Context: an optimization exercise on an open-source flow, tuned for small area and a short achievable clock period. The choices shown serve that exercise and are no tape-out recipe.
Only simulation tests tie the RTL to the original design; equivalence was not proved.
Some runs may be left out. An edit can pass the tests and still lose a function that they never use.
Power figures rest on the tool's default switching activity, not on a simulated workload.

[design/flow/design.v]
module RVPLIC (
  input      [31:0]   io_sb_SBaddress,
  input               io_sb_SBvalid,
  input      [31:0]   io_sb_SBwdata,
  input               io_sb_SBwrite,
  input      [3:0]    io_sb_SBsize,
  output              io_sb_SBready,
  output     [31:0]   io_sb_SBrdata,
  input               io_sel,
  output              io_irq_pending,
  input               io_has_pending_irq_0,
  input               io_has_pending_irq_1,
  input               io_has_pending_irq_2,
  input               io_has_pending_irq_3,
  input               io_has_pending_irq_4,
  input               io_has_pending_irq_5,
  input               io_has_pending_irq_6,
  input               io_has_pending_irq_7,
  input               io_has_pending_irq_8,
  input               io_has_pending_irq_9,
  input               io_has_pending_irq_10,
  input               io_has_pending_irq_11,
  input               io_has_pending_irq_12,
  input               io_has_pending_irq_13,
  input               io_has_pending_irq_14,
  input               io_has_pending_irq_15,
  input               io_has_pending_irq_16,
  input               io_has_pending_irq_17,
  input               io_has_pending_irq_18,
  input               io_has_pending_irq_19,
  input               io_has_pending_irq_20,
  input               io_has_pending_irq_21,
  input               io_has_pending_irq_22,
  input               io_has_pending_irq_23,
  input               io_has_pending_irq_24,
  input               io_has_pending_irq_25,
  input               io_has_pending_irq_26,
  input               io_has_pending_irq_27,
  input               io_has_pending_irq_28,
  input               io_has_pending_irq_29,
  input               io_has_pending_irq_30,
  input               io_has_pending_irq_31,
  input               io_has_pending_irq_32,
  input               io_has_pending_irq_33,
  input               io_has_pending_irq_34,
  input               io_has_pending_irq_35,
  input               io_has_pending_irq_36,
  input               io_has_pending_irq_37,
  input               io_has_pending_irq_38,
  input               io_has_pending_irq_39,
  input               io_has_pending_irq_40,
  input               io_has_pending_irq_41,
  input               io_has_pending_irq_42,
  input               io_has_pending_irq_43,
  input               io_has_pending_irq_44,
  input               io_has_pending_irq_45,
  input               io_has_pending_irq_46,
  input               io_has_pending_irq_47,
  input               io_has_pending_irq_48,
  input               io_has_pending_irq_49,
  input               io_has_pending_irq_50,
  input               io_has_pending_irq_51,
  input               io_has_pending_irq_52,
  input               clk,
  input               reset
);
  reg        [2:0]    _zz_263;
  wire       [23:0]   _zz_264;
  wire       [23:0]   _zz_265;
  wire       [23:0]   _zz_266;
  wire       [23:0]   _zz_267;
  wire       [2:0]    _zz_268;
  wire       [21:0]   _zz_269;
  wire       [5:0]    _zz_270;
  wire       [23:0]   _zz_271;
  wire       [23:0]   _zz_272;
  wire       [23:0]   _zz_273;
  wire       [23:0]   _zz_274;
  wire       [63:0]   _zz_275;
  wire       [63:0]   _zz_276;
  wire       [30:0]   _zz_277;
  wire       [62:0]   _zz_278;
  wire       [23:0]   _zz_279;
  wire       [23:0]   _zz_280;
  wire       [31:0]   _zz_281;
  wire       [63:0]   _zz_282;
  wire       [63:0]   _zz_283;
  wire       [20:0]   _zz_284;
  wire       [31:0]   _zz_285;
  wire       [23:0]   _zz_286;
  wire       [23:0]   _zz_287;
  wire       [2:0]    _zz_288;
  wire       [23:0]   _zz_289;
  wire       [23:0]   _zz_290;
  wire       [63:0]   _zz_291;
  wire       [63:0]   _zz_292;
  wire       [31:0]   _zz_293;
  wire       [63:0]   _zz_294;
  wire       [23:0]   _zz_295;
  wire       [23:0]   _zz_296;
  wire       [23:0]   _zz_297;
  wire       [23:0]   _zz_298;
  wire       [2:0]    _zz_299;
  wire       [21:0]   _zz_300;
  wire       [5:0]    _zz_301;
  wire       [23:0]   _zz_302;
  wire       [23:0]   _zz_303;
  wire       [31:0]   _zz_304;
  wire       [52:0]   _zz_305;
  wire       [23:0]   _zz_306;
  wire       [23:0]   _zz_307;
  wire       [20:0]   _zz_308;
  wire       [52:0]   _zz_309;
  wire       [23:0]   _zz_310;
  wire       [23:0]   _zz_311;
  wire       [23:0]   _zz_312;
  wire       [23:0]   _zz_313;
  wire       [31:0]   _zz_314;
  wire       [23:0]   _zz_315;
  wire       [23:0]   _zz_316;
  wire       [2:0]    _zz_317;
  wire       [23:0]   _zz_318;
  wire       [23:0]   _zz_319;
  wire       [31:0]   _zz_320;
  wire       [63:0]   _zz_321;
  wire       [62:0]   _zz_322;
  wire       [61:0]   _zz_323;
  wire       [60:0]   _zz_324;
  wire       [59:0]   _zz_325;
  wire       [58:0]   _zz_326;
  wire       [57:0]   _zz_327;
  wire       [56:0]   _zz_328;
  wire       [55:0]   _zz_329;
  wire       [54:0]   _zz_330;
  wire       [53:0]   _zz_331;
  wire       [52:0]   _zz_332;
  wire       [51:0]   _zz_333;
  wire       [50:0]   _zz_334;
  wire       [49:0]   _zz_335;
  wire       [48:0]   _zz_336;
  wire       [47:0]   _zz_337;
  wire       [46:0]   _zz_338;
  wire       [45:0]   _zz_339;
  wire       [44:0]   _zz_340;
  wire       [43:0]   _zz_341;
  wire       [42:0]   _zz_342;
  wire       [41:0]   _zz_343;
  wire       [40:0]   _zz_344;
  wire       [39:0]   _zz_345;
  wire       [38:0]   _zz_346;
  wire       [37:0]   _zz_347;
  wire       [36:0]   _zz_348;
  wire       [35:0]   _zz_349;
  wire       [34:0]   _zz_350;
  wire       [33:0]   _zz_351;
  wire       [32:0]   _zz_352;
  wire       [31:0]   _zz_353;
  wire       [30:0]   _zz_354;
  wire       [29:0]   _zz_355;
  wire       [28:0]   _zz_356;
  wire       [27:0]   _zz_357;
  wire       [26:0]   _zz_358;
  wire       [25:0]   _zz_359;
  wire       [24:0]   _zz_360;
  wire       [23:0]   _zz_361;
  wire       [22:0]   _zz_362;
  wire       [21:0]   _zz_363;
  wire       [20:0]   _zz_364;
  wire       [19:0]   _zz_365;
  wire       [18:0]   _zz_366;
  wire       [17:0]   _zz_367;
  wire       [16:0]   _zz_368;
  wire       [15:0]   _zz_369;
  wire       [14:0]   _zz_370;
  wire       [13:0]   _zz_371;
  wire       [12:0]   _zz_372;
  wire       [11:0]   _zz_373;
  wire       [0:0]    _zz_374;
  wire       [31:0]   _zz_375;
  wire       [1:0]    _zz_376;
  wire       [31:0]   _zz_377;
  wire       [1:0]    _zz_378;
  wire       [31:0]   _zz_379;
  wire       [2:0]    _zz_380;
  wire       [31:0]   _zz_381;
  wire       [2:0]    _zz_382;
  wire       [31:0]   _zz_383;
  wire       [2:0]    _zz_384;
  wire       [31:0]   _zz_385;
  wire       [2:0]    _zz_386;
  wire       [31:0]   _zz_387;
  wire       [3:0]    _zz_388;
  wire       [31:0]   _zz_389;
  wire       [3:0]    _zz_390;
  wire       [31:0]   _zz_391;
  wire       [3:0]    _zz_392;
  wire       [31:0]   _zz_393;
  wire       [3:0]    _zz_394;
  wire       [31:0]   _zz_395;
  wire       [3:0]    _zz_396;
  wire       [31:0]   _zz_397;
  wire       [3:0]    _zz_398;
  wire       [31:0]   _zz_399;
  wire       [3:0]    _zz_400;
  wire       [31:0]   _zz_401;
  wire       [3:0]    _zz_402;
  wire       [31:0]   _zz_403;
  wire       [4:0]    _zz_404;
  wire       [31:0]   _zz_405;
  wire       [4:0]    _zz_406;
  wire       [31:0]   _zz_407;
  wire       [4:0]    _zz_408;
  wire       [31:0]   _zz_409;
  wire       [4:0]    _zz_410;
  wire       [31:0]   _zz_411;
  wire       [4:0]    _zz_412;
  wire       [31:0]   _zz_413;
  wire       [4:0]    _zz_414;
  wire       [31:0]   _zz_415;
  wire       [4:0]    _zz_416;
  wire       [31:0]   _zz_417;
  wire       [4:0]    _zz_418;
  wire       [31:0]   _zz_419;
  wire       [4:0]    _zz_420;
  wire       [31:0]   _zz_421;
  wire       [4:0]    _zz_422;
  wire       [31:0]   _zz_423;
  wire       [4:0]    _zz_424;
  wire       [31:0]   _zz_425;
  wire       [4:0]    _zz_426;
  wire       [31:0]   _zz_427;
  wire       [4:0]    _zz_428;
  wire       [31:0]   _zz_429;
  wire       [4:0]    _zz_430;
  wire       [31:0]   _zz_431;
  wire       [4:0]    _zz_432;
  wire       [31:0]   _zz_433;
  wire       [4:0]    _zz_434;
  wire       [31:0]   _zz_435;
  wire       [5:0]    _zz_436;
  wire       [31:0]   _zz_437;
  wire       [5:0]    _zz_438;
  wire       [31:0]   _zz_439;
  wire       [5:0]    _zz_440;
  wire       [31:0]   _zz_441;
  wire       [5:0]    _zz_442;
  wire       [31:0]   _zz_443;
  wire       [5:0]    _zz_444;
  wire       [31:0]   _zz_445;
  wire       [5:0]    _zz_446;
  wire       [31:0]   _zz_447;
  wire       [5:0]    _zz_448;
  wire       [31:0]   _zz_449;
  wire       [5:0]    _zz_450;
  wire       [31:0]   _zz_451;
  wire       [5:0]    _zz_452;
  wire       [31:0]   _zz_453;
  wire       [5:0]    _zz_454;
  wire       [31:0]   _zz_455;
  wire       [5:0]    _zz_456;
  wire       [31:0]   _zz_457;
  wire       [5:0]    _zz_458;
  wire       [31:0]   _zz_459;
  wire       [5:0]    _zz_460;
  wire       [31:0]   _zz_461;
  wire       [5:0]    _zz_462;
  wire       [31:0]   _zz_463;
  wire       [5:0]    _zz_464;
  wire       [31:0]   _zz_465;
  wire       [5:0]    _zz_466;
  wire       [31:0]   _zz_467;
  wire       [5:0]    _zz_468;
  wire       [31:0]   _zz_469;
  wire       [5:0]    _zz_470;
  wire       [31:0]   _zz_471;
  wire       [5:0]    _zz_472;
  wire       [31:0]   _zz_473;
  wire       [5:0]    _zz_474;
  wire       [31:0]   _zz_475;
  wire       [5:0]    _zz_476;
  wire       [31:0]   _zz_477;
  wire       [0:0]    _zz_478;
  wire       [41:0]   _zz_479;
  wire       [0:0]    _zz_480;
  wire       [30:0]   _zz_481;
  wire       [0:0]    _zz_482;
  wire       [19:0]   _zz_483;
  wire       [0:0]    _zz_484;
  wire       [8:0]    _zz_485;
  wire       [0:0]    _zz_486;
  wire       [41:0]   _zz_487;
  wire       [0:0]    _zz_488;
  wire       [30:0]   _zz_489;
  wire       [0:0]    _zz_490;
  wire       [19:0]   _zz_491;
  wire       [0:0]    _zz_492;
  wire       [8:0]    _zz_493;
  wire       [31:0]   _zz_494;
  wire       [31:0]   _zz_495;
  wire       [31:0]   _zz_496;
  reg                 rdy;
  wire       [21:0]   intAddr;
  wire                read;
  wire                write;
  wire       [23:0]   SRC_PRIO_BASE;
  wire       [23:0]   SRC_PRIO_END;
  wire       [23:0]   PENDING_ARR_BASE;
  wire       [23:0]   HART0_MMODE_INT_EN_BASE;
  wire       [23:0]   HART0_MMODE_PRIO_THRES_BASE;
  wire       [23:0]   HART0_MMODE_CLAIM_BASE;
  wire       [31:0]   current_irq;
  reg        [31:0]   claim_complete;
  reg        [2:0]    interrupt_priorities_0;
  reg        [2:0]    interrupt_priorities_1;
  reg        [2:0]    interrupt_priorities_2;
  reg        [2:0]    interrupt_priorities_3;
  reg        [2:0]    interrupt_priorities_4;
  reg        [2:0]    interrupt_priorities_5;
  reg        [2:0]    interrupt_priorities_6;
  reg        [2:0]    interrupt_priorities_7;
  reg        [2:0]    interrupt_priorities_8;
  reg        [2:0]    interrupt_priorities_9;
  reg        [2:0]    interrupt_priorities_10;
  reg        [2:0]    interrupt_priorities_11;
  reg        [2:0]    interrupt_priorities_12;
  reg        [2:0]    interrupt_priorities_13;
  reg        [2:0]    interrupt_priorities_14;
  reg        [2:0]    interrupt_priorities_15;
  reg        [2:0]    interrupt_priorities_16;
  reg        [2:0]    interrupt_priorities_17;
  reg        [2:0]    interrupt_priorities_18;
  reg        [2:0]    interrupt_priorities_19;
  reg        [2:0]    interrupt_priorities_20;
  reg        [2:0]    interrupt_priorities_21;
  reg        [2:0]    interrupt_priorities_22;
  reg        [2:0]    interrupt_priorities_23;
  reg        [2:0]    interrupt_priorities_24;
  reg        [2:0]    interrupt_priorities_25;
  reg        [2:0]    interrupt_priorities_26;
  reg        [2:0]    interrupt_priorities_27;
  reg        [2:0]    interrupt_priorities_28;
  reg        [2:0]    interrupt_priorities_29;
  reg        [2:0]    interrupt_priorities_30;
  reg        [2:0]    interrupt_priorities_31;
  reg        [2:0]    interrupt_priorities_32;
  reg        [2:0]    interrupt_priorities_33;
  reg        [2:0]    interrupt_priorities_34;
  reg        [2:0]    interrupt_priorities_35;
  reg        [2:0]    interrupt_priorities_36;
  reg        [2:0]    interrupt_priorities_37;
  reg        [2:0]    interrupt_priorities_38;
  reg        [2:0]    interrupt_priorities_39;
  reg        [2:0]    interrupt_priorities_40;
  reg        [2:0]    interrupt_priorities_41;
  reg        [2:0]    interrupt_priorities_42;
  reg        [2:0]    interrupt_priorities_43;
  reg        [2:0]    interrupt_priorities_44;
  reg        [2:0]    interrupt_priorities_45;
  reg        [2:0]    interrupt_priorities_46;
  reg        [2:0]    interrupt_priorities_47;
  reg        [2:0]    interrupt_priorities_48;
  reg        [2:0]    interrupt_priorities_49;
  reg        [2:0]    interrupt_priorities_50;
  reg        [2:0]    interrupt_priorities_51;
  reg        [2:0]    interrupt_priorities_52;
  reg                 pending_interrupts_0;
  reg                 pending_interrupts_1;
  reg                 pending_interrupts_2;
  reg                 pending_interrupts_3;
  reg                 pending_interrupts_4;
  reg                 pending_interrupts_5;
  reg                 pending_interrupts_6;
  reg                 pending_interrupts_7;
  reg                 pending_interrupts_8;
  reg                 pending_interrupts_9;
  reg                 pending_interrupts_10;
  reg                 pending_interrupts_11;
  reg                 pending_interrupts_12;
  reg                 pending_interrupts_13;
  reg                 pending_interrupts_14;
  reg                 pending_interrupts_15;
  reg                 pending_interrupts_16;
  reg                 pending_interrupts_17;
  reg                 pending_interrupts_18;
  reg                 pending_interrupts_19;
  reg                 pending_interrupts_20;
  reg                 pending_interrupts_21;
  reg                 pending_interrupts_22;
  reg                 pending_interrupts_23;
  reg                 pending_interrupts_24;
  reg                 pending_interrupts_25;
  reg                 pending_interrupts_26;
  reg                 pending_interrupts_27;
  reg                 pending_interrupts_28;
  reg                 pending_interrupts_29;
  reg                 pending_interrupts_30;
  reg                 pending_interrupts_31;
  reg                 pending_interrupts_32;
  reg                 pending_interrupts_33;
  reg                 pending_interrupts_34;
  reg                 pending_interrupts_35;
  reg                 pending_interrupts_36;
  reg                 pending_interrupts_37;
  reg                 pending_interrupts_38;
  reg                 pending_interrupts_39;
  reg                 pending_interrupts_40;
  reg                 pending_interrupts_41;
  reg                 pending_interrupts_42;
  reg                 pending_interrupts_43;
  reg                 pending_interrupts_44;
  reg                 pending_interrupts_45;
  reg                 pending_interrupts_46;
  reg                 pending_interrupts_47;
  reg                 pending_interrupts_48;
  reg                 pending_interrupts_49;
  reg                 pending_interrupts_50;
  reg                 pending_interrupts_51;
  reg                 pending_interrupts_52;
  reg        [63:0]   interrupts_enabled;
  reg        [2:0]    interrupt_threshold;
  reg                 has_interrupt_pending;
  reg        [31:0]   SBPlicLogic_sbDataOutputReg;
  wire       [2:0]    _zz_1;
  wire       [63:0]   _zz_2;
  wire       [63:0]   _zz_3;
  wire       [2:0]    _zz_4;
  wire                _zz_5;
  wire       [2:0]    _zz_6;
  wire                _zz_7;
  wire       [2:0]    _zz_8;
  wire                _zz_9;
  wire       [2:0]    _zz_10;
  wire                _zz_11;
  wire       [2:0]    _zz_12;
  wire                _zz_13;
  wire       [2:0]    _zz_14;
  wire                _zz_15;
  wire       [2:0]    _zz_16;
  wire                _zz_17;
  wire       [2:0]    _zz_18;
  wire                _zz_19;
  wire       [2:0]    _zz_20;
  wire                _zz_21;
  wire       [2:0]    _zz_22;
  wire                _zz_23;
  wire       [2:0]    _zz_24;
  wire                _zz_25;
  wire       [2:0]    _zz_26;
  wire                _zz_27;
  wire       [2:0]    _zz_28;
  wire                _zz_29;
  wire       [2:0]    _zz_30;
  wire                _zz_31;
  wire       [2:0]    _zz_32;
  wire                _zz_33;
  wire       [2:0]    _zz_34;
  wire                _zz_35;
  wire       [2:0]    _zz_36;
  wire                _zz_37;
  wire       [2:0]    _zz_38;
  wire                _zz_39;
  wire       [2:0]    _zz_40;
  wire                _zz_41;
  wire       [2:0]    _zz_42;
  wire                _zz_43;
  wire       [2:0]    _zz_44;
  wire                _zz_45;
  wire       [2:0]    _zz_46;
  wire                _zz_47;
  wire       [2:0]    _zz_48;
  wire                _zz_49;
  wire       [2:0]    _zz_50;
  wire                _zz_51;
  wire       [2:0]    _zz_52;
  wire                _zz_53;
  wire       [2:0]    _zz_54;
  wire                _zz_55;
  wire       [2:0]    _zz_56;
  wire                _zz_57;
  wire       [2:0]    _zz_58;
  wire                _zz_59;
  wire       [2:0]    _zz_60;
  wire                _zz_61;
  wire       [2:0]    _zz_62;
  wire                _zz_63;
  wire       [2:0]    _zz_64;
  wire                _zz_65;
  wire       [2:0]    _zz_66;
  wire                _zz_67;
  wire       [2:0]    _zz_68;
  wire                _zz_69;
  wire       [2:0]    _zz_70;
  wire                _zz_71;
  wire       [2:0]    _zz_72;
  wire                _zz_73;
  wire       [2:0]    _zz_74;
  wire                _zz_75;
  wire       [2:0]    _zz_76;
  wire                _zz_77;
  wire       [2:0]    _zz_78;
  wire                _zz_79;
  wire       [2:0]    _zz_80;
  wire                _zz_81;
  wire       [2:0]    _zz_82;
  wire                _zz_83;
  wire       [2:0]    _zz_84;
  wire                _zz_85;
  wire       [2:0]    _zz_86;
  wire                _zz_87;
  wire       [2:0]    _zz_88;
  wire                _zz_89;
  wire       [2:0]    _zz_90;
  wire                _zz_91;
  wire       [2:0]    _zz_92;
  wire                _zz_93;
  wire       [2:0]    _zz_94;
  wire                _zz_95;
  wire       [2:0]    _zz_96;
  wire                _zz_97;
  wire       [2:0]    _zz_98;
  wire                _zz_99;
  wire       [2:0]    _zz_100;
  wire                _zz_101;
  wire       [2:0]    _zz_102;
  wire                _zz_103;
  wire       [2:0]    _zz_104;
  wire                _zz_105;
  wire       [2:0]    _zz_106;
  wire                _zz_107;
  wire                _zz_108;
  wire                _zz_109;
  wire       [2:0]    _zz_110;
  wire                _zz_111;
  wire                _zz_112;
  wire       [2:0]    _zz_113;
  wire                _zz_114;
  wire                _zz_115;
  wire       [2:0]    _zz_116;
  wire                _zz_117;
  wire                _zz_118;
  wire       [2:0]    _zz_119;
  wire                _zz_120;
  wire                _zz_121;
  wire       [2:0]    _zz_122;
  wire                _zz_123;
  wire                _zz_124;
  wire       [2:0]    _zz_125;
  wire                _zz_126;
  wire                _zz_127;
  wire       [2:0]    _zz_128;
  wire                _zz_129;
  wire                _zz_130;
  wire       [2:0]    _zz_131;
  wire                _zz_132;
  wire                _zz_133;
  wire       [2:0]    _zz_134;
  wire                _zz_135;
  wire                _zz_136;
  wire       [2:0]    _zz_137;
  wire                _zz_138;
  wire                _zz_139;
  wire       [2:0]    _zz_140;
  wire                _zz_141;
  wire                _zz_142;
  wire       [2:0]    _zz_143;
  wire                _zz_144;
  wire                _zz_145;
  wire       [2:0]    _zz_146;
  wire                _zz_147;
  wire                _zz_148;
  wire       [2:0]    _zz_149;
  wire                _zz_150;
  wire                _zz_151;
  wire       [2:0]    _zz_152;
  wire                _zz_153;
  wire                _zz_154;
  wire       [2:0]    _zz_155;
  wire                _zz_156;
  wire                _zz_157;
  wire       [2:0]    _zz_158;
  wire                _zz_159;
  wire                _zz_160;
  wire       [2:0]    _zz_161;
  wire                _zz_162;
  wire                _zz_163;
  wire       [2:0]    _zz_164;
  wire                _zz_165;
  wire                _zz_166;
  wire       [2:0]    _zz_167;
  wire                _zz_168;
  wire                _zz_169;
  wire       [2:0]    _zz_170;
  wire                _zz_171;
  wire                _zz_172;
  wire       [2:0]    _zz_173;
  wire                _zz_174;
  wire                _zz_175;
  wire       [2:0]    _zz_176;
  wire                _zz_177;
  wire                _zz_178;
  wire       [2:0]    _zz_179;
  wire                _zz_180;
  wire                _zz_181;
  wire       [2:0]    _zz_182;
  wire                _zz_183;
  wire                _zz_184;
  wire       [2:0]    _zz_185;
  wire                _zz_186;
  wire                _zz_187;
  wire       [2:0]    _zz_188;
  wire                _zz_189;
  wire                _zz_190;
  wire       [2:0]    _zz_191;
  wire                _zz_192;
  wire                _zz_193;
  wire       [2:0]    _zz_194;
  wire                _zz_195;
  wire                _zz_196;
  wire       [2:0]    _zz_197;
  wire                _zz_198;
  wire                _zz_199;
  wire       [2:0]    _zz_200;
  wire                _zz_201;
  wire                _zz_202;
  wire       [2:0]    _zz_203;
  wire                _zz_204;
  wire                _zz_205;
  wire       [2:0]    _zz_206;
  wire                _zz_207;
  wire                _zz_208;
  wire       [2:0]    _zz_209;
  wire                _zz_210;
  wire                _zz_211;
  wire       [2:0]    _zz_212;
  wire                _zz_213;
  wire                _zz_214;
  wire       [2:0]    _zz_215;
  wire                _zz_216;
  wire                _zz_217;
  wire       [2:0]    _zz_218;
  wire                _zz_219;
  wire                _zz_220;
  wire       [2:0]    _zz_221;
  wire                _zz_222;
  wire                _zz_223;
  wire       [2:0]    _zz_224;
  wire                _zz_225;
  wire                _zz_226;
  wire       [2:0]    _zz_227;
  wire                _zz_228;
  wire                _zz_229;
  wire       [2:0]    _zz_230;
  wire                _zz_231;
  wire                _zz_232;
  wire       [2:0]    _zz_233;
  wire                _zz_234;
  wire                _zz_235;
  wire       [2:0]    _zz_236;
  wire                _zz_237;
  wire                _zz_238;
  wire       [2:0]    _zz_239;
  wire                _zz_240;
  wire                _zz_241;
  wire       [2:0]    _zz_242;
  wire                _zz_243;
  wire                _zz_244;
  wire       [2:0]    _zz_245;
  wire                _zz_246;
  wire                _zz_247;
  wire       [2:0]    _zz_248;
  wire                _zz_249;
  wire                _zz_250;
  wire       [2:0]    _zz_251;
  wire                _zz_252;
  wire                _zz_253;
  wire       [2:0]    _zz_254;
  wire                _zz_255;
  wire                _zz_256;
  wire       [2:0]    _zz_257;
  wire                _zz_258;
  wire                _zz_259;
  wire                _zz_260;
  wire                _zz_261;
  wire       [31:0]   _zz_262;
  assign _zz_264 = (SRC_PRIO_BASE + 24'h0);
  assign _zz_265 = {2'd0, intAddr};
  assign _zz_266 = {2'd0, intAddr};
  assign _zz_267 = (SRC_PRIO_END + 24'h0);
  assign _zz_268 = io_sb_SBwdata[2 : 0];
  assign _zz_269 = (intAddr / 3'b100);
  assign _zz_270 = _zz_269[5:0];
  assign _zz_271 = {2'd0, intAddr};
  assign _zz_272 = (PENDING_ARR_BASE + 24'h0);
  assign _zz_273 = {2'd0, intAddr};
  assign _zz_274 = (HART0_MMODE_INT_EN_BASE + 24'h0);
  assign _zz_275 = ({32'd0,32'hffffffff} <<< 32);
  assign _zz_276 = ({1'd0,_zz_278} <<< 1);
  assign _zz_277 = io_sb_SBwdata[31 : 1];
  assign _zz_278 = {32'd0, _zz_277};
  assign _zz_279 = {2'd0, intAddr};
  assign _zz_280 = (HART0_MMODE_INT_EN_BASE + 24'h000004);
  assign _zz_281 = 32'hffffffff;
  assign _zz_282 = {32'd0, _zz_281};
  assign _zz_283 = ({32'd0,_zz_285} <<< 32);
  assign _zz_284 = io_sb_SBwdata[20 : 0];
  assign _zz_285 = {11'd0, _zz_284};
  assign _zz_286 = {2'd0, intAddr};
  assign _zz_287 = (HART0_MMODE_PRIO_THRES_BASE + 24'h0);
  assign _zz_288 = io_sb_SBwdata[2 : 0];
  assign _zz_289 = {2'd0, intAddr};
  assign _zz_290 = (HART0_MMODE_CLAIM_BASE + 24'h0);
  assign _zz_291 = (_zz_292 & 64'h0000000000000001);
  assign _zz_292 = (interrupts_enabled >>> _zz_294);
  assign _zz_293 = io_sb_SBwdata[31 : 0];
  assign _zz_294 = {32'd0, _zz_293};
  assign _zz_295 = (SRC_PRIO_BASE + 24'h0);
  assign _zz_296 = {2'd0, intAddr};
  assign _zz_297 = {2'd0, intAddr};
  assign _zz_298 = (SRC_PRIO_END + 24'h0);
  assign _zz_299 = _zz_263;
  assign _zz_300 = (intAddr / 3'b100);
  assign _zz_301 = _zz_300[5:0];
  assign _zz_302 = {2'd0, intAddr};
  assign _zz_303 = (PENDING_ARR_BASE + 24'h0);
  assign _zz_304 = _zz_305[31 : 0];
  assign _zz_305 = {pending_interrupts_52,{pending_interrupts_51,{pending_interrupts_50,{pending_interrupts_49,{pending_interrupts_48,{pending_interrupts_47,{pending_interrupts_46,{pending_interrupts_45,{pending_interrupts_44,{pending_interrupts_43,{_zz_478,_zz_479}}}}}}}}}}};
  assign _zz_306 = {2'd0, intAddr};
  assign _zz_307 = (PENDING_ARR_BASE + 24'h000004);
  assign _zz_308 = _zz_309[52 : 32];
  assign _zz_309 = {pending_interrupts_52,{pending_interrupts_51,{pending_interrupts_50,{pending_interrupts_49,{pending_interrupts_48,{pending_interrupts_47,{pending_interrupts_46,{pending_interrupts_45,{pending_interrupts_44,{pending_interrupts_43,{_zz_486,_zz_487}}}}}}}}}}};
  assign _zz_310 = {2'd0, intAddr};
  assign _zz_311 = (HART0_MMODE_INT_EN_BASE + 24'h0);
  assign _zz_312 = {2'd0, intAddr};
  assign _zz_313 = (HART0_MMODE_INT_EN_BASE + 24'h000004);
  assign _zz_314 = (interrupts_enabled >>> 32);
  assign _zz_315 = {2'd0, intAddr};
  assign _zz_316 = (HART0_MMODE_PRIO_THRES_BASE + 24'h0);
  assign _zz_317 = interrupt_threshold;
  assign _zz_318 = {2'd0, intAddr};
  assign _zz_319 = (HART0_MMODE_CLAIM_BASE + 24'h0);
  assign _zz_320 = claim_complete;
  assign _zz_321 = (interrupts_enabled >>> 0);
  assign _zz_322 = (interrupts_enabled >>> 1);
  assign _zz_323 = (interrupts_enabled >>> 2);
  assign _zz_324 = (interrupts_enabled >>> 3);
  assign _zz_325 = (interrupts_enabled >>> 4);
  assign _zz_326 = (interrupts_enabled >>> 5);
  assign _zz_327 = (interrupts_enabled >>> 6);
  assign _zz_328 = (interrupts_enabled >>> 7);
  assign _zz_329 = (interrupts_enabled >>> 8);
  assign _zz_330 = (interrupts_enabled >>> 9);
  assign _zz_331 = (interrupts_enabled >>> 10);
  assign _zz_332 = (interrupts_enabled >>> 11);
  assign _zz_333 = (interrupts_enabled >>> 12);
  assign _zz_334 = (interrupts_enabled >>> 13);
  assign _zz_335 = (interrupts_enabled >>> 14);
  assign _zz_336 = (interrupts_enabled >>> 15);
  assign _zz_337 = (interrupts_enabled >>> 16);
  assign _zz_338 = (interrupts_enabled >>> 17);
  assign _zz_339 = (interrupts_enabled >>> 18);
  assign _zz_340 = (interrupts_enabled >>> 19);
  assign _zz_341 = (interrupts_enabled >>> 20);
  assign _zz_342 = (interrupts_enabled >>> 21);
  assign _zz_343 = (interrupts_enabled >>> 22);
  assign _zz_344 = (interrupts_enabled >>> 23);
  assign _zz_345 = (interrupts_enabled >>> 24);
  assign _zz_346 = (interrupts_enabled >>> 25);
  assign _zz_347 = (interrupts_enabled >>> 26);
  assign _zz_348 = (interrupts_enabled >>> 27);
  assign _zz_349 = (interrupts_enabled >>> 28);
  assign _zz_350 = (interrupts_enabled >>> 29);
  assign _zz_351 = (interrupts_enabled >>> 30);
  assign _zz_352 = (interrupts_enabled >>> 31);
  assign _zz_353 = (interrupts_enabled >>> 32);
  assign _zz_354 = (interrupts_enabled >>> 33);
  assign _zz_355 = (interrupts_enabled >>> 34);
  assign _zz_356 = (interrupts_enabled >>> 35);
  assign _zz_357 = (interrupts_enabled >>> 36);
  assign _zz_358 = (interrupts_enabled >>> 37);
  assign _zz_359 = (interrupts_enabled >>> 38);
  assign _zz_360 = (interrupts_enabled >>> 39);
  assign _zz_361 = (interrupts_enabled >>> 40);
  assign _zz_362 = (interrupts_enabled >>> 41);
  assign _zz_363 = (interrupts_enabled >>> 42);
  assign _zz_364 = (interrupts_enabled >>> 43);
  assign _zz_365 = (interrupts_enabled >>> 44);
  assign _zz_366 = (interrupts_enabled >>> 45);
  assign _zz_367 = (interrupts_enabled >>> 46);
  assign _zz_368 = (interrupts_enabled >>> 47);
  assign _zz_369 = (interrupts_enabled >>> 48);
  assign _zz_370 = (interrupts_enabled >>> 49);
  assign _zz_371 = (interrupts_enabled >>> 50);
  assign _zz_372 = (interrupts_enabled >>> 51);
  assign _zz_373 = (interrupts_enabled >>> 52);
  assign _zz_374 = (1'b0 | 1'b1);
  assign _zz_375 = {31'd0, _zz_374};
  assign _zz_376 = (2'b00 | 2'b10);
  assign _zz_377 = {30'd0, _zz_376};
  assign _zz_378 = (2'b00 | 2'b11);
  assign _zz_379 = {30'd0, _zz_378};
  assign _zz_380 = (3'b000 | 3'b100);
  assign _zz_381 = {29'd0, _zz_380};
  assign _zz_382 = (3'b000 | 3'b101);
  assign _zz_383 = {29'd0, _zz_382};
  assign _zz_384 = (3'b000 | 3'b110);
  assign _zz_385 = {29'd0, _zz_384};
  assign _zz_386 = (3'b000 | 3'b111);
  assign _zz_387 = {29'd0, _zz_386};
  assign _zz_388 = (4'b0000 | 4'b1000);
  assign _zz_389 = {28'd0, _zz_388};
  assign _zz_390 = (4'b0000 | 4'b1001);
  assign _zz_391 = {28'd0, _zz_390};
  assign _zz_392 = (4'b0000 | 4'b1010);
  assign _zz_393 = {28'd0, _zz_392};
  assign _zz_394 = (4'b0000 | 4'b1011);
  assign _zz_395 = {28'd0, _zz_394};
  assign _zz_396 = (4'b0000 | 4'b1100);
  assign _zz_397 = {28'd0, _zz_396};
  assign _zz_398 = (4'b0000 | 4'b1101);
  assign _zz_399 = {28'd0, _zz_398};
  assign _zz_400 = (4'b0000 | 4'b1110);
  assign _zz_401 = {28'd0, _zz_400};
  assign _zz_402 = (4'b0000 | 4'b1111);
  assign _zz_403 = {28'd0, _zz_402};
  assign _zz_404 = (5'h0 | 5'h10);
  assign _zz_405 = {27'd0, _zz_404};
  assign _zz_406 = (5'h0 | 5'h11);
  assign _zz_407 = {27'd0, _zz_406};
  assign _zz_408 = (5'h0 | 5'h12);
  assign _zz_409 = {27'd0, _zz_408};
  assign _zz_410 = (5'h0 | 5'h13);
  assign _zz_411 = {27'd0, _zz_410};
  assign _zz_412 = (5'h0 | 5'h14);
  assign _zz_413 = {27'd0, _zz_412};
  assign _zz_414 = (5'h0 | 5'h15);
  assign _zz_415 = {27'd0, _zz_414};
  assign _zz_416 = (5'h0 | 5'h16);
  assign _zz_417 = {27'd0, _zz_416};
  assign _zz_418 = (5'h0 | 5'h17);
  assign _zz_419 = {27'd0, _zz_418};
  assign _zz_420 = (5'h0 | 5'h18);
  assign _zz_421 = {27'd0, _zz_420};
  assign _zz_422 = (5'h0 | 5'h19);
  assign _zz_423 = {27'd0, _zz_422};
  assign _zz_424 = (5'h0 | 5'h1a);
  assign _zz_425 = {27'd0, _zz_424};
  assign _zz_426 = (5'h0 | 5'h1b);
  assign _zz_427 = {27'd0, _zz_426};
  assign _zz_428 = (5'h0 | 5'h1c);
  assign _zz_429 = {27'd0, _zz_428};
  assign _zz_430 = (5'h0 | 5'h1d);
  assign _zz_431 = {27'd0, _zz_430};
  assign _zz_432 = (5'h0 | 5'h1e);
  assign _zz_433 = {27'd0, _zz_432};
  assign _zz_434 = (5'h0 | 5'h1f);
  assign _zz_435 = {27'd0, _zz_434};
  assign _zz_436 = (6'h0 | 6'h20);
  assign _zz_437 = {26'd0, _zz_436};
  assign _zz_438 = (6'h0 | 6'h21);
  assign _zz_439 = {26'd0, _zz_438};
  assign _zz_440 = (6'h0 | 6'h22);
  assign _zz_441 = {26'd0, _zz_440};
  assign _zz_442 = (6'h0 | 6'h23);
  assign _zz_443 = {26'd0, _zz_442};
  assign _zz_444 = (6'h0 | 6'h24);
  assign _zz_445 = {26'd0, _zz_444};
  assign _zz_446 = (6'h0 | 6'h25);
  assign _zz_447 = {26'd0, _zz_446};
  assign _zz_448 = (6'h0 | 6'h26);
  assign _zz_449 = {26'd0, _zz_448};
  assign _zz_450 = (6'h0 | 6'h27);
  assign _zz_451 = {26'd0, _zz_450};
  assign _zz_452 = (6'h0 | 6'h28);
  assign _zz_453 = {26'd0, _zz_452};
  assign _zz_454 = (6'h0 | 6'h29);
  assign _zz_455 = {26'd0, _zz_454};
  assign _zz_456 = (6'h0 | 6'h2a);
  assign _zz_457 = {26'd0, _zz_456};
  assign _zz_458 = (6'h0 | 6'h2b);
  assign _zz_459 = {26'd0, _zz_458};
  assign _zz_460 = (6'h0 | 6'h2c);
  assign _zz_461 = {26'd0, _zz_460};
  assign _zz_462 = (6'h0 | 6'h2d);
  assign _zz_463 = {26'd0, _zz_462};
  assign _zz_464 = (6'h0 | 6'h2e);
  assign _zz_465 = {26'd0, _zz_464};
  assign _zz_466 = (6'h0 | 6'h2f);
  assign _zz_467 = {26'd0, _zz_466};
  assign _zz_468 = (6'h0 | 6'h30);
  assign _zz_469 = {26'd0, _zz_468};
  assign _zz_470 = (6'h0 | 6'h31);
  assign _zz_471 = {26'd0, _zz_470};
  assign _zz_472 = (6'h0 | 6'h32);
  assign _zz_473 = {26'd0, _zz_472};
  assign _zz_474 = (6'h0 | 6'h33);
  assign _zz_475 = {26'd0, _zz_474};
  assign _zz_476 = (6'h0 | 6'h34);
  assign _zz_477 = {26'd0, _zz_476};
  assign _zz_478 = pending_interrupts_42;
  assign _zz_479 = {pending_interrupts_41,{pending_interrupts_40,{pending_interrupts_39,{pending_interrupts_38,{pending_interrupts_37,{pending_interrupts_36,{pending_interrupts_35,{pending_interrupts_34,{pending_interrupts_33,{pending_interrupts_32,{_zz_480,_zz_481}}}}}}}}}}};
  assign _zz_480 = pending_interrupts_31;
  assign _zz_481 = {pending_interrupts_30,{pending_interrupts_29,{pending_interrupts_28,{pending_interrupts_27,{pending_interrupts_26,{pending_interrupts_25,{pending_interrupts_24,{pending_interrupts_23,{pending_interrupts_22,{pending_interrupts_21,{_zz_482,_zz_483}}}}}}}}}}};
  assign _zz_482 = pending_interrupts_20;
  assign _zz_483 = {pending_interrupts_19,{pending_interrupts_18,{pending_interrupts_17,{pending_interrupts_16,{pending_interrupts_15,{pending_interrupts_14,{pending_interrupts_13,{pending_interrupts_12,{pending_interrupts_11,{pending_interrupts_10,{_zz_484,_zz_485}}}}}}}}}}};
  assign _zz_484 = pending_interrupts_9;
  assign _zz_485 = {pending_interrupts_8,{pending_interrupts_7,{pending_interrupts_6,{pending_interrupts_5,{pending_interrupts_4,{pending_interrupts_3,{pending_interrupts_2,{pending_interrupts_1,pending_interrupts_0}}}}}}}};
  assign _zz_486 = pending_interrupts_42;
  assign _zz_487 = {pending_interrupts_41,{pending_interrupts_40,{pending_interrupts_39,{pending_interrupts_38,{pending_interrupts_37,{pending_interrupts_36,{pending_interrupts_35,{pending_interrupts_34,{pending_interrupts_33,{pending_interrupts_32,{_zz_488,_zz_489}}}}}}}}}}};
  assign _zz_488 = pending_interrupts_31;
  assign _zz_489 = {pending_interrupts_30,{pending_interrupts_29,{pending_interrupts_28,{pending_interrupts_27,{pending_interrupts_26,{pending_interrupts_25,{pending_interrupts_24,{pending_interrupts_23,{pending_interrupts_22,{pending_interrupts_21,{_zz_490,_zz_491}}}}}}}}}}};
  assign _zz_490 = pending_interrupts_20;
  assign _zz_491 = {pending_interrupts_19,{pending_interrupts_18,{pending_interrupts_17,{pending_interrupts_16,{pending_interrupts_15,{pending_interrupts_14,{pending_interrupts_13,{pending_interrupts_12,{pending_interrupts_11,{pending_interrupts_10,{_zz_492,_zz_493}}}}}}}}}}};
  assign _zz_492 = pending_interrupts_9;
  assign _zz_493 = {pending_interrupts_8,{pending_interrupts_7,{pending_interrupts_6,{pending_interrupts_5,{pending_interrupts_4,{pending_interrupts_3,{pending_interrupts_2,{pending_interrupts_1,pending_interrupts_0}}}}}}}};
  assign _zz_494 = (_zz_214 ? (_zz_211 ? (_zz_208 ? (_zz_205 ? (_zz_202 ? (_zz_199 ? (_zz_196 ? (_zz_193 ? (_zz_190 ? (_zz_187 ? (_zz_184 ? (_zz_181 ? (_zz_178 ? (_zz_175 ? (_zz_172 ? (_zz_169 ? _zz_495 : _zz_415) : _zz_417) : _zz_419) : _zz_421) : _zz_423) : _zz_425) : _zz_427) : _zz_429) : _zz_431) : _zz_433) : _zz_435) : _zz_437) : _zz_439) : _zz_441) : _zz_443) : _zz_445);
  assign _zz_495 = (_zz_166 ? (_zz_163 ? (_zz_160 ? (_zz_157 ? (_zz_154 ? (_zz_151 ? (_zz_148 ? (_zz_145 ? (_zz_142 ? (_zz_139 ? (_zz_136 ? (_zz_133 ? (_zz_130 ? (_zz_127 ? (_zz_124 ? (_zz_121 ? _zz_496 : _zz_383) : _zz_385) : _zz_387) : _zz_389) : _zz_391) : _zz_393) : _zz_395) : _zz_397) : _zz_399) : _zz_401) : _zz_403) : _zz_405) : _zz_407) : _zz_409) : _zz_411) : _zz_413);
  assign _zz_496 = (_zz_118 ? (_zz_115 ? (_zz_112 ? (_zz_109 ? 32'h0 : _zz_375) : _zz_377) : _zz_379) : _zz_381);
  always @(*) begin
    case(_zz_301)
      6'b000000 : begin
        _zz_263 = interrupt_priorities_0;
      end
      6'b000001 : begin
        _zz_263 = interrupt_priorities_1;
      end
      6'b000010 : begin
        _zz_263 = interrupt_priorities_2;
      end
      6'b000011 : begin
        _zz_263 = interrupt_priorities_3;
      end
      6'b000100 : begin
        _zz_263 = interrupt_priorities_4;
      end
      6'b000101 : begin
        _zz_263 = interrupt_priorities_5;
      end
      6'b000110 : begin
        _zz_263 = interrupt_priorities_6;
      end
      6'b000111 : begin
        _zz_263 = interrupt_priorities_7;
      end
      6'b001000 : begin
        _zz_263 = interrupt_priorities_8;
      end
      6'b001001 : begin
        _zz_263 = interrupt_priorities_9;
      end
      6'b001010 : begin
        _zz_263 = interrupt_priorities_10;
      end
      6'b001011 : begin
        _zz_263 = interrupt_priorities_11;
      end
      6'b001100 : begin
        _zz_263 = interrupt_priorities_12;
      end
      6'b001101 : begin
        _zz_263 = interrupt_priorities_13;
      end
      6'b001110 : begin
        _zz_263 = interrupt_priorities_14;
      end
      6'b001111 : begin
        _zz_263 = interrupt_priorities_15;
      end
      6'b010000 : begin
        _zz_263 = interrupt_priorities_16;
      end
      6'b010001 : begin
        _zz_263 = interrupt_priorities_17;
      end
      6'b010010 : begin
        _zz_263 = interrupt_priorities_18;
      end
      6'b010011 : begin
        _zz_263 = interrupt_priorities_19;
      end
      6'b010100 : begin
        _zz_263 = interrupt_priorities_20;
      end
      6'b010101 : begin
        _zz_263 = interrupt_priorities_21;
      end
      6'b010110 : begin
        _zz_263 = interrupt_priorities_22;
      end
      6'b010111 : begin
        _zz_263 = interrupt_priorities_23;
      end
      6'b011000 : begin
        _zz_263 = interrupt_priorities_24;
      end
      6'b011001 : begin
        _zz_263 = interrupt_priorities_25;
      end
      6'b011010 : begin
        _zz_263 = interrupt_priorities_26;
      end
      6'b011011 : begin
        _zz_263 = interrupt_priorities_27;
      end
      6'b011100 : begin
        _zz_263 = interrupt_priorities_28;
      end
      6'b011101 : begin
        _zz_263 = interrupt_priorities_29;
      end
      6'b011110 : begin
        _zz_263 = interrupt_priorities_30;
      end
      6'b011111 : begin
        _zz_263 = interrupt_priorities_31;
      end
      6'b100000 : begin
        _zz_263 = interrupt_priorities_32;
      end
      6'b100001 : begin
        _zz_263 = interrupt_priorities_33;
      end
      6'b100010 : begin
        _zz_263 = interrupt_priorities_34;
      end
      6'b100011 : begin
        _zz_263 = interrupt_priorities_35;
      end
      6'b100100 : begin
        _zz_263 = interrupt_priorities_36;
      end
      6'b100101 : begin
        _zz_263 = interrupt_priorities_37;
      end
      6'b100110 : begin
        _zz_263 = interrupt_priorities_38;
      end
      6'b100111 : begin
        _zz_263 = interrupt_priorities_39;
      end
      6'b101000 : begin
        _zz_263 = interrupt_priorities_40;
      end
      6'b101001 : begin
        _zz_263 = interrupt_priorities_41;
      end
      6'b101010 : begin
        _zz_263 = interrupt_priorities_42;
      end
      6'b101011 : begin
        _zz_263 = interrupt_priorities_43;
      end
      6'b101100 : begin
        _zz_263 = interrupt_priorities_44;
      end
      6'b101101 : begin
        _zz_263 = interrupt_priorities_45;
      end
      6'b101110 : begin
        _zz_263 = interrupt_priorities_46;
      end
      6'b101111 : begin
        _zz_263 = interrupt_priorities_47;
      end
      6'b110000 : begin
        _zz_263 = interrupt_priorities_48;
      end
      6'b110001 : begin
        _zz_263 = interrupt_priorities_49;
      end
      6'b110010 : begin
        _zz_263 = interrupt_priorities_50;
      end
      6'b110011 : begin
        _zz_263 = interrupt_priorities_51;
      end
      default : begin
        _zz_263 = interrupt_priorities_52;
      end
    endcase
  end
  assign read = ((io_sb_SBvalid && io_sel) && (! io_sb_SBwrite));
  assign write = ((io_sb_SBvalid && io_sel) && io_sb_SBwrite);
  assign SRC_PRIO_BASE = 24'h000004;
  assign SRC_PRIO_END = 24'h0000d0;
  assign PENDING_ARR_BASE = 24'h001000;
  assign HART0_MMODE_INT_EN_BASE = 24'h002000;
  assign HART0_MMODE_PRIO_THRES_BASE = 24'h200000;
  assign HART0_MMODE_CLAIM_BASE = 24'h200004;
  assign current_irq = 32'h0;
  assign intAddr = io_sb_SBaddress[21 : 0];
  assign _zz_1 = _zz_268;
  assign _zz_2 = ({63'd0,1'b1} <<< _zz_270);
  assign _zz_3 = ({63'd0,1'b1} <<< claim_complete[5 : 0]);
  assign _zz_4 = interrupt_priorities_0;
  assign _zz_5 = (((interrupt_priorities_0 <= interrupt_threshold) && ((_zz_321 & 64'h0000000000000001) == 64'h0000000000000001)) && pending_interrupts_0);
  assign _zz_6 = interrupt_priorities_1;
  assign _zz_7 = (((interrupt_priorities_1 <= interrupt_threshold) && ((_zz_322 & 63'h0000000000000001) == 63'h0000000000000001)) && pending_interrupts_1);
  assign _zz_8 = interrupt_priorities_2;
  assign _zz_9 = (((interrupt_priorities_2 <= interrupt_threshold) && ((_zz_323 & 62'h0000000000000001) == 62'h0000000000000001)) && pending_interrupts_2);
  assign _zz_10 = interrupt_priorities_3;
  assign _zz_11 = (((interrupt_priorities_3 <= interrupt_threshold) && ((_zz_324 & 61'h0000000000000001) == 61'h0000000000000001)) && pending_interrupts_3);
  assign _zz_12 = interrupt_priorities_4;
  assign _zz_13 = (((interrupt_priorities_4 <= interrupt_threshold) && ((_zz_325 & 60'h000000000000001) == 60'h000000000000001)) && pending_interrupts_4);
  assign _zz_14 = interrupt_priorities_5;
  assign _zz_15 = (((interrupt_priorities_5 <= interrupt_threshold) && ((_zz_326 & 59'h000000000000001) == 59'h000000000000001)) && pending_interrupts_5);
  assign _zz_16 = interrupt_priorities_6;
  assign _zz_17 = (((interrupt_priorities_6 <= interrupt_threshold) && ((_zz_327 & 58'h000000000000001) == 58'h000000000000001)) && pending_interrupts_6);
  assign _zz_18 = interrupt_priorities_7;
  assign _zz_19 = (((interrupt_priorities_7 <= interrupt_threshold) && ((_zz_328 & 57'h000000000000001) == 57'h000000000000001)) && pending_interrupts_7);
  assign _zz_20 = interrupt_priorities_8;
  assign _zz_21 = (((interrupt_priorities_8 <= interrupt_threshold) && ((_zz_329 & 56'h00000000000001) == 56'h00000000000001)) && pending_interrupts_8);
  assign _zz_22 = interrupt_priorities_9;
  assign _zz_23 = (((interrupt_priorities_9 <= interrupt_threshold) && ((_zz_330 & 55'h00000000000001) == 55'h00000000000001)) && pending_interrupts_9);
  assign _zz_24 = interrupt_priorities_10;
  assign _zz_25 = (((interrupt_priorities_10 <= interrupt_threshold) && ((_zz_331 & 54'h00000000000001) == 54'h00000000000001)) && pending_interrupts_10);
  assign _zz_26 = interrupt_priorities_11;
  assign _zz_27 = (((interrupt_priorities_11 <= interrupt_threshold) && ((_zz_332 & 53'h00000000000001) == 53'h00000000000001)) && pending_interrupts_11);
  assign _zz_28 = interrupt_priorities_12;
  assign _zz_29 = (((interrupt_priorities_12 <= interrupt_threshold) && ((_zz_333 & 52'h0000000000001) == 52'h0000000000001)) && pending_interrupts_12);
  assign _zz_30 = interrupt_priorities_13;
  assign _zz_31 = (((interrupt_priorities_13 <= interrupt_threshold) && ((_zz_334 & 51'h0000000000001) == 51'h0000000000001)) && pending_interrupts_13);
  assign _zz_32 = interrupt_priorities_14;
  assign _zz_33 = (((interrupt_priorities_14 <= interrupt_threshold) && ((_zz_335 & 50'h0000000000001) == 50'h0000000000001)) && pending_interrupts_14);
  assign _zz_34 = interrupt_priorities_15;
  assign _zz_35 = (((interrupt_priorities_15 <= interrupt_threshold) && ((_zz_336 & 49'h0000000000001) == 49'h0000000000001)) && pending_interrupts_15);
  assign _zz_36 = interrupt_priorities_16;
  assign _zz_37 = (((interrupt_priorities_16 <= interrupt_threshold) && ((_zz_337 & 48'h000000000001) == 48'h000000000001)) && pending_interrupts_16);
  assign _zz_38 = interrupt_priorities_17;
  assign _zz_39 = (((interrupt_priorities_17 <= interrupt_threshold) && ((_zz_338 & 47'h000000000001) == 47'h000000000001)) && pending_interrupts_17);
  assign _zz_40 = interrupt_priorities_18;
  assign _zz_41 = (((interrupt_priorities_18 <= interrupt_threshold) && ((_zz_339 & 46'h000000000001) == 46'h000000000001)) && pending_interrupts_18);
  assign _zz_42 = interrupt_priorities_19;
  assign _zz_43 = (((interrupt_priorities_19 <= interrupt_threshold) && ((_zz_340 & 45'h000000000001) == 45'h000000000001)) && pending_interrupts_19);
  assign _zz_44 = interrupt_priorities_20;
  assign _zz_45 = (((interrupt_priorities_20 <= interrupt_threshold) && ((_zz_341 & 44'h00000000001) == 44'h00000000001)) && pending_interrupts_20);
  assign _zz_46 = interrupt_priorities_21;
  assign _zz_47 = (((interrupt_priorities_21 <= interrupt_threshold) && ((_zz_342 & 43'h00000000001) == 43'h00000000001)) && pending_interrupts_21);
  assign _zz_48 = interrupt_priorities_22;
  assign _zz_49 = (((interrupt_priorities_22 <= interrupt_threshold) && ((_zz_343 & 42'h00000000001) == 42'h00000000001)) && pending_interrupts_22);
  assign _zz_50 = interrupt_priorities_23;
  assign _zz_51 = (((interrupt_priorities_23 <= interrupt_threshold) && ((_zz_344 & 41'h00000000001) == 41'h00000000001)) && pending_interrupts_23);
  assign _zz_52 = interrupt_priorities_24;
  assign _zz_53 = (((interrupt_priorities_24 <= interrupt_threshold) && ((_zz_345 & 40'h0000000001) == 40'h0000000001)) && pending_interrupts_24);
  assign _zz_54 = interrupt_priorities_25;
  assign _zz_55 = (((interrupt_priorities_25 <= interrupt_threshold) && ((_zz_346 & 39'h0000000001) == 39'h0000000001)) && pending_interrupts_25);
  assign _zz_56 = interrupt_priorities_26;
  assign _zz_57 = (((interrupt_priorities_26 <= interrupt_threshold) && ((_zz_347 & 38'h0000000001) == 38'h0000000001)) && pending_interrupts_26);
  assign _zz_58 = interrupt_priorities_27;
  assign _zz_59 = (((interrupt_priorities_27 <= interrupt_threshold) && ((_zz_348 & 37'h0000000001) == 37'h0000000001)) && pending_interrupts_27);
  assign _zz_60 = interrupt_priorities_28;
  assign _zz_61 = (((interrupt_priorities_28 <= interrupt_threshold) && ((_zz_349 & 36'h000000001) == 36'h000000001)) && pending_interrupts_28);
  assign _zz_62 = interrupt_priorities_29;
  assign _zz_63 = (((interrupt_priorities_29 <= interrupt_threshold) && ((_zz_350 & 35'h000000001) == 35'h000000001)) && pending_interrupts_29);
  assign _zz_64 = interrupt_priorities_30;
  assign _zz_65 = (((interrupt_priorities_30 <= interrupt_threshold) && ((_zz_351 & 34'h000000001) == 34'h000000001)) && pending_interrupts_30);
  assign _zz_66 = interrupt_priorities_31;
  assign _zz_67 = (((interrupt_priorities_31 <= interrupt_threshold) && ((_zz_352 & 33'h000000001) == 33'h000000001)) && pending_interrupts_31);
  assign _zz_68 = interrupt_priorities_32;
  assign _zz_69 = (((interrupt_priorities_32 <= interrupt_threshold) && ((_zz_353 & 32'h00000001) == 32'h00000001)) && pending_interrupts_32);
  assign _zz_70 = interrupt_priorities_33;
  assign _zz_71 = (((interrupt_priorities_33 <= interrupt_threshold) && ((_zz_354 & 31'h00000001) == 31'h00000001)) && pending_interrupts_33);
  assign _zz_72 = interrupt_priorities_34;
  assign _zz_73 = (((interrupt_priorities_34 <= interrupt_threshold) && ((_zz_355 & 30'h00000001) == 30'h00000001)) && pending_interrupts_34);
  assign _zz_74 = interrupt_priorities_35;
  assign _zz_75 = (((interrupt_priorities_35 <= interrupt_threshold) && ((_zz_356 & 29'h00000001) == 29'h00000001)) && pending_interrupts_35);
  assign _zz_76 = interrupt_priorities_36;
  assign _zz_77 = (((interrupt_priorities_36 <= interrupt_threshold) && ((_zz_357 & 28'h0000001) == 28'h0000001)) && pending_interrupts_36);
  assign _zz_78 = interrupt_priorities_37;
  assign _zz_79 = (((interrupt_priorities_37 <= interrupt_threshold) && ((_zz_358 & 27'h0000001) == 27'h0000001)) && pending_interrupts_37);
  assign _zz_80 = interrupt_priorities_38;
  assign _zz_81 = (((interrupt_priorities_38 <= interrupt_threshold) && ((_zz_359 & 26'h0000001) == 26'h0000001)) && pending_interrupts_38);
  assign _zz_82 = interrupt_priorities_39;
  assign _zz_83 = (((interrupt_priorities_39 <= interrupt_threshold) && ((_zz_360 & 25'h0000001) == 25'h0000001)) && pending_interrupts_39);
  assign _zz_84 = interrupt_priorities_40;
  assign _zz_85 = (((interrupt_priorities_40 <= interrupt_threshold) && ((_zz_361 & 24'h000001) == 24'h000001)) && pending_interrupts_40);
  assign _zz_86 = interrupt_priorities_41;
  assign _zz_87 = (((interrupt_priorities_41 <= interrupt_threshold) && ((_zz_362 & 23'h000001) == 23'h000001)) && pending_interrupts_41);
  assign _zz_88 = interrupt_priorities_42;
  assign _zz_89 = (((interrupt_priorities_42 <= interrupt_threshold) && ((_zz_363 & 22'h000001) == 22'h000001)) && pending_interrupts_42);
  assign _zz_90 = interrupt_priorities_43;
  assign _zz_91 = (((interrupt_priorities_43 <= interrupt_threshold) && ((_zz_364 & 21'h000001) == 21'h000001)) && pending_interrupts_43);
  assign _zz_92 = interrupt_priorities_44;
  assign _zz_93 = (((interrupt_priorities_44 <= interrupt_threshold) && ((_zz_365 & 20'h00001) == 20'h00001)) && pending_interrupts_44);
  assign _zz_94 = interrupt_priorities_45;
  assign _zz_95 = (((interrupt_priorities_45 <= interrupt_threshold) && ((_zz_366 & 19'h00001) == 19'h00001)) && pending_interrupts_45);
  assign _zz_96 = interrupt_priorities_46;
  assign _zz_97 = (((interrupt_priorities_46 <= interrupt_threshold) && ((_zz_367 & 18'h00001) == 18'h00001)) && pending_interrupts_46);
  assign _zz_98 = interrupt_priorities_47;
  assign _zz_99 = (((interrupt_priorities_47 <= interrupt_threshold) && ((_zz_368 & 17'h00001) == 17'h00001)) && pending_interrupts_47);
  assign _zz_100 = interrupt_priorities_48;
  assign _zz_101 = (((interrupt_priorities_48 <= interrupt_threshold) && ((_zz_369 & 16'h0001) == 16'h0001)) && pending_interrupts_48);
  assign _zz_102 = interrupt_priorities_49;
  assign _zz_103 = (((interrupt_priorities_49 <= interrupt_threshold) && ((_zz_370 & 15'h0001) == 15'h0001)) && pending_interrupts_49);
  assign _zz_104 = interrupt_priorities_50;
  assign _zz_105 = (((interrupt_priorities_50 <= interrupt_threshold) && ((_zz_371 & 14'h0001) == 14'h0001)) && pending_interrupts_50);
  assign _zz_106 = interrupt_priorities_51;
  assign _zz_107 = (((interrupt_priorities_51 <= interrupt_threshold) && ((_zz_372 & 13'h0001) == 13'h0001)) && pending_interrupts_51);
  assign _zz_108 = (((interrupt_priorities_52 <= interrupt_threshold) && ((_zz_373 & 12'h001) == 12'h001)) && pending_interrupts_52);
  assign _zz_109 = ((! _zz_7) || (_zz_5 && (_zz_6 <= _zz_4)));
  assign _zz_110 = (_zz_109 ? _zz_4 : _zz_6);
  assign _zz_111 = (_zz_109 ? _zz_5 : _zz_7);
  assign _zz_112 = ((! _zz_9) || (_zz_111 && (_zz_8 <= _zz_110)));
  assign _zz_113 = (_zz_112 ? _zz_110 : _zz_8);
  assign _zz_114 = (_zz_112 ? _zz_111 : _zz_9);
  assign _zz_115 = ((! _zz_11) || (_zz_114 && (_zz_10 <= _zz_113)));
  assign _zz_116 = (_zz_115 ? _zz_113 : _zz_10);
  assign _zz_117 = (_zz_115 ? _zz_114 : _zz_11);
  assign _zz_118 = ((! _zz_13) || (_zz_117 && (_zz_12 <= _zz_116)));
  assign _zz_119 = (_zz_118 ? _zz_116 : _zz_12);
  assign _zz_120 = (_zz_118 ? _zz_117 : _zz_13);
  assign _zz_121 = ((! _zz_15) || (_zz_120 && (_zz_14 <= _zz_119)));
  assign _zz_122 = (_zz_121 ? _zz_119 : _zz_14);
  assign _zz_123 = (_zz_121 ? _zz_120 : _zz_15);
  assign _zz_124 = ((! _zz_17) || (_zz_123 && (_zz_16 <= _zz_122)));
  assign _zz_125 = (_zz_124 ? _zz_122 : _zz_16);
  assign _zz_126 = (_zz_124 ? _zz_123 : _zz_17);
  assign _zz_127 = ((! _zz_19) || (_zz_126 && (_zz_18 <= _zz_125)));
  assign _zz_128 = (_zz_127 ? _zz_125 : _zz_18);
  assign _zz_129 = (_zz_127 ? _zz_126 : _zz_19);
  assign _zz_130 = ((! _zz_21) || (_zz_129 && (_zz_20 <= _zz_128)));
  assign _zz_131 = (_zz_130 ? _zz_128 : _zz_20);
  assign _zz_132 = (_zz_130 ? _zz_129 : _zz_21);
  assign _zz_133 = ((! _zz_23) || (_zz_132 && (_zz_22 <= _zz_131)));
  assign _zz_134 = (_zz_133 ? _zz_131 : _zz_22);
  assign _zz_135 = (_zz_133 ? _zz_132 : _zz_23);
  assign _zz_136 = ((! _zz_25) || (_zz_135 && (_zz_24 <= _zz_134)));
  assign _zz_137 = (_zz_136 ? _zz_134 : _zz_24);
  assign _zz_138 = (_zz_136 ? _zz_135 : _zz_25);
  assign _zz_139 = ((! _zz_27) || (_zz_138 && (_zz_26 <= _zz_137)));
  assign _zz_140 = (_zz_139 ? _zz_137 : _zz_26);
  assign _zz_141 = (_zz_139 ? _zz_138 : _zz_27);
  assign _zz_142 = ((! _zz_29) || (_zz_141 && (_zz_28 <= _zz_140)));
  assign _zz_143 = (_zz_142 ? _zz_140 : _zz_28);
  assign _zz_144 = (_zz_142 ? _zz_141 : _zz_29);
  assign _zz_145 = ((! _zz_31) || (_zz_144 && (_zz_30 <= _zz_143)));
  assign _zz_146 = (_zz_145 ? _zz_143 : _zz_30);
  assign _zz_147 = (_zz_145 ? _zz_144 : _zz_31);
  assign _zz_148 = ((! _zz_33) || (_zz_147 && (_zz_32 <= _zz_146)));
  assign _zz_149 = (_zz_148 ? _zz_146 : _zz_32);
  assign _zz_150 = (_zz_148 ? _zz_147 : _zz_33);
  assign _zz_151 = ((! _zz_35) || (_zz_150 && (_zz_34 <= _zz_149)));
  assign _zz_152 = (_zz_151 ? _zz_149 : _zz_34);
  assign _zz_153 = (_zz_151 ? _zz_150 : _zz_35);
  assign _zz_154 = ((! _zz_37) || (_zz_153 && (_zz_36 <= _zz_152)));
  assign _zz_155 = (_zz_154 ? _zz_152 : _zz_36);
  assign _zz_156 = (_zz_154 ? _zz_153 : _zz_37);
  assign _zz_157 = ((! _zz_39) || (_zz_156 && (_zz_38 <= _zz_155)));
  assign _zz_158 = (_zz_157 ? _zz_155 : _zz_38);
  assign _zz_159 = (_zz_157 ? _zz_156 : _zz_39);
  assign _zz_160 = ((! _zz_41) || (_zz_159 && (_zz_40 <= _zz_158)));
  assign _zz_161 = (_zz_160 ? _zz_158 : _zz_40);
  assign _zz_162 = (_zz_160 ? _zz_159 : _zz_41);
  assign _zz_163 = ((! _zz_43) || (_zz_162 && (_zz_42 <= _zz_161)));
  assign _zz_164 = (_zz_163 ? _zz_161 : _zz_42);
  assign _zz_165 = (_zz_163 ? _zz_162 : _zz_43);
  assign _zz_166 = ((! _zz_45) || (_zz_165 && (_zz_44 <= _zz_164)));
  assign _zz_167 = (_zz_166 ? _zz_164 : _zz_44);
  assign _zz_168 = (_zz_166 ? _zz_165 : _zz_45);
  assign _zz_169 = ((! _zz_47) || (_zz_168 && (_zz_46 <= _zz_167)));
  assign _zz_170 = (_zz_169 ? _zz_167 : _zz_46);
  assign _zz_171 = (_zz_169 ? _zz_168 : _zz_47);
  assign _zz_172 = ((! _zz_49) || (_zz_171 && (_zz_48 <= _zz_170)));
  assign _zz_173 = (_zz_172 ? _zz_170 : _zz_48);
  assign _zz_174 = (_zz_172 ? _zz_171 : _zz_49);
  assign _zz_175 = ((! _zz_51) || (_zz_174 && (_zz_50 <= _zz_173)));
  assign _zz_176 = (_zz_175 ? _zz_173 : _zz_50);
  assign _zz_177 = (_zz_175 ? _zz_174 : _zz_51);
  assign _zz_178 = ((! _zz_53) || (_zz_177 && (_zz_52 <= _zz_176)));
  assign _zz_179 = (_zz_178 ? _zz_176 : _zz_52);
  assign _zz_180 = (_zz_178 ? _zz_177 : _zz_53);
  assign _zz_181 = ((! _zz_55) || (_zz_180 && (_zz_54 <= _zz_179)));
  assign _zz_182 = (_zz_181 ? _zz_179 : _zz_54);
  assign _zz_183 = (_zz_181 ? _zz_180 : _zz_55);
  assign _zz_184 = ((! _zz_57) || (_zz_183 && (_zz_56 <= _zz_182)));
  assign _zz_185 = (_zz_184 ? _zz_182 : _zz_56);
  assign _zz_186 = (_zz_184 ? _zz_183 : _zz_57);
  assign _zz_187 = ((! _zz_59) || (_zz_186 && (_zz_58 <= _zz_185)));
  assign _zz_188 = (_zz_187 ? _zz_185 : _zz_58);
  assign _zz_189 = (_zz_187 ? _zz_186 : _zz_59);
  assign _zz_190 = ((! _zz_61) || (_zz_189 && (_zz_60 <= _zz_188)));
  assign _zz_191 = (_zz_190 ? _zz_188 : _zz_60);
  assign _zz_192 = (_zz_190 ? _zz_189 : _zz_61);
  assign _zz_193 = ((! _zz_63) || (_zz_192 && (_zz_62 <= _zz_191)));
  assign _zz_194 = (_zz_193 ? _zz_191 : _zz_62);
  assign _zz_195 = (_zz_193 ? _zz_192 : _zz_63);
  assign _zz_196 = ((! _zz_65) || (_zz_195 && (_zz_64 <= _zz_194)));
  assign _zz_197 = (_zz_196 ? _zz_194 : _zz_64);
  assign _zz_198 = (_zz_196 ? _zz_195 : _zz_65);
  assign _zz_199 = ((! _zz_67) || (_zz_198 && (_zz_66 <= _zz_197)));
  assign _zz_200 = (_zz_199 ? _zz_197 : _zz_66);
  assign _zz_201 = (_zz_199 ? _zz_198 : _zz_67);
  assign _zz_202 = ((! _zz_69) || (_zz_201 && (_zz_68 <= _zz_200)));
  assign _zz_203 = (_zz_202 ? _zz_200 : _zz_68);
  assign _zz_204 = (_zz_202 ? _zz_201 : _zz_69);
  assign _zz_205 = ((! _zz_71) || (_zz_204 && (_zz_70 <= _zz_203)));
  assign _zz_206 = (_zz_205 ? _zz_203 : _zz_70);
  assign _zz_207 = (_zz_205 ? _zz_204 : _zz_71);
  assign _zz_208 = ((! _zz_73) || (_zz_207 && (_zz_72 <= _zz_206)));
  assign _zz_209 = (_zz_208 ? _zz_206 : _zz_72);
  assign _zz_210 = (_zz_208 ? _zz_207 : _zz_73);
  assign _zz_211 = ((! _zz_75) || (_zz_210 && (_zz_74 <= _zz_209)));
  assign _zz_212 = (_zz_211 ? _zz_209 : _zz_74);
  assign _zz_213 = (_zz_211 ? _zz_210 : _zz_75);
  assign _zz_214 = ((! _zz_77) || (_zz_213 && (_zz_76 <= _zz_212)));
  assign _zz_215 = (_zz_214 ? _zz_212 : _zz_76);
  assign _zz_216 = (_zz_214 ? _zz_213 : _zz_77);
  assign _zz_217 = ((! _zz_79) || (_zz_216 && (_zz_78 <= _zz_215)));
  assign _zz_218 = (_zz_217 ? _zz_215 : _zz_78);
  assign _zz_219 = (_zz_217 ? _zz_216 : _zz_79);
  assign _zz_220 = ((! _zz_81) || (_zz_219 && (_zz_80 <= _zz_218)));
  assign _zz_221 = (_zz_220 ? _zz_218 : _zz_80);
  assign _zz_222 = (_zz_220 ? _zz_219 : _zz_81);
  assign _zz_223 = ((! _zz_83) || (_zz_222 && (_zz_82 <= _zz_221)));
  assign _zz_224 = (_zz_223 ? _zz_221 : _zz_82);
  assign _zz_225 = (_zz_223 ? _zz_222 : _zz_83);
  assign _zz_226 = ((! _zz_85) || (_zz_225 && (_zz_84 <= _zz_224)));
  assign _zz_227 = (_zz_226 ? _zz_224 : _zz_84);
  assign _zz_228 = (_zz_226 ? _zz_225 : _zz_85);
  assign _zz_229 = ((! _zz_87) || (_zz_228 && (_zz_86 <= _zz_227)));
  assign _zz_230 = (_zz_229 ? _zz_227 : _zz_86);
  assign _zz_231 = (_zz_229 ? _zz_228 : _zz_87);
  assign _zz_232 = ((! _zz_89) || (_zz_231 && (_zz_88 <= _zz_230)));
  assign _zz_233 = (_zz_232 ? _zz_230 : _zz_88);
  assign _zz_234 = (_zz_232 ? _zz_231 : _zz_89);
  assign _zz_235 = ((! _zz_91) || (_zz_234 && (_zz_90 <= _zz_233)));
  assign _zz_236 = (_zz_235 ? _zz_233 : _zz_90);
  assign _zz_237 = (_zz_235 ? _zz_234 : _zz_91);
  assign _zz_238 = ((! _zz_93) || (_zz_237 && (_zz_92 <= _zz_236)));
  assign _zz_239 = (_zz_238 ? _zz_236 : _zz_92);
  assign _zz_240 = (_zz_238 ? _zz_237 : _zz_93);
  assign _zz_241 = ((! _zz_95) || (_zz_240 && (_zz_94 <= _zz_239)));
  assign _zz_242 = (_zz_241 ? _zz_239 : _zz_94);
  assign _zz_243 = (_zz_241 ? _zz_240 : _zz_95);
  assign _zz_244 = ((! _zz_97) || (_zz_243 && (_zz_96 <= _zz_242)));
  assign _zz_245 = (_zz_244 ? _zz_242 : _zz_96);
  assign _zz_246 = (_zz_244 ? _zz_243 : _zz_97);
  assign _zz_247 = ((! _zz_99) || (_zz_246 && (_zz_98 <= _zz_245)));
  assign _zz_248 = (_zz_247 ? _zz_245 : _zz_98);
  assign _zz_249 = (_zz_247 ? _zz_246 : _zz_99);
  assign _zz_250 = ((! _zz_101) || (_zz_249 && (_zz_100 <= _zz_248)));
  assign _zz_251 = (_zz_250 ? _zz_248 : _zz_100);
  assign _zz_252 = (_zz_250 ? _zz_249 : _zz_101);
  assign _zz_253 = ((! _zz_103) || (_zz_252 && (_zz_102 <= _zz_251)));
  assign _zz_254 = (_zz_253 ? _zz_251 : _zz_102);
  assign _zz_255 = (_zz_253 ? _zz_252 : _zz_103);
  assign _zz_256 = ((! _zz_105) || (_zz_255 && (_zz_104 <= _zz_254)));
  assign _zz_257 = (_zz_256 ? _zz_254 : _zz_104);
  assign _zz_258 = (_zz_256 ? _zz_255 : _zz_105);
  assign _zz_259 = ((! _zz_107) || (_zz_258 && (_zz_106 <= _zz_257)));
  assign _zz_260 = (_zz_259 ? _zz_258 : _zz_107);
  assign _zz_261 = ((! _zz_108) || (_zz_260 && (interrupt_priorities_52 <= (_zz_259 ? _zz_257 : _zz_106))));
  assign _zz_262 = (_zz_261 ? (_zz_259 ? (_zz_256 ? (_zz_253 ? (_zz_250 ? (_zz_247 ? (_zz_244 ? (_zz_241 ? (_zz_238 ? (_zz_235 ? (_zz_232 ? (_zz_229 ? (_zz_226 ? (_zz_223 ? (_zz_220 ? (_zz_217 ? _zz_494 : _zz_447) : _zz_449) : _zz_451) : _zz_453) : _zz_455) : _zz_457) : _zz_459) : _zz_461) : _zz_463) : _zz_465) : _zz_467) : _zz_469) : _zz_471) : _zz_473) : _zz_475) : _zz_477);
  assign io_sb_SBready = rdy;
  assign io_sb_SBrdata = SBPlicLogic_sbDataOutputReg;
  assign io_irq_pending = has_interrupt_pending;
  always @ (posedge clk or posedge reset) begin
    if (reset) begin
      rdy <= 1'b0;
      claim_complete <= 32'h0;
      interrupt_priorities_0 <= 3'b000;
      interrupt_priorities_1 <= 3'b000;
      interrupt_priorities_2 <= 3'b000;
      interrupt_priorities_3 <= 3'b000;
      interrupt_priorities_4 <= 3'b000;
      interrupt_priorities_5 <= 3'b000;
      interrupt_priorities_6 <= 3'b000;
      interrupt_priorities_7 <= 3'b000;
      interrupt_priorities_8 <= 3'b000;
      interrupt_priorities_9 <= 3'b000;
      interrupt_priorities_10 <= 3'b000;
      interrupt_priorities_11 <= 3'b000;
      interrupt_priorities_12 <= 3'b000;
      interrupt_priorities_13 <= 3'b000;
      interrupt_priorities_14 <= 3'b000;
      interrupt_priorities_15 <= 3'b000;
      interrupt_priorities_16 <= 3'b000;
      interrupt_priorities_17 <= 3'b000;
      interrupt_priorities_18 <= 3'b000;
      interrupt_priorities_19 <= 3'b000;
      interrupt_priorities_20 <= 3'b000;
      interrupt_priorities_21 <= 3'b000;
      interrupt_priorities_22 <= 3'b000;
      interrupt_priorities_23 <= 3'b000;
      interrupt_priorities_24 <= 3'b000;
      interrupt_priorities_25 <= 3'b000;
      interrupt_priorities_26 <= 3'b000;
      interrupt_priorities_27 <= 3'b000;
      interrupt_priorities_28 <= 3'b000;
      interrupt_priorities_29 <= 3'b000;
      interrupt_priorities_30 <= 3'b000;
      interrupt_priorities_31 <= 3'b000;
      interrupt_priorities_32 <= 3'b000;
      interrupt_priorities_33 <= 3'b000;
      interrupt_priorities_34 <= 3'b000;
      interrupt_priorities_35 <= 3'b000;
      interrupt_priorities_36 <= 3'b000;
      interrupt_priorities_37 <= 3'b000;
      interrupt_priorities_38 <= 3'b000;
      interrupt_priorities_39 <= 3'b000;
      interrupt_priorities_40 <= 3'b000;
      interrupt_priorities_41 <= 3'b000;
      interrupt_priorities_42 <= 3'b000;
      interrupt_priorities_43 <= 3'b000;
      interrupt_priorities_44 <= 3'b000;
      interrupt_priorities_45 <= 3'b000;
      interrupt_priorities_46 <= 3'b000;
      interrupt_priorities_47 <= 3'b000;
      interrupt_priorities_48 <= 3'b000;
      interrupt_priorities_49 <= 3'b000;
      interrupt_priorities_50 <= 3'b000;
      interrupt_priorities_51 <= 3'b000;
      interrupt_priorities_52 <= 3'b000;
      pending_interrupts_0 <= 1'b0;
      pending_interrupts_1 <= 1'b0;
      pending_interrupts_2 <= 1'b0;
      pending_interrupts_3 <= 1'b0;
      pending_interrupts_4 <= 1'b0;
      pending_interrupts_5 <= 1'b0;
      pending_interrupts_6 <= 1'b0;
      pending_interrupts_7 <= 1'b0;
      pending_interrupts_8 <= 1'b0;
      pending_interrupts_9 <= 1'b0;
      pending_interrupts_10 <= 1'b0;
      pending_interrupts_11 <= 1'b0;
      pending_interrupts_12 <= 1'b0;
      pending_interrupts_13 <= 1'b0;
      pending_interrupts_14 <= 1'b0;
      pending_interrupts_15 <= 1'b0;
      pending_interrupts_16 <= 1'b0;
      pending_interrupts_17 <= 1'b0;
      pending_interrupts_18 <= 1'b0;
      pending_interrupts_19 <= 1'b0;
      pending_interrupts_20 <= 1'b0;
      pending_interrupts_21 <= 1'b0;
      pending_interrupts_22 <= 1'b0;
      pending_interrupts_23 <= 1'b0;
      pending_interrupts_24 <= 1'b0;
      pending_interrupts_25 <= 1'b0;
      pending_interrupts_26 <= 1'b0;
      pending_interrupts_27 <= 1'b0;
      pending_interrupts_28 <= 1'b0;
      pending_interrupts_29 <= 1'b0;
      pending_interrupts_30 <= 1'b0;
      pending_interrupts_31 <= 1'b0;
      pending_interrupts_32 <= 1'b0;
      pending_interrupts_33 <= 1'b0;
      pending_interrupts_34 <= 1'b0;
      pending_interrupts_35 <= 1'b0;
      pending_interrupts_36 <= 1'b0;
      pending_interrupts_37 <= 1'b0;
      pending_interrupts_38 <= 1'b0;
      pending_interrupts_39 <= 1'b0;
      pending_interrupts_40 <= 1'b0;
      pending_interrupts_41 <= 1'b0;
      pending_interrupts_42 <= 1'b0;
      pending_interrupts_43 <= 1'b0;
      pending_interrupts_44 <= 1'b0;
      pending_interrupts_45 <= 1'b0;
      pending_interrupts_46 <= 1'b0;
      pending_interrupts_47 <= 1'b0;
      pending_interrupts_48 <= 1'b0;
      pending_interrupts_49 <= 1'b0;
      pending_interrupts_50 <= 1'b0;
      pending_interrupts_51 <= 1'b0;
      pending_interrupts_52 <= 1'b0;
      interrupts_enabled <= 64'h0;
      interrupt_threshold <= 3'b111;
      has_interrupt_pending <= 1'b0;
      SBPlicLogic_sbDataOutputReg <= 32'h0;
    end else begin
      if(io_has_pending_irq_0)begin
        pending_interrupts_0 <= 1'b1;
      end
      if(io_has_pending_irq_1)begin
        pending_interrupts_1 <= 1'b1;
      end
      if(io_has_pending_irq_2)begin
        pending_interrupts_2 <= 1'b1;
      end
      if(io_has_pending_irq_3)begin
        pending_interrupts_3 <= 1'b1;
      end
      if(io_has_pending_irq_4)begin
        pending_interrupts_4 <= 1'b1;
      end
      if(io_has_pending_irq_5)begin
        pending_interrupts_5 <= 1'b1;
      end
      if(io_has_pending_irq_6)begin
        pending_interrupts_6 <= 1'b1;
      end
      if(io_has_pending_irq_7)begin
        pending_interrupts_7 <= 1'b1;
      end
      if(io_has_pending_irq_8)begin
        pending_interrupts_8 <= 1'b1;
      end
      if(io_has_pending_irq_9)begin
        pending_interrupts_9 <= 1'b1;
      end
      if(io_has_pending_irq_10)begin
        pending_interrupts_10 <= 1'b1;
      end
      if(io_has_pending_irq_11)begin
        pending_interrupts_11 <= 1'b1;
      end
      if(io_has_pending_irq_12)begin
        pending_interrupts_12 <= 1'b1;
      end
      if(io_has_pending_irq_13)begin
        pending_interrupts_13 <= 1'b1;
      end
      if(io_has_pending_irq_14)begin
        pending_interrupts_14 <= 1'b1;
      end
      if(io_has_pending_irq_15)begin
        pending_interrupts_15 <= 1'b1;
      end
      if(io_has_pending_irq_16)begin
        pending_interrupts_16 <= 1'b1;
      end
      if(io_has_pending_irq_17)begin
        pending_interrupts_17 <= 1'b1;
      end
      if(io_has_pending_irq_18)begin
        pending_interrupts_18 <= 1'b1;
      end
      if(io_has_pending_irq_19)begin
        pending_interrupts_19 <= 1'b1;
      end
      if(io_has_pending_irq_20)begin
        pending_interrupts_20 <= 1'b1;
      end
      if(io_has_pending_irq_21)begin
        pending_interrupts_21 <= 1'b1;
      end
      if(io_has_pending_irq_22)begin
        pending_interrupts_22 <= 1'b1;
      end
      if(io_has_pending_irq_23)begin
        pending_interrupts_23 <= 1'b1;
      end
      if(io_has_pending_irq_24)begin
        pending_interrupts_24 <= 1'b1;
      end
      if(io_has_pending_irq_25)begin
        pending_interrupts_25 <= 1'b1;
      end
      if(io_has_pending_irq_26)begin
        pending_interrupts_26 <= 1'b1;
      end
      if(io_has_pending_irq_27)begin
        pending_interrupts_27 <= 1'b1;
      end
      if(io_has_pending_irq_28)begin
        pending_interrupts_28 <= 1'b1;
      end
      if(io_has_pending_irq_29)begin
        pending_interrupts_29 <= 1'b1;
      end
      if(io_has_pending_irq_30)begin
        pending_interrupts_30 <= 1'b1;
      end
      if(io_has_pending_irq_31)begin
        pending_interrupts_31 <= 1'b1;
      end
      if(io_has_pending_irq_32)begin
        pending_interrupts_32 <= 1'b1;
      end
      if(io_has_pending_irq_33)begin
        pending_interrupts_33 <= 1'b1;
      end
      if(io_has_pending_irq_34)begin
        pending_interrupts_34 <= 1'b1;
      end
      if(io_has_pending_irq_35)begin
        pending_interrupts_35 <= 1'b1;
      end
      if(io_has_pending_irq_36)begin
        pending_interrupts_36 <= 1'b1;
      end
      if(io_has_pending_irq_37)begin
        pending_interrupts_37 <= 1'b1;
      end
      if(io_has_pending_irq_38)begin
        pending_interrupts_38 <= 1'b1;
      end
      if(io_has_pending_irq_39)begin
        pending_interrupts_39 <= 1'b1;
      end
      if(io_has_pending_irq_40)begin
        pending_interrupts_40 <= 1'b1;
      end
      if(io_has_pending_irq_41)begin
        pending_interrupts_41 <= 1'b1;
      end
      if(io_has_pending_irq_42)begin
        pending_interrupts_42 <= 1'b1;
      end
      if(io_has_pending_irq_43)begin
        pending_interrupts_43 <= 1'b1;
      end
      if(io_has_pending_irq_44)begin
        pending_interrupts_44 <= 1'b1;
      end
      if(io_has_pending_irq_45)begin
        pending_interrupts_45 <= 1'b1;
      end
      if(io_has_pending_irq_46)begin
        pending_interrupts_46 <= 1'b1;
      end
      if(io_has_pending_irq_47)begin
        pending_interrupts_47 <= 1'b1;
      end
      if(io_has_pending_irq_48)begin
        pending_interrupts_48 <= 1'b1;
      end
      if(io_has_pending_irq_49)begin
        pending_interrupts_49 <= 1'b1;
      end
      if(io_has_pending_irq_50)begin
        pending_interrupts_50 <= 1'b1;
      end
      if(io_has_pending_irq_51)begin
        pending_interrupts_51 <= 1'b1;
      end
      if(io_has_pending_irq_52)begin
        pending_interrupts_52 <= 1'b1;
      end
      if(write)begin
        if(((_zz_264 <= _zz_265) && (_zz_266 <= _zz_267)))begin
          if(_zz_2[0])begin
            interrupt_priorities_0 <= _zz_1;
          end
          if(_zz_2[1])begin
            interrupt_priorities_1 <= _zz_1;
          end
          if(_zz_2[2])begin
            interrupt_priorities_2 <= _zz_1;
          end
          if(_zz_2[3])begin
            interrupt_priorities_3 <= _zz_1;
          end
          if(_zz_2[4])begin
            interrupt_priorities_4 <= _zz_1;
          end
          if(_zz_2[5])begin
            interrupt_priorities_5 <= _zz_1;
          end
          if(_zz_2[6])begin
            interrupt_priorities_6 <= _zz_1;
          end
          if(_zz_2[7])begin
            interrupt_priorities_7 <= _zz_1;
          end
          if(_zz_2[8])begin
            interrupt_priorities_8 <= _zz_1;
          end
          if(_zz_2[9])begin
            interrupt_priorities_9 <= _zz_1;
          end
          if(_zz_2[10])begin
            interrupt_priorities_10 <= _zz_1;
          end
          if(_zz_2[11])begin
            interrupt_priorities_11 <= _zz_1;
          end
          if(_zz_2[12])begin
            interrupt_priorities_12 <= _zz_1;
          end
          if(_zz_2[13])begin
            interrupt_priorities_13 <= _zz_1;
          end
          if(_zz_2[14])begin
            interrupt_priorities_14 <= _zz_1;
          end
          if(_zz_2[15])begin
            interrupt_priorities_15 <= _zz_1;
          end
          if(_zz_2[16])begin
            interrupt_priorities_16 <= _zz_1;
          end
          if(_zz_2[17])begin
            interrupt_priorities_17 <= _zz_1;
          end
          if(_zz_2[18])begin
            interrupt_priorities_18 <= _zz_1;
          end
          if(_zz_2[19])begin
            interrupt_priorities_19 <= _zz_1;
          end
          if(_zz_2[20])begin
            interrupt_priorities_20 <= _zz_1;
          end
          if(_zz_2[21])begin
            interrupt_priorities_21 <= _zz_1;
          end
          if(_zz_2[22])begin
            interrupt_priorities_22 <= _zz_1;
          end
          if(_zz_2[23])begin
            interrupt_priorities_23 <= _zz_1;
          end
          if(_zz_2[24])begin
            interrupt_priorities_24 <= _zz_1;
          end
          if(_zz_2[25])begin
            interrupt_priorities_25 <= _zz_1;
          end
          if(_zz_2[26])begin
            interrupt_priorities_26 <= _zz_1;
          end
          if(_zz_2[27])begin
            interrupt_priorities_27 <= _zz_1;
          end
          if(_zz_2[28])begin
            interrupt_priorities_28 <= _zz_1;
          end
          if(_zz_2[29])begin
            interrupt_priorities_29 <= _zz_1;
          end
          if(_zz_2[30])begin
            interrupt_priorities_30 <= _zz_1;
          end
          if(_zz_2[31])begin
            interrupt_priorities_31 <= _zz_1;
          end
          if(_zz_2[32])begin
            interrupt_priorities_32 <= _zz_1;
          end
          if(_zz_2[33])begin
            interrupt_priorities_33 <= _zz_1;
          end
          if(_zz_2[34])begin
            interrupt_priorities_34 <= _zz_1;
          end
          if(_zz_2[35])begin
            interrupt_priorities_35 <= _zz_1;
          end
          if(_zz_2[36])begin
            interrupt_priorities_36 <= _zz_1;
          end
          if(_zz_2[37])begin
            interrupt_priorities_37 <= _zz_1;
          end
          if(_zz_2[38])begin
            interrupt_priorities_38 <= _zz_1;
          end
          if(_zz_2[39])begin
            interrupt_priorities_39 <= _zz_1;
          end
          if(_zz_2[40])begin
            interrupt_priorities_40 <= _zz_1;
          end
          if(_zz_2[41])begin
            interrupt_priorities_41 <= _zz_1;
          end
          if(_zz_2[42])begin
            interrupt_priorities_42 <= _zz_1;
          end
          if(_zz_2[43])begin
            interrupt_priorities_43 <= _zz_1;
          end
          if(_zz_2[44])begin
            interrupt_priorities_44 <= _zz_1;
          end
          if(_zz_2[45])begin
            interrupt_priorities_45 <= _zz_1;
          end
          if(_zz_2[46])begin
            interrupt_priorities_46 <= _zz_1;
          end
          if(_zz_2[47])begin
            interrupt_priorities_47 <= _zz_1;
          end
          if(_zz_2[48])begin
            interrupt_priorities_48 <= _zz_1;
          end
          if(_zz_2[49])begin
            interrupt_priorities_49 <= _zz_1;
          end
          if(_zz_2[50])begin
            interrupt_priorities_50 <= _zz_1;
          end
          if(_zz_2[51])begin
            interrupt_priorities_51 <= _zz_1;
          end
          if(_zz_2[52])begin
            interrupt_priorities_52 <= _zz_1;
          end
        end else begin
          if(! (_zz_271 == _zz_272)) begin
            if((_zz_273 == _zz_274))begin
              interrupts_enabled <= ((interrupts_enabled & _zz_275) | _zz_276);
            end else begin
              if((_zz_279 == _zz_280))begin
                interrupts_enabled <= ((interrupts_enabled & _zz_282) | _zz_283);
              end else begin
                if((_zz_286 == _zz_287))begin
                  interrupt_threshold <= _zz_288;
                end else begin
                  if((_zz_289 == _zz_290))begin
                    if(_zz_291[0])begin
                      claim_complete <= 32'h0;
                      has_interrupt_pending <= 1'b0;
                    end
                  end
                end
              end
            end
          end
        end
      end else begin
        if(read)begin
          if(((_zz_295 <= _zz_296) && (_zz_297 <= _zz_298)))begin
            SBPlicLogic_sbDataOutputReg <= {29'd0, _zz_299};
          end else begin
            if((_zz_302 == _zz_303))begin
              SBPlicLogic_sbDataOutputReg <= _zz_304;
            end else begin
              if((_zz_306 == _zz_307))begin
                SBPlicLogic_sbDataOutputReg <= {11'd0, _zz_308};
              end else begin
                if((_zz_310 == _zz_311))begin
                  SBPlicLogic_sbDataOutputReg <= interrupts_enabled[31:0];
                end else begin
                  if((_zz_312 == _zz_313))begin
                    SBPlicLogic_sbDataOutputReg <= _zz_314;
                  end else begin
                    if((_zz_315 == _zz_316))begin
                      SBPlicLogic_sbDataOutputReg <= {29'd0, _zz_317};
                    end else begin
                      if((_zz_318 == _zz_319))begin
                        if((! (claim_complete == 32'h0)))begin
                          if(_zz_3[0])begin
                            pending_interrupts_0 <= 1'b0;
                          end
                          if(_zz_3[1])begin
                            pending_interrupts_1 <= 1'b0;
                          end
                          if(_zz_3[2])begin
                            pending_interrupts_2 <= 1'b0;
                          end
                          if(_zz_3[3])begin
                            pending_interrupts_3 <= 1'b0;
                          end
                          if(_zz_3[4])begin
                            pending_interrupts_4 <= 1'b0;
                          end
                          if(_zz_3[5])begin
                            pending_interrupts_5 <= 1'b0;
                          end
                          if(_zz_3[6])begin
                            pending_interrupts_6 <= 1'b0;
                          end
                          if(_zz_3[7])begin
                            pending_interrupts_7 <= 1'b0;
                          end
                          if(_zz_3[8])begin
                            pending_interrupts_8 <= 1'b0;
                          end
                          if(_zz_3[9])begin
                            pending_interrupts_9 <= 1'b0;
                          end
                          if(_zz_3[10])begin
                            pending_interrupts_10 <= 1'b0;
                          end
                          if(_zz_3[11])begin
                            pending_interrupts_11 <= 1'b0;
                          end
                          if(_zz_3[12])begin
                            pending_interrupts_12 <= 1'b0;
                          end
                          if(_zz_3[13])begin
                            pending_interrupts_13 <= 1'b0;
                          end
                          if(_zz_3[14])begin
                            pending_interrupts_14 <= 1'b0;
                          end
                          if(_zz_3[15])begin
                            pending_interrupts_15 <= 1'b0;
                          end
                          if(_zz_3[16])begin
                            pending_interrupts_16 <= 1'b0;
                          end
                          if(_zz_3[17])begin
                            pending_interrupts_17 <= 1'b0;
                          end
                          if(_zz_3[18])begin
                            pending_interrupts_18 <= 1'b0;
                          end
                          if(_zz_3[19])begin
                            pending_interrupts_19 <= 1'b0;
                          end
                          if(_zz_3[20])begin
                            pending_interrupts_20 <= 1'b0;
                          end
                          if(_zz_3[21])begin
                            pending_interrupts_21 <= 1'b0;
                          end
                          if(_zz_3[22])begin
                            pending_interrupts_22 <= 1'b0;
                          end
                          if(_zz_3[23])begin
                            pending_interrupts_23 <= 1'b0;
                          end
                          if(_zz_3[24])begin
                            pending_interrupts_24 <= 1'b0;
                          end
                          if(_zz_3[25])begin
                            pending_interrupts_25 <= 1'b0;
                          end
                          if(_zz_3[26])begin
                            pending_interrupts_26 <= 1'b0;
                          end
                          if(_zz_3[27])begin
                            pending_interrupts_27 <= 1'b0;
                          end
                          if(_zz_3[28])begin
                            pending_interrupts_28 <= 1'b0;
                          end
                          if(_zz_3[29])begin
                            pending_interrupts_29 <= 1'b0;
                          end
                          if(_zz_3[30])begin
                            pending_interrupts_30 <= 1'b0;
                          end
                          if(_zz_3[31])begin
                            pending_interrupts_31 <= 1'b0;
                          end
                          if(_zz_3[32])begin
                            pending_interrupts_32 <= 1'b0;
                          end
                          if(_zz_3[33])begin
                            pending_interrupts_33 <= 1'b0;
                          end
                          if(_zz_3[34])begin
                            pending_interrupts_34 <= 1'b0;
                          end
                          if(_zz_3[35])begin
                            pending_interrupts_35 <= 1'b0;
                          end
                          if(_zz_3[36])begin
                            pending_interrupts_36 <= 1'b0;
                          end
                          if(_zz_3[37])begin
                            pending_interrupts_37 <= 1'b0;
                          end
                          if(_zz_3[38])begin
                            pending_interrupts_38 <= 1'b0;
                          end
                          if(_zz_3[39])begin
                            pending_interrupts_39 <= 1'b0;
                          end
                          if(_zz_3[40])begin
                            pending_interrupts_40 <= 1'b0;
                          end
                          if(_zz_3[41])begin
                            pending_interrupts_41 <= 1'b0;
                          end
                          if(_zz_3[42])begin
                            pending_interrupts_42 <= 1'b0;
                          end
                          if(_zz_3[43])begin
                            pending_interrupts_43 <= 1'b0;
                          end
                          if(_zz_3[44])begin
                            pending_interrupts_44 <= 1'b0;
                          end
                          if(_zz_3[45])begin
                            pending_interrupts_45 <= 1'b0;
                          end
                          if(_zz_3[46])begin
                            pending_interrupts_46 <= 1'b0;
                          end
                          if(_zz_3[47])begin
                            pending_interrupts_47 <= 1'b0;
                          end
                          if(_zz_3[48])begin
                            pending_interrupts_48 <= 1'b0;
                          end
                          if(_zz_3[49])begin
                            pending_interrupts_49 <= 1'b0;
                          end
                          if(_zz_3[50])begin
                            pending_interrupts_50 <= 1'b0;
                          end
                          if(_zz_3[51])begin
                            pending_interrupts_51 <= 1'b0;
                          end
                          if(_zz_3[52])begin
                            pending_interrupts_52 <= 1'b0;
                          end
                        end
                        SBPlicLogic_sbDataOutputReg <= _zz_320;
                      end
                    end
                  end
                end
              end
            end
          end
        end
      end
      if((claim_complete == 32'h0))begin
        if(((_zz_262 != 32'h0) && (_zz_261 ? _zz_260 : _zz_108)))begin
          claim_complete <= _zz_262;
          has_interrupt_pending <= 1'b1;
        end
      end
      rdy <= 1'b0;
      if(((read || write) && io_sel))begin
        rdy <= 1'b1;
      end
    end
  end
endmodule
[design/flow/run.sh]
#!/bin/bash
# synth_recipe.tcl (not shown) runs the flow's synth.tcl, then flattens the netlist and writes it again
# the make line also repeats each setting of config.mk as NAME=value (left out here)
make -C /OpenROAD-flow-scripts/flow DESIGN_CONFIG=/design/flow/config.mk WORK_HOME=/design/flow/orfs CLKGATE_MAP_FILE= SYNTH_SCRIPT=/design/flow/synth_recipe.tcl finish
[design/flow/config.mk]
export PLATFORM = sky130hd
export DESIGN_NAME = RVPLIC
export DESIGN_NICKNAME = RVPLIC
export VERILOG_FILES = /design/flow/design.v
export SDC_FILE = /design/flow/constraint.sdc
export NUM_CORES = 4
export LEC_CHECK = 0
export CAP_MARGIN = 20
export CORE_MARGIN = 2
export CORE_UTILIZATION = 40
export SLEW_MARGIN = 20
[design/flow/constraint.sdc]
create_clock -name core_clock -period 80.0 [get_ports {clk}]
set_input_delay 16.0000 -clock core_clock [delete_from_list [all_inputs] [get_ports {clk}]]
set_output_delay 16.0000 -clock core_clock [all_outputs]
set_load 0.01 [all_outputs]
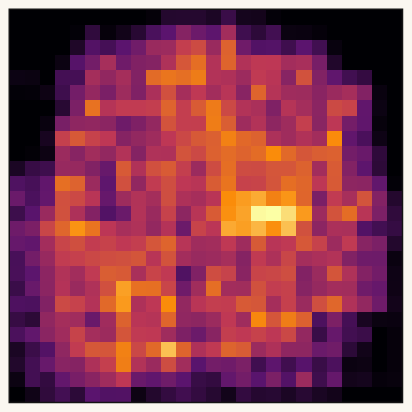
**Above:** run 1 (routed metal per tile).
Drawn at 1.5 px/µm. The die is cut into 26 by 26 equal tiles; black is low, pale yellow is high, scaled to the fullest tile. Values are wire area over tile area, all layers added.
29% of the tiles are over half the peak. 12% of the tiles are nearly empty. The fullest tile reaches 0.79. The emptiest ninth of the die: top left. The densest ninth of the die: middle. The mean over all tiles is 0.28.
Vias: 26.2k
Total GRT Usage: 33.2%
drt wl/cell: 27.5 µm

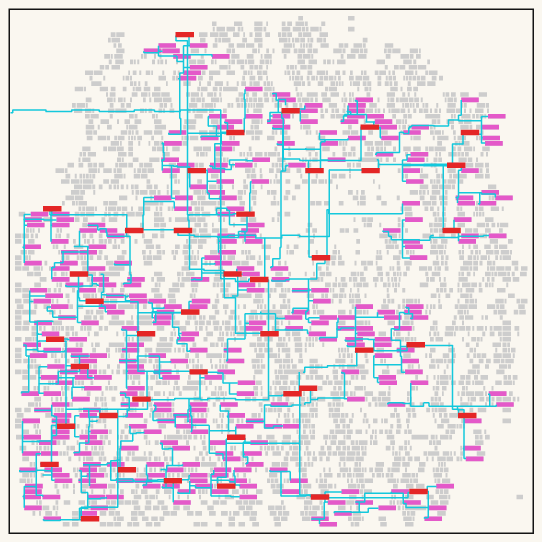
**Above:** run 1 (routed clock nets over the placement).
Drawn at 2 px/µm.
Key: clock wires = cyan [length 5170 µm]; clock drivers = red [count 41]; flip-flops = magenta [count 333]
There are 42 routed clock nets. Position of the flops: widely spread.
Clk. pwr: 0.000203 W
clock skew: 0.0456 ns
worst skew pair latency: 0.61 ns

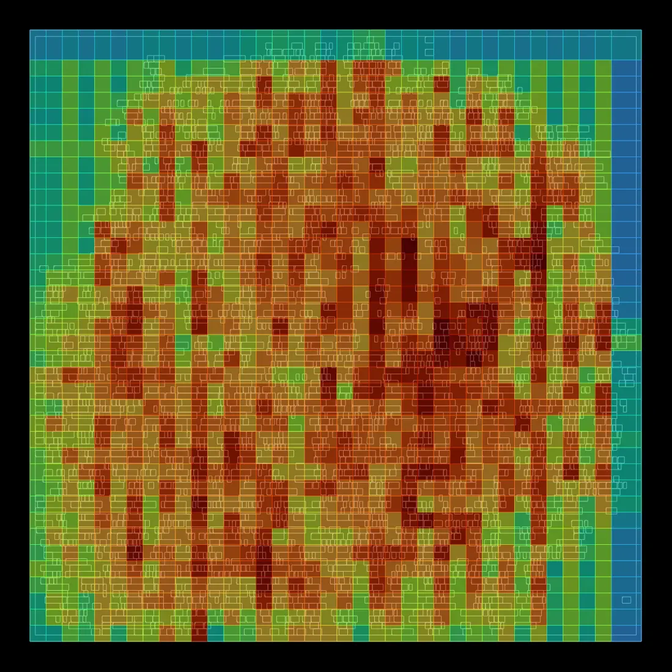
**Above:** run 1 (congestion heat map).
Global Route met1 Usage: 43.4%
GR met3 Demand/Resource: 6.51%
GRT met2 Usage: 52.5%

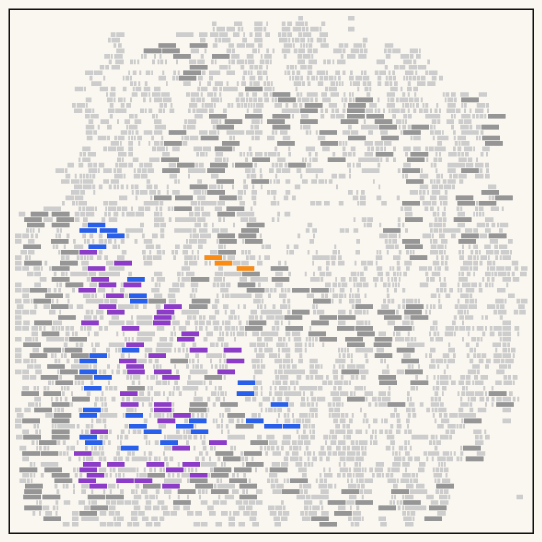
**Above:** run 1 (sequential cells colored by netlist name).
Drawn at 2 px/µm. Other sequential cells in the stronger gray, the rest of the logic in the fainter gray.
Key: interrupts_enabled = purple [sequential cells 52]; interrupt_priorities_3 = orange [sequential cells 3]; claim_complete = blue [sequential cells 32]
Another 246 sequential cells are not colored.
Layout Utilization: 47.1%
sequential cell area share: 27.0%
Flop+latch power: 0.000169 W
Storage cell area: 8340 µm²

==> notes.md, run 1 <==
* Sink Count at around 330
* Post-synthesis adder-cell area fraction at approximately 15%
* Tightest Pin Transition at approximately 1.2 ns
* HP Class: flop to flop
* Initial antenna violation count at 5
* Largest net degree at the start of global routing at approximately 110
* Clk slew on worst S/H paths at about 0.06 ns
* Post-synthesis instance total at about 3k
* Status: timing/DRC/antenna clean
* Clk root buf: clkbuf_16
* Net Switching at 0.0000962 W
* Flop pwr share at between 40% and 50%
* Reg2reg start: interrupt_threshold[1]
* Critical path's slowest cell: dfstp_2
* Setup WS post-layout at 5.54 ns
* Number of synthesized register bits at about 330
* Post-Syn Nets at around 3.5k
* Placement Cell Area at ~29000 µm²
* Worst Setup SP: interrupt_threshold[1]
* Async S/R FF share, synth at 100%
* Synth unique cells at just under 90
* Count leader, synth: dfrtp_1
* Maxcap violations at 0
* HP Start: interrupt_priorities_0[1]
* Iter 0 DRT Violations at around 2.8k
* Post-placement worst setup slack at about 1.2 ns
* H-tree levels at 2
* Synth area leader: dfrtp_1
* Final setup viols at 0
* Mux share of post-synthesis cell area at between 8 and 9%
* WP data required at 80.50 ns
* Period minus WS final at 74.46 ns
* Core area at ~66000 µm²
* Post-Syn Area at 26500 µm²
* Main combinational cell family by area after synthesis: compound AO/OA/AOI/OAI gates
* Slew HR at a little over a fifth
* Top flop regs: interrupts_enabled x52, SBPlicLogic_sbDataOutputReg x32, claim_complete x32
* Mean post-synth cell area at around 8.6 µm²
* CTS Hold Bufs at 0
* Antenna-violating nets left at 0
* Detailed placement HPWL at 88200 µm
* Final Hold Fails at 0
* Comb pwr share at roughly 4.7%
* Sw Share at 24.7%
* Worst setup SP type: flop
* Simple-Gate Fraction of Synth Area at 18.3%
* Fin. max-slew vios at 0
* Final nets at about 3.7k
[run 1: cell type report]
type                    instances  area, µm²
fillers                      6289      34700
diodes                          3       7.51
flip-flops and latches        333       8340
inverters                     199        754
well taps                     864       1080
clock buffers                  58       1190
clock inverters                18        283
repair buffers                212       1950
multi-input cells            2455      17300
[run 1: logic make-up (layout without fill, tap and decap cells)]
family / count (synthesis) / after routing
adders and majority gates: 309 / 309
DFF: 333 / 333
AOI/OAI and AO/OA: 929 / 929
buffers and inverters: 300 / 487
and+or+nand+nor: 1031 / 1031
muxes: 186 / 186
other: 0 / 3
[run 1: power by group through the flow]
stage / sequential (W) / combinational, W / clock, W
global placement: 0.000172 / 0.0000181 / 0
floorplan: 0.000172 / 0.00000700 / 0
CTS: 0.000169 / 0.0000183 / 0.000204
detailed placement: 0.000172 / 0.0000182 / 0
finish: 0.000169 / 0.0000185 / 0.000203
global route: 0.000169 / 0.0000195 / 0.000212
[run 1: final timing paths]
| kind | slack [ns] | cells past startpoint | to |
|---|---|---|---|
| max reg2reg | 5.54 | 401 | claim_complete[4] |
| min | 0.41 | 0 | interrupt_priorities_0[1] |
| min reg2reg | 0.41 | 0 | interrupt_priorities_0[1] |
| max | 5.54 | 401 | claim_complete[4] |
| min in group asynchronous | 15.91 | 2 | interrupt_priorities_39[2] |
| max in group asynchronous | 61.93 | 4 | pending_interrupts_28 |
[run 1: cell usage in the layout, fill, tap and decap left out, types with 65 or more instances in the layout]
| master | count |
|---|---|
| a21oi_1 | 195 |
| nand2_1 | 285 |
| buf_4 | 65 |
| dfrtp_1 | 330 |
| clkdlybuf4s50_1 | 142 |
| a31oi_1 | 68 |
| o21ai_0 | 225 |
| ha_1 | 309 |
| nor2_1 | 301 |
| mux2_2 | 139 |
| inv_1 | 195 |
| nor3_1 | 89 |
| nand3_1 | 78 |
[run 1: per-layer routing]
| metal | vias to the layer above | share of wire [%] | GRT usage [%] | routed length (µm) |
|---|---|---|---|---|
| li1 | 11700 | - | - | - |
| met1 | 12900 | 41 | 43.4 | 46900 |
| met2 | 1254 | 44 | 52.5 | 50500 |
| met3 | 286 | 8.6 | 6.51 | 9760 |
| met4 | 8 | 6.0 | 16.7 | 6900 |
| met5 | - | 0.047 | 0 | 54 |
[run 1: repair_timing]
item | CTS | global route
endpoints found under the setup margin | 0 | 6
gates resized for setup | 0 | 61
hold endpoints to repair | 0 | 0
buffers inserted | 0 | 18
[run 1: worst max-delay path, delay by kind of cell, from the launching register on]
family | cells | cell delay [ns]
compound gates | 234 | 40.71
fa+ha+maj | 52 | 13.99
simple gates | 68 | 10.91
mux | 13 | 4.23
buf+inv | 34 | 3.89
flops | 1 | 0.55
[run 1: through the flow]
stage | std cells | power [W]
finish | 4142 | 0.000390
global route | 4139 | 0.000400
CTS | 4120 | 0.000391
detailed placement | 4044 | 0.000190
global placement | 4043 | 0.000190
floorplan | 3088 | 0.000179
**Run 1: I/O pins on the die edge**

Drawn at 2 px/µm. Pins as bars across the die edge, other pins in gray.
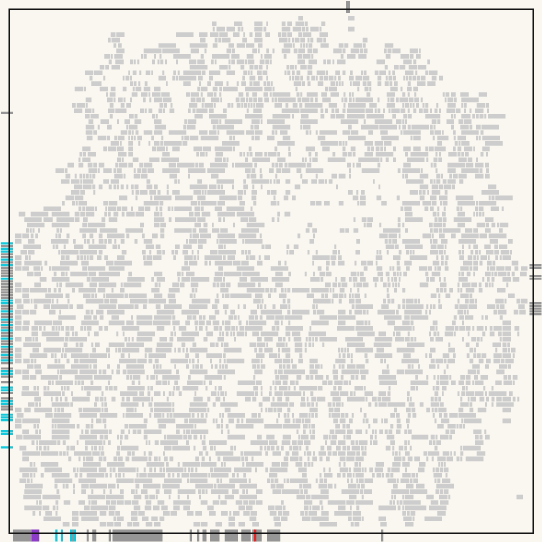

--- run 2 (changed files replaced; the others as in run 1) ---
==> design/flow/design.v <==
module RVPLIC (
  input      [31:0]   io_sb_SBaddress,
  input               io_sb_SBvalid,
  input      [31:0]   io_sb_SBwdata,
  input               io_sb_SBwrite,
  input      [3:0]    io_sb_SBsize,
  output              io_sb_SBready,
  output     [31:0]   io_sb_SBrdata,
  input               io_sel,
  output              io_irq_pending,
  input               io_has_pending_irq_0,
  input               io_has_pending_irq_1,
  input               io_has_pending_irq_2,
  input               io_has_pending_irq_3,
  input               io_has_pending_irq_4,
  input               io_has_pending_irq_5,
  input               io_has_pending_irq_6,
  input               io_has_pending_irq_7,
  input               io_has_pending_irq_8,
  input               io_has_pending_irq_9,
  input               io_has_pending_irq_10,
  input               io_has_pending_irq_11,
  input               io_has_pending_irq_12,
  input               io_has_pending_irq_13,
  input               io_has_pending_irq_14,
  input               io_has_pending_irq_15,
  input               io_has_pending_irq_16,
  input               io_has_pending_irq_17,
  input               io_has_pending_irq_18,
  input               io_has_pending_irq_19,
  input               io_has_pending_irq_20,
  input               io_has_pending_irq_21,
  input               io_has_pending_irq_22,
  input               io_has_pending_irq_23,
  input               io_has_pending_irq_24,
  input               io_has_pending_irq_25,
  input               io_has_pending_irq_26,
  input               io_has_pending_irq_27,
  input               io_has_pending_irq_28,
  input               io_has_pending_irq_29,
  input               io_has_pending_irq_30,
  input               io_has_pending_irq_31,
  input               io_has_pending_irq_32,
  input               io_has_pending_irq_33,
  input               io_has_pending_irq_34,
  input               io_has_pending_irq_35,
  input               io_has_pending_irq_36,
  input               io_has_pending_irq_37,
  input               io_has_pending_irq_38,
  input               io_has_pending_irq_39,
  input               io_has_pending_irq_40,
  input               io_has_pending_irq_41,
  input               io_has_pending_irq_42,
  input               io_has_pending_irq_43,
  input               io_has_pending_irq_44,
  input               io_has_pending_irq_45,
  input               io_has_pending_irq_46,
  input               io_has_pending_irq_47,
  input               io_has_pending_irq_48,
  input               io_has_pending_irq_49,
  input               io_has_pending_irq_50,
  input               io_has_pending_irq_51,
  input               io_has_pending_irq_52,
  input               clk,
  input               reset
);
  wire [52:0] irq_in = {io_has_pending_irq_52, io_has_pending_irq_51, io_has_pending_irq_50, io_has_pending_irq_49, io_has_pending_irq_48, io_has_pending_irq_47, io_has_pending_irq_46, io_has_pending_irq_45, io_has_pending_irq_44, io_has_pending_irq_43, io_has_pending_irq_42, io_has_pending_irq_41, io_has_pending_irq_40, io_has_pending_irq_39, io_has_pending_irq_38, io_has_pending_irq_37, io_has_pending_irq_36, io_has_pending_irq_35, io_has_pending_irq_34, io_has_pending_irq_33, io_has_pending_irq_32, io_has_pending_irq_31, io_has_pending_irq_30, io_has_pending_irq_29, io_has_pending_irq_28, io_has_pending_irq_27, io_has_pending_irq_26, io_has_pending_irq_25, io_has_pending_irq_24, io_has_pending_irq_23, io_has_pending_irq_22, io_has_pending_irq_21, io_has_pending_irq_20, io_has_pending_irq_19, io_has_pending_irq_18, io_has_pending_irq_17, io_has_pending_irq_16, io_has_pending_irq_15, io_has_pending_irq_14, io_has_pending_irq_13, io_has_pending_irq_12, io_has_pending_irq_11, io_has_pending_irq_10, io_has_pending_irq_9, io_has_pending_irq_8, io_has_pending_irq_7, io_has_pending_irq_6, io_has_pending_irq_5, io_has_pending_irq_4, io_has_pending_irq_3, io_has_pending_irq_2, io_has_pending_irq_1, io_has_pending_irq_0};
  reg          rdy;
  reg  [5:0]   claim;
  reg          irq_pend;
  reg  [158:3] prio;       
  reg  [52:0]  pend;
  reg  [52:1]  en;
  reg  [2:0]   thr;
  reg  [31:0]  rdata;
  assign io_sb_SBready  = rdy;
  assign io_sb_SBrdata  = rdata;
  assign io_irq_pending = irq_pend;
  wire [21:0] A   = io_sb_SBaddress[21:0];
  wire        acc = io_sb_SBvalid & io_sel;
  wire        wr  = acc & io_sb_SBwrite;
  wire        rd  = acc & ~io_sb_SBwrite;
  wire [5:0]  idx = A[7:2];
  wire        hi0 = ~|A[21:8];
  wire        low0 = ~|A[7:0];
  wire        prio_hit = hi0 & (idx != 6'd0) & ((idx < 6'd52) | ((idx == 6'd52) & (A[1:0] == 2'd0)));
  wire        mid_1000 = (A[21:12] == 10'h001) & ~|A[11:3] & (A[1:0] == 2'd0);
  wire        mid_2000 = (A[21:12] == 10'h002) & ~|A[11:3] & (A[1:0] == 2'd0);
  wire        mid_2000_ = (A[21:12] == 10'h200) & ~|A[11:3] & (A[1:0] == 2'd0);
  wire        pend0_hit = mid_1000  & ~A[2];
  wire        pend1_hit = mid_1000  &  A[2];
  wire        en0_hit   = mid_2000  & ~A[2];
  wire        en1_hit   = mid_2000  &  A[2];
  wire        thr_hit   = mid_2000_ & ~A[2];
  wire        claim_hit = mid_2000_ &  A[2];
  wire [52:1] p2, p1, p0, le;
  genvar gi;
  generate for (gi = 1; gi <= 52; gi = gi + 1) begin : g_src
    assign p2[gi] = prio[3*gi+2];
    assign p1[gi] = prio[3*gi+1];
    assign p0[gi] = prio[3*gi];
    wire x0 = ~prio[3*gi] | thr[0];
    wire x1 = (~prio[3*gi+1] & thr[1]) | (~prio[3*gi+1] & x0) | (thr[1] & x0);
    assign le[gi] = (~prio[3*gi+2] & thr[2]) | (~prio[3*gi+2] & x1) | (thr[2] & x1);
  end endgenerate
  wire [52:1] e  = pend[52:1] & en & le;
  wire        any = |e;
  wire        M2 = |(e & p2);
  wire [52:1] c1 = e & (p2 | {52{~M2}});
  wire        M1 = |(c1 & p1);
  wire [52:1] c2 = c1 & (p1 | {52{~M1}});
  wire        M0 = |(c2 & p0);
  wire [52:1] f  = c2 & (p0 | {52{~M0}});
  wire [63:0] fl = {11'd0, f, 1'b0};
  wire [31:0] v1;  wire [31:0] i1;
  wire [15:0] v2;  wire [31:0] i2;
  wire [7:0]  v3;  wire [23:0] i3;
  wire [3:0]  v4;  wire [15:0] i4;
  wire [1:0]  v5;  wire [9:0]  i5;
  wire [5:0]  best;
  generate
    for (gi = 0; gi < 32; gi = gi + 1) begin : l1
      assign v1[gi] = fl[2*gi] | fl[2*gi+1];
      assign i1[gi] = ~fl[2*gi];
    end
    for (gi = 0; gi < 16; gi = gi + 1) begin : l2
      assign v2[gi] = v1[2*gi] | v1[2*gi+1];
      assign i2[2*gi+1:2*gi] = v1[2*gi] ? {1'b0, i1[2*gi]} : {1'b1, i1[2*gi+1]};
    end
    for (gi = 0; gi < 8; gi = gi + 1) begin : l3
      assign v3[gi] = v2[2*gi] | v2[2*gi+1];
      assign i3[3*gi+2:3*gi] = v2[2*gi] ? {1'b0, i2[4*gi+1:4*gi]} : {1'b1, i2[4*gi+3:4*gi+2]};
    end
    for (gi = 0; gi < 4; gi = gi + 1) begin : l4
      assign v4[gi] = v3[2*gi] | v3[2*gi+1];
      assign i4[4*gi+3:4*gi] = v3[2*gi] ? {1'b0, i3[6*gi+2:6*gi]} : {1'b1, i3[6*gi+5:6*gi+3]};
    end
    for (gi = 0; gi < 2; gi = gi + 1) begin : l5
      assign v5[gi] = v4[2*gi] | v4[2*gi+1];
      assign i5[5*gi+4:5*gi] = v4[2*gi] ? {1'b0, i4[8*gi+3:8*gi]} : {1'b1, i4[8*gi+7:8*gi+4]};
    end
  endgenerate
  assign best = v5[0] ? {1'b0, i5[4:0]} : {1'b1, i5[9:5]};
  wire [63:0] en_ext = {11'd0, en, 1'b0};
  wire        cmp = wr & claim_hit & ~|io_sb_SBwdata[31:6] & en_ext[io_sb_SBwdata[5:0]];
  wire        claim_z = (claim == 6'd0);
  reg  [2:0]  prio_rd;
  integer k;
  always @(*) begin
    prio_rd = 3'd0;
    for (k = 1; k <= 52; k = k + 1)
      if (idx == k) prio_rd = prio[3*k +: 3];
  end
  wire [31:0] rd_val = ({32{prio_hit}}  & {29'd0, prio_rd})
                     | ({32{pend0_hit}} & pend[31:0])
                     | ({32{pend1_hit}} & {11'd0, pend[52:32]})
                     | ({32{en0_hit}}   & {en[31:1], 1'b0})
                     | ({32{en1_hit}}   & {11'd0, en[52:32]})
                     | ({32{thr_hit}}   & {29'd0, thr})
                     | ({32{claim_hit}} & {26'd0, claim});
  wire rd_hit = rd & (prio_hit | pend0_hit | pend1_hit | en0_hit | en1_hit | thr_hit | claim_hit);
  wire clr_en = rd & claim_hit;
  always @(posedge clk or posedge reset) begin
    if (reset) begin
      rdy      <= 1'b0;
      claim    <= 6'd0;
      irq_pend <= 1'b0;
      prio     <= {156{1'b0}};
      pend     <= 53'd0;
      en       <= 52'd0;
      thr      <= 3'b111;
      rdata    <= 32'd0;
    end else begin
      rdy <= acc;
      for (k = 1; k <= 52; k = k + 1)
        if (wr & prio_hit & (idx == k)) prio[3*k +: 3] <= io_sb_SBwdata[2:0];
      if (wr & en0_hit) en[31:1]  <= io_sb_SBwdata[31:1];
      if (wr & en1_hit) en[52:32] <= io_sb_SBwdata[20:0];
      if (wr & thr_hit) thr <= io_sb_SBwdata[2:0];
      pend[0] <= pend[0] | irq_in[0];
      for (k = 1; k <= 52; k = k + 1)
        pend[k] <= (pend[k] | irq_in[k]) & ~(clr_en & (claim == k));
      if (rd_hit) rdata <= rd_val;
      if (claim_z) begin
        if (any) begin
          claim    <= best;
          irq_pend <= 1'b1;
        end
      end else if (cmp) begin
        claim    <= 6'd0;
        irq_pend <= 1'b0;
      end
    end
  end
endmodule
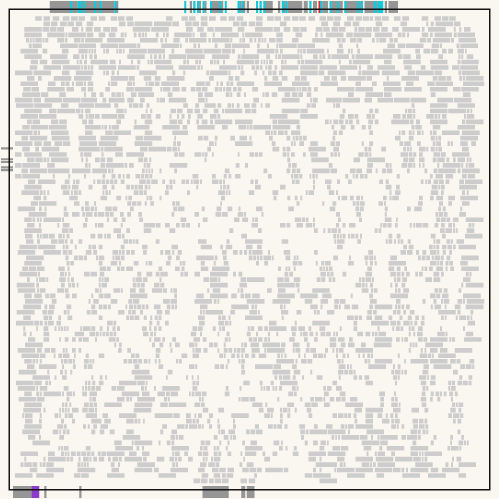
**Above:** run 2 (I/O pins on the die edge).
Drawn at 2 px/µm. Pins as bars across the die edge, other pins in gray.
Key: io_sb_SBrdata = cyan [pins 32, direction output, edge top]; io_has_pending_irq_46 = red [pins 1, direction input, edge top]; io_sb_SBsize = purple [pins 4, direction input, edge bottom]
All pins by edge: 119 top, 36 bottom, 5 left.
Die Width: 240 µm
Die H: 240 µm
# port buffers: 145

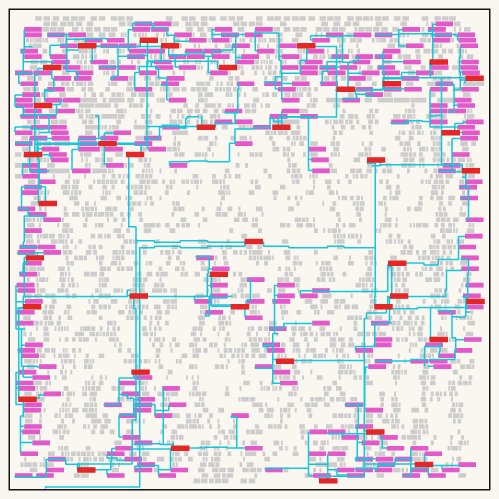
**Above:** run 2 (routed clock nets over the placement).
Drawn at 2 px/µm.
Key: flip-flops = magenta [count 304]; clock wires = cyan [length 4820 µm]; clock drivers = red [count 39]
Position of the flops: widely spread. There are 40 routed clock nets.
clock skew: 0.0178 ns
worst skew pair latency: 0.58 ns
Clk. pwr: 0.000183 W
Clock power frac: 51.7%

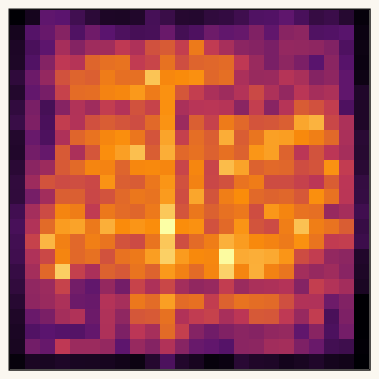
**Above:** run 2 (routed metal per tile).
Drawn at 1.5 px/µm. The die is cut into 24 by 24 equal tiles; black is low, pale yellow is high, scaled to the fullest tile. Values are wire area over tile area, all layers added.
1.6% of the tiles are nearly empty. 49% of the tiles are over half the peak. The mean over all tiles is 0.41. The densest ninth of the die: middle. The fullest tile reaches 0.87.
Total GRT Usage: 45.1%
Vias: 24.7k
drt wl/cell: 37.8 µm
Routed WL: 131000 µm

==> notes.md, run 2 <==
* Ys Warns at 1
* Clk root buf: clkbuf_16
* Layout fillers at 5355 (-15%)
* Final setup viols at 0 (unchanged)
* Post-placement worst setup slack at 58.72 ns (+57.57 ns)
* Placement Cell Area at 24300 µm² (-16%)
* Storage cell area at 7610 µm² (-8.7%)
* Count leader, synth: nand2_1
* Fin crit share at roughly a quarter
* Clk slew on worst S/H paths at 0.06 ns (about the same)
* Final nets at 2825 (-23%)
* Iter 0 DRT Violations at 3968 (+42%)
* Routed vias/inst at 7.09
* Leading cell type in the layout, fill and taps excluded: nand2_1
* Fraction of layout cells with a size suffix above 1 at about an eighth
* Initial antenna violation count at 8 (+3)
* Largest net degree at the start of global routing at 120 (+5.3%)
* Die Footprint at 57400 µm²
* Core area at 55000 µm² (-16%)
* Post-Syn Nets at 2747 (-22%)
* Final Power at 0.000354 W (-9.1%)
* Final Hold Fails at 0 (unchanged)
* Critical path's slowest cell: o221ai_1
* Slew HR at 14.5% (-7.3 points)
* Async S/R FF share, synth at 100% (unchanged)
* Period minus WS final at 21.06 ns (-53.39 ns)
* Synth area leader: dfrtp_1
* Setup WS post-layout at 58.94 ns (+53.39 ns)
* Post-synthesis instance total at 2621 (-15%)
* Area taken by multi-input logic gates at 13600 µm² (-21%)
* Tightest Pin Transition at 1.27 ns (+0.102 ns)
* Detailed placement HPWL at 102000 µm (+16%)
* Placement row count at between 80 and 90
* Post-CTS sizing at 0 (unchanged)
* Status: timing/DRC/antenna clean
* Antenna-violating nets left at 0 (unchanged)
* WP data required at 80.44 ns (-0.06 ns)
* CTS Hold Bufs at 0 (unchanged)
* Largest register FFs at approximately 160
* Maxcap violations at 0 (unchanged)
* Most frequent cells in the layout: 312 x nand2_1, 301 x dfrtp_1, 189 x nor2_1, 183 x o21ai_0, 158 x mux2_2
* Synth unique cells at 100 (+12%)
* Mean post-synth cell area at 8.47 µm² (-1.2%)
* Worst setup SP type: primary input
* HP Class: flop to flop
* Top flop regs: prio x156, pend x53, en x52
* H-tree levels at 2 (unchanged)
* Number of synthesized register bits at 304 (-8.7%)
* Post-CTS setup buffer count at 0 (unchanged)
* Post-Syn Area at 22200 µm² (-16%)
* Fin. max-slew vios at 0 (unchanged)
* Sink Count at 304 (-8.7%)
-- run 2: changes by cell type in the layout (fill, tap and decap cells not counted), sizes merged, moves of 62 or more --
cell    change
o21ai      -64
ha        -309
inv       -118
nand2b     +62
nor2      -120
a21oi      -66
-- run 2: final timing paths --
kind | start | end | slack, ns | cells after the start
min in group asynchronous | reset | prio[6] | 15.98 | 2
min reg2reg | rdata[30] | rdata[30] | 0.48 | 2
max | io_sb_SBaddress[4] | rdata[1] | 58.94 | 18
max in group asynchronous | reset | en[39] | 62.10 | 4
min | rdata[30] | rdata[30] | 0.48 | 2
max reg2reg | thr[2] | claim[0] | 70.62 | 20
-- run 2: final cells by class --
class                           count  area share (%)
Multi-Input combinational cell   2084            53.3
Sequential cell                   304            29.7
Inverter                           75            1.13
Timing Repair Buffer              195            7.07
Tap cell                          748            3.66
Antenna cell                        2          0.0195
Clock buffer                       48            4.06
Clock inverter                     23            1.02
-- run 2: per-layer routing --
metal	track usage, %	part of all wire, %	wire (µm)
met1	59.5	38	50400
met2	64.8	41	54200
met3	14.2	13	16900
met4	26.4	7.5	9870
met5	0	0.027	36
-- run 2: worst max-delay path: cells and delay by family --
family,cells,cell delay [ns]
compound gates,8,2.59
buf+inv,1,0.72
mux,2,0.49
simple gates,7,1.67
-- run 2: kinds of logic after synthesis --
| family | after synthesis | share of synthesized area [%] |
|---|---|---|
| mux | 181 | 9.84 |
| compound gates | 777 | 24.2 |
| simple gates | 1069 | 24.5 |
| fa+ha+maj | 57 | 2.60 |
| buf+inv | 233 | 4.52 |
| flops | 304 | 34.3 |
-- run 2: through the flow --
stage | cells | hold WS (ns) | util, %
after global placement | 3405 | 0.471 | 44.1
after CTS | 3476 | 0.492 | 46.5
after detailed placement | 3405 | 0.475 | 44.2
after global routing | 3477 | 0.502 | 46.6
final | 3479 | 0.485 | 46.6
after floorplan | 2621 | 0.440 | -
-- run 2: power breakdown --
group	switching, W	internal, W	leakage (nW)
Combinational	0.0000112	0.00000620	5.37
Clock	0.0000764	0.000107	0.633
Sequential	0.0000000138	0.000154	3.89
Total	0.0000876	0.000267	9.90
**Run 2: congestion heat map**

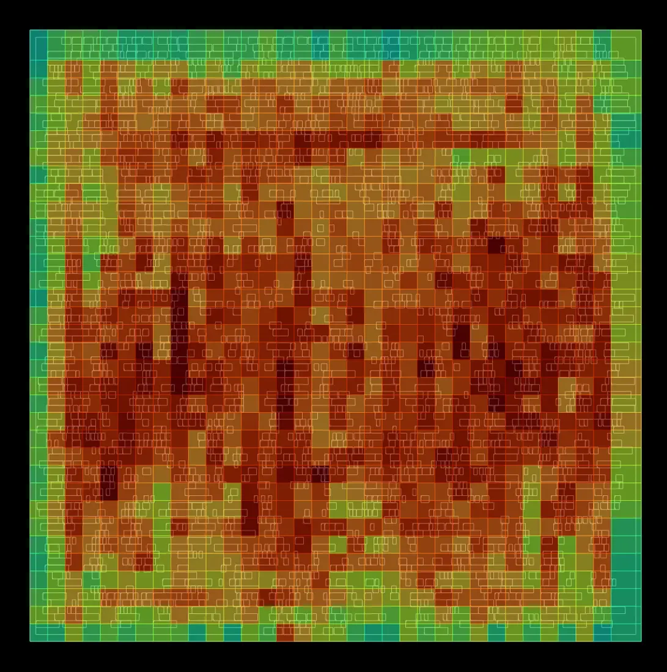

## Run 3: files that changed since run 2, shown whole
==> design/flow/design.v <==
module RVPLIC (
  input      [31:0]   io_sb_SBaddress,
  input               io_sb_SBvalid,
  input      [31:0]   io_sb_SBwdata,
  input               io_sb_SBwrite,
  input      [3:0]    io_sb_SBsize,
  output              io_sb_SBready,
  output     [31:0]   io_sb_SBrdata,
  input               io_sel,
  output              io_irq_pending,
  input               io_has_pending_irq_0,
  input               io_has_pending_irq_1,
  input               io_has_pending_irq_2,
  input               io_has_pending_irq_3,
  input               io_has_pending_irq_4,
  input               io_has_pending_irq_5,
  input               io_has_pending_irq_6,
  input               io_has_pending_irq_7,
  input               io_has_pending_irq_8,
  input               io_has_pending_irq_9,
  input               io_has_pending_irq_10,
  input               io_has_pending_irq_11,
  input               io_has_pending_irq_12,
  input               io_has_pending_irq_13,
  input               io_has_pending_irq_14,
  input               io_has_pending_irq_15,
  input               io_has_pending_irq_16,
  input               io_has_pending_irq_17,
  input               io_has_pending_irq_18,
  input               io_has_pending_irq_19,
  input               io_has_pending_irq_20,
  input               io_has_pending_irq_21,
  input               io_has_pending_irq_22,
  input               io_has_pending_irq_23,
  input               io_has_pending_irq_24,
  input               io_has_pending_irq_25,
  input               io_has_pending_irq_26,
  input               io_has_pending_irq_27,
  input               io_has_pending_irq_28,
  input               io_has_pending_irq_29,
  input               io_has_pending_irq_30,
  input               io_has_pending_irq_31,
  input               io_has_pending_irq_32,
  input               io_has_pending_irq_33,
  input               io_has_pending_irq_34,
  input               io_has_pending_irq_35,
  input               io_has_pending_irq_36,
  input               io_has_pending_irq_37,
  input               io_has_pending_irq_38,
  input               io_has_pending_irq_39,
  input               io_has_pending_irq_40,
  input               io_has_pending_irq_41,
  input               io_has_pending_irq_42,
  input               io_has_pending_irq_43,
  input               io_has_pending_irq_44,
  input               io_has_pending_irq_45,
  input               io_has_pending_irq_46,
  input               io_has_pending_irq_47,
  input               io_has_pending_irq_48,
  input               io_has_pending_irq_49,
  input               io_has_pending_irq_50,
  input               io_has_pending_irq_51,
  input               io_has_pending_irq_52,
  input               clk,
  input               reset
);
  wire [52:0] irq_in = {io_has_pending_irq_52, io_has_pending_irq_51, io_has_pending_irq_50, io_has_pending_irq_49, io_has_pending_irq_48, io_has_pending_irq_47, io_has_pending_irq_46, io_has_pending_irq_45, io_has_pending_irq_44, io_has_pending_irq_43, io_has_pending_irq_42, io_has_pending_irq_41, io_has_pending_irq_40, io_has_pending_irq_39, io_has_pending_irq_38, io_has_pending_irq_37, io_has_pending_irq_36, io_has_pending_irq_35, io_has_pending_irq_34, io_has_pending_irq_33, io_has_pending_irq_32, io_has_pending_irq_31, io_has_pending_irq_30, io_has_pending_irq_29, io_has_pending_irq_28, io_has_pending_irq_27, io_has_pending_irq_26, io_has_pending_irq_25, io_has_pending_irq_24, io_has_pending_irq_23, io_has_pending_irq_22, io_has_pending_irq_21, io_has_pending_irq_20, io_has_pending_irq_19, io_has_pending_irq_18, io_has_pending_irq_17, io_has_pending_irq_16, io_has_pending_irq_15, io_has_pending_irq_14, io_has_pending_irq_13, io_has_pending_irq_12, io_has_pending_irq_11, io_has_pending_irq_10, io_has_pending_irq_9, io_has_pending_irq_8, io_has_pending_irq_7, io_has_pending_irq_6, io_has_pending_irq_5, io_has_pending_irq_4, io_has_pending_irq_3, io_has_pending_irq_2, io_has_pending_irq_1, io_has_pending_irq_0};
  reg          rdy;
  reg  [5:0]   claim;
  reg          irq_pend;
  reg  [158:3] prio;       
  reg  [52:0]  pend;
  reg  [52:1]  en;
  reg  [2:0]   thr;
  reg  [31:0]  rdata;
  assign io_sb_SBready  = rdy;
  assign io_sb_SBrdata  = rdata;
  assign io_irq_pending = irq_pend;
  wire [21:0] A    = io_sb_SBaddress[21:0];
  wire [31:0] wd   = io_sb_SBwdata;
  wire        acc  = io_sb_SBvalid & io_sel;
  wire        wr   = acc & io_sb_SBwrite;
  wire        rd   = acc & ~io_sb_SBwrite;
  wire        hi0  = ~|A[21:8];
  wire        a10z = ~|A[1:0];
  wire [5:0]  idx  = A[7:2];
  wire        prio_hit = hi0 & (idx != 6'd0) & ((idx < 6'd52) | ((idx == 6'd52) & a10z));
  wire        m1000 = (A[21:12] == 10'h001) & ~|A[11:3] & a10z;
  wire        m2000 = (A[21:12] == 10'h002) & ~|A[11:3] & a10z;
  wire        m2000h = (A[21:12] == 10'h200) & ~|A[11:3] & a10z;
  wire        pend0_hit = m1000  & ~A[2];
  wire        pend1_hit = m1000  &  A[2];
  wire        en0_hit   = m2000  & ~A[2];
  wire        en1_hit   = m2000  &  A[2];
  wire        thr_hit   = m2000h & ~A[2];
  wire        claim_hit = m2000h &  A[2];
  wire [6:0]  rw;      
  wire [6:0]  rr;      
  wire [7:0]  cc;      
  wire [7:0]  cw0, cw1, cw2;
  genvar gi;
  generate
    for (gi = 0; gi < 7; gi = gi + 1) begin : g_row
      assign rw[gi] = wr & hi0 & (idx[5:3] == gi);
      assign rr[gi] = rd & hi0 & (idx[5:3] == gi);
    end
    for (gi = 0; gi < 8; gi = gi + 1) begin : g_col
      assign cc[gi]  = (idx[2:0] == gi);
      assign cw0[gi] = cc[gi] & wd[0];
      assign cw1[gi] = cc[gi] & wd[1];
      assign cw2[gi] = cc[gi] & wd[2];
    end
  endgenerate
  wire       c52 = cc[4] & a10z;
  wire [2:0] cw52 = {3{c52}} & wd[2:0];
  wire [158:3] prio_d;
  generate
    for (gi = 1; gi <= 51; gi = gi + 1) begin : g_pw
      pri_wr u_pw (.q(prio[3*gi+2:3*gi]), .r(rw[gi/8]), .c(cc[gi%8]),
                   .cw({cw2[gi%8], cw1[gi%8], cw0[gi%8]}), .d(prio_d[3*gi+2:3*gi]));
    end
  endgenerate
  pri_wr u_pw52 (.q(prio[158:156]), .r(rw[6]), .c(c52), .cw(cw52), .d(prio_d[158:156]));
  wire [2:0] prio_rd;
  wire [20:0] row_rd;    
  generate
    for (gi = 0; gi < 7; gi = gi + 1) begin : g_rrow
      wire [23:0] rowq;
      wire [7:0]  csel;
      if (gi == 0) begin : r0
        assign rowq = {prio[23:3], 3'b000};
        assign csel = {cc[7:1], 1'b0};
      end else if (gi == 6) begin : r6
        assign rowq = {9'd0, prio[158:144]};
        assign csel = {3'b000, c52, cc[3:0]};
      end else begin : rn
        assign rowq = prio[24*gi+23:24*gi];
        assign csel = cc;
      end
      assign row_rd[3*gi+0] = rr[gi] & |(csel & {rowq[21], rowq[18], rowq[15], rowq[12], rowq[9], rowq[6], rowq[3], rowq[0]});
      assign row_rd[3*gi+1] = rr[gi] & |(csel & {rowq[22], rowq[19], rowq[16], rowq[13], rowq[10], rowq[7], rowq[4], rowq[1]});
      assign row_rd[3*gi+2] = rr[gi] & |(csel & {rowq[23], rowq[20], rowq[17], rowq[14], rowq[11], rowq[8], rowq[5], rowq[2]});
    end
  endgenerate
  assign prio_rd[0] = row_rd[0] | row_rd[3] | row_rd[6] | row_rd[9]  | row_rd[12] | row_rd[15] | row_rd[18];
  assign prio_rd[1] = row_rd[1] | row_rd[4] | row_rd[7] | row_rd[10] | row_rd[13] | row_rd[16] | row_rd[19];
  assign prio_rd[2] = row_rd[2] | row_rd[5] | row_rd[8] | row_rd[11] | row_rd[14] | row_rd[17] | row_rd[20];
  wire [2:0]  tn = ~thr;
  wire        M2, M1, M0;
  wire [52:1] g2, g1, g0, f;
  generate for (gi = 1; gi <= 52; gi = gi + 1) begin : g_arb
    arb_src u_as (.pend(pend[gi]), .en(en[gi]), .p(prio[3*gi+2:3*gi]), .tn(tn),
                  .M2n(~M2), .M1n(~M1), .M0n(~M0),
                  .g2(g2[gi]), .g1(g1[gi]), .g0(g0[gi]), .f(f[gi]));
  end endgenerate
  assign M2 = |g2;
  assign M1 = |g1;
  assign M0 = |g0;
  wire [5:0] best;
  pri_enc u_pe (.f(f), .id(best));
  wire any = |best;
  wire [63:0] en_ext = {11'd0, en, 1'b0};
  wire        cmp = wr & claim_hit & ~|wd[31:6] & en_ext[wd[5:0]];
  wire        claim_z = ~|claim;
  wire pend0_r = rd & pend0_hit, pend1_r = rd & pend1_hit;
  wire en0_r = rd & en0_hit, en1_r = rd & en1_hit;
  wire thr_r = rd & thr_hit, claim_r = rd & claim_hit;
  wire rd_hit = (rd & prio_hit) | pend0_r | pend1_r | en0_r | en1_r | thr_r | claim_r;
  wire [31:0] rd_val = {29'd0, prio_rd}
                     | ({32{pend0_r}} & pend[31:0])
                     | ({32{pend1_r}} & {11'd0, pend[52:32]})
                     | ({32{en0_r}}   & {en[31:1], 1'b0})
                     | ({32{en1_r}}   & {11'd0, en[52:32]})
                     | ({32{thr_r}}   & {29'd0, thr})
                     | ({32{claim_r}} & {26'd0, claim});
  wire [31:0] rdata_d = (rdata & {32{~rd_hit}}) | rd_val;
  wire [6:0] ch;
  wire [7:0] cl;
  generate
    for (gi = 0; gi < 7; gi = gi + 1) begin : g_ch
      assign ch[gi] = claim_r & (claim[5:3] == gi);
    end
    for (gi = 0; gi < 8; gi = gi + 1) begin : g_cl
      assign cl[gi] = (claim[2:0] == gi);
    end
  endgenerate
  wire [52:0] pend_d;
  assign pend_d[0] = pend[0] | irq_in[0];
  generate for (gi = 1; gi <= 52; gi = gi + 1) begin : g_pd
    pend_upd u_pu (.q(pend[gi]), .s(irq_in[gi]), .r(ch[gi/8]), .c(cl[gi%8]), .d(pend_d[gi]));
  end endgenerate
  wire en0_w = wr & en0_hit, en1_w = wr & en1_hit;
  wire [52:1] en_d;
  generate for (gi = 1; gi <= 52; gi = gi + 1) begin : g_en
    if (gi < 32) begin : lo
      ao22 u_e (.a(en[gi]), .b(~en0_w), .c(en0_w), .d(wd[gi]), .y(en_d[gi]));
    end else begin : hi
      ao22 u_e (.a(en[gi]), .b(~en1_w), .c(en1_w), .d(wd[gi-32]), .y(en_d[gi]));
    end
  end endgenerate
  integer k;
  always @(posedge clk or posedge reset) begin
    if (reset) begin
      rdy      <= 1'b0;
      claim    <= 6'd0;
      irq_pend <= 1'b0;
      prio     <= {156{1'b0}};
      pend     <= 53'd0;
      en       <= 52'd0;
      thr      <= 3'b111;
      rdata    <= 32'd0;
    end else begin
      rdy   <= acc;
      prio  <= prio_d;
      en    <= en_d;
      pend  <= pend_d;
      rdata <= rdata_d;
      if (wr & thr_hit) thr <= wd[2:0];
      if (claim_z) begin
        claim    <= best;
        irq_pend <= any;
      end else if (cmp) begin
        claim    <= 6'd0;
        irq_pend <= 1'b0;
      end
    end
  end
endmodule
module pri_wr (input [2:0] q, input r, input c, input [2:0] cw, output [2:0] d);
  wire wen = ~(r & c);
  assign d = (q & {3{wen}}) | ({3{r}} & cw);
endmodule
module ao22 (input a, input b, input c, input d, output y);
  assign y = (a & b) | (c & d);
endmodule
module pend_upd (input q, input s, input r, input c, output d);
  assign d = (q | s) & ~(r & c);
endmodule
module arb_src (input pend, input en, input [2:0] p, input [2:0] tn,
                input M2n, input M1n, input M0n,
                output g2, output g1, output g0, output f);
  wire gt0 = p[0] & tn[0];
  wire gt1 = (p[1] & tn[1]) | (p[1] & gt0) | (tn[1] & gt0);
  wire gt  = (p[2] & tn[2]) | (p[2] & gt1) | (tn[2] & gt1);
  wire e   = pend & en & ~gt;
  assign g2 = e & p[2];
  wire c1  = e & (p[2] | M2n);
  assign g1 = c1 & p[1];
  wire c2  = c1 & (p[1] | M1n);
  assign g0 = c2 & p[0];
  assign f  = c2 & (p[0] | M0n);
endmodule
module pri_enc (input [52:1] f, output [5:0] id);
  reg [5:0] b;
  integer k;
  always @(*) begin
    b = 6'd0;
    for (k = 52; k >= 1; k = k - 1)
      if (f[k]) b = k;
  end
  assign id = b;
endmodule
==> design/flow/config.mk <==
export PLATFORM = sky130hd
export DESIGN_NAME = RVPLIC
export DESIGN_NICKNAME = RVPLIC
export VERILOG_FILES = /design/flow/design.v
export SDC_FILE = /design/flow/constraint.sdc
export NUM_CORES = 4
export LEC_CHECK = 0
export CAP_MARGIN = 20
export CORE_MARGIN = 2
export CORE_UTILIZATION = 40
export SLEW_MARGIN = 20
export SYNTH_HIERARCHICAL = 1
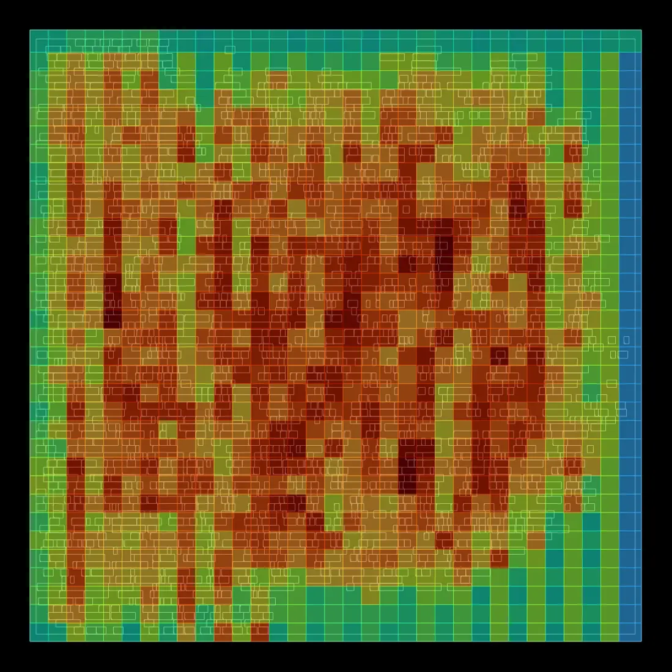
**Above:** run 3 (congestion heat map).
drt wl/cell: 32.2 µm
Total GRT Usage: 33.9%
Layout Utilization: 48.1%
GR peak layer: met2

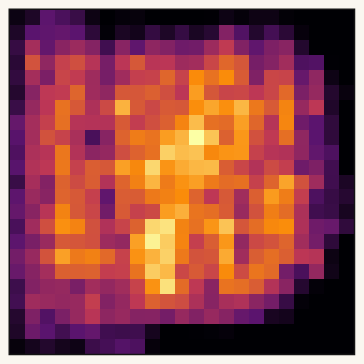
**Above:** run 3 (routed metal per tile).
Drawn at 1.5 px/µm. The die is cut into 23 by 23 equal tiles; black is low, pale yellow is high, scaled to the fullest tile. Values are wire area over tile area, all layers added.
41% of the tiles are over half the peak. The densest ninth of the die: middle. 14% of the tiles are nearly empty. The mean over all tiles is 0.30. The emptiest ninth of the die: bottom right.
Routed WL: 90600 µm
Vias: 19.7k

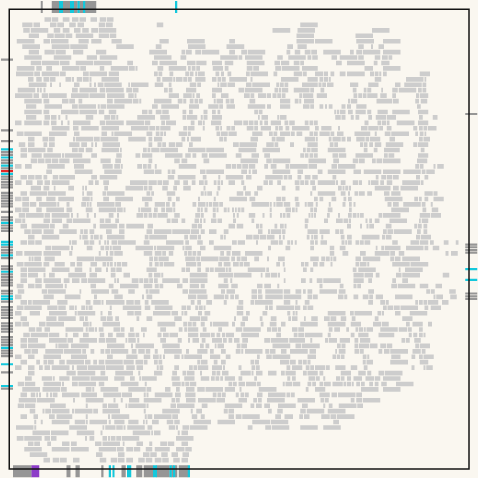
**Above:** run 3 (I/O pins on the die edge).
Drawn at 2 px/µm. Pins as bars across the die edge, other pins in gray.
Key: io_has_pending_irq_46 = red [pins 1, direction input, edge left]; io_sb_SBsize = purple [pins 4, direction input, edge bottom]; io_sb_SBrdata = cyan [pins 32, direction output, edge 14 left, 9 bottom, 7 top, 2 right]
All pins by edge: 72 left, 52 bottom, 26 top, 10 right.
Die Width: 229 µm
Die H: 229 µm

==> notes.md, run 3 <==
* Ys Warns at 8 (+7)
* Sink Count at 304 (unchanged)
* Clk root buf: clkbuf_16
* Final setup viols at 0 (unchanged)
* Core area at 50100 µm² (-8.9%)
* Post-CTS setup buffer count at 0 (unchanged)
* Top flop regs: prio x156, pend x53, en x52
* Async S/R FF share, synth at 100% (unchanged)
* Fraction of layout cells with a size suffix above 1 at 24.4% (+11 points)
* Hold path cells at 2 (unchanged)
* # port buffers at 145 (unchanged)
* Post-synthesis instance total at 1928 (-26%)
* Hold_ws at 0.483 ns (-0.00139 ns)
* Largest register FFs at 156 (unchanged)
* Fin crit share at 24.6% (-1.8 points)
* Clk slew on worst S/H paths at 0.06 ns (about the same)
* Post-Syn Area at 20300 µm² (-8.6%)
* Count leader, synth: dfrtp_1
* Mean post-synth cell area at 10.5 µm² (+24%)
* Synth area leader: dfrtp_1
* Placement row count at 82 (-4.7%)
* Die Footprint at 52500 µm² (-8.5%)
* Post-CTS sizing at 0 (unchanged)
* Status: timing/DRC/antenna clean
* Placement Cell Area at 22900 µm² (-5.8%)
* WP data required at 80.41 ns (-0.03 ns)
* Reg2reg path depth at 31 (+55%)
* Most frequent cells in the layout: 301 x dfrtp_1, 219 x a22o_1, 161 x nor4_1, 141 x clkdlybuf4s50_1, 117 x nand2_1
## run 3: kinds of logic (layout without fill, tap and decap cells)
logic type             after synthesis  count (layout)  share of synthesized area (%)
AO/OA/AOI/OAI                      672             672                           28.4
buffers and inverters              132             342                           2.58
flip-flops                         304             304                           37.5
multiplexers                       123             123                           7.42
other                                0               1                              0
AND/OR/NAND/NOR                    697             697                           24.1
## run 3: worst paths after layout
kind / start / end / slack, ns
setup reg to reg: thr[2] / irq_pend / 68.19
setup / recovery: io_sb_SBaddress[5] / pend[30] / 60.34
hold / removal: rdata[5] / rdata[5] / 0.48
hold reg to reg: rdata[5] / rdata[5] / 0.48
min in group asynchronous: reset / en[25] / 15.97
max in group asynchronous: reset / en[48] / 62.54
## run 3: layout make-up
type                    instances  area [µm²]
well taps                     672         841
clock inverters                 5        35.0
clock buffers                  59        1120
flip-flops and latches        304        7610
fillers                      4620       26000
inverters                      77         304
multi-input cells            1492       12300
repair buffers                201        1870
diodes                          1        2.50
## run 3: per-stage QoR
step / power [W] / util [%] / instances / setup slack [ns]
global placement: 0.000181 / 45.7 / 2743 / 59.84
floorplan: 0.000167 / - / 1928 / 55.60
global route: 0.000353 / 48.1 / 2810 / 60.29
detailed placement: 0.000181 / 45.7 / 2744 / 59.89
finish: 0.000345 / 48.1 / 2811 / 60.34
CTS: 0.000345 / 48.0 / 2808 / 60.45
## run 3: where the power goes
part / switching (W) / internal, W / leakage, nW / total, W
registers: 0.0000000165 / 0.000154 / 3.88 / 0.000154
logic: 0.0000160 / 0.00000904 / 3.93 / 0.0000250
clock network: 0.0000704 / 0.0000955 / 0.565 / 0.000166
total: 0.0000864 / 0.000258 / 8.37 / 0.000345
## run 3: worst max-delay path, cell delays in order
cell and delay [ns]:
clkdlybuf4s50_1 0.87, or3_1 0.69, or4_1 0.71, nor4_2 0.52, nand2_1 0.25, nor2_1 0.92
a2bb2oi_2 0.10
## run 3: per-module statistics from Yosys (local to each module, per instance)
| module | cells inside | flops+latches | area [µm²] | copies in the design |
|---|---|---|---|---|
| RVPLIC | 875 | 304 | 11700 | 1 |
| pri_enc | 117 | 0 | 646 | 1 |
| pri_wr | 4 | 0 | 32.5 | 52 |
| pend_upd | 1 | 0 | 15.0 | 52 |
| arb_src | 12 | 0 | 96.3 | 52 |
| ao22 | 1 | 0 | 8.76 | 52 |
## run 3: per-layer routing
layer / wire [µm] / GRT usage [%]
met2: 39800 / 50.9
met1: 35800 / 44.3
met3: 9430 / 8.60
met4: 5560 / 19.4
met5: 0 / 0
**Run 3: routed clock nets over the placement**

Drawn at 2 px/µm.
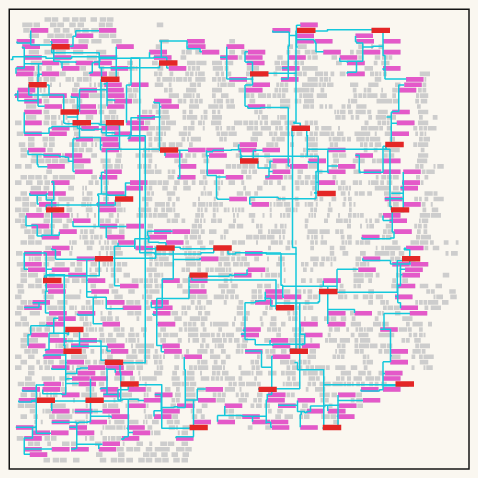

--- run 4: outline of the changes from run 3 ---
design/flow/design.v: 262 -> 2530 lines; modules unchanged: 1
  RVPLIC: edited, 228 -> 2500 lines
  c_inv: new, 1 lines
  c_buf: new, 1 lines
  c_nand2: new, 1 lines
  c_nand3: new, 1 lines
  c_nand4: new, 1 lines
  c_nor2: new, 1 lines
  c_nor3: new, 1 lines
  c_nor4: new, 1 lines
  c_and2: new, 1 lines
  c_and3: new, 1 lines
  c_and4: new, 1 lines
  c_or2: new, 1 lines
  c_or3: new, 1 lines
  c_or4: new, 1 lines
  c_a21oi: new, 1 lines
  c_o21ai: new, 1 lines
  c_a22o: new, 1 lines
  c_a22oi: new, 1 lines
  c_a222oi: new, 1 lines
  c_maj3: new, 1 lines
  removed: pri_wr, ao22, pend_upd, arb_src
==> module c_a222oi as of run 4 <==
module c_a222oi (input a, b, c, d, e, f, output y); assign y = ~((a & b) | (c & d) | (e & f)); endmodule
==> module c_nor3 as of run 4 <==
module c_nor3   (input a, b, c, output y); assign y = ~(a | b | c); endmodule
==> module c_or4 as of run 4 <==
module c_or4    (input a, b, c, d, output y); assign y = a | b | c | d; endmodule
==> module c_nand4 as of run 4 <==
module c_nand4  (input a, b, c, d, output y); assign y = ~(a & b & c & d); endmodule
==> module c_and2 as of run 4 <==
module c_and2   (input a, b, output y); assign y = a & b; endmodule
==> module c_maj3 as of run 4 <==
module c_maj3   (input a, b, c, output y); assign y = (a & b) | (a & c) | (b & c); endmodule
==> module c_and4 as of run 4 <==
module c_and4   (input a, b, c, d, output y); assign y = a & b & c & d; endmodule
==> module c_a22o as of run 4 <==
module c_a22o   (input a, b, c, d, output y); assign y = (a & b) | (c & d); endmodule
==> module c_nor2 as of run 4 <==
module c_nor2   (input a, b, output y); assign y = ~(a | b); endmodule
==> module c_a21oi as of run 4 <==
module c_a21oi  (input a, b, c, output y); assign y = ~((a & b) | c); endmodule
==> module c_buf as of run 4 <==
module c_buf    (input a, output y); assign y = a; endmodule
==> module c_nand2 as of run 4 <==
module c_nand2  (input a, b, output y); assign y = ~(a & b); endmodule
==> module c_inv as of run 4 <==
module c_inv    (input a, output y); assign y = ~a; endmodule
==> module c_or3 as of run 4 <==
module c_or3    (input a, b, c, output y); assign y = a | b | c; endmodule
==> module c_o21ai as of run 4 <==
module c_o21ai  (input a, b, c, output y); assign y = ~((a | b) & c); endmodule
==> module c_and3 as of run 4 <==
module c_and3   (input a, b, c, output y); assign y = a & b & c; endmodule
==> module c_nand3 as of run 4 <==
module c_nand3  (input a, b, c, output y); assign y = ~(a & b & c); endmodule
==> module c_a22oi as of run 4 <==
module c_a22oi  (input a, b, c, d, output y); assign y = ~((a & b) | (c & d)); endmodule
==> module c_or2 as of run 4 <==
module c_or2    (input a, b, output y); assign y = a | b; endmodule
==> module c_nor4 as of run 4 <==
module c_nor4   (input a, b, c, d, output y); assign y = ~(a | b | c | d); endmodule
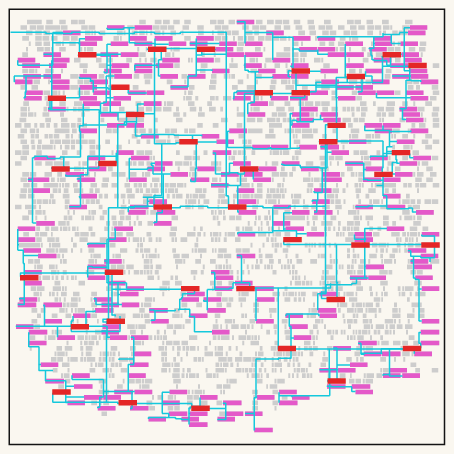
**Above:** run 4 (routed clock nets over the placement).
Drawn at 2 px/µm.
Key: clock wires = cyan [length 4440 µm]; clock drivers = red [count 38]; flip-flops = magenta [count 304]
There are 39 routed clock nets.
Clk. pwr: 0.000176 W
worst skew pair latency: 0.57 ns
clock skew: 0.0134 ns
Clock power frac: 50.6%

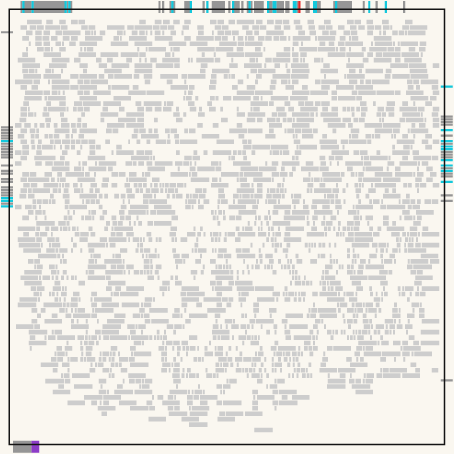
**Above:** run 4 (I/O pins on the die edge).
Drawn at 2 px/µm. Pins as bars across the die edge, other pins in gray.
Key: io_sb_SBsize = purple [pins 4, direction input, edge bottom]; io_sb_SBrdata = cyan [pins 32, direction output, edge 19 top, 9 right, 4 left]; io_has_pending_irq_46 = red [pins 1, direction input, edge top]
All pins by edge: 96 top, 26 left, 24 right, 14 bottom.
Die H: 217 µm
Die Width: 217 µm

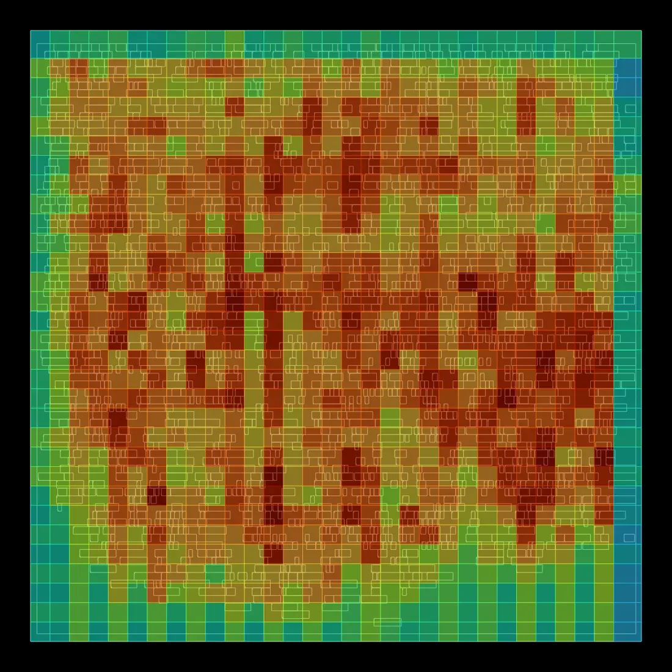
**Above:** run 4 (congestion heat map).
Total GRT Usage: 34.7%
Layout Utilization: 49.7%
drt wl/cell: 30.6 µm
GRT met2 Usage: 50.7%

==> notes.md, run 4 <==
* Most frequent cells in the layout: 258 x nand2_1, 249 x dfrtp_1, 208 x a22o_1, 151 x nor2_1, 145 x clkdlybuf4s50_1
* Post-CTS sizing at 0 (unchanged)
* Crit path to: claim[3]
* Hold path cells at 2 (unchanged)
* Layout fillers at 4221 (-8.6%)
* Maxcap violations at 0
* DRC violations left at 0
* Mean post-synth cell area at 9.74 µm² (-7.4%)
* Routed WL at 83000 µm (-8.4%)
* Fin crit share at 24.4% (-0.17 points)
* Placement Cell Area at 20800 µm² (-9.1%)
* RSZ-0062 raised after global routing: false
* Area taken by multi-input logic gates at 10000 µm² (-18%)
* Detailed placement HPWL at 60400 µm
* Post-synthesis instance total at 1861 (-3.5%)
* Pleak at 9.43 nW
* Hold_ws at 0.514 ns (+0.0309 ns)
* Ys Warns at 8 (unchanged)
* Complex-gate fraction of the synthesized area at 27.8% (-0.51 points)
* Status: timing/DRC/antenna clean
* Largest register FFs at 53 (-66%)
* Clk root buf: clkbuf_16
* Clk slew on worst S/H paths at 0.06 ns (about the same)
* Die Footprint at 47000 µm² (-10%)
* Sink Count at 304 (unchanged)
* Count leader, synth: nand2_1
* Core area at 44500 µm² (-11%)
* Initial antenna violation count at 5
* Main combinational cell family by area after synthesis: compound AO/OA/AOI/OAI gates
* Routability cong. at 0.997
* Simple-Gate Fraction of Synth Area at 19.8% (-4.3 points)
* Storage cell area at 7680 µm² (+0.95%)
* Worst Setup SP: io_sb_SBwdata[1]
* Post-Synth XOR/XNOR Area at 0.0483% (+0.048 points)
* CTS Buffer Depth at 3
* Vias at 17.8k (-9.9%)
* Mux share of post-synthesis cell area at 0.518% (-6.9 points)
* Synth area leader: dfrtp_1
* # port buffers at 145 (unchanged)
* Async S/R FF share, synth at 100% (unchanged)
* Post-Syn Area at 18100 µm² (-11%)
* Final setup viols at 0 (unchanged)
* Post-CTS setup buffer count at 0 (unchanged)
* Reg2reg start: thr[0]
* CP max stage delay at 1.06 ns (+0.14 ns)
* R2r endpoint: irq_pend
* Worst setup SP type: primary input
* Worst-path cell chain: clkdlybuf4s50_1 -> buf_4 -> nor3_1 -> a222oi_1 -> nand3_1 -> a222oi_1 -> nand3_1 -> and4b_1 -> nand4_1 -> nor4_2 -> nor2_1
* Setup WS post-layout at 60.48 ns (+0.138 ns)
* Reg2reg path depth at 32 (+3.2%)
* Placement row count at 77 (-6.1%)
* Maximum VDD drop at around 15 µV
* WP data required at 80.42 ns (about the same)
* Critical path's slowest cell: nor3_1
* Post-synthesis adder-cell area fraction at 6.46% (+6.5 points)
* R2R Setup Slk at 70.27 ns (+2.08 ns)
* Post-placement worst setup slack at 60.01 ns (+0.120 ns)
* Fraction of layout cells with a size suffix above 1 at 22.9% (-1.5 points)
* Global route total overflow at 0
-- run 4: cell types whose count changed in the layout (fill, tap and decap cells not counted), sizes merged, moves of 53 or more --
cell	change
nand2	+89
a222oi	+97
nor4	-128
nor4b	-102
a21oi	+90
mux2i	-70
inv	+57
o22ai	-107
maj3	+104
and3	+53
-- run 4: worst min path at each step --
stage,slack (ns),from,end
after floorplan,0.44,pend[0],pend[0]
after global placement,0.48,pend[30],rdata[30]
after detailed placement,0.50,pend[31],rdata[31]
after CTS,0.51,pend[31],rdata[31]
after global routing,0.53,pend[0],pend[0]
final,0.51,pend[31],rdata[31]
-- run 4: critical path, delay by kind of cell --
kind	cells	cell delay [ns]
AND/OR/NAND/NOR	7	2.83
buffers and inverters	2	0.65
AO/OA/AOI/OAI	2	0.45
-- run 4: cell families after synthesis --
group | count (synthesis)
compound gates | 598
xor+xnor | 1
fa+ha+maj | 104
buf+inv | 144
flops | 304
mux | 9
simple gates | 701
-- run 4: final cells by class --
class / count / share of cell area (%)
diodes: 2 / 0.0226
inverters: 134 / 2.31
repair buffers: 195 / 8.32
clock buffers: 53 / 4.92
flip-flops and latches: 304 / 34.8
well taps: 592 / 3.35
clock inverters: 17 / 0.888
multi-input cells: 1413 / 45.4
-- run 4: report_power, final --
group	switching [W]	leakage [nW]	internal, W
Clock	0.0000710	0.621	0.000105
Sequential	0.00000000665	3.73	0.000154
Combinational	0.0000116	5.07	0.00000640
Total	0.0000826	9.43	0.000266
-- run 4: per-layer routing --
metal  GRT usage (%)  vias to the layer above  wire (µm)
met5               0                        -         15
li1                -                     7639          -
met2            50.7                     1022      35500
met4            19.2                        2       5010
met1            46.3                     8901      33300
met3            9.73                      204       9280
-- run 4: per-module statistics from Yosys (local to each module, per instance), a selection --
module	area [µm²]	cells inside	flip-flops and latches
c_a21oi	8.76	1	0
c_and2	6.26	1	0
c_nand3	5.00	1	0
c_o21ai	5.00	1	0
c_a22oi	12.5	1	0
c_a222oi	10.0	1	0
-- run 4: per-stage QoR --
step           util, %  cells  power (W)
2_1_floorplan        -   1861   0.000162
3_3_place_gp      46.7   2638   0.000174
3_5_place_dp      46.8   2638   0.000174
4_1_cts           49.6   2708   0.000351
5_1_grt           49.7   2708   0.000359
6_report          49.7   2710   0.000348
**Run 4: sequential cells colored by netlist name**

Drawn at 2 px/µm. Other sequential cells in the stronger gray, the rest of the logic in the fainter gray.
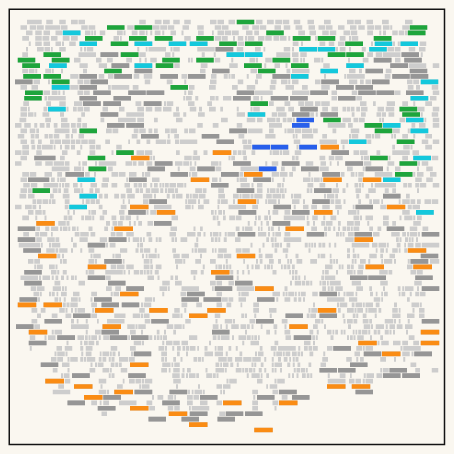

--- run 5 (diff from run 4) ---
==> design/flow/flow/run.sh (new file) <==
#!/bin/bash
# Own layout flow: the standard flow (standard.sh), with
#  - logic cells of the synthesized netlist set to their smallest drive strength
#    (registers untouched; the resizer upsizes again where slew or load needs it),
#  - port buffers of type buf_2 instead of the resizer's default pick.
set -euo pipefail
cd "$(dirname "$0")/.."
R=orfs/results/${FLOW_PLATFORM}/RVPLIC/base
bash standard.sh "$PWD/$R/1_2_yosys.v" > synth.log 2>&1
cp "$R/1_2_yosys.v" yosys_orig.v
bash flow/downsize.sh "$R/1_2_yosys.v" > downsize.log 2>&1
export BUFFER_PORTS_ARGS="-buffer_cell sky130_fd_sc_hd__buf_2"
bash standard.sh finish > layout.log 2>&1
==> design/flow/flow/downsize.sh (new file) <==
#!/bin/bash
# Replace sky130_fd_sc_hd__<logic>_{2,4} cells by their _1 variant when one exists.
set -euo pipefail
f=$1
for c in a21oi a22oi a222oi nor4 nor3 nor2 nand4 nand3 nand2 maj3 a22o o21ai and2 and3 and4 or2 or3 or4 inv a21o o21a a211oi a31oi o211ai a221oi o221ai a32oi a2111oi nor4b nand4b nand2b nor2b o22ai mux2i a21boi o21bai; do
  sed -i -E "s/\bsky130_fd_sc_hd__${c}_[248]\b/sky130_fd_sc_hd__${c}_1/g" "$f"
done
grep -c "sky130_fd_sc_hd__" "$f"
==> design/flow/standard.sh (new file) <==
#!/bin/bash
# synth_recipe.tcl (not shown) runs the flow's synth.tcl, then flattens the netlist and writes it again
# the make line also repeats each setting of config.mk as NAME=value (left out here)
make -C /OpenROAD-flow-scripts/flow DESIGN_CONFIG=/design/flow/config.mk WORK_HOME=/design/flow/orfs CLKGATE_MAP_FILE= SYNTH_SCRIPT=/design/flow/synth_recipe.tcl "${@:-finish}"
--- a/design/flow/config.mk
+++ b/design/flow/config.mk
@@ -9,4 +9,6 @@
 export CORE_MARGIN = 2
 export CORE_UTILIZATION = 40
+export CTS_BUF_LIST = sky130_fd_sc_hd__clkbuf_8
+export CTS_CLUSTER_SIZE = 20
 export SLEW_MARGIN = 20
 export SYNTH_HIERARCHICAL = 1
removed: design/flow/run.sh
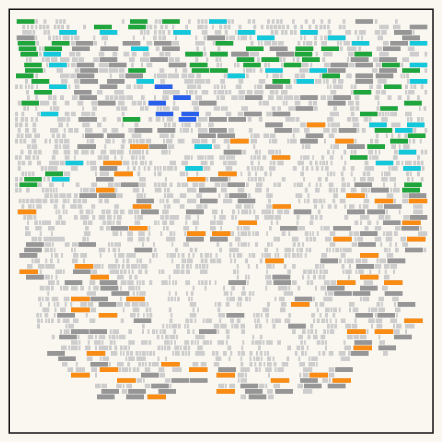
**Above:** run 5 (sequential cells colored by netlist name).
Drawn at 2 px/µm. Other sequential cells in the stronger gray, the rest of the logic in the fainter gray.
Key: pr1n = orange [sequential cells 52]; rdata = cyan [sequential cells 32]; claim = blue [sequential cells 6, where top middle]; pend = green [sequential cells 53]
Another 161 sequential cells are not colored.
Flop+latch power: 0.000154 W
Layout Utilization: 47.7%

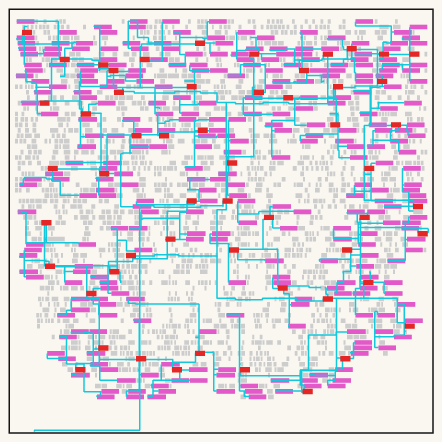
**Above:** run 5 (routed clock nets over the placement).
Drawn at 2 px/µm.
Key: flip-flops = magenta [count 304]; clock drivers = red [count 55]; clock wires = cyan [length 4810 µm]
There are 56 routed clock nets.
Clk. pwr: 0.000155 W
worst skew pair latency: 0.67 ns

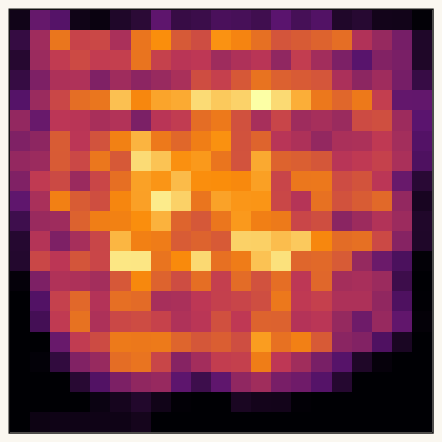
**Above:** run 5 (routed metal per tile).
Drawn at 2 px/µm. The die is cut into 21 by 21 equal tiles; black is low, pale yellow is high, scaled to the fullest tile. Values are wire area over tile area, all layers added.
The emptiest ninth of the die: bottom right. 46% of the tiles are over half the peak. The fullest tile reaches 0.72.
drt wl/cell: 30.1 µm
Routed WL: 80600 µm

==> notes.md, run 5 <==
* Status: timing/DRC/antenna clean
* GRT met2 Usage at 52.6% (+1.9 points)
* Worst Setup SP: io_sb_SBwdata[1]
* Worst setup SP type: primary input
* Placement row count at 75 (-2.6%)
* Post-CTS sizing at 0 (unchanged)
* DRC violations left at 0 (unchanged)
* Layout fillers at 4120 (-2.4%)
* Most frequent cells in the layout: 258 x nand2_1, 249 x dfrtp_1, 208 x a22o_1, 154 x inv_1, 153 x nor2_1
* Reg2reg path depth at 32 (unchanged)
* CP bufs+invs at 1 (-1)
* Critical path's slowest cell: nor4_1
* Crit path to: claim[4]
* Storage cell area at 7680 µm² (about the same)
* Post-CTS setup buffer count at 0 (unchanged)
* Fmax at 52.3 MHz
* Core area at 42100 µm² (-5.3%)
* Clock skew at 0.0239 ns (+0.0105 ns)
* Reg2reg start: thr[0]
* Die H at 211 µm (-2.6%)
* Sink Count at 304 (unchanged)
* Die Width at 211 µm (-2.6%)
* Vias at 17.8k (+0.33%)
* Clk slew on worst S/H paths at 0.06 ns (about the same)
* Global Route met1 Usage at 49.3% (+3.0 points)
* Antenna-violating nets left at 0
* RSZ-0062 raised after global routing: false
* Post-synthesis instance total at 1861 (unchanged)
* Final setup viols at 0 (unchanged)
* Maximum VDD drop at 10.7 µV (-28%)
* H-tree levels at 2
* CTS Buffer Depth at 3 (unchanged)
* Clk root buf: clkbuf_8
* Mean post-synth cell area at 9.22 µm² (-5.3%)
* Fraction of layout cells with a size suffix above 1 at 16.3% (-6.6 points)
* Die Footprint at 44600 µm² (-5.2%)
* Maxcap violations at 0 (unchanged)
* CP max stage delay at 0.93 ns (-0.13 ns)
* Routability cong. at 0.984 (-1.3%)
* GR met3 Demand/Resource at 9.68% (-0.049 points)
* Ys Warns at 8 (unchanged)
* WP data required at 80.51 ns (+0.09 ns)
* Total GRT Usage at 36.1% (+1.4 points)
* Area taken by multi-input logic gates at 9060 µm² (-9.8%)
* Placement Cell Area at 19000 µm² (-8.9%)
* Pleak at 9.27 nW (-1.7%)
* R2R Setup Slk at 69.52 ns (-0.75 ns)
* Largest register FFs at 53 (unchanged)
* Global route total overflow at 0 (unchanged)
* Initial antenna violation count at 2 (-3)
* Worst-path cell chain: buf_2 -> nor3b_1 -> a222oi_1 -> nand3_1 -> a222oi_1 -> nand3_1 -> and4b_1 -> nand4_1 -> nor4_1 -> nor2_1
* Top delay family on crit path: simple AND/OR/NAND/NOR gates
* Post-Syn Area at 17200 µm² (-5.3%)
## run 5: report_power, final
| part | switching (W) | leakage (nW) | internal (W) | total, W |
|---|---|---|---|---|
| Combinational | 0.0000105 | 4.86 | 0.00000324 | 0.0000138 |
| Sequential | 0.00000000834 | 3.73 | 0.000154 | 0.000154 |
| Clock | 0.0000712 | 0.676 | 0.0000836 | 0.000155 |
| Total | 0.0000817 | 9.27 | 0.000241 | 0.000323 |
## run 5: through the flow
step / hold WS, ns / util (%) / setup WS [ns] / total power (W) / cells
after CTS: 0.496 / 47.7 / 61.05 / 0.000324 / 2679
after detailed placement: 0.483 / 45.0 / 60.35 / 0.000170 / 2577
after floorplan: 0.432 / - / 55.69 / 0.000162 / 1861
after global routing: 0.515 / 47.7 / 60.68 / 0.000332 / 2680
final: 0.500 / 47.7 / 60.87 / 0.000323 / 2681
after global placement: 0.486 / 45.0 / 60.49 / 0.000170 / 2577
## run 5: worst min-delay path by stage
stage,depth (start not counted),startpoint,end,slack [ns]
6_report,1,pend[0],pend[0],0.50
5_1_grt,1,pend[0],pend[0],0.51
4_1_cts,1,pend[0],pend[0],0.50
3_5_place_dp,1,pend[0],pend[0],0.48
3_3_place_gp,1,pend[0],pend[0],0.49
2_1_floorplan,1,pend[0],pend[0],0.43
## run 5: metal layers
metal | routed length, µm | vias up | share of wire [%]
li1 | - | 7651 | -
met1 | 32500 | 8839 | 40
met2 | 34200 | 1146 | 42
met3 | 9500 | 190 | 12
met4 | 4430 | 0 | 5.5
met5 | 0 | - | 0
## run 5: cell type report
class	count	area share [%]
Timing Repair Buffer	187	5.17
Multi-Input combinational cell	1413	45.1
Antenna cell	2	0.0249
Inverter	134	2.54
Tap cell	539	3.35
Clock inverter	30	0.777
Sequential cell	304	38.2
Clock buffer	72	4.93
**Run 5: congestion heat map**

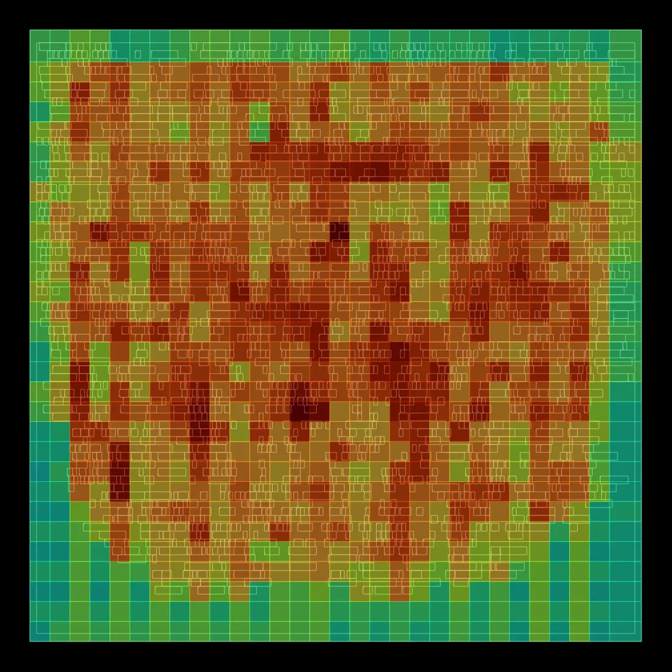

--- run 6 (diff from run 5) ---
--- a/design/flow/flow/run.sh
+++ b/design/flow/flow/run.sh
@@ -3,4 +3,5 @@
 #  - logic cells of the synthesized netlist set to their smallest drive strength
 #    (registers untouched; the resizer upsizes again where slew or load needs it),
+#  - repair_timing asked for a setup margin, so that the paths from the inputs get sized up,
 #  - port buffers of type buf_2 instead of the resizer's default pick.
 set -euo pipefail
@@ -11,3 +12,4 @@
 bash flow/downsize.sh "$R/1_2_yosys.v" > downsize.log 2>&1
 export BUFFER_PORTS_ARGS="-buffer_cell sky130_fd_sc_hd__buf_2"
+export SETUP_SLACK_MARGIN=62.5
 bash standard.sh finish > layout.log 2>&1
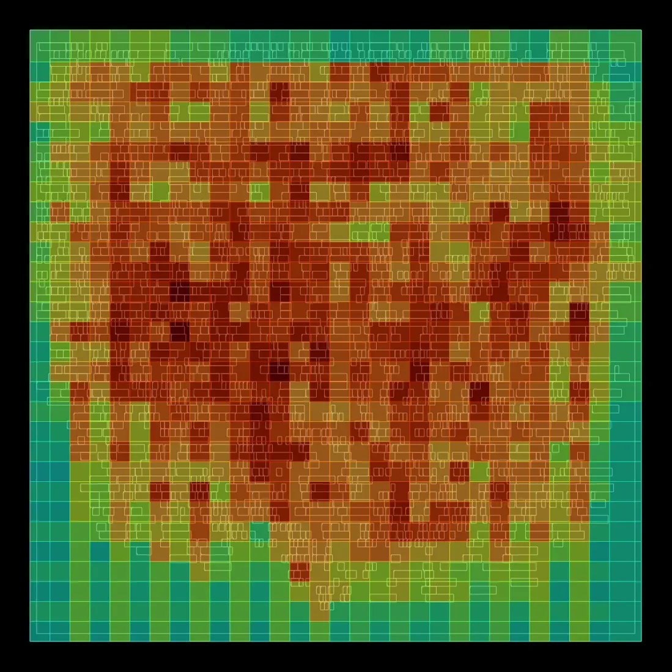
**Above:** run 6 (congestion heat map).
Total GRT Usage: 36.5%
drt wl/cell: 30.9 µm
GRT met2 Usage: 51.5%
Layout Utilization: 51.2%
GR met3 Demand/Resource: 10.3%

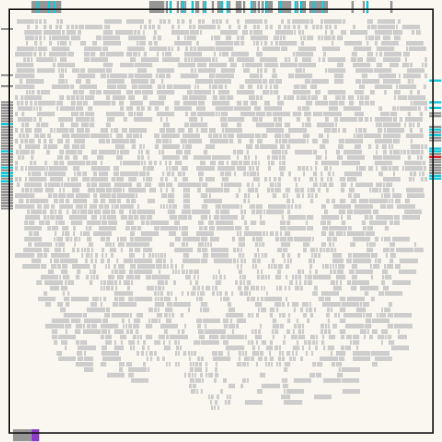
**Above:** run 6 (I/O pins on the die edge).
Drawn at 2 px/µm. Pins as bars across the die edge, other pins in gray.
Key: io_sb_SBsize = purple [pins 4, direction input, edge bottom]; io_has_pending_irq_46 = red [pins 1, direction input, edge right]; io_sb_SBrdata = cyan [pins 32, direction output, edge 17 top, 9 right, 6 left]
Die H: 211 µm
Die Width: 211 µm

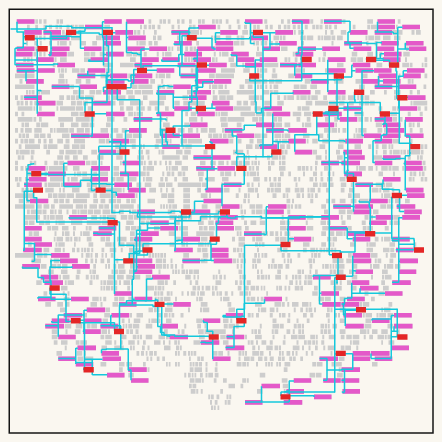
**Above:** run 6 (routed clock nets over the placement).
Drawn at 2 px/µm.
Key: flip-flops = magenta [count 304]; clock drivers = red [count 55]; clock wires = cyan [length 4740 µm]
There are 56 routed clock nets.
worst skew pair latency: 0.68 ns
Clk. pwr: 0.000160 W
clock skew: 0.0330 ns
Clock power frac: 48.1%

==> notes.md, run 6 <==
* Status: timing/DRC/antenna clean
* Clk root buf: clkbuf_8
* Area taken by multi-input logic gates at 9720 µm² (+7.3%)
* RSZ-0062 raised after global routing: true
* Sink Count at 304 (unchanged)
* Slew HR at a little over a fifth
* Setup WS post-layout at 62.25 ns (+1.38 ns)
* Final setup viols at 0 (unchanged)
* Largest register FFs at 53 (unchanged)
* Worst endpoint data arrival time at around 18 ns
* Pleak at 9.92 nW (+7.1%)
* R2R Setup Slk at 69.32 ns (-0.20 ns)
* Antenna-violating nets left at 0 (unchanged)
* Post-synthesis instance total at 1861 (unchanged)
* CP max stage delay at 0.62 ns (-0.31 ns)
* Critical path's slowest cell: a222oi_1
* Clk slew on worst S/H paths at 0.06 ns (about the same)
* Hold path cells at 2 (+1)
* Routability cong. at 0.993 (+0.96%)
* Post-Syn Area at 17200 µm² (unchanged)
* Ys Warns at 8 (unchanged)
* Worst-path cell chain: buf_16 -> nor3b_4 -> buf_12 -> a222oi_1 -> nand3_1 -> a222oi_1 -> nand3_1 -> and4b_1 -> nand4_1 -> nor4_4 -> buf_6 -> nor2_2
* Die Footprint at 44600 µm² (unchanged)
* Post-Syn Nets at a little under 2k
* Reg2reg path depth at 31 (-3.1%)
* H-tree levels at 2 (unchanged)
* Vias at 18.8k (+5.5%)
* Fraction of layout cells with a size suffix above 1 at 22.8% (+6.5 points)
* Worst setup SP type: primary input
* Reg2reg start: thr[0]
* Maximum VDD drop at 12.4 µV (+16%)
* Worst Setup SP: io_sb_SBwdata[0]
* Storage cell area at 7680 µm² (about the same)
* Top delay family on crit path: simple AND/OR/NAND/NOR gates
* CTS Buffer Depth at 3 (unchanged)
* Routed WL at 84600 µm (+4.9%)
* Core area at 42100 µm² (unchanged)
* Maxcap violations at 0 (unchanged)
* Post-placement worst setup slack at 60.84 ns (+0.492 ns)
* Placement row count at 75 (unchanged)
* Final Hold Fails at 0
* Crit path to: claim[2]
* Most frequent cells in the layout: 248 x dfrtp_1, 208 x a22o_1, 203 x nand2_1, 150 x inv_1, 148 x nor2_1
* DRC violations left at 0 (unchanged)
* Initial antenna violation count at 5 (+3)
* HP Start: rdata[22]
* R2r endpoint: irq_pend
* CP bufs+invs at 3 (+2)
* Fmax at 56.3 MHz (+7.8%)
-- run 6: worst min-delay path by stage --
stage,slack [ns],to
detailed placement,0.51,rdata[22]
global route,0.56,rdata[28]
finish,0.52,rdata[22]
floorplan,0.43,pend[0]
global placement,0.49,rdata[22]
CTS,0.52,rdata[22]
-- run 6: worst min-delay path: stages (launching register included) --
cell,delay (ns)
dfrtp_1,0.34
a222oi_1,0.09
inv_1,0.05
-- run 6: timing repair --
| item | CTS | global route |
|---|---|---|
| pin swaps | 25 | 27 |
| gates resized for setup | 39 | 24 |
| setup endpoints to repair | 296 | 141 |
| gates cloned | 7 | 5 |
| setup buffers | 21 | 35 |
-- run 6: final cells by class --
| type | count | area share (%) |
|---|---|---|
| sequential | 304 | 35.6 |
| tap | 539 | 3.13 |
| clock inverter | 28 | 0.742 |
| timing repair buffer | 230 | 8.18 |
| clock buffer | 76 | 4.85 |
| inverter | 134 | 2.40 |
| antenna | 7 | 0.0812 |
| multi-input combinational | 1421 | 45.1 |
-- run 6: power breakdown --
group	total [W]	internal (W)	switching (W)	leakage [nW]
Combinational	0.0000192	0.00000631	0.0000129	5.49
Sequential	0.000154	0.000154	0.00000000564	3.73
Clock	0.000160	0.0000878	0.0000725	0.696
-- run 6: metal layers --
metal / track usage [%] / vias up / part of all wire, %
met5: 0 / - / 0.11
met4: 21.7 / 2 / 6.8
met3: 10.3 / 314 / 14
met2: 51.5 / 1502 / 41
met1: 49.7 / 9180 / 38
li1: - / 7803 / -
-- run 6: stage by stage --
stage / cell area, µm² / std cells / power (W) / hold slack (ns)
floorplan: 17900 / 1861 / 0.000163 / 0.432
global placement: 19300 / 2559 / 0.000171 / 0.495
detailed placement: 19300 / 2559 / 0.000171 / 0.506
CTS: 21000 / 2691 / 0.000332 / 0.520
global route: 21600 / 2732 / 0.000342 / 0.558
finish: 21600 / 2739 / 0.000334 / 0.524
**Run 6: routed metal per tile**

Drawn at 2 px/µm. The die is cut into 21 by 21 equal tiles; black is low, pale yellow is high, scaled to the fullest tile. Values are wire area over tile area, all layers added.
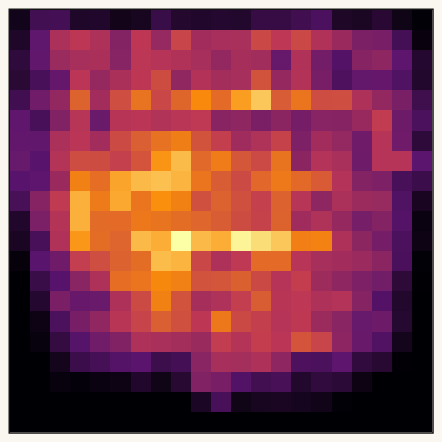

--- run 7 (diff from run 6) ---
==> design/flow/flow/run.sh (replaced) <==
#!/bin/bash
# Own layout flow: the standard flow (standard.sh), with
#  - logic cells of the synthesized netlist set to their smallest drive strength
#    (registers untouched; the resizer upsizes again where slew or load needs it),
#  - port buffers of type buf_2 instead of the resizer's default pick,
#  - clock tree of clkbuf_8 with sink clusters of at most 12 and no dummy loads,
#  - repair_timing asked for a setup margin of 61.6 ns.
set -euo pipefail
cd "$(dirname "$0")/.."
R=orfs/results/${FLOW_PLATFORM}/RVPLIC/base
bash standard.sh "$PWD/$R/1_2_yosys.v" > synth.log 2>&1
cp "$R/1_2_yosys.v" yosys_orig.v
bash flow/downsize.sh "$R/1_2_yosys.v" > downsize.log 2>&1
export BUFFER_PORTS_ARGS="-buffer_cell sky130_fd_sc_hd__buf_2"
export CTS_ARGS="-sink_clustering_enable -repair_clock_nets -dont_use_dummy_load -buf_list sky130_fd_sc_hd__clkbuf_8 -sink_clustering_size 12 -sink_clustering_max_diameter 50"
export SETUP_SLACK_MARGIN=61.6
bash standard.sh finish > layout.log 2>&1
--- a/design/flow/config.mk
+++ b/design/flow/config.mk
@@ -9,6 +9,4 @@
 export CORE_MARGIN = 2
 export CORE_UTILIZATION = 40
-export CTS_BUF_LIST = sky130_fd_sc_hd__clkbuf_8
-export CTS_CLUSTER_SIZE = 20
 export SLEW_MARGIN = 20
 export SYNTH_HIERARCHICAL = 1
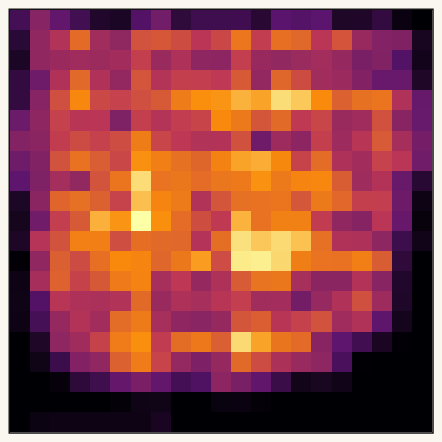
**Above:** run 7 (routed metal per tile).
Drawn at 2 px/µm. The die is cut into 21 by 21 equal tiles; black is low, pale yellow is high, scaled to the fullest tile. Values are wire area over tile area, all layers added.
The densest ninth of the die: middle. 12% of the tiles are nearly empty. The emptiest ninth of the die: bottom right.
Routed WL: 80400 µm
Total GRT Usage: 35.7%
drt wl/cell: 30.6 µm
Vias: 17.9k

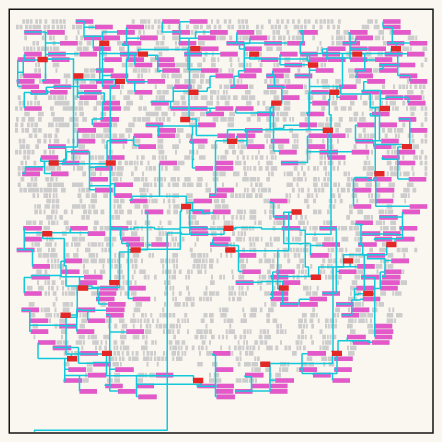
**Above:** run 7 (routed clock nets over the placement).
Drawn at 2 px/µm.
Key: clock drivers = red [count 40]; flip-flops = magenta [count 304]; clock wires = cyan [length 4330 µm]
Position of the flops: widely spread. There are 41 routed clock nets.
Clk. pwr: 0.000102 W
clock skew: 0.0410 ns
Clock power frac: 37.8%

==> notes.md, run 7 <==
* Status: timing/DRC/antenna clean
* Post-Syn Nets at 1987 (unchanged)
* Post-placement worst setup slack at 60.40 ns (-0.449 ns)
* Maximum VDD drop at 10.9 µV (-12%)
* Post-synthesis instance total at 1861 (unchanged)
* WP data required at around 80 ns
* Antenna-violating nets left at 0 (unchanged)
* First-pass detailed-route iteration total at 12
* Global route total overflow at 0
* Largest net degree at the start of global routing at 76
* Final Power at 0.000271 W (-19%)
* Routed vias/inst at 6.80
* Layout fillers at 4155
* CTS Buffer Depth at 3 (unchanged)
* Worst endpoint data arrival time at 18.81 ns (+0.46 ns)
* Initial Util at roughly 40%
* Sink Count at 304 (unchanged)
* Placement row count at 75 (unchanged)
* Most frequent cells in the layout: 258 x nand2_1, 249 x dfrtp_1, 208 x a22o_1, 152 x nor2_1, 144 x buf_2
* Die Footprint at 44600 µm² (unchanged)
* Fraction of layout cells with a size suffix above 1 at 15.5% (-7.3 points)
* Placement Cell Area at 19000 µm² (-1.8%)
* Worst skew pair latency at 0.63 ns (-0.05 ns)
* Post-Syn Area at 17200 µm² (unchanged)
* Storage cell area at 7680 µm² (about the same)
* Ys Warns at 8 (unchanged)
* Fin area at 19700 µm² (-8.7%)
* Critical path's slowest cell: nor3b_2
* DRC violations left at 0 (unchanged)
* Core area at 42100 µm² (unchanged)
* Final setup viols at 0 (unchanged)
* Final Hold Fails at 0 (unchanged)
* Clk slew on worst S/H paths at 0.06 ns (about the same)
* Clk root buf: clkbuf_8
* Setup TNS at 0 ns
* Die H at 211 µm (unchanged)
* Leading cell type in the layout, fill and taps excluded: nand2_1
* Initial antenna violation count at 4 (-1)
* Area taken by multi-input logic gates at 9180 µm² (-5.5%)
* Largest register FFs at 53 (unchanged)
* H-tree levels at 2 (unchanged)
* Worst setup SP type: primary input
* Worst-path cell chain: buf_2 -> nor3b_2 -> a222oi_1 -> nand3_1 -> a222oi_1 -> nand3_1 -> and4b_1 -> nand4_1 -> nor4_4 -> nor2_1
* Slew HR at 22.2% (+0.82 points)
* Routability cong. at 1.04 (+4.3%)
* RSZ-0062 raised after global routing: true
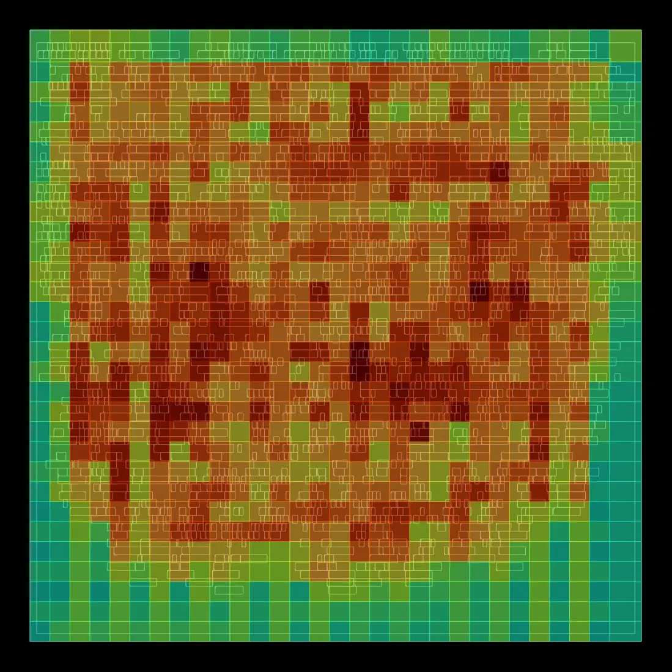
**Above:** run 7 (congestion heat map).
Global Route met1 Usage: 49.6%
GRT met2 Usage: 50.7%
Layout Utilization: 46.7%
GR met3 Demand/Resource: 9.65%

[run 7: power by group]
group / total, W / switching (W) / leakage (nW) / internal (W)
clock network: 0.000102 / 0.0000580 / 0.288 / 0.0000443
logic: 0.0000143 / 0.0000109 / 4.95 / 0.00000339
registers: 0.000154 / 0.00000000596 / 3.73 / 0.000154
total: 0.000271 / 0.0000689 / 8.97 / 0.000202
[run 7: through the flow]
stage / cells / hold WS (ns)
floorplan: 1861 / 0.432
global placement: 2577 / 0.476
detailed placement: 2577 / 0.489
CTS: 2617 / 0.502
global route: 2622 / 0.528
finish: 2625 / 0.504
[run 7: worst max-delay path, delay by kind of cell]
family,cells,cell delay (ns)
AND/OR/NAND/NOR,7,1.98
AO/OA/AOI/OAI,2,0.35
buffers and inverters,1,0.46
[run 7: path summary, 6_finish.rpt]
path                       slack [ns]  depth (start not counted)             start       end
setup / recovery                61.65                         10  io_sb_SBwdata[0]  claim[0]
hold / removal                   0.50                          1           pend[0]   pend[0]
setup reg to reg                69.50                         32            thr[0]  irq_pend
hold reg to reg                  0.50                          1           pend[0]   pend[0]
max in group asynchronous       62.12                          5             reset  pr1n[42]
min in group asynchronous       15.52                          2             reset  pend[45]
[run 7: routing by layer]
layer	GRT usage, %	vias to the layer above	part of all wire [%]	wire length (µm)
met4	18.4	2	5.5	4410
met1	49.6	8844	40	32400
met2	50.7	1212	42	33700
met5	0	-	0.010	8
met3	9.65	195	12	9840
li1	-	7610	-	-
[run 7: area by class of cell]
cell class / count / area share (%)
multi-input combinational: 1413 / 46.6
sequential: 304 / 39.0
timing repair buffer: 192 / 5.55
tap: 539 / 3.42
clock buffer: 40 / 2.80
inverter: 134 / 2.57
antenna: 3 / 0.0381
[run 7: what timing repair did]
item / 4_1_cts / 5_1_grt
setup buffers: 0 / 5
pin swaps: 0 / 3
resized for setup: 7 / 11
endpoints found under the setup margin: 66 / 86
**Run 7: I/O pins on the die edge**

Drawn at 2 px/µm. Pins as bars across the die edge, other pins in gray.
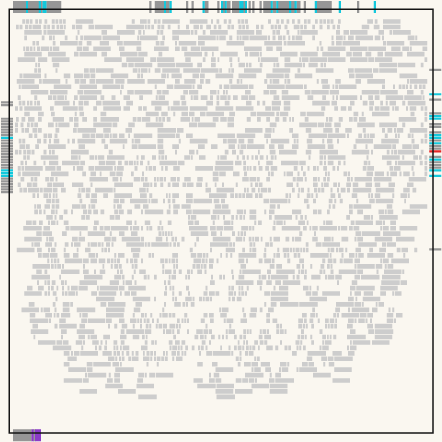

--- run 8 (diff from run 7) ---
--- a/design/flow/config.mk
+++ b/design/flow/config.mk
@@ -8,5 +8,5 @@
 export CAP_MARGIN = 20
 export CORE_MARGIN = 2
-export CORE_UTILIZATION = 40
+export CORE_UTILIZATION = 65
 export SLEW_MARGIN = 20
 export SYNTH_HIERARCHICAL = 1
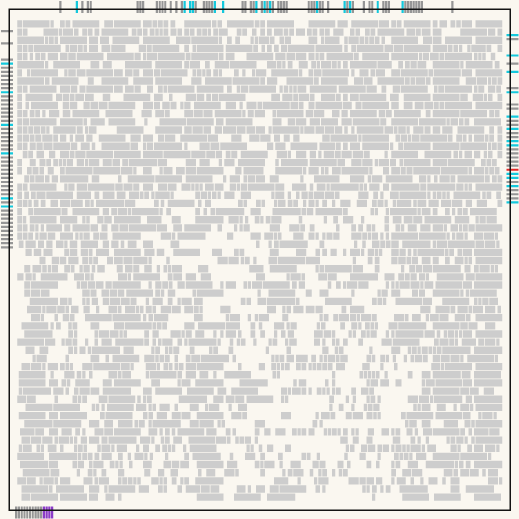
**Above:** run 8 (I/O pins on the die edge).
Drawn at 3 px/µm. Pins as bars across the die edge, other pins in gray.
Key: io_sb_SBsize = purple [pins 4, direction input, edge bottom]; io_has_pending_irq_46 = red [pins 1, direction input, edge right]; io_sb_SBrdata = cyan [pins 32, direction output, edge 14 top, 12 right, 6 left]
All pins by edge: 66 top, 49 left, 31 right, 14 bottom.
Die Width: 166 µm
Die H: 166 µm

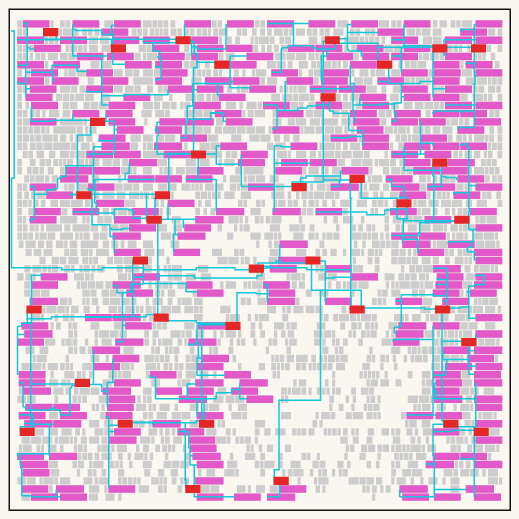
**Above:** run 8 (routed clock nets over the placement).
Drawn at 3 px/µm.
Key: clock wires = cyan [length 3550 µm]; flip-flops = magenta [count 304]; clock drivers = red [count 36]
There are 37 routed clock nets. Position of the flops: widely spread.
Clock power frac: 35.9%
worst skew pair latency: 0.56 ns
clock skew: 0.0814 ns

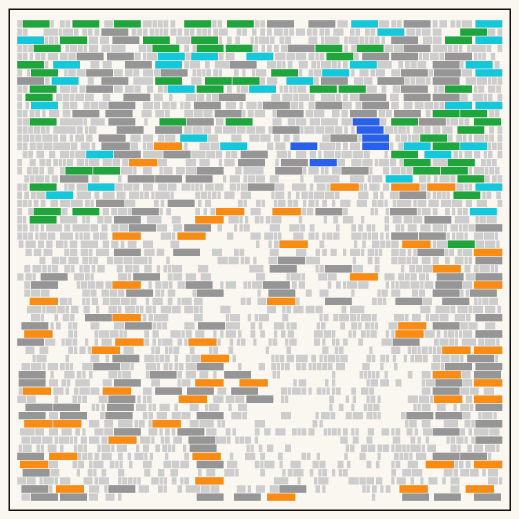
**Above:** run 8 (sequential cells colored by netlist name).
Drawn at 3 px/µm. Other sequential cells in the stronger gray, the rest of the logic in the fainter gray.
Key: pr1n = orange [sequential cells 52]; pend = green [sequential cells 53]; rdata = cyan [sequential cells 32]; claim = blue [sequential cells 6, where top right]
sequential cell area share: 39.8%
Layout Utilization: 74.2%
Storage cell area: 7680 µm²

==> notes.md, run 8 <==
* Top delay family on crit path: simple AND/OR/NAND/NOR gates
* Sink Count at 304 (unchanged)
* Largest register FFs at 53 (unchanged)
* Clk slew on worst S/H paths at 0.07 ns (about the same)
* Maximum VDD drop at 18.8 µV (+72%)
* Most frequent cells in the layout: 258 x nand2_1, 249 x dfrtp_1, 208 x a22o_1, 151 x nor2_1, 145 x buf_2
* CTS buffer count at 36
* DRC violations left at 0 (unchanged)
* First-pass detailed-route iteration total at 13 (+1)
* Leading cell type in the layout, fill and taps excluded: nand2_1
* Drt wl/cell at 31.6 µm (+3.2%)
* Routed WL at 76100 µm (-5.3%)
* H-tree levels at 2 (unchanged)
* Worst-path cell chain: buf_2 -> nor3b_4 -> a222oi_1 -> nand3_1 -> a222oi_1 -> nand3_1 -> and4b_1 -> nand4_1 -> nor4_1 -> buf_4 -> nor2_1
* Post-CTS setup buffer count at 0 (unchanged)
* RSZ-0062 raised after global routing: false
* Worst setup SP type: primary input
* Layout fillers at 1867 (-55%)
* Initial Util at 66.0% (+25 points)
* CP bufs+invs at 2 (+1)
* Post-synthesis instance total at 1861 (unchanged)
* Biggest register: pend
* Slew HR at 14.3% (-7.9 points)
* Core area at 26000 µm² (-38%)
* Antenna-violating nets left at 0 (unchanged)
* Status: timing/DRC/antenna clean
* Ys Warns at 8 (unchanged)
* Post-Syn Nets at 1987 (unchanged)
* WP data required at 80.45 ns (about the same)
* Vias at 18.9k (+5.9%)
* Die Footprint at 27700 µm² (-38%)
* Fraction of layout cells with a size suffix above 1 at 14.8% (-0.64 points)
* Routability cong. at 1.10 (+5.8%)
* Diode count at 0 (-3)
* Final setup viols at 0 (unchanged)
* Post-CTS sizing at 4 (-3)
* Clk root buf: clkbuf_8
* Placement row count at 59 (-21%)
* Initial antenna violation count at 3 (-1)
* Setup TNS at 0 ns (unchanged)
* Final Hold Fails at 0 (unchanged)
* HP Class: flop to flop
* Iter 0 DRT Violations at between 4k and 5k
* First-pass GRT wire length at between 100000 and 150000 µm
* Global route total overflow at 0 (unchanged)
* Hold_ws at 0.490 ns (-0.0134 ns)
* Worst endpoint data arrival time at 18.90 ns (+0.09 ns)
* Critical path's slowest cell: nor3b_4
* CTS Buffer Depth at 3 (unchanged)
* Total GRT Usage at 53.7% (+18 points)
* Post-Syn Area at 17200 µm² (unchanged)
[run 8: metrics by stage]
stage	setup slack, ns	std cells	power (W)	cell area (µm²)
3_5_place_dp	60.85	2371	0.000170	18700
3_3_place_gp	61.08	2371	0.000169	18700
4_1_cts	61.67	2407	0.000260	19200
5_1_grt	61.62	2407	0.000267	19300
6_report	61.55	2407	0.000262	19300
2_1_floorplan	60.00	1861	0.000162	17200
[run 8: metal layers]
metal	vias to the layer above	GRT usage [%]	share of wire (%)	routed length [µm]
met4	4	33.6	8.8	6730
met5	-	0	0.029	22
met2	1988	75.0	40	30400
met1	8866	68.8	33	25300
met3	477	23.1	18	13600
li1	7585	-	-	-
[run 8: layout make-up]
class	instances	area (µm²)	area share, %
repair buffers	185	1030	5.32
inverters	134	507	2.63
clock buffers	36	495	2.57
well taps	335	419	2.18
flip-flops and latches	304	7680	39.8
multi-input cells	1413	9150	47.5
[run 8: final timing paths]
path	end	startpoint	slack (ns)	depth (start not counted)
worst min-delay path	pend[0]	pend[0]	0.49	1
worst min register to register	pend[0]	pend[0]	0.49	1
max in group asynchronous	en[1]	reset	62.48	4
min in group asynchronous	rdata[29]	reset	15.36	2
worst max register to register	irq_pend	thr[1]	69.55	29
worst max-delay path	claim[3]	io_sb_SBwdata[1]	61.55	11
[run 8: power by group]
| part | total (W) | leakage (nW) | switching (W) | internal, W |
|---|---|---|---|---|
| Sequential | 0.000154 | 3.73 | 0.0000000119 | 0.000154 |
| Clock | 0.0000938 | 0.259 | 0.0000538 | 0.0000401 |
| Combinational | 0.0000140 | 4.88 | 0.0000107 | 0.00000333 |
**Run 8: congestion heat map**

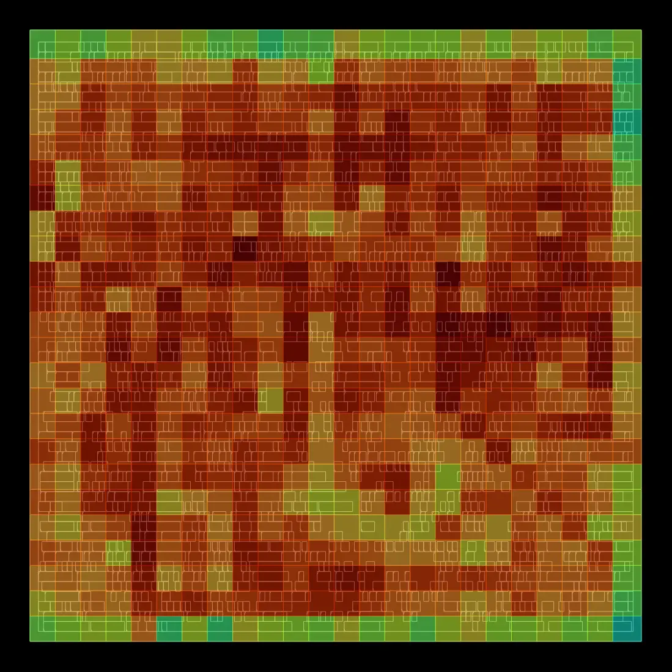

--- run 9 (diff from run 8) ---
--- a/design/flow/flow/run.sh
+++ b/design/flow/flow/run.sh
@@ -5,5 +5,5 @@
 #  - port buffers of type buf_2 instead of the resizer's default pick,
 #  - clock tree of clkbuf_8 with sink clusters of at most 12 and no dummy loads,
-#  - repair_timing asked for a setup margin of 61.6 ns.
+#  - repair_timing asked for a setup margin of 62.2 ns.
 set -euo pipefail
 cd "$(dirname "$0")/.."
@@ -14,4 +14,4 @@
 export BUFFER_PORTS_ARGS="-buffer_cell sky130_fd_sc_hd__buf_2"
 export CTS_ARGS="-sink_clustering_enable -repair_clock_nets -dont_use_dummy_load -buf_list sky130_fd_sc_hd__clkbuf_8 -sink_clustering_size 12 -sink_clustering_max_diameter 50"
-export SETUP_SLACK_MARGIN=61.6
+export SETUP_SLACK_MARGIN=62.2
 bash standard.sh finish > layout.log 2>&1
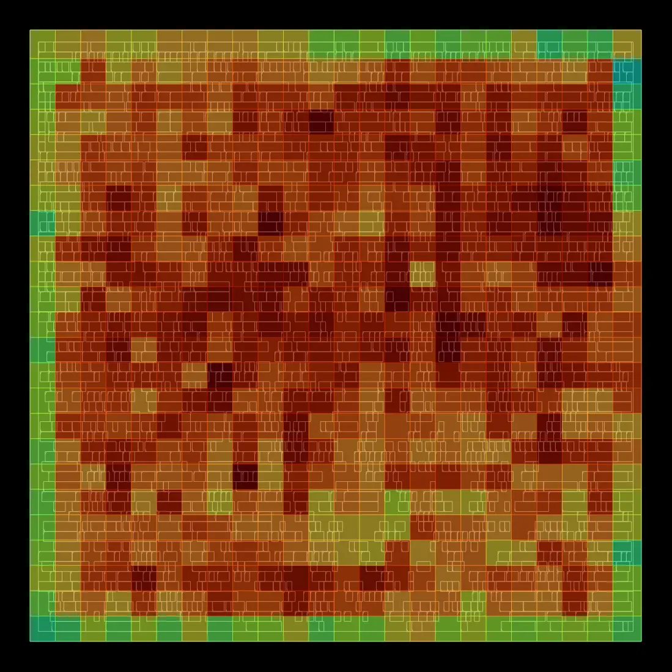
**Above:** run 9 (congestion heat map).
Layout Utilization: 75.2%
drt wl/cell: 31.4 µm
Global Route met1 Usage: 68.5%
Total GRT Usage: 52.6%
GR met3 Demand/Resource: 19.9%

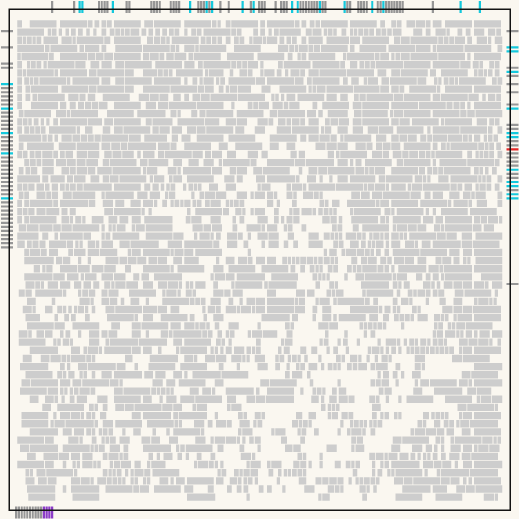
**Above:** run 9 (I/O pins on the die edge).
Drawn at 3 px/µm. Pins as bars across the die edge, other pins in gray.
Key: io_sb_SBrdata = cyan [pins 32, direction output, edge 16 top, 11 right, 5 left]; io_has_pending_irq_46 = red [pins 1, direction input, edge right]; io_sb_SBsize = purple [pins 4, direction input, edge bottom]
All pins by edge: 71 top, 45 left, 30 right, 14 bottom.

==> notes.md, run 9 <==
* Status: timing/DRC/antenna clean
* Routed WL at 75400 µm (-0.81%)
* Placement row count at 59 (unchanged)
* H-tree levels at 1 (-1)
* Fraction of layout cells with a size suffix above 1 at 15.9% (+1.1 points)
* Initial Util at 66.0% (unchanged)
* Flop pwr share at 60.6% (+1.8 points)
* Clk root buf: clkbuf_8
* Clock skew at 0.0336 ns (-0.0478 ns)
* Post-Syn Area at 17200 µm² (unchanged)
* Final setup viols at 0 (unchanged)
* Routability cong. at 1.10 (+0.76%)
* Setup TNS at 0 ns (unchanged)
* Hold_ws at 0.507 ns (+0.0163 ns)
* Die Width at 166 µm (unchanged)
* CTS Buffer Depth at 3 (unchanged)
* Final Power at 0.000254 W (-3.0%)
* Biggest register: pend
* Clock power frac at 33.5% (-2.4 points)
* Die H at 166 µm (unchanged)
* Post-synthesis instance total at 1861 (unchanged)
* Net Switching at 0.0000627 W (-2.7%)
* Ys Warns at 8 (unchanged)
* WP data required at 80.52 ns (+0.07 ns)
* Leading cell type in the layout, fill and taps excluded: nand2_1
* Largest register FFs at 53 (unchanged)
* Die Footprint at 27700 µm² (unchanged)
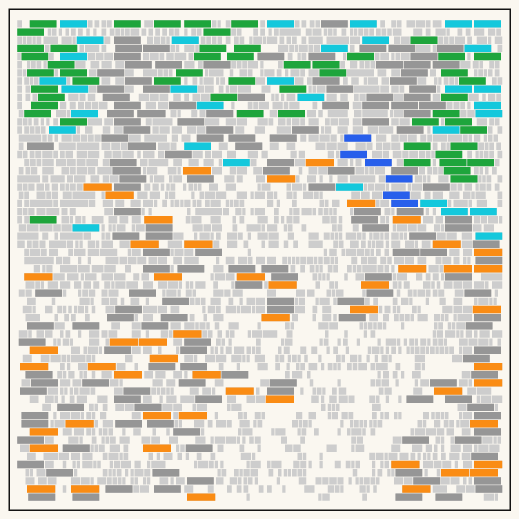
**Above:** run 9 (sequential cells colored by netlist name).
Drawn at 3 px/µm. Other sequential cells in the stronger gray, the rest of the logic in the fainter gray.
Key: claim = blue [sequential cells 6]; rdata = cyan [sequential cells 32]; pr1n = orange [sequential cells 52]; pend = green [sequential cells 53]
Another 161 sequential cells are not colored.
sequential cell area share: 39.3%

==> run 9: changes by cell type in the layout (fill, tap and decap cells not counted), sizes merged <==
cell / before / now
buf: 185 / 179
clkinvlp: 1 / 2
diode: 0 / 3
clkbuf: 36 / 31
inv: 133 / 132
==> run 9: power by group through the flow <==
stage	clock (W)	sequential [W]	combinational, W
2_1_floorplan	0	0.000157	0.00000598
3_3_place_gp	0	0.000157	0.0000130
3_5_place_dp	0	0.000157	0.0000133
4_1_cts	0.0000833	0.000154	0.0000137
5_1_grt	0.0000890	0.000154	0.0000158
6_report	0.0000849	0.000154	0.0000150
==> run 9: repair_timing <==
item	4_1_cts	5_1_grt
setup endpoints to repair	62	14
pin swaps	6	16
gates resized for setup	20	27
setup buffers	4	3
gates cloned	0	1
endpoints found under the hold margin	0	0
==> run 9: final timing paths <==
| kind | start | cells after the start | end | slack, ns |
|---|---|---|---|---|
| max in group asynchronous | reset | 4 | pr2[37] | 62.76 |
| min reg2reg | pend[0] | 1 | pend[0] | 0.51 |
| min in group asynchronous | reset | 3 | rdata[29] | 15.67 |
| max reg2reg | thr[0] | 32 | irq_pend | 69.02 |
| min | pend[0] | 1 | pend[0] | 0.51 |
| max | io_sb_SBaddress[2] | 9 | rdata[0] | 62.11 |
==> run 9: cell type report <==
class | count | share of cell area [%]
clock buffer | 30 | 2.11
tap | 335 | 2.15
antenna | 3 | 0.0384
multi-input combinational | 1413 | 48.2
inverter | 134 | 2.61
sequential | 304 | 39.3
timing repair buffer | 180 | 5.64
==> run 9: critical path, cell delays in order <==
cell and delay [ns]:
buf_12 0.14, clkinvlp_4 0.15, nor3_4 0.09, buf_6 0.19
a222oi_1 0.54, nand3_1 0.30, a222oi_1 0.60, and4_1 0.29
nand2_1 0.05
==> run 9: through the flow <==
stage | util (%) | cell area [µm²] | cells | setup WS [ns]
2_1_floorplan | - | 17500 | 1861 | 60.00
3_3_place_gp | 72.4 | 18800 | 2357 | 61.18
3_5_place_dp | 72.4 | 18800 | 2357 | 61.02
4_1_cts | 74.5 | 19400 | 2391 | 62.23
5_1_grt | 75.2 | 19500 | 2397 | 62.19
6_report | 75.2 | 19500 | 2399 | 62.11
==> run 9: metal layers <==
metal | wire, µm | global-route usage (%) | vias up | share of wire (%)
li1 | - | - | 7571 | -
met1 | 25200 | 68.5 | 8776 | 33
met2 | 30100 | 73.2 | 1985 | 40
met3 | 13000 | 19.9 | 471 | 17
met4 | 7130 | 35.2 | 0 | 9.5
met5 | 0 | 0 | - | 0
**Run 9: routed metal per tile**

Drawn at 2 px/µm. The die is cut into 33 by 33 equal tiles; black is low, pale yellow is high, scaled to the fullest tile. Values are wire area over tile area, all layers added.
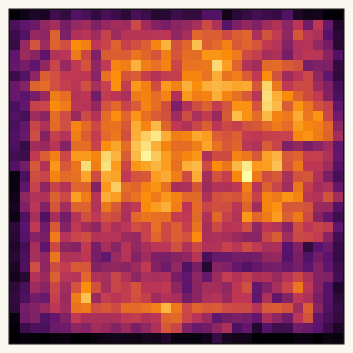

--- run 10 (diff from run 9) ---
--- a/design/flow/flow/run.sh
+++ b/design/flow/flow/run.sh
@@ -5,5 +5,5 @@
 #  - port buffers of type buf_2 instead of the resizer's default pick,
 #  - clock tree of clkbuf_8 with sink clusters of at most 12 and no dummy loads,
-#  - repair_timing asked for a setup margin of 62.2 ns.
+#  - repair_timing asked for a setup margin of 62.4 ns.
 set -euo pipefail
 cd "$(dirname "$0")/.."
@@ -14,4 +14,4 @@
 export BUFFER_PORTS_ARGS="-buffer_cell sky130_fd_sc_hd__buf_2"
 export CTS_ARGS="-sink_clustering_enable -repair_clock_nets -dont_use_dummy_load -buf_list sky130_fd_sc_hd__clkbuf_8 -sink_clustering_size 12 -sink_clustering_max_diameter 50"
-export SETUP_SLACK_MARGIN=62.2
+export SETUP_SLACK_MARGIN=62.4
 bash standard.sh finish > layout.log 2>&1
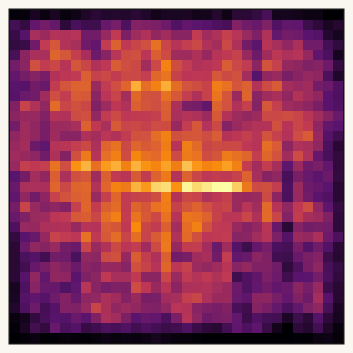
**Above:** run 10 (routed metal per tile).
Drawn at 2 px/µm. The die is cut into 33 by 33 equal tiles; black is low, pale yellow is high, scaled to the fullest tile. Values are wire area over tile area, all layers added.
The densest ninth of the die: middle. The fullest tile reaches 1.5. 33% of the tiles are over half the peak. The mean over all tiles is 0.60. The emptiest ninth of the die: bottom right.
drt wl/cell: 33.9 µm
Vias: 20.3k
Routed WL: 83300 µm
Total GRT Usage: 54.8%

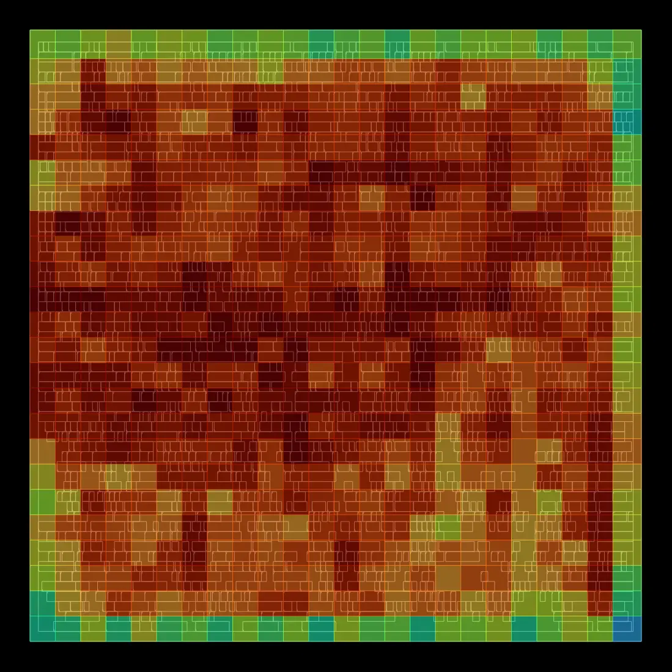
**Above:** run 10 (congestion heat map).
GRT met2 Usage: 75.6%
Layout Utilization: 79.4%
GR met3 Demand/Resource: 24.0%
Global Route met1 Usage: 69.5%

==> notes.md, run 10 <==
* Status: timing/DRC/antenna clean
* Worst skew pair latency at ~0.58 ns
* Largest register FFs at 53 (unchanged)
* Die Width at 166 µm (unchanged)
* PD cells at about 13 nW/µm²
* Flop pwr share at 57.3% (-3.3 points)
* WL met1 at 25900 µm (+2.7%)
* H-tree levels at 2 (+1)
* CTS Buffer Depth at 3 (unchanged)
* Ys Warns at 8 (unchanged)
* Final Hold Fails at 0
* Post-synthesis instance total at 1861 (unchanged)
* Sw Share at about a quarter
* Setup TNS at 0 ns (unchanged)
* Instance count on the critical path at 11 (+2)
* Fin crit share at ~22%
* Hold path cells at 2 (+1)
* Max layer used: met5
* Syn-to-layout area delta at 20.2%
* WP data required at 80.51 ns (about the same)
* Die Footprint at 27700 µm² (unchanged)
* Die H at 166 µm (unchanged)
* Net Switching at 0.0000687 W (+9.6%)
* Detailed placement HPWL at roughly 52000 µm
* CP bufs+invs at 2 (-1)
* Met2 WL at 32000 µm (+6.5%)
* Fraction of layout cells with a size suffix above 1 at 21.1% (+5.2 points)
* Biggest register: pend
* Reg2reg path depth at 32 (unchanged)
* Worst-path cell chain: buf_16 -> nor3b_4 -> a222oi_1 -> nand3_1 -> a222oi_1 -> nand3_1 -> and4b_1 -> nand4_1 -> nor4_4 -> buf_6 -> nor2_1
* Hold_ws at 0.526 ns (+0.0197 ns)
* Routability cong. at 1.15 (+4.3%)
* Met3 routed WL at 16100 µm (+24%)
* Leading cell type in the layout, fill and taps excluded: dfrtp_1
* Top delay family on crit path: simple AND/OR/NAND/NOR gates
* Clock skew at 0.0656 ns (+0.0320 ns)
* Clock power frac at 35.6% (+2.1 points)
* Clk slew on worst S/H paths at 0.08 ns
* Final setup viols at 0 (unchanged)
* CP max stage delay at 0.52 ns (-0.08 ns)
* Post-Syn Area at 17200 µm² (unchanged)
* # port buffers at approximately 150
* Clk root buf: clkbuf_8
* Initial Util at 66.0% (unchanged)
* Placement row count at 59 (unchanged)
* Critical path's slowest cell: a222oi_1
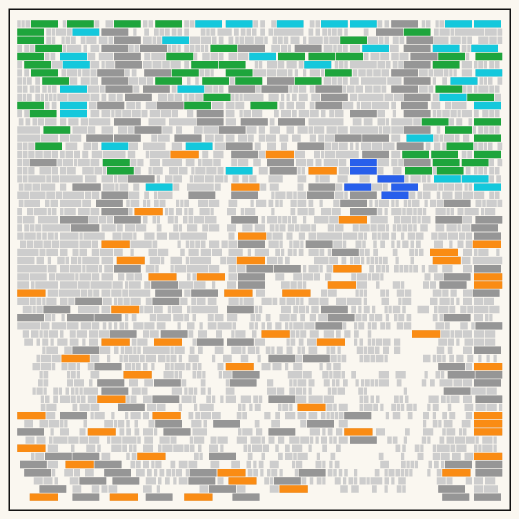
**Above:** run 10 (sequential cells colored by netlist name).
Drawn at 3 px/µm. Other sequential cells in the stronger gray, the rest of the logic in the fainter gray.
Key: pr1n = orange [sequential cells 52]; claim = blue [sequential cells 6]; pend = green [sequential cells 53]; rdata = cyan [sequential cells 32]
Another 161 sequential cells are not colored.
sequential cell area share: 37.2%

## run 10: power by group through the flow
stage / sequential, W / combinational [W] / clock [W]
final: 0.000154 / 0.0000192 / 0.0000955
after global routing: 0.000154 / 0.0000195 / 0.0000991
after CTS: 0.000154 / 0.0000158 / 0.0000932
after detailed placement: 0.000157 / 0.0000138 / 0
after global placement: 0.000157 / 0.0000135 / 0
after floorplan: 0.000157 / 0.00000645 / 0
## run 10: area by class of cell
class | count | area (µm²)
diodes | 4 | 10.0
clock buffers | 36 | 495
fillers | 1642 | 5350
inverters | 134 | 510
multi-input cells | 1423 | 9760
flip-flops and latches | 304 | 7680
well taps | 335 | 419
repair buffers | 225 | 1760
## run 10: path summary, 6_finish.rpt
kind / from / to / slack, ns
setup / recovery: io_sb_SBwdata[0] / claim[3] / 62.23
hold / removal: rdata[30] / rdata[30] / 0.53
setup reg to reg: thr[0] / claim[0] / 68.17
hold reg to reg: rdata[30] / rdata[30] / 0.53
max in group asynchronous: reset / pr2[2] / 62.78
min in group asynchronous: reset / rdata[23] / 15.56
## run 10: per-stage QoR
| step | std cells | power, W | cell area, µm² | setup slack (ns) |
|---|---|---|---|---|
| 5_1_grt | 2459 | 0.000272 | 20600 | 62.18 |
| 3_5_place_dp | 2352 | 0.000170 | 19000 | 61.11 |
| 2_1_floorplan | 1861 | 0.000163 | 17800 | 60.00 |
| 4_1_cts | 2417 | 0.000263 | 20000 | 62.38 |
| 6_report | 2461 | 0.000269 | 20600 | 62.23 |
| 3_3_place_gp | 2352 | 0.000170 | 19000 | 61.17 |
## run 10: worst min-delay path, stage by stage, from the launching register on
cell and delay (ns):
dfrtp_1 0.35, a222oi_1 0.10, inv_1 0.06
## run 10: timing repair
action	in CTS	in global routing
setup endpoints to repair	193	241
cloned	5	11
pin swaps	26	42
resized for setup	47	37
setup buffers	24	29
## run 10: routing by layer
| layer | vias up | GRT usage [%] |
|---|---|---|
| li1 | 7708 | - |
| met1 | 9302 | 69.5 |
| met2 | 2515 | 75.6 |
| met3 | 739 | 24.0 |
| met4 | 8 | 37.1 |
| met5 | - | 0 |
**Run 10: routed clock nets over the placement**

Drawn at 3 px/µm.
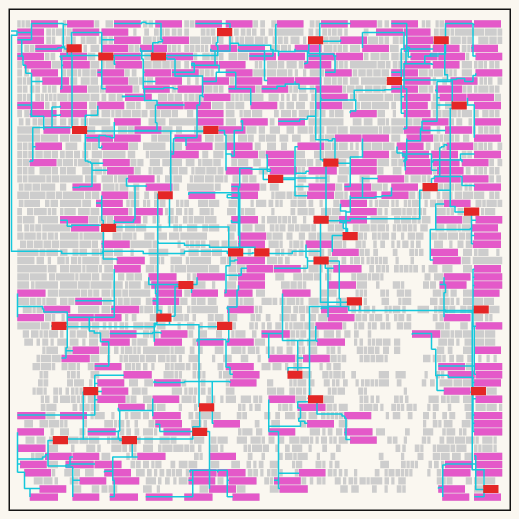

--- run 11 (diff from run 10) ---
==> design/flow/flow/run.sh (replaced) <==
#!/bin/bash
# Own layout flow: the standard flow (standard.sh), with
#  - logic cells of the synthesized netlist set to their smallest drive strength
#    (registers untouched; the resizer upsizes again where slew or load needs it),
#  - port buffers of type buf_1 instead of the resizer's default pick,
#  - clock tree of clkbuf_8 with sink clusters of at most 12 and no dummy loads,
#  - repair_timing asked for a setup margin of 62.2 ns.
set -euo pipefail
cd "$(dirname "$0")/.."
R=orfs/results/${FLOW_PLATFORM}/RVPLIC/base
bash standard.sh "$PWD/$R/1_2_yosys.v" > synth.log 2>&1
cp "$R/1_2_yosys.v" yosys_orig.v
bash flow/downsize.sh "$R/1_2_yosys.v" > downsize.log 2>&1
export BUFFER_PORTS_ARGS="-buffer_cell sky130_fd_sc_hd__buf_1"
export CTS_ARGS="-sink_clustering_enable -repair_clock_nets -dont_use_dummy_load -buf_list sky130_fd_sc_hd__clkbuf_8 -sink_clustering_size 12 -sink_clustering_max_diameter 50"
export SETUP_SLACK_MARGIN=62.2
bash standard.sh finish > layout.log 2>&1
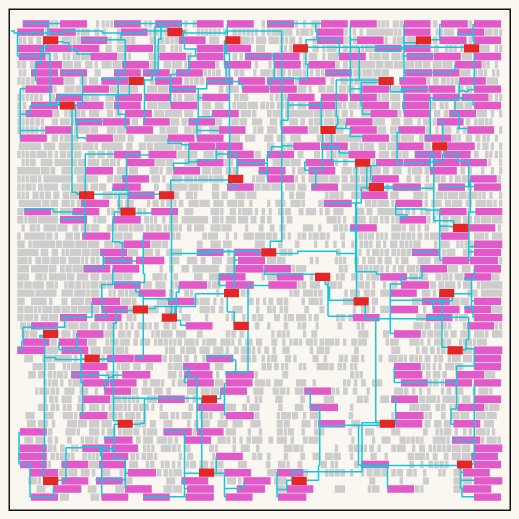
**Above:** run 11 (routed clock nets over the placement).
Drawn at 3 px/µm.
Key: clock drivers = red [count 36]; flip-flops = magenta [count 304]; clock wires = cyan [length 3650 µm]
Position of the flops: widely spread.
Clock power frac: 35.7%
worst skew pair latency: 0.58 ns
clock skew: 0.0677 ns
Clk. pwr: 0.0000948 W

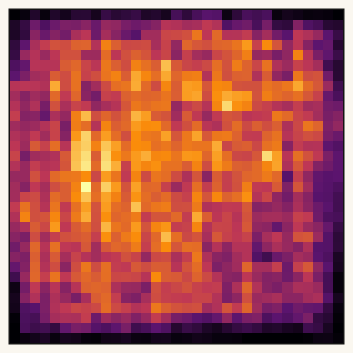
**Above:** run 11 (routed metal per tile).
Drawn at 2 px/µm. The die is cut into 33 by 33 equal tiles; black is low, pale yellow is high, scaled to the fullest tile. Values are wire area over tile area, all layers added.
The fullest tile reaches 1.2. The emptiest ninth of the die: bottom right. 1.9% of the tiles are nearly empty. The mean over all tiles is 0.58. 51% of the tiles are over half the peak.
drt wl/cell: 33.2 µm
Total GRT Usage: 54.0%
Routed WL: 81100 µm

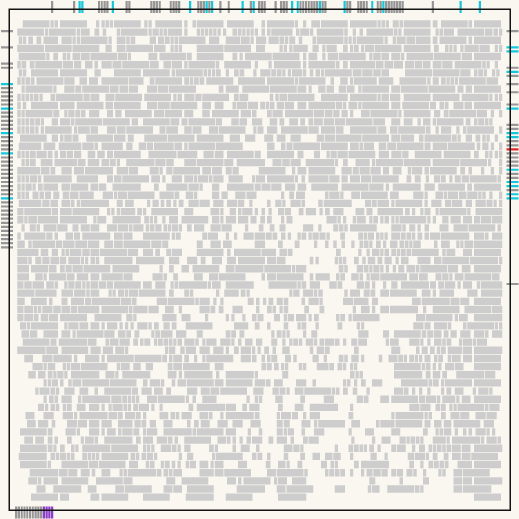
**Above:** run 11 (I/O pins on the die edge).
Drawn at 3 px/µm. Pins as bars across the die edge, other pins in gray.
Key: io_has_pending_irq_46 = red [pins 1, direction input, edge right]; io_sb_SBsize = purple [pins 4, direction input, edge bottom]; io_sb_SBrdata = cyan [pins 32, direction output, edge 16 top, 11 right, 5 left]

==> notes.md, run 11 <==
* Status: timing/DRC/antenna clean
* Biggest register: pend
* Core area at between 20000 and 30000 µm²
* Fin. max-slew vios at 0
* GR met3 Demand/Resource at 21.1% (-3.0 points)
* GRT met2 Usage at 74.7% (-0.90 points)
* Clk slew on worst S/H paths at 0.06 ns (-0.02 ns)
* Slew HR at around 19%
* Largest register FFs at 53 (unchanged)
* Sink Count at between 300 and 400
* R2R Setup Slk at 68.56 ns (+0.39 ns)
* Final setup viols at 0 (unchanged)
* Setup TNS at 0 ns (unchanged)
* WP data required at 80.47 ns (-0.04 ns)
* Layout fillers at 1792 (+9.1%)
* Worst endpoint data arrival time at approximately 19 ns
* Ys Warns at 8 (unchanged)
* Post-synthesis instance total at 1861 (unchanged)
* Fin crit share at 22.7% (+0.49 points)
* CP Capture Type: flop
* Leading cell type in the layout, fill and taps excluded: nand2_1
* Initial Util at 66.0% (unchanged)
* Die Width at 166 µm (unchanged)
* Fraction of layout cells with a size suffix above 1 at 11.4% (-9.7 points)
* Routability cong. at 1.07 (-7.0%)
* PD cells at 13.3 nW/µm² (+2.3%)
* Tightest Pin Transition at approximately 1.2 ns
* Mean post-synth cell area at just over 9 µm²
* Final Power at 0.000266 W (-1.1%)
* Vias at 19.6k (-3.2%)
* Hold path cells at 1 (-1)
* H-tree levels at 2 (unchanged)
* Worst-path maximum fanout at 10
* Die Footprint at 27700 µm² (unchanged)
* Detailed placement HPWL at 53300 µm (+1.9%)
* Global Route met1 Usage at 70.3% (+0.76 points)
* GR peak layer: met2
* Clk root buf: clkbuf_8
* CTS Buffer Depth at 3 (unchanged)
* Syn-to-layout area delta at 16.2%
* Vias in the first global route at 17.7k
* Post-Syn Nets at just under 2k
* # port buffers at 145 (unchanged)
* Placement row count at 59 (unchanged)
* Post-Syn Area at 17200 µm² (unchanged)
* Period minus WS final at 18.16 ns
* CTS Hold Bufs at 0
* RSZ-0062 raised after global routing: true
* Final Hold Fails at 0 (unchanged)
* Reg2reg path depth at 32 (unchanged)
* Die H at 166 µm (unchanged)
* Diode count at 0 (-4)
* WS Path Type: primary input to flop
[run 11: changes by cell type in the layout (fill, tap and decap cells not counted), moves of 4 or more]
cell and delta:
nor2_4 -4, buf_6 -6, buf_16 -4, nand2_1 +48
diode_2 -4, nand2_2 -47, buf_1 +140, buf_2 -137
[run 11: cell type report]
class	instances	area (µm²)	share of cell area, %
Timing Repair Buffer	213	1300	6.51
Timing Repair inverter	1	7.51	0.0376
Sequential cell	304	7680	38.5
Multi-Input combinational cell	1421	9530	47.8
Clock buffer	36	495	2.48
Inverter	134	514	2.58
Tap cell	335	419	2.10
[run 11: repair_timing]
action | in CTS | in global routing
setup endpoints to repair | 135 | 213
endpoints found under the hold margin | 0 | 0
gates resized for setup | 36 | 44
buffers inserted | 16 | 19
pin swaps | 12 | 23
gates cloned | 3 | 9
[run 11: worst max-delay path, cell delays in order]
cell	delay, ns
clkbuf_4	0.16
buf_12	0.17
buf_4	0.14
and3_1	0.27
a22oi_1	0.28
nand3_1	0.16
a222oi_1	0.45
nand3_1	0.15
and4b_1	0.22
nand4_1	0.23
nor4_4	0.08
buf_6	0.16
nor2_4	0.14
[run 11: worst paths after layout]
path                                   to              from
worst max-delay path             claim[2]  io_sb_SBwdata[2]
worst min-delay path              pend[0]           pend[0]
worst max register to register   claim[0]            thr[0]
worst min register to register    pend[0]           pend[0]
max in group asynchronous         pr2[52]             reset
min in group asynchronous       rdata[30]             reset
[run 11: through the flow]
step                util (%)  instance area, µm²  setup slack, ns  hold slack, ns  instances
CTS                     75.0               19500            62.19           0.497       2415
global route            76.8               19900            61.90           0.531       2444
global placement        71.8               18700            60.92           0.473       2360
finish                  76.8               19900            61.84           0.534       2444
detailed placement      71.8               18700            60.85           0.489       2360
floorplan                  -               17500            60.00           0.432       1861
[run 11: power breakdown]
part,internal [W],switching (W)
combinational,0.00000458,0.0000124
clock,0.0000401,0.0000548
sequential,0.000154,0.0000000115
[run 11: per-layer routing]
metal,share of wire (%),up-vias
li1,-,7672
met1,31,9021
met2,38,2264
met3,20,667
met4,11,2
met5,0.020,-
**Run 11: sequential cells colored by netlist name**

Drawn at 3 px/µm. Other sequential cells in the stronger gray, the rest of the logic in the fainter gray.
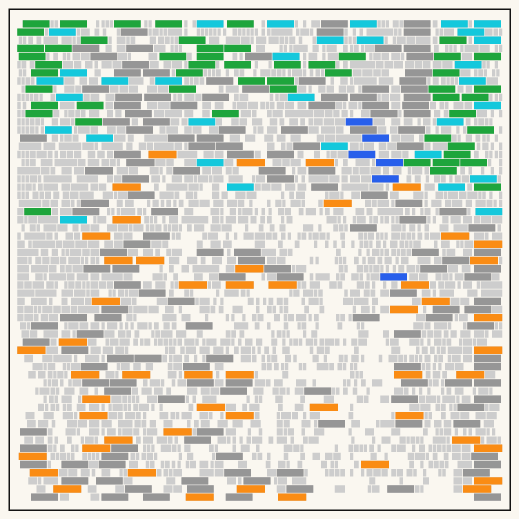

--- run 12 (diff from run 11) ---
==> design/flow/flow/run.sh (replaced) <==
#!/bin/bash
# Own layout flow: the standard flow (standard.sh), with
#  - logic cells of the synthesized netlist set to their smallest drive strength
#    (registers untouched; the resizer upsizes again where slew or load needs it),
#  - port buffers of type buf_2 instead of the resizer's default pick,
#  - clock tree of clkbuf_8 with sink clusters of at most 16 and no dummy loads,
#  - repair_timing asked for a setup margin of 62.2 ns.
set -euo pipefail
cd "$(dirname "$0")/.."
R=orfs/results/${FLOW_PLATFORM}/RVPLIC/base
bash standard.sh "$PWD/$R/1_2_yosys.v" > synth.log 2>&1
cp "$R/1_2_yosys.v" yosys_orig.v
bash flow/downsize.sh "$R/1_2_yosys.v" > downsize.log 2>&1
export BUFFER_PORTS_ARGS="-buffer_cell sky130_fd_sc_hd__buf_2"
export CTS_ARGS="-sink_clustering_enable -repair_clock_nets -dont_use_dummy_load -buf_list sky130_fd_sc_hd__clkbuf_8 -sink_clustering_size 16 -sink_clustering_max_diameter 60"
export SETUP_SLACK_MARGIN=62.2
bash standard.sh finish > layout.log 2>&1
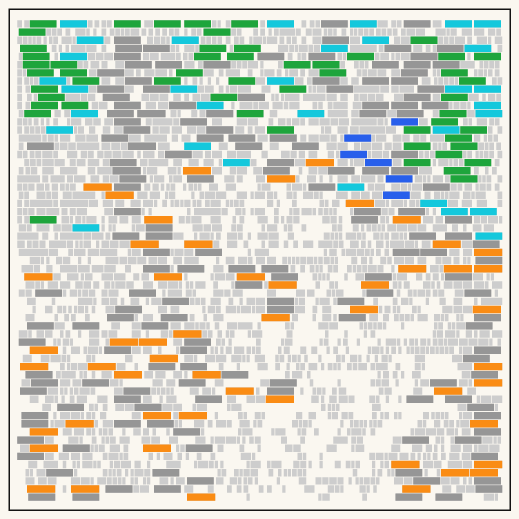
**Above:** run 12 (sequential cells colored by netlist name).
Drawn at 3 px/µm. Other sequential cells in the stronger gray, the rest of the logic in the fainter gray.
Key: pend = green [sequential cells 53, where a horizontal strip, top]; rdata = cyan [sequential cells 32]; pr1n = orange [sequential cells 52]; claim = blue [sequential cells 6]
Layout Utilization: 75.1%
sequential cell area share: 39.3%

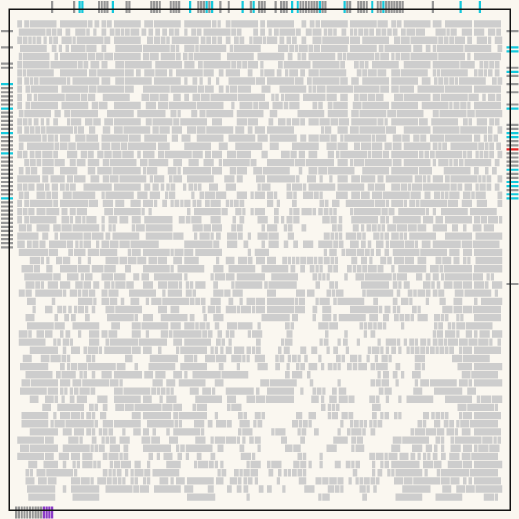
**Above:** run 12 (I/O pins on the die edge).
Drawn at 3 px/µm. Pins as bars across the die edge, other pins in gray.
Key: io_has_pending_irq_46 = red [pins 1, direction input, edge right]; io_sb_SBsize = purple [pins 4, direction input, edge bottom]; io_sb_SBrdata = cyan [pins 32, direction output, edge 16 top, 11 right, 5 left]

==> notes.md, run 12 <==
* WP data required at 80.53 ns (+0.06 ns)
* Core area at 26000 µm² (unchanged)
* Fraction of layout cells with a size suffix above 1 at 16.0% (+4.6 points)
* CTS Hold Bufs at 0 (unchanged)
* Placement Cell Area at 18800 µm² (+0.85%)
* Net Switching at 0.0000617 W (-8.1%)
* Critical path's slowest cell: a222oi_1
* PD cells at 12.7 nW/µm² (-4.4%)
* Vias in the first global route at 17.2k (-3.2%)
* Worst-path cell chain: buf_4 -> nand2_1 -> nor2_4 -> buf_4 -> a222oi_1 -> nand3_1 -> a222oi_1 -> and4_1 -> nand2_1
* Fin. max-slew vios at 0 (unchanged)
* Drt wl/cell at 31.7 µm (-4.6%)
* Sink Count at 304 (unchanged)
* Initial Util at 66.0% (unchanged)
* H-tree levels at 1 (-1)
* Worst endpoint data arrival time at 18.41 ns (-0.22 ns)
* Setup TNS at 0 ns (unchanged)
* Ys Warns at 8 (unchanged)
* Routability cong. at 1.10 (+3.2%)
* Slew HR at 21.0% (+1.7 points)
* WS Path Type: primary input to flop
* Largest register FFs at 53 (unchanged)
* Fin area at 19500 µm² (-2.2%)
* Biggest register: pend
* Total GRT Usage at 52.1% (-1.9 points)
* Routed WL at 75900 µm (-6.4%)
* Flop pwr share at 61.9% (+4.0 points)
* Final setup viols at 0 (unchanged)
* First-pass GRT wire length at 108000 µm
* Vias at 18.8k (-4.0%)
* Status: timing/DRC/antenna clean
* # port buffers at 145 (unchanged)
* Post-synthesis instance total at 1861 (unchanged)
* Fin crit share at 22.3% (-0.35 points)
* Placement row count at 59 (unchanged)
* Mean post-synth cell area at 9.22 µm² (unchanged)
* Post-Syn Nets at 1987 (unchanged)
* Comb pwr share at 6.1% (-0.3 points)
* Die Width at 166 µm (unchanged)
* Clk root buf: clkbuf_8
* Clk slew on worst S/H paths at 0.11 ns (+0.05 ns)
* Fin cells at 2398 (-1.9%)
* Placed instance count at 2357 (-0.13%)
* CTS Buffer Depth at 3 (unchanged)
* Tightest Pin Transition at 1.17 ns (-0.0313 ns)
* Final Hold Fails at 0 (unchanged)
* Leading cell type in the layout, fill and taps excluded: nand2_1
* RSZ-0062 raised after global routing: true
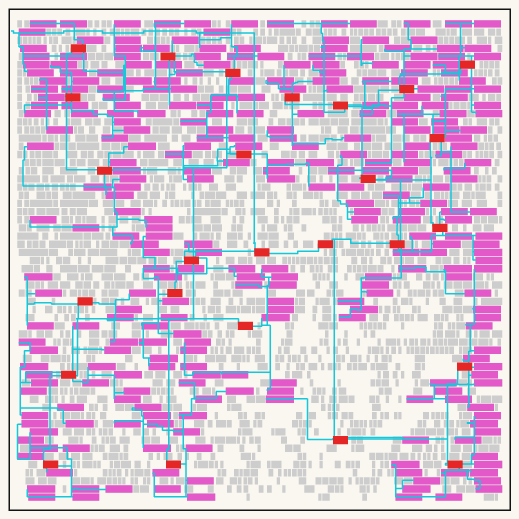
**Above:** run 12 (routed clock nets over the placement).
Drawn at 3 px/µm.
Key: clock drivers = red [count 26]; flip-flops = magenta [count 304]; clock wires = cyan [length 3380 µm]
Position of the flops: widely spread.
clock skew: 0.0613 ns
Clk. pwr: 0.0000797 W
Clock power frac: 32.1%
worst skew pair latency: 0.63 ns

-- run 12: critical path: cells and delay by family --
family          cells  cell delay, ns
buf+inv             2            0.43
simple gates        5            0.89
compound gates      2            1.07
-- run 12: through the flow --
stage / worst slack [ns] / util [%] / hold WS, ns / power (W)
after floorplan: 60.00 / - / 0.432 / 0.000163
after global placement: 61.18 / 72.4 / 0.472 / 0.000170
after detailed placement: 61.02 / 72.4 / 0.488 / 0.000170
after CTS: 62.21 / 74.4 / 0.506 / 0.000246
after global routing: 62.09 / 75.1 / 0.545 / 0.000253
final: 62.12 / 75.1 / 0.516 / 0.000248
-- run 12: routing by layer --
layer / track usage, % / share of wire [%]
met5: 0 / 0
met4: 34.4 / 9.2
met3: 17.7 / 17
met2: 72.9 / 40
met1: 69.1 / 33
-- run 12: path summary, 6_finish.rpt --
path / start / to / slack (ns) / cells after the start
setup / recovery: io_sb_SBaddress[3] / rdata[0] / 62.12 / 9
hold / removal: pend[0] / pend[0] / 0.52 / 1
setup reg to reg: thr[0] / irq_pend / 69.14 / 32
hold reg to reg: pend[0] / pend[0] / 0.52 / 1
max in group asynchronous: reset / pr2[45] / 62.65 / 4
min in group asynchronous: reset / rdata[30] / 15.70 / 3
-- run 12: layout make-up --
cell class / instances / area [µm²]
flip-flops and latches: 304 / 7680
inverters: 134 / 510
diodes: 1 / 2.50
fillers: 1885 / 6480
clock buffers: 26 / 358
multi-input cells: 1416 / 9440
well taps: 335 / 419
repair buffers: 182 / 1100
-- run 12: repair_timing --
| action | in CTS | in global routing |
|---|---|---|
| pin swaps | 6 | 17 |
| buffers inserted | 5 | 4 |
| setup endpoints to repair | 59 | 18 |
| resized for setup | 22 | 22 |
| cloned | 0 | 4 |
-- run 12: power by group through the flow --
stage	registers [W]	logic (W)	clock network, W
2_1_floorplan	0.000157	0.00000598	0
3_3_place_gp	0.000157	0.0000130	0
3_5_place_dp	0.000157	0.0000133	0
4_1_cts	0.000154	0.0000137	0.0000787
5_1_grt	0.000154	0.0000158	0.0000836
6_report	0.000154	0.0000150	0.0000797
**Run 12: routed metal per tile**

Drawn at 2 px/µm. The die is cut into 33 by 33 equal tiles; black is low, pale yellow is high, scaled to the fullest tile. Values are wire area over tile area, all layers added.
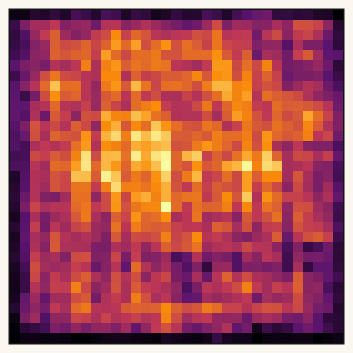

--- run 13 (diff from run 12) ---
--- a/design/flow/flow/run.sh
+++ b/design/flow/flow/run.sh
@@ -5,5 +5,5 @@
 #  - port buffers of type buf_2 instead of the resizer's default pick,
 #  - clock tree of clkbuf_8 with sink clusters of at most 16 and no dummy loads,
-#  - repair_timing asked for a setup margin of 62.2 ns.
+#  - repair_timing asked for a setup margin of 62.4 ns.
 set -euo pipefail
 cd "$(dirname "$0")/.."
@@ -14,4 +14,4 @@
 export BUFFER_PORTS_ARGS="-buffer_cell sky130_fd_sc_hd__buf_2"
 export CTS_ARGS="-sink_clustering_enable -repair_clock_nets -dont_use_dummy_load -buf_list sky130_fd_sc_hd__clkbuf_8 -sink_clustering_size 16 -sink_clustering_max_diameter 60"
-export SETUP_SLACK_MARGIN=62.2
+export SETUP_SLACK_MARGIN=62.4
 bash standard.sh finish > layout.log 2>&1
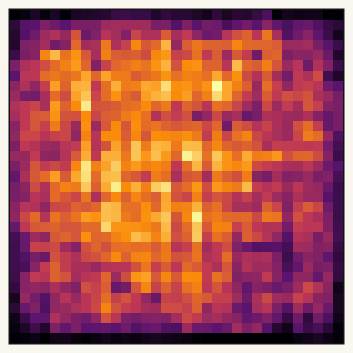
**Above:** run 13 (routed metal per tile).
Drawn at 2 px/µm. The die is cut into 33 by 33 equal tiles; black is low, pale yellow is high, scaled to the fullest tile. Values are wire area over tile area, all layers added.
2.0% of the tiles are nearly empty. The emptiest ninth of the die: bottom right. The densest ninth of the die: middle. The fullest tile reaches 1.2.
Total GRT Usage: 53.5%
drt wl/cell: 32.8 µm

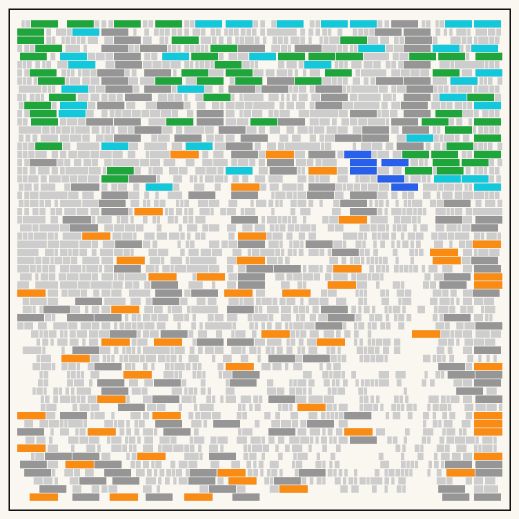
**Above:** run 13 (sequential cells colored by netlist name).
Drawn at 3 px/µm. Other sequential cells in the stronger gray, the rest of the logic in the fainter gray.
Key: pr1n = orange [sequential cells 52]; pend = green [sequential cells 53, where a horizontal strip, top]; claim = blue [sequential cells 6]; rdata = cyan [sequential cells 32]
Another 161 sequential cells are not colored.
Layout Utilization: 78.1%
sequential cell area share: 37.8%

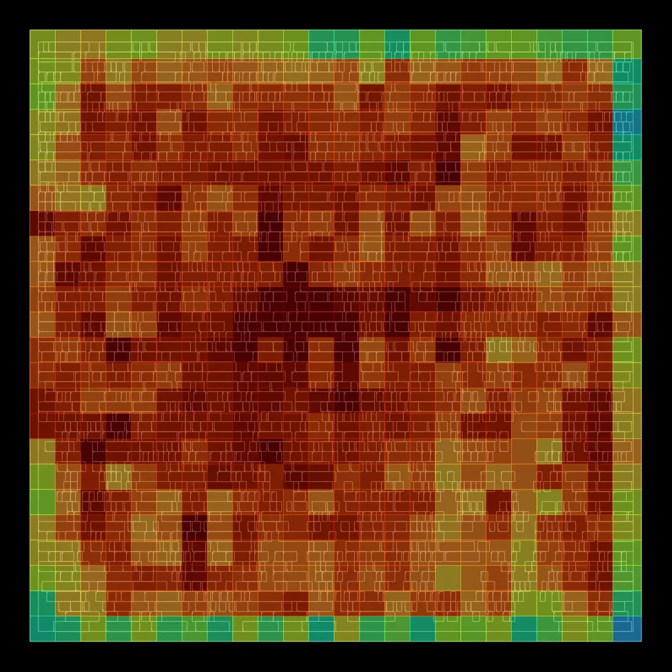
**Above:** run 13 (congestion heat map).
GRT met2 Usage: 74.1%
Global Route met1 Usage: 68.2%

==> notes.md, run 13 <==
* Biggest register: pend
* WS Path Type: primary input to flop
* PD cells at 12.7 nW/µm² (-0.25%)
* Initial antenna violation count at 3
* Final setup viols at 0 (unchanged)
* Final Hold Fails at 0 (unchanged)
* Fraction of layout cells with a size suffix above 1 at 19.9% (+3.9 points)
* # port buffers at 145 (unchanged)
* Placement row count at 59 (unchanged)
* Fin. max-slew vios at 0 (unchanged)
* Reg2reg start: thr[0]
* Sink Count at 304 (unchanged)
* Setup TNS at 0 ns (unchanged)
* Hold_ws at 0.520 ns (+0.00449 ns)
* WP data required at 80.50 ns (-0.03 ns)
* Fin cells at 2438 (+1.7%)
* Worst skew pair latency at 0.64 ns (about the same)
* Final Power at 0.000258 W (+3.7%)
* Die Width at 166 µm (unchanged)
* Post-placement worst setup slack at 61.11 ns (+0.0914 ns)
* Routed WL at 79900 µm (+5.3%)
* Tightest Pin Transition at 1.23 ns (+0.0558 ns)
* Status: timing/DRC/antenna clean
* Placed instance count at 2352 (-0.21%)
* Post-Syn Nets at 1987 (unchanged)
* Clk slew on worst S/H paths at 0.09 ns (-0.02 ns)
* Worst endpoint data arrival time at 18.29 ns (-0.12 ns)
* Largest register FFs at 53 (unchanged)
* Setup WS post-layout at 62.21 ns (+0.0887 ns)
* Leading cell type in the layout, fill and taps excluded: dfrtp_1
* Vias in the first global route at 17.8k (+3.5%)
* RSZ-0062 raised after global routing: true
* Initial Util at 66.0% (unchanged)
* Worst Setup SP: io_sb_SBaddress[2]
* H-tree levels at 1 (unchanged)
* First-pass GRT wire length at 111000 µm (+3.0%)
* Post-synthesis instance total at 1861 (unchanged)
* Slew HR at 17.8% (-3.2 points)
* CTS Hold Bufs at 0 (unchanged)
* Fin crit share at 22.2% (-0.11 points)
* Clk root buf: clkbuf_8
* Worst-path maximum fanout at 8
* Vias at 19.6k (+4.1%)
* Core area at 26000 µm² (unchanged)
* Ys Warns at 8 (unchanged)
* HP Start: rdata[31]
run 13: report_power, final:
group,switching [W],internal [W],leakage (nW)
Sequential,0.0000000116,0.000154,3.73
Combinational,0.0000127,0.00000594,5.36
Clock,0.0000533,0.0000320,0.209
Total,0.0000660,0.000192,9.30
run 13: worst paths after layout:
| check | endpoint | slack, ns | cells past startpoint |
|---|---|---|---|
| max | rdata[0] | 62.21 | 10 |
| min | rdata[31] | 0.52 | 2 |
| min reg2reg | rdata[31] | 0.52 | 2 |
| max in group asynchronous | pr2[2] | 62.80 | 5 |
| max reg2reg | irq_pend | 68.43 | 32 |
| min in group asynchronous | rdata[23] | 15.50 | 3 |
run 13: final cells by class:
| cell class | instances | area (µm²) |
|---|---|---|
| Clock buffer | 29 | 399 |
| Multi-Input combinational cell | 1422 | 9690 |
| Inverter | 134 | 513 |
| Tap cell | 335 | 419 |
| Fill cell | 1719 | 5700 |
| Antenna cell | 2 | 5.00 |
| Timing Repair Buffer | 212 | 1580 |
| Sequential cell | 304 | 7680 |
run 13: layer usage:
layer | wire [µm] | share of wire [%] | global-route usage [%] | vias up
li1 | - | - | - | 7655
met1 | 25300 | 32 | 68.2 | 9113
met2 | 30900 | 39 | 74.1 | 2244
met3 | 15700 | 20 | 23.3 | 604
met4 | 7990 | 10 | 35.0 | 0
met5 | 0 | 0 | 0 | -
run 13: per-stage QoR:
step	instance area (µm²)	utilization (%)
floorplan	17800	-
global placement	19000	73.2
detailed placement	19000	73.2
CTS	19800	76.1
global route	20300	78.1
finish	20300	78.1
run 13: worst max-delay path, cell delays in order:
cell,delay [ns]
buf_16,0.12
clkinvlp_4,0.21
nand3_4,0.20
inv_4,0.05
buf_12,0.13
a222oi_1,0.34
nand3_1,0.27
a222oi_1,0.58
and4_1,0.29
nand2_1,0.07
run 13: repair_timing:
action                                  4_1_cts  5_1_grt
pin swaps                                    19       30
gates cloned                                  4       11
endpoints found under the setup margin      171      185
setup buffers                                12       28
gates resized for setup                      42       23
**Run 13: routed clock nets over the placement**

Drawn at 3 px/µm.
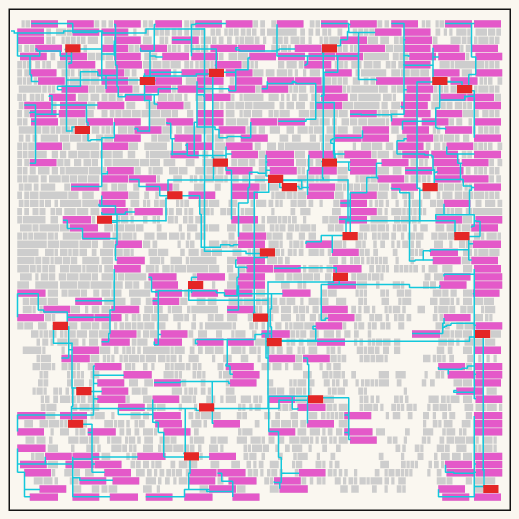

--- run 14 (diff from run 13) ---
==> design/flow/flow/run.sh (replaced) <==
#!/bin/bash
# Own layout flow: the standard flow (standard.sh), with
#  - logic cells of the synthesized netlist set to their smallest drive strength
#    (registers untouched; the resizer upsizes again where slew or load needs it),
#  - port buffers of type buf_2 instead of the resizer's default pick,
#  - clock tree of clkbuf_16 with sink clusters of at most 20 and no dummy loads,
#  - repair_timing asked for a setup margin of 61.6 ns.
set -euo pipefail
cd "$(dirname "$0")/.."
R=orfs/results/${FLOW_PLATFORM}/RVPLIC/base
bash standard.sh "$PWD/$R/1_2_yosys.v" > synth.log 2>&1
cp "$R/1_2_yosys.v" yosys_orig.v
bash flow/downsize.sh "$R/1_2_yosys.v" > downsize.log 2>&1
export BUFFER_PORTS_ARGS="-buffer_cell sky130_fd_sc_hd__buf_2"
export CTS_ARGS="-sink_clustering_enable -repair_clock_nets -dont_use_dummy_load -buf_list sky130_fd_sc_hd__clkbuf_16 -sink_clustering_size 20 -sink_clustering_max_diameter 60"
export SETUP_SLACK_MARGIN=61.6
bash standard.sh finish > layout.log 2>&1
--- a/design/flow/config.mk
+++ b/design/flow/config.mk
@@ -8,5 +8,5 @@
 export CAP_MARGIN = 20
 export CORE_MARGIN = 2
-export CORE_UTILIZATION = 65
+export CORE_UTILIZATION = 40
 export SLEW_MARGIN = 20
 export SYNTH_HIERARCHICAL = 1
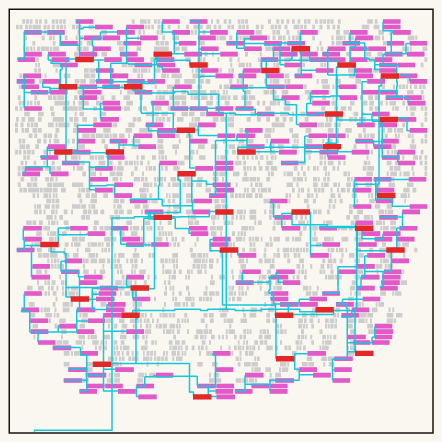
**Above:** run 14 (routed clock nets over the placement).
Drawn at 2 px/µm.
Key: flip-flops = magenta [count 304]; clock wires = cyan [length 4200 µm]; clock drivers = red [count 34]
Position of the flops: widely spread. There are 35 routed clock nets.
clock skew: 0.0386 ns
Clock power frac: 44.6%
worst skew pair latency: 0.56 ns

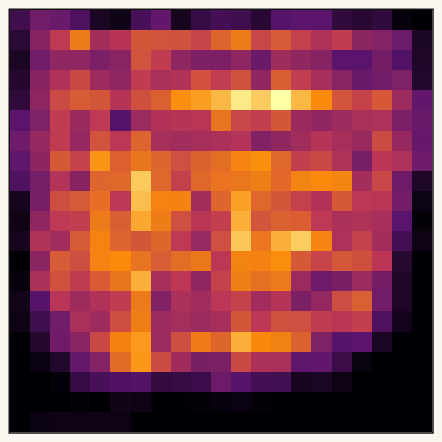
**Above:** run 14 (routed metal per tile).
Drawn at 2 px/µm. The die is cut into 21 by 21 equal tiles; black is low, pale yellow is high, scaled to the fullest tile. Values are wire area over tile area, all layers added.
37% of the tiles are over half the peak. The emptiest ninth of the die: bottom right. The densest ninth of the die: middle. 12% of the tiles are nearly empty. The fullest tile reaches 0.81.
Routed WL: 80600 µm
Vias: 17.8k
Total GRT Usage: 35.8%

==> notes.md, run 14 <==
* Top delay family on crit path: compound AO/OA/AOI/OAI gates
* Initial antenna violation count at 4 (+1)
* Ys Warns at 8 (unchanged)
* RSZ-0062 raised after global routing: false
* Post-synthesis instance total at 1861 (unchanged)
* Status: timing/DRC/antenna clean
* Die Width at 211 µm (+27%)
* Setup TNS at 0 ns (unchanged)
* Fin. max-slew vios at 0 (unchanged)
* Final setup viols at 0 (unchanged)
* Clk slew on worst S/H paths at 0.05 ns (-0.04 ns)
* Reg2reg start: thr[0]
* GR peak layer: met2
* Final Power at 0.000304 W (+18%)
* Core area at 42100 µm² (+62%)
* First-pass GRT wire length at 116000 µm (+3.8%)
* CTS Hold Bufs at 0 (unchanged)
* Hold worst-path end: pend[0]
* Post-Syn Nets at 1987 (unchanged)
* Biggest register: pend
* GRT met2 Usage at 50.4% (-24 points)
* Sink Count at 304 (unchanged)
* WS Path Type: primary input to flop
* Placement Cell Area at 19000 µm² (-0.18%)
* R2R Setup Slk at 69.52 ns (+1.09 ns)
* Vias in the first global route at 16.8k (-5.6%)
* Placement row count at 75 (+27%)
* Diode count at 0 (-2)
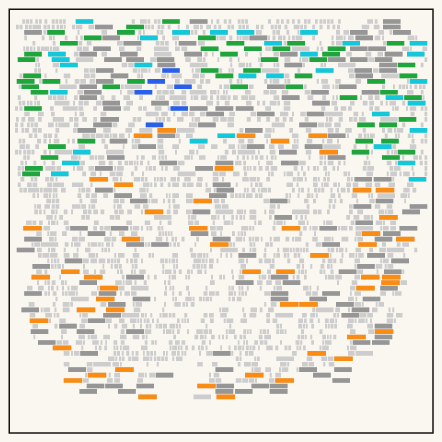
**Above:** run 14 (sequential cells colored by netlist name).
Drawn at 2 px/µm. Other sequential cells in the stronger gray, the rest of the logic in the fainter gray.
Key: rdata = cyan [sequential cells 32]; pr1n = orange [sequential cells 52]; pend = green [sequential cells 53]; claim = blue [sequential cells 6]
sequential cell area share: 38.4%
Layout Utilization: 47.4%

-- run 14: metal layers --
| layer | wire (µm) | part of all wire [%] |
|---|---|---|
| met1 | 32400 | 40 |
| met2 | 33600 | 42 |
| met3 | 9840 | 12 |
| met4 | 4810 | 6.0 |
| met5 | 8 | 0.0099 |
-- run 14: metrics by stage --
stage	setup slack [ns]	hold WS, ns
finish	61.68	0.505
global route	61.62	0.525
CTS	61.51	0.500
detailed placement	60.40	0.489
global placement	60.47	0.476
floorplan	60.00	0.432
-- run 14: power by group --
group	switching (W)	total, W	internal [W]
Combinational	0.0000110	0.0000144	0.00000344
Clock	0.0000612	0.000136	0.0000746
Sequential	0.00000000581	0.000154	0.000154
Total	0.0000721	0.000304	0.000232
-- run 14: worst max-delay path by stage --
stage	end	slack [ns]	cells past startpoint
floorplan	claim[0]	60.00	1
global placement	claim[4]	60.47	10
detailed placement	claim[0]	60.40	10
CTS	pend[44]	61.51	6
global route	claim[0]	61.62	10
finish	irq_pend	61.68	10
-- run 14: cell type report --
cell class,count,share of cell area (%)
multi-input combinational,1413,46.0
tap,539,3.37
clock buffer,34,4.26
sequential,304,38.4
timing repair buffer,191,5.43
inverter,134,2.53
-- run 14: what timing repair did --
item / CTS / global route
buffers inserted: 0 / 4
gates resized for setup: 9 / 12
endpoints found under the hold margin: 0 / 0
setup endpoints to repair: 84 / 86
pin swaps: 0 / 3
**Run 14: congestion heat map**

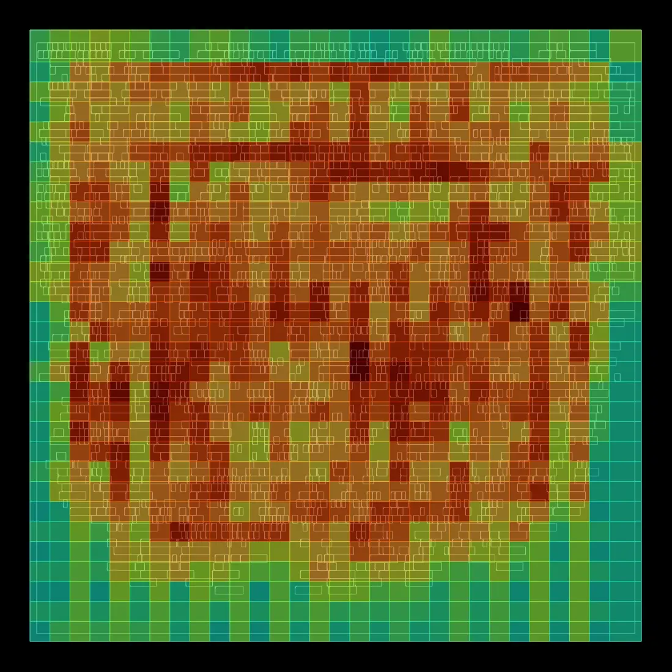

==> run 15: too many edits to list; what changed since run 14 <==
design/flow/design.v: 2530 -> 2606 lines; modules unchanged: 21
  RVPLIC: edited, 2500 -> 2576 lines
==> design/flow/flow/run.sh (replaced) <==
#!/bin/bash
# Own layout flow: the standard flow (standard.sh), with
#  - logic cells of the synthesized netlist set to their smallest drive strength
#    (registers untouched; the resizer upsizes again where slew or load needs it),
#  - port buffers of type buf_2 instead of the resizer's default pick,
#  - clock tree of clkbuf_8 with sink clusters of at most 12 and no dummy loads,
#  - repair_timing asked for a setup margin of 62.2 ns.
set -euo pipefail
cd "$(dirname "$0")/.."
R=orfs/results/${FLOW_PLATFORM}/RVPLIC/base
bash standard.sh "$PWD/$R/1_2_yosys.v" > synth.log 2>&1
cp "$R/1_2_yosys.v" yosys_orig.v
bash flow/downsize.sh "$R/1_2_yosys.v" > downsize.log 2>&1
export BUFFER_PORTS_ARGS="-buffer_cell sky130_fd_sc_hd__buf_2"
export CTS_ARGS="-sink_clustering_enable -repair_clock_nets -dont_use_dummy_load -buf_list sky130_fd_sc_hd__clkbuf_8 -sink_clustering_size 12 -sink_clustering_max_diameter 50"
export SETUP_SLACK_MARGIN=62.2
bash standard.sh finish > layout.log 2>&1
--- a/design/flow/config.mk
+++ b/design/flow/config.mk
@@ -8,5 +8,5 @@
 export CAP_MARGIN = 20
 export CORE_MARGIN = 2
-export CORE_UTILIZATION = 40
+export CORE_UTILIZATION = 65
 export SLEW_MARGIN = 20
 export SYNTH_HIERARCHICAL = 1
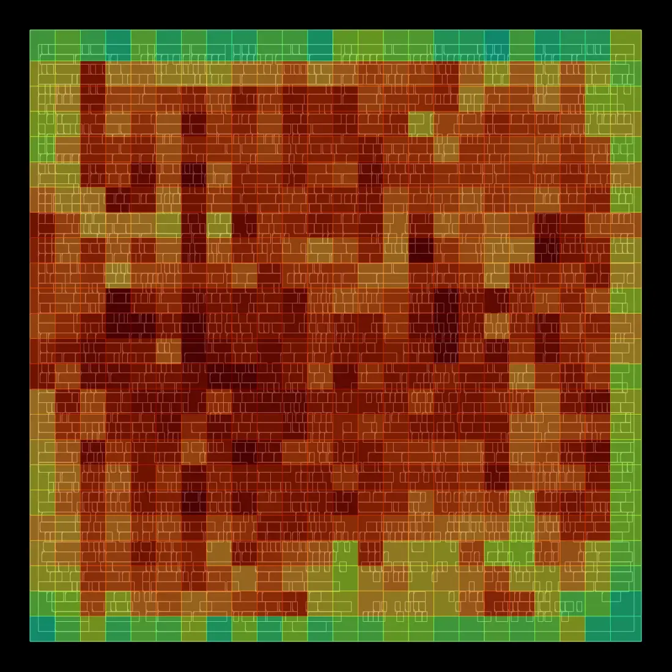
**Above:** run 15 (congestion heat map).
GRT met2 Usage: 73.0%
GR met3 Demand/Resource: 19.2%

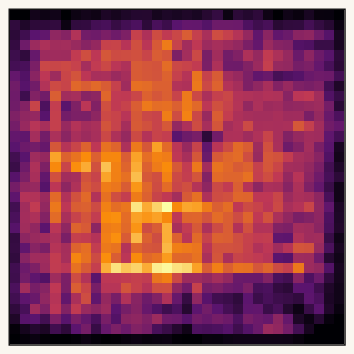
**Above:** run 15 (routed metal per tile).
Drawn at 2 px/µm. The die is cut into 33 by 33 equal tiles; black is low, pale yellow is high, scaled to the fullest tile. Values are wire area over tile area, all layers added.
The densest ninth of the die: middle. The mean over all tiles is 0.54. The fullest tile reaches 1.3. The emptiest ninth of the die: bottom right. 2.6% of the tiles are nearly empty.
Total GRT Usage: 51.8%
Vias: 19.6k

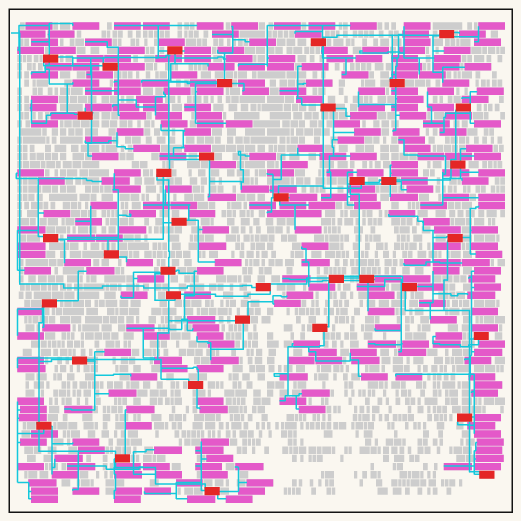
**Above:** run 15 (routed clock nets over the placement).
Drawn at 3 px/µm.
Key: flip-flops = magenta [count 304]; clock wires = cyan [length 3610 µm]; clock drivers = red [count 37]
There are 38 routed clock nets. Position of the flops: widely spread.
clock skew: 0.0621 ns
Clk. pwr: 0.0000961 W
Clock power frac: 36.2%

==> notes.md, run 15 <==
* Final setup viols at 0 (unchanged)
* R2r endpoint: irq_pend
* Ys Warns at 8 (unchanged)
* Worst skew pair latency at 0.57 ns (about the same)
* RSZ-0062 raised after global routing: true
* Placement Cell Area at 18900 µm² (-0.28%)
* CTS tree: done
* Die H at approximately 170 µm
* Setup TNS at 0 ns (unchanged)
* First-pass GRT wire length at 109000 µm (-6.2%)
* Vias in the first global route at 17.7k (+5.3%)
* Fin area at 20100 µm²
* Syn-to-layout area delta at 16.4%
* Sink Count at 304 (unchanged)
* Biggest register: pend
* Final Power at 0.000265 W (-13%)
* I/O Pins at 160
* Die Width at 167 µm (-21%)
* WS Path Type: primary input to flop
* Post-synthesis instance total at 1899 (+2.0%)
* PD cells at between 10 and 15 nW/µm²
* WP data required at roughly 80 ns
* Die Footprint at between 20000 and 30000 µm²
* Post-Syn Nets at 2025 (+1.9%)
* GR peak layer: met2
* Reg2reg start: thr[0]
* R2R Setup Slk at 69.32 ns (-0.20 ns)
* Status: timing/DRC/antenna clean
* Core area at 26100 µm² (-38%)
* Fin. max-slew vios at 0 (unchanged)
* Initial antenna violation count at 1 (-3)
* Routed WL at 77300 µm (-4.1%)
* CTS Hold Bufs at 0 (unchanged)
* Placement row count at 59 (-21%)
* Crit path to: rdata[2]
* Clk slew on worst S/H paths at 0.08 ns (+0.03 ns)
## run 15: changes by cell type in the layout (fill, tap and decap cells not counted), sizes merged, moves of 2 or more
cell,delta
and3,-2
a222oi,-66
and4,+6
nand4,+19
clkinvlp,+2
nand3,-16
buf,+17
diode,+2
clkbuf,+3
a22oi,+97
nor2,+6
## run 15: layout make-up
cell class                 count  area, µm²
timing repair buffer         208       1370
timing repair inverter         1       7.51
antenna                        2       5.00
multi-input combinational   1458       9650
sequential                   304       7680
tap                          335        419
clock buffer                  37        509
fill                        1854       5990
inverter                     134        510
## run 15: how the worst min path moves through the flow
stage / cells after the start / slack [ns] / from / end
finish: 2 / 0.53 / rdata[23] / rdata[23]
detailed placement: 2 / 0.51 / rdata[23] / rdata[23]
CTS: 2 / 0.53 / rdata[23] / rdata[23]
global placement: 2 / 0.49 / pend[7] / rdata[7]
global route: 2 / 0.55 / rdata[30] / rdata[30]
floorplan: 1 / 0.43 / pend[0] / pend[0]
## run 15: metrics by stage
stage,util (%),hold slack (ns),worst slack [ns]
final,77.1,0.528,62.08
after global routing,77.1,0.550,62.09
after CTS,75.6,0.525,62.17
after detailed placement,72.5,0.507,61.15
after global placement,72.4,0.492,61.25
after floorplan,-,0.432,60.00
## run 15: power breakdown
group          total [W]  leakage, nW   switching, W  internal, W
Combinational  0.0000155         5.16      0.0000116   0.00000398
Sequential      0.000154         3.73  0.00000000971     0.000154
Clock          0.0000961        0.266      0.0000549    0.0000411
Total           0.000265         9.16      0.0000665     0.000199
## run 15: metal layers
metal,routed length [µm],vias to the layer above
li1,-,7729
met1,25300,9147
met2,30200,2143
met3,14200,601
met4,7410,4
met5,135,-
## run 15: critical path: stages
cell,delay (ns)
buf_4,0.31
inv_1,0.29
and3_1,0.23
buf_4,0.24
a22oi_1,0.40
nand4_1,0.18
a22oi_1,0.35
and3_1,0.27
nand2_1,0.08
## run 15: timing repair
action	4_1_cts	5_1_grt
endpoints found under the setup margin	171	257
endpoints found under the hold margin	0	0
setup buffers	19	18
pin swaps	10	11
gates resized for setup	25	13
cloned	2	7
**Run 15: I/O pins on the die edge**

Drawn at 3 px/µm. Pins as bars across the die edge, other pins in gray.
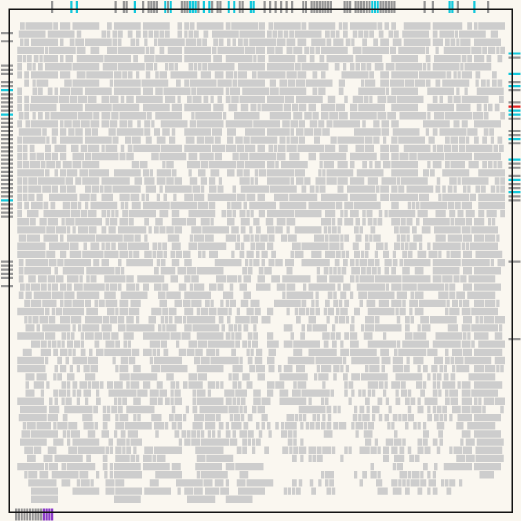

==> run 16: too many edits to list; what changed since run 15 <==
design/flow/design.v: 2606 -> 2762 lines; modules unchanged: 21
  RVPLIC: edited, 2576 -> 2732 lines
--- a/design/flow/flow/run.sh
+++ b/design/flow/flow/run.sh
@@ -5,5 +5,5 @@
 #  - port buffers of type buf_2 instead of the resizer's default pick,
 #  - clock tree of clkbuf_8 with sink clusters of at most 12 and no dummy loads,
-#  - repair_timing asked for a setup margin of 62.2 ns.
+#  - repair_timing asked for a setup margin of 62.4 ns.
 set -euo pipefail
 cd "$(dirname "$0")/.."
@@ -14,4 +14,4 @@
 export BUFFER_PORTS_ARGS="-buffer_cell sky130_fd_sc_hd__buf_2"
 export CTS_ARGS="-sink_clustering_enable -repair_clock_nets -dont_use_dummy_load -buf_list sky130_fd_sc_hd__clkbuf_8 -sink_clustering_size 12 -sink_clustering_max_diameter 50"
-export SETUP_SLACK_MARGIN=62.2
+export SETUP_SLACK_MARGIN=62.4
 bash standard.sh finish > layout.log 2>&1
--- a/design/flow/config.mk
+++ b/design/flow/config.mk
@@ -8,5 +8,5 @@
 export CAP_MARGIN = 20
 export CORE_MARGIN = 2
-export CORE_UTILIZATION = 65
+export CORE_UTILIZATION = 55
 export SLEW_MARGIN = 20
 export SYNTH_HIERARCHICAL = 1
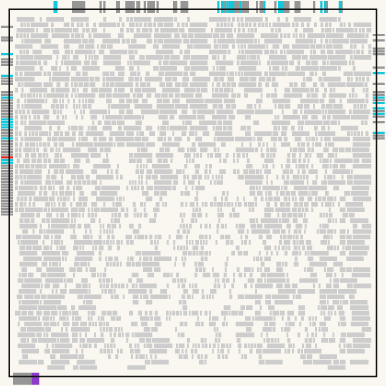
**Above:** run 16 (I/O pins on the die edge).
Drawn at 2 px/µm. Pins as bars across the die edge, other pins in gray.
Key: io_has_pending_irq_46 = red [pins 1, direction input, edge left]; io_sb_SBsize = purple [pins 4, direction input, edge bottom]; io_sb_SBrdata = cyan [pins 32, direction output, edge 16 top, 10 left, 6 right]
All pins by edge: 68 top, 57 left, 21 right, 14 bottom.
Die Width: 183 µm
Die H: 183 µm

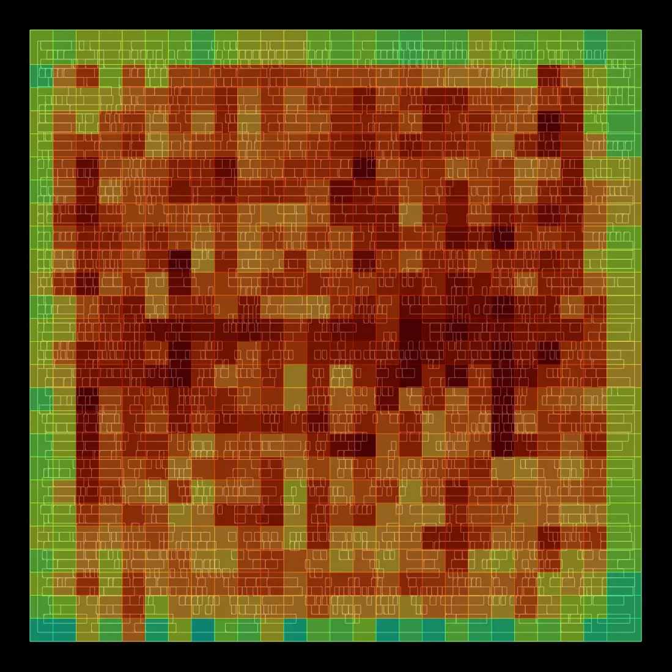
**Above:** run 16 (congestion heat map).
Total GRT Usage: 49.6%
Global Route met1 Usage: 64.4%
GRT met2 Usage: 68.1%
Layout Utilization: 64.8%

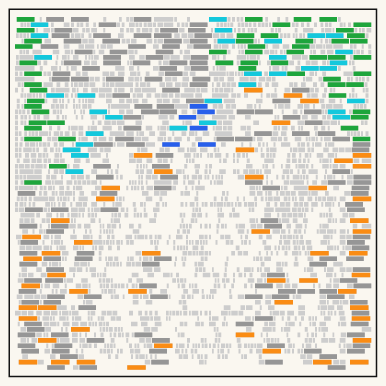
**Above:** run 16 (sequential cells colored by netlist name).
Drawn at 2 px/µm. Other sequential cells in the stronger gray, the rest of the logic in the fainter gray.
Key: pr1n = orange [sequential cells 52]; pend = green [sequential cells 53]; rdata = cyan [sequential cells 32]; claim = blue [sequential cells 6]
Another 161 sequential cells are not colored.
sequential cell area share: 37.5%

==> notes.md, run 16 <==
* Initial antenna violation count at 3 (+2)
* Sink Count at 304 (unchanged)
* Routed WL at 85800 µm (+11%)
* Vias at 19.4k (-0.97%)
* Sw Share at 25.2% (+0.15 points)
* Clock skew at 0.0732 ns (+0.0111 ns)
* Final Power at 0.000270 W (+1.7%)
* Vias in the first global route at 17.8k (+0.57%)
* Syn-to-layout area delta at 16.3% (about the same)
* Biggest register: pend
* Reg2reg start: thr[0]
* Post-synthesis instance total at 1976 (+4.1%)
* Net Switching at 0.0000680 W (+2.3%)
* CTS tree: done
* R2r endpoint: irq_pend
* Core area at 31600 µm² (+21%)
* Fin. max-slew vios at 0 (unchanged)
* Hold path cells at 2 (unchanged)
* R2R Setup Slk at 69.12 ns (-0.20 ns)
* Final setup viols at 0 (unchanged)
* RSZ-0062 raised after global routing: true
* Flop pwr share at 57.0% (-0.9 points)
* CTS Hold Bufs at 0 (unchanged)
* Hold worst-path end: rdata[31]
* Hold_ws at 0.534 ns (+0.00582 ns)
* Clock power frac at 36.4% (+0.2 points)
* Worst skew pair latency at 0.60 ns (+0.03 ns)
* Internal Power at 0.000202 W (+1.5%)
* Die Footprint at 33400 µm² (+20%)
* Ys Warns at 8 (unchanged)
* Placement row count at 65 (+10%)
* PD cells at 13.2 nW/µm² (about the same)
* First-pass GRT wire length at 119000 µm (+9.9%)
* Setup TNS at 0 ns (unchanged)
* WP data required at 80.45 ns (about the same)
* Status: timing/DRC/antenna clean
* HP Start: rdata[31]
* Clk slew on worst S/H paths at 0.08 ns (about the same)
* Iter 0 DRT Violations at approximately 4.4k
* WS Path Type: primary input to flop
* Fmax at between 50 and 60 MHz
* Comb pwr share at 6.6% (+0.7 points)
==> run 16: final cells by class <==
cell class | instances | area, µm²
Fill cell | 2683 | 11100
Multi-Input combinational cell | 1413 | 9240
Sequential cell | 304 | 7680
Timing Repair Buffer | 217 | 1510
Inverter | 249 | 991
Clock buffer | 38 | 523
Tap cell | 402 | 503
Timing Repair inverter | 1 | 7.51
Antenna cell | 2 | 5.00
==> run 16: through the flow <==
| stage | instance area [µm²] | utilization (%) | setup slack (ns) |
|---|---|---|---|
| 6_report | 20500 | 64.8 | 62.02 |
| 5_1_grt | 20500 | 64.8 | 62.05 |
| 4_1_cts | 20200 | 64.0 | 62.21 |
| 3_5_place_dp | 19100 | 60.5 | 60.69 |
| 3_3_place_gp | 19100 | 60.5 | 60.79 |
| 2_1_floorplan | 17800 | - | 60.00 |
==> run 16: critical path: stages <==
cell	delay (ns)
buf_16	0.14
clkinvlp_4	0.19
nor3_2	0.06
inv_2	0.11
clkinvlp_4	0.17
a222oi_1	0.65
nand3_1	0.30
a222oi_1	0.45
and4_1	0.27
nand2_1	0.09
==> run 16: worst max-delay path by stage <==
| stage | to |
|---|---|
| final | rdata[0] |
| after floorplan | claim[0] |
| after CTS | rdata[1] |
| after detailed placement | pr0[23] |
| after global routing | rdata[0] |
| after global placement | pr0[22] |
==> run 16: routing by layer <==
layer | wire, µm | track usage (%)
met4 | 7120 | 31.8
met3 | 14800 | 20.3
met5 | 134 | 2.22
met1 | 30200 | 64.4
met2 | 33500 | 68.1
==> run 16: power groups by stage <==
stage           logic (W)  clock network (W)  registers [W]
3_5_place_dp    0.0000135                  0       0.000157
6_report        0.0000177          0.0000984       0.000154
3_3_place_gp    0.0000132                  0       0.000157
5_1_grt         0.0000183           0.000103       0.000154
2_1_floorplan  0.00000600                  0       0.000157
4_1_cts         0.0000159          0.0000972       0.000154
==> run 16: timing repair <==
action / CTS / global route
setup endpoints to repair: 217 / 130
setup buffers: 46 / 11
pin swaps: 39 / 26
gates cloned: 2 / 2
endpoints found under the hold margin: 0 / 0
resized for setup: 63 / 27

[static timing again, ports no longer ideal]
Ports are ideal in the flow. The routed layouts listed here were re-timed in OpenROAD. Step 1 assumes that a clkbuf_16 drives the clock port and a buf_2 every other input. Step 2, shift: input delay + t, output delay - t, t = (earliest + latest rising clock arrival at the registers) / 2. This alone moves slack from input paths to output paths. Three values: ideal ports, drivers, drivers and shift; two values: the first two.
run	shift t [ns]	setup slack, ns	hold WS [ns]	worst register clock-pin slew, ns	pins driven straight from the clock port
run 1	0.649	5.543 / 5.543 / 5.543	0.413 / 0.413 / 0.413	0.07 / 0.07	1
run 2	0.627	58.936 / 58.972 / 58.345	0.485 / 0.485 / 0.485	0.07 / 0.07	1
run 3	0.629	60.338 / 60.367 / 59.739	0.483 / 0.483 / 0.483	0.06 / 0.06	1
run 4	0.620	60.476 / 60.512 / 59.892	0.514 / 0.514 / 0.514	0.06 / 0.06	1
run 5	0.714	60.872 / 60.904 / 60.189	0.500 / 0.500 / 0.500	0.07 / 0.07	1
run 6	0.722	62.251 / 62.152 / 61.430	0.524 / 0.524 / 0.524	0.07 / 0.07	1
run 7	0.653	61.651 / 61.674 / 61.021	0.504 / 0.504 / 0.504	0.08 / 0.08	1
run 8	0.575	61.550 / 61.579 / 61.004	0.490 / 0.490 / 0.490	0.09 / 0.09	1
run 9	0.663	62.115 / 62.115 / 61.452	0.507 / 0.507 / 0.507	0.09 / 0.09	1
run 10	0.599	62.228 / 62.090 / 61.490	0.526 / 0.526 / 0.526	0.09 / 0.09	1
run 11	0.595	61.838 / 61.856 / 61.261	0.534 / 0.534 / 0.534	0.08 / 0.08	1
run 12	0.637	62.121 / 62.136 / 61.500	0.516 / 0.516 / 0.516	0.11 / 0.11	1
run 13	0.663	62.209 / 62.041 / 61.378	0.520 / 0.520 / 0.520	0.11 / 0.11	1
run 14	0.595	61.682 / 61.716 / 61.121	0.505 / 0.505 / 0.505	0.08 / 0.08	1
run 15	0.598	62.079 / 62.106 / 61.508	0.528 / 0.528 / 0.528	0.08 / 0.08	1
run 16	0.619	62.022 / 61.992 / 61.373	0.534 / 0.534 / 0.534	0.09 / 0.09	1
After both steps every run listed still meets setup and hold. The setup slack of run 13, which loses most, moves by -0.168 ns with the drivers and by -0.831 ns with both steps.
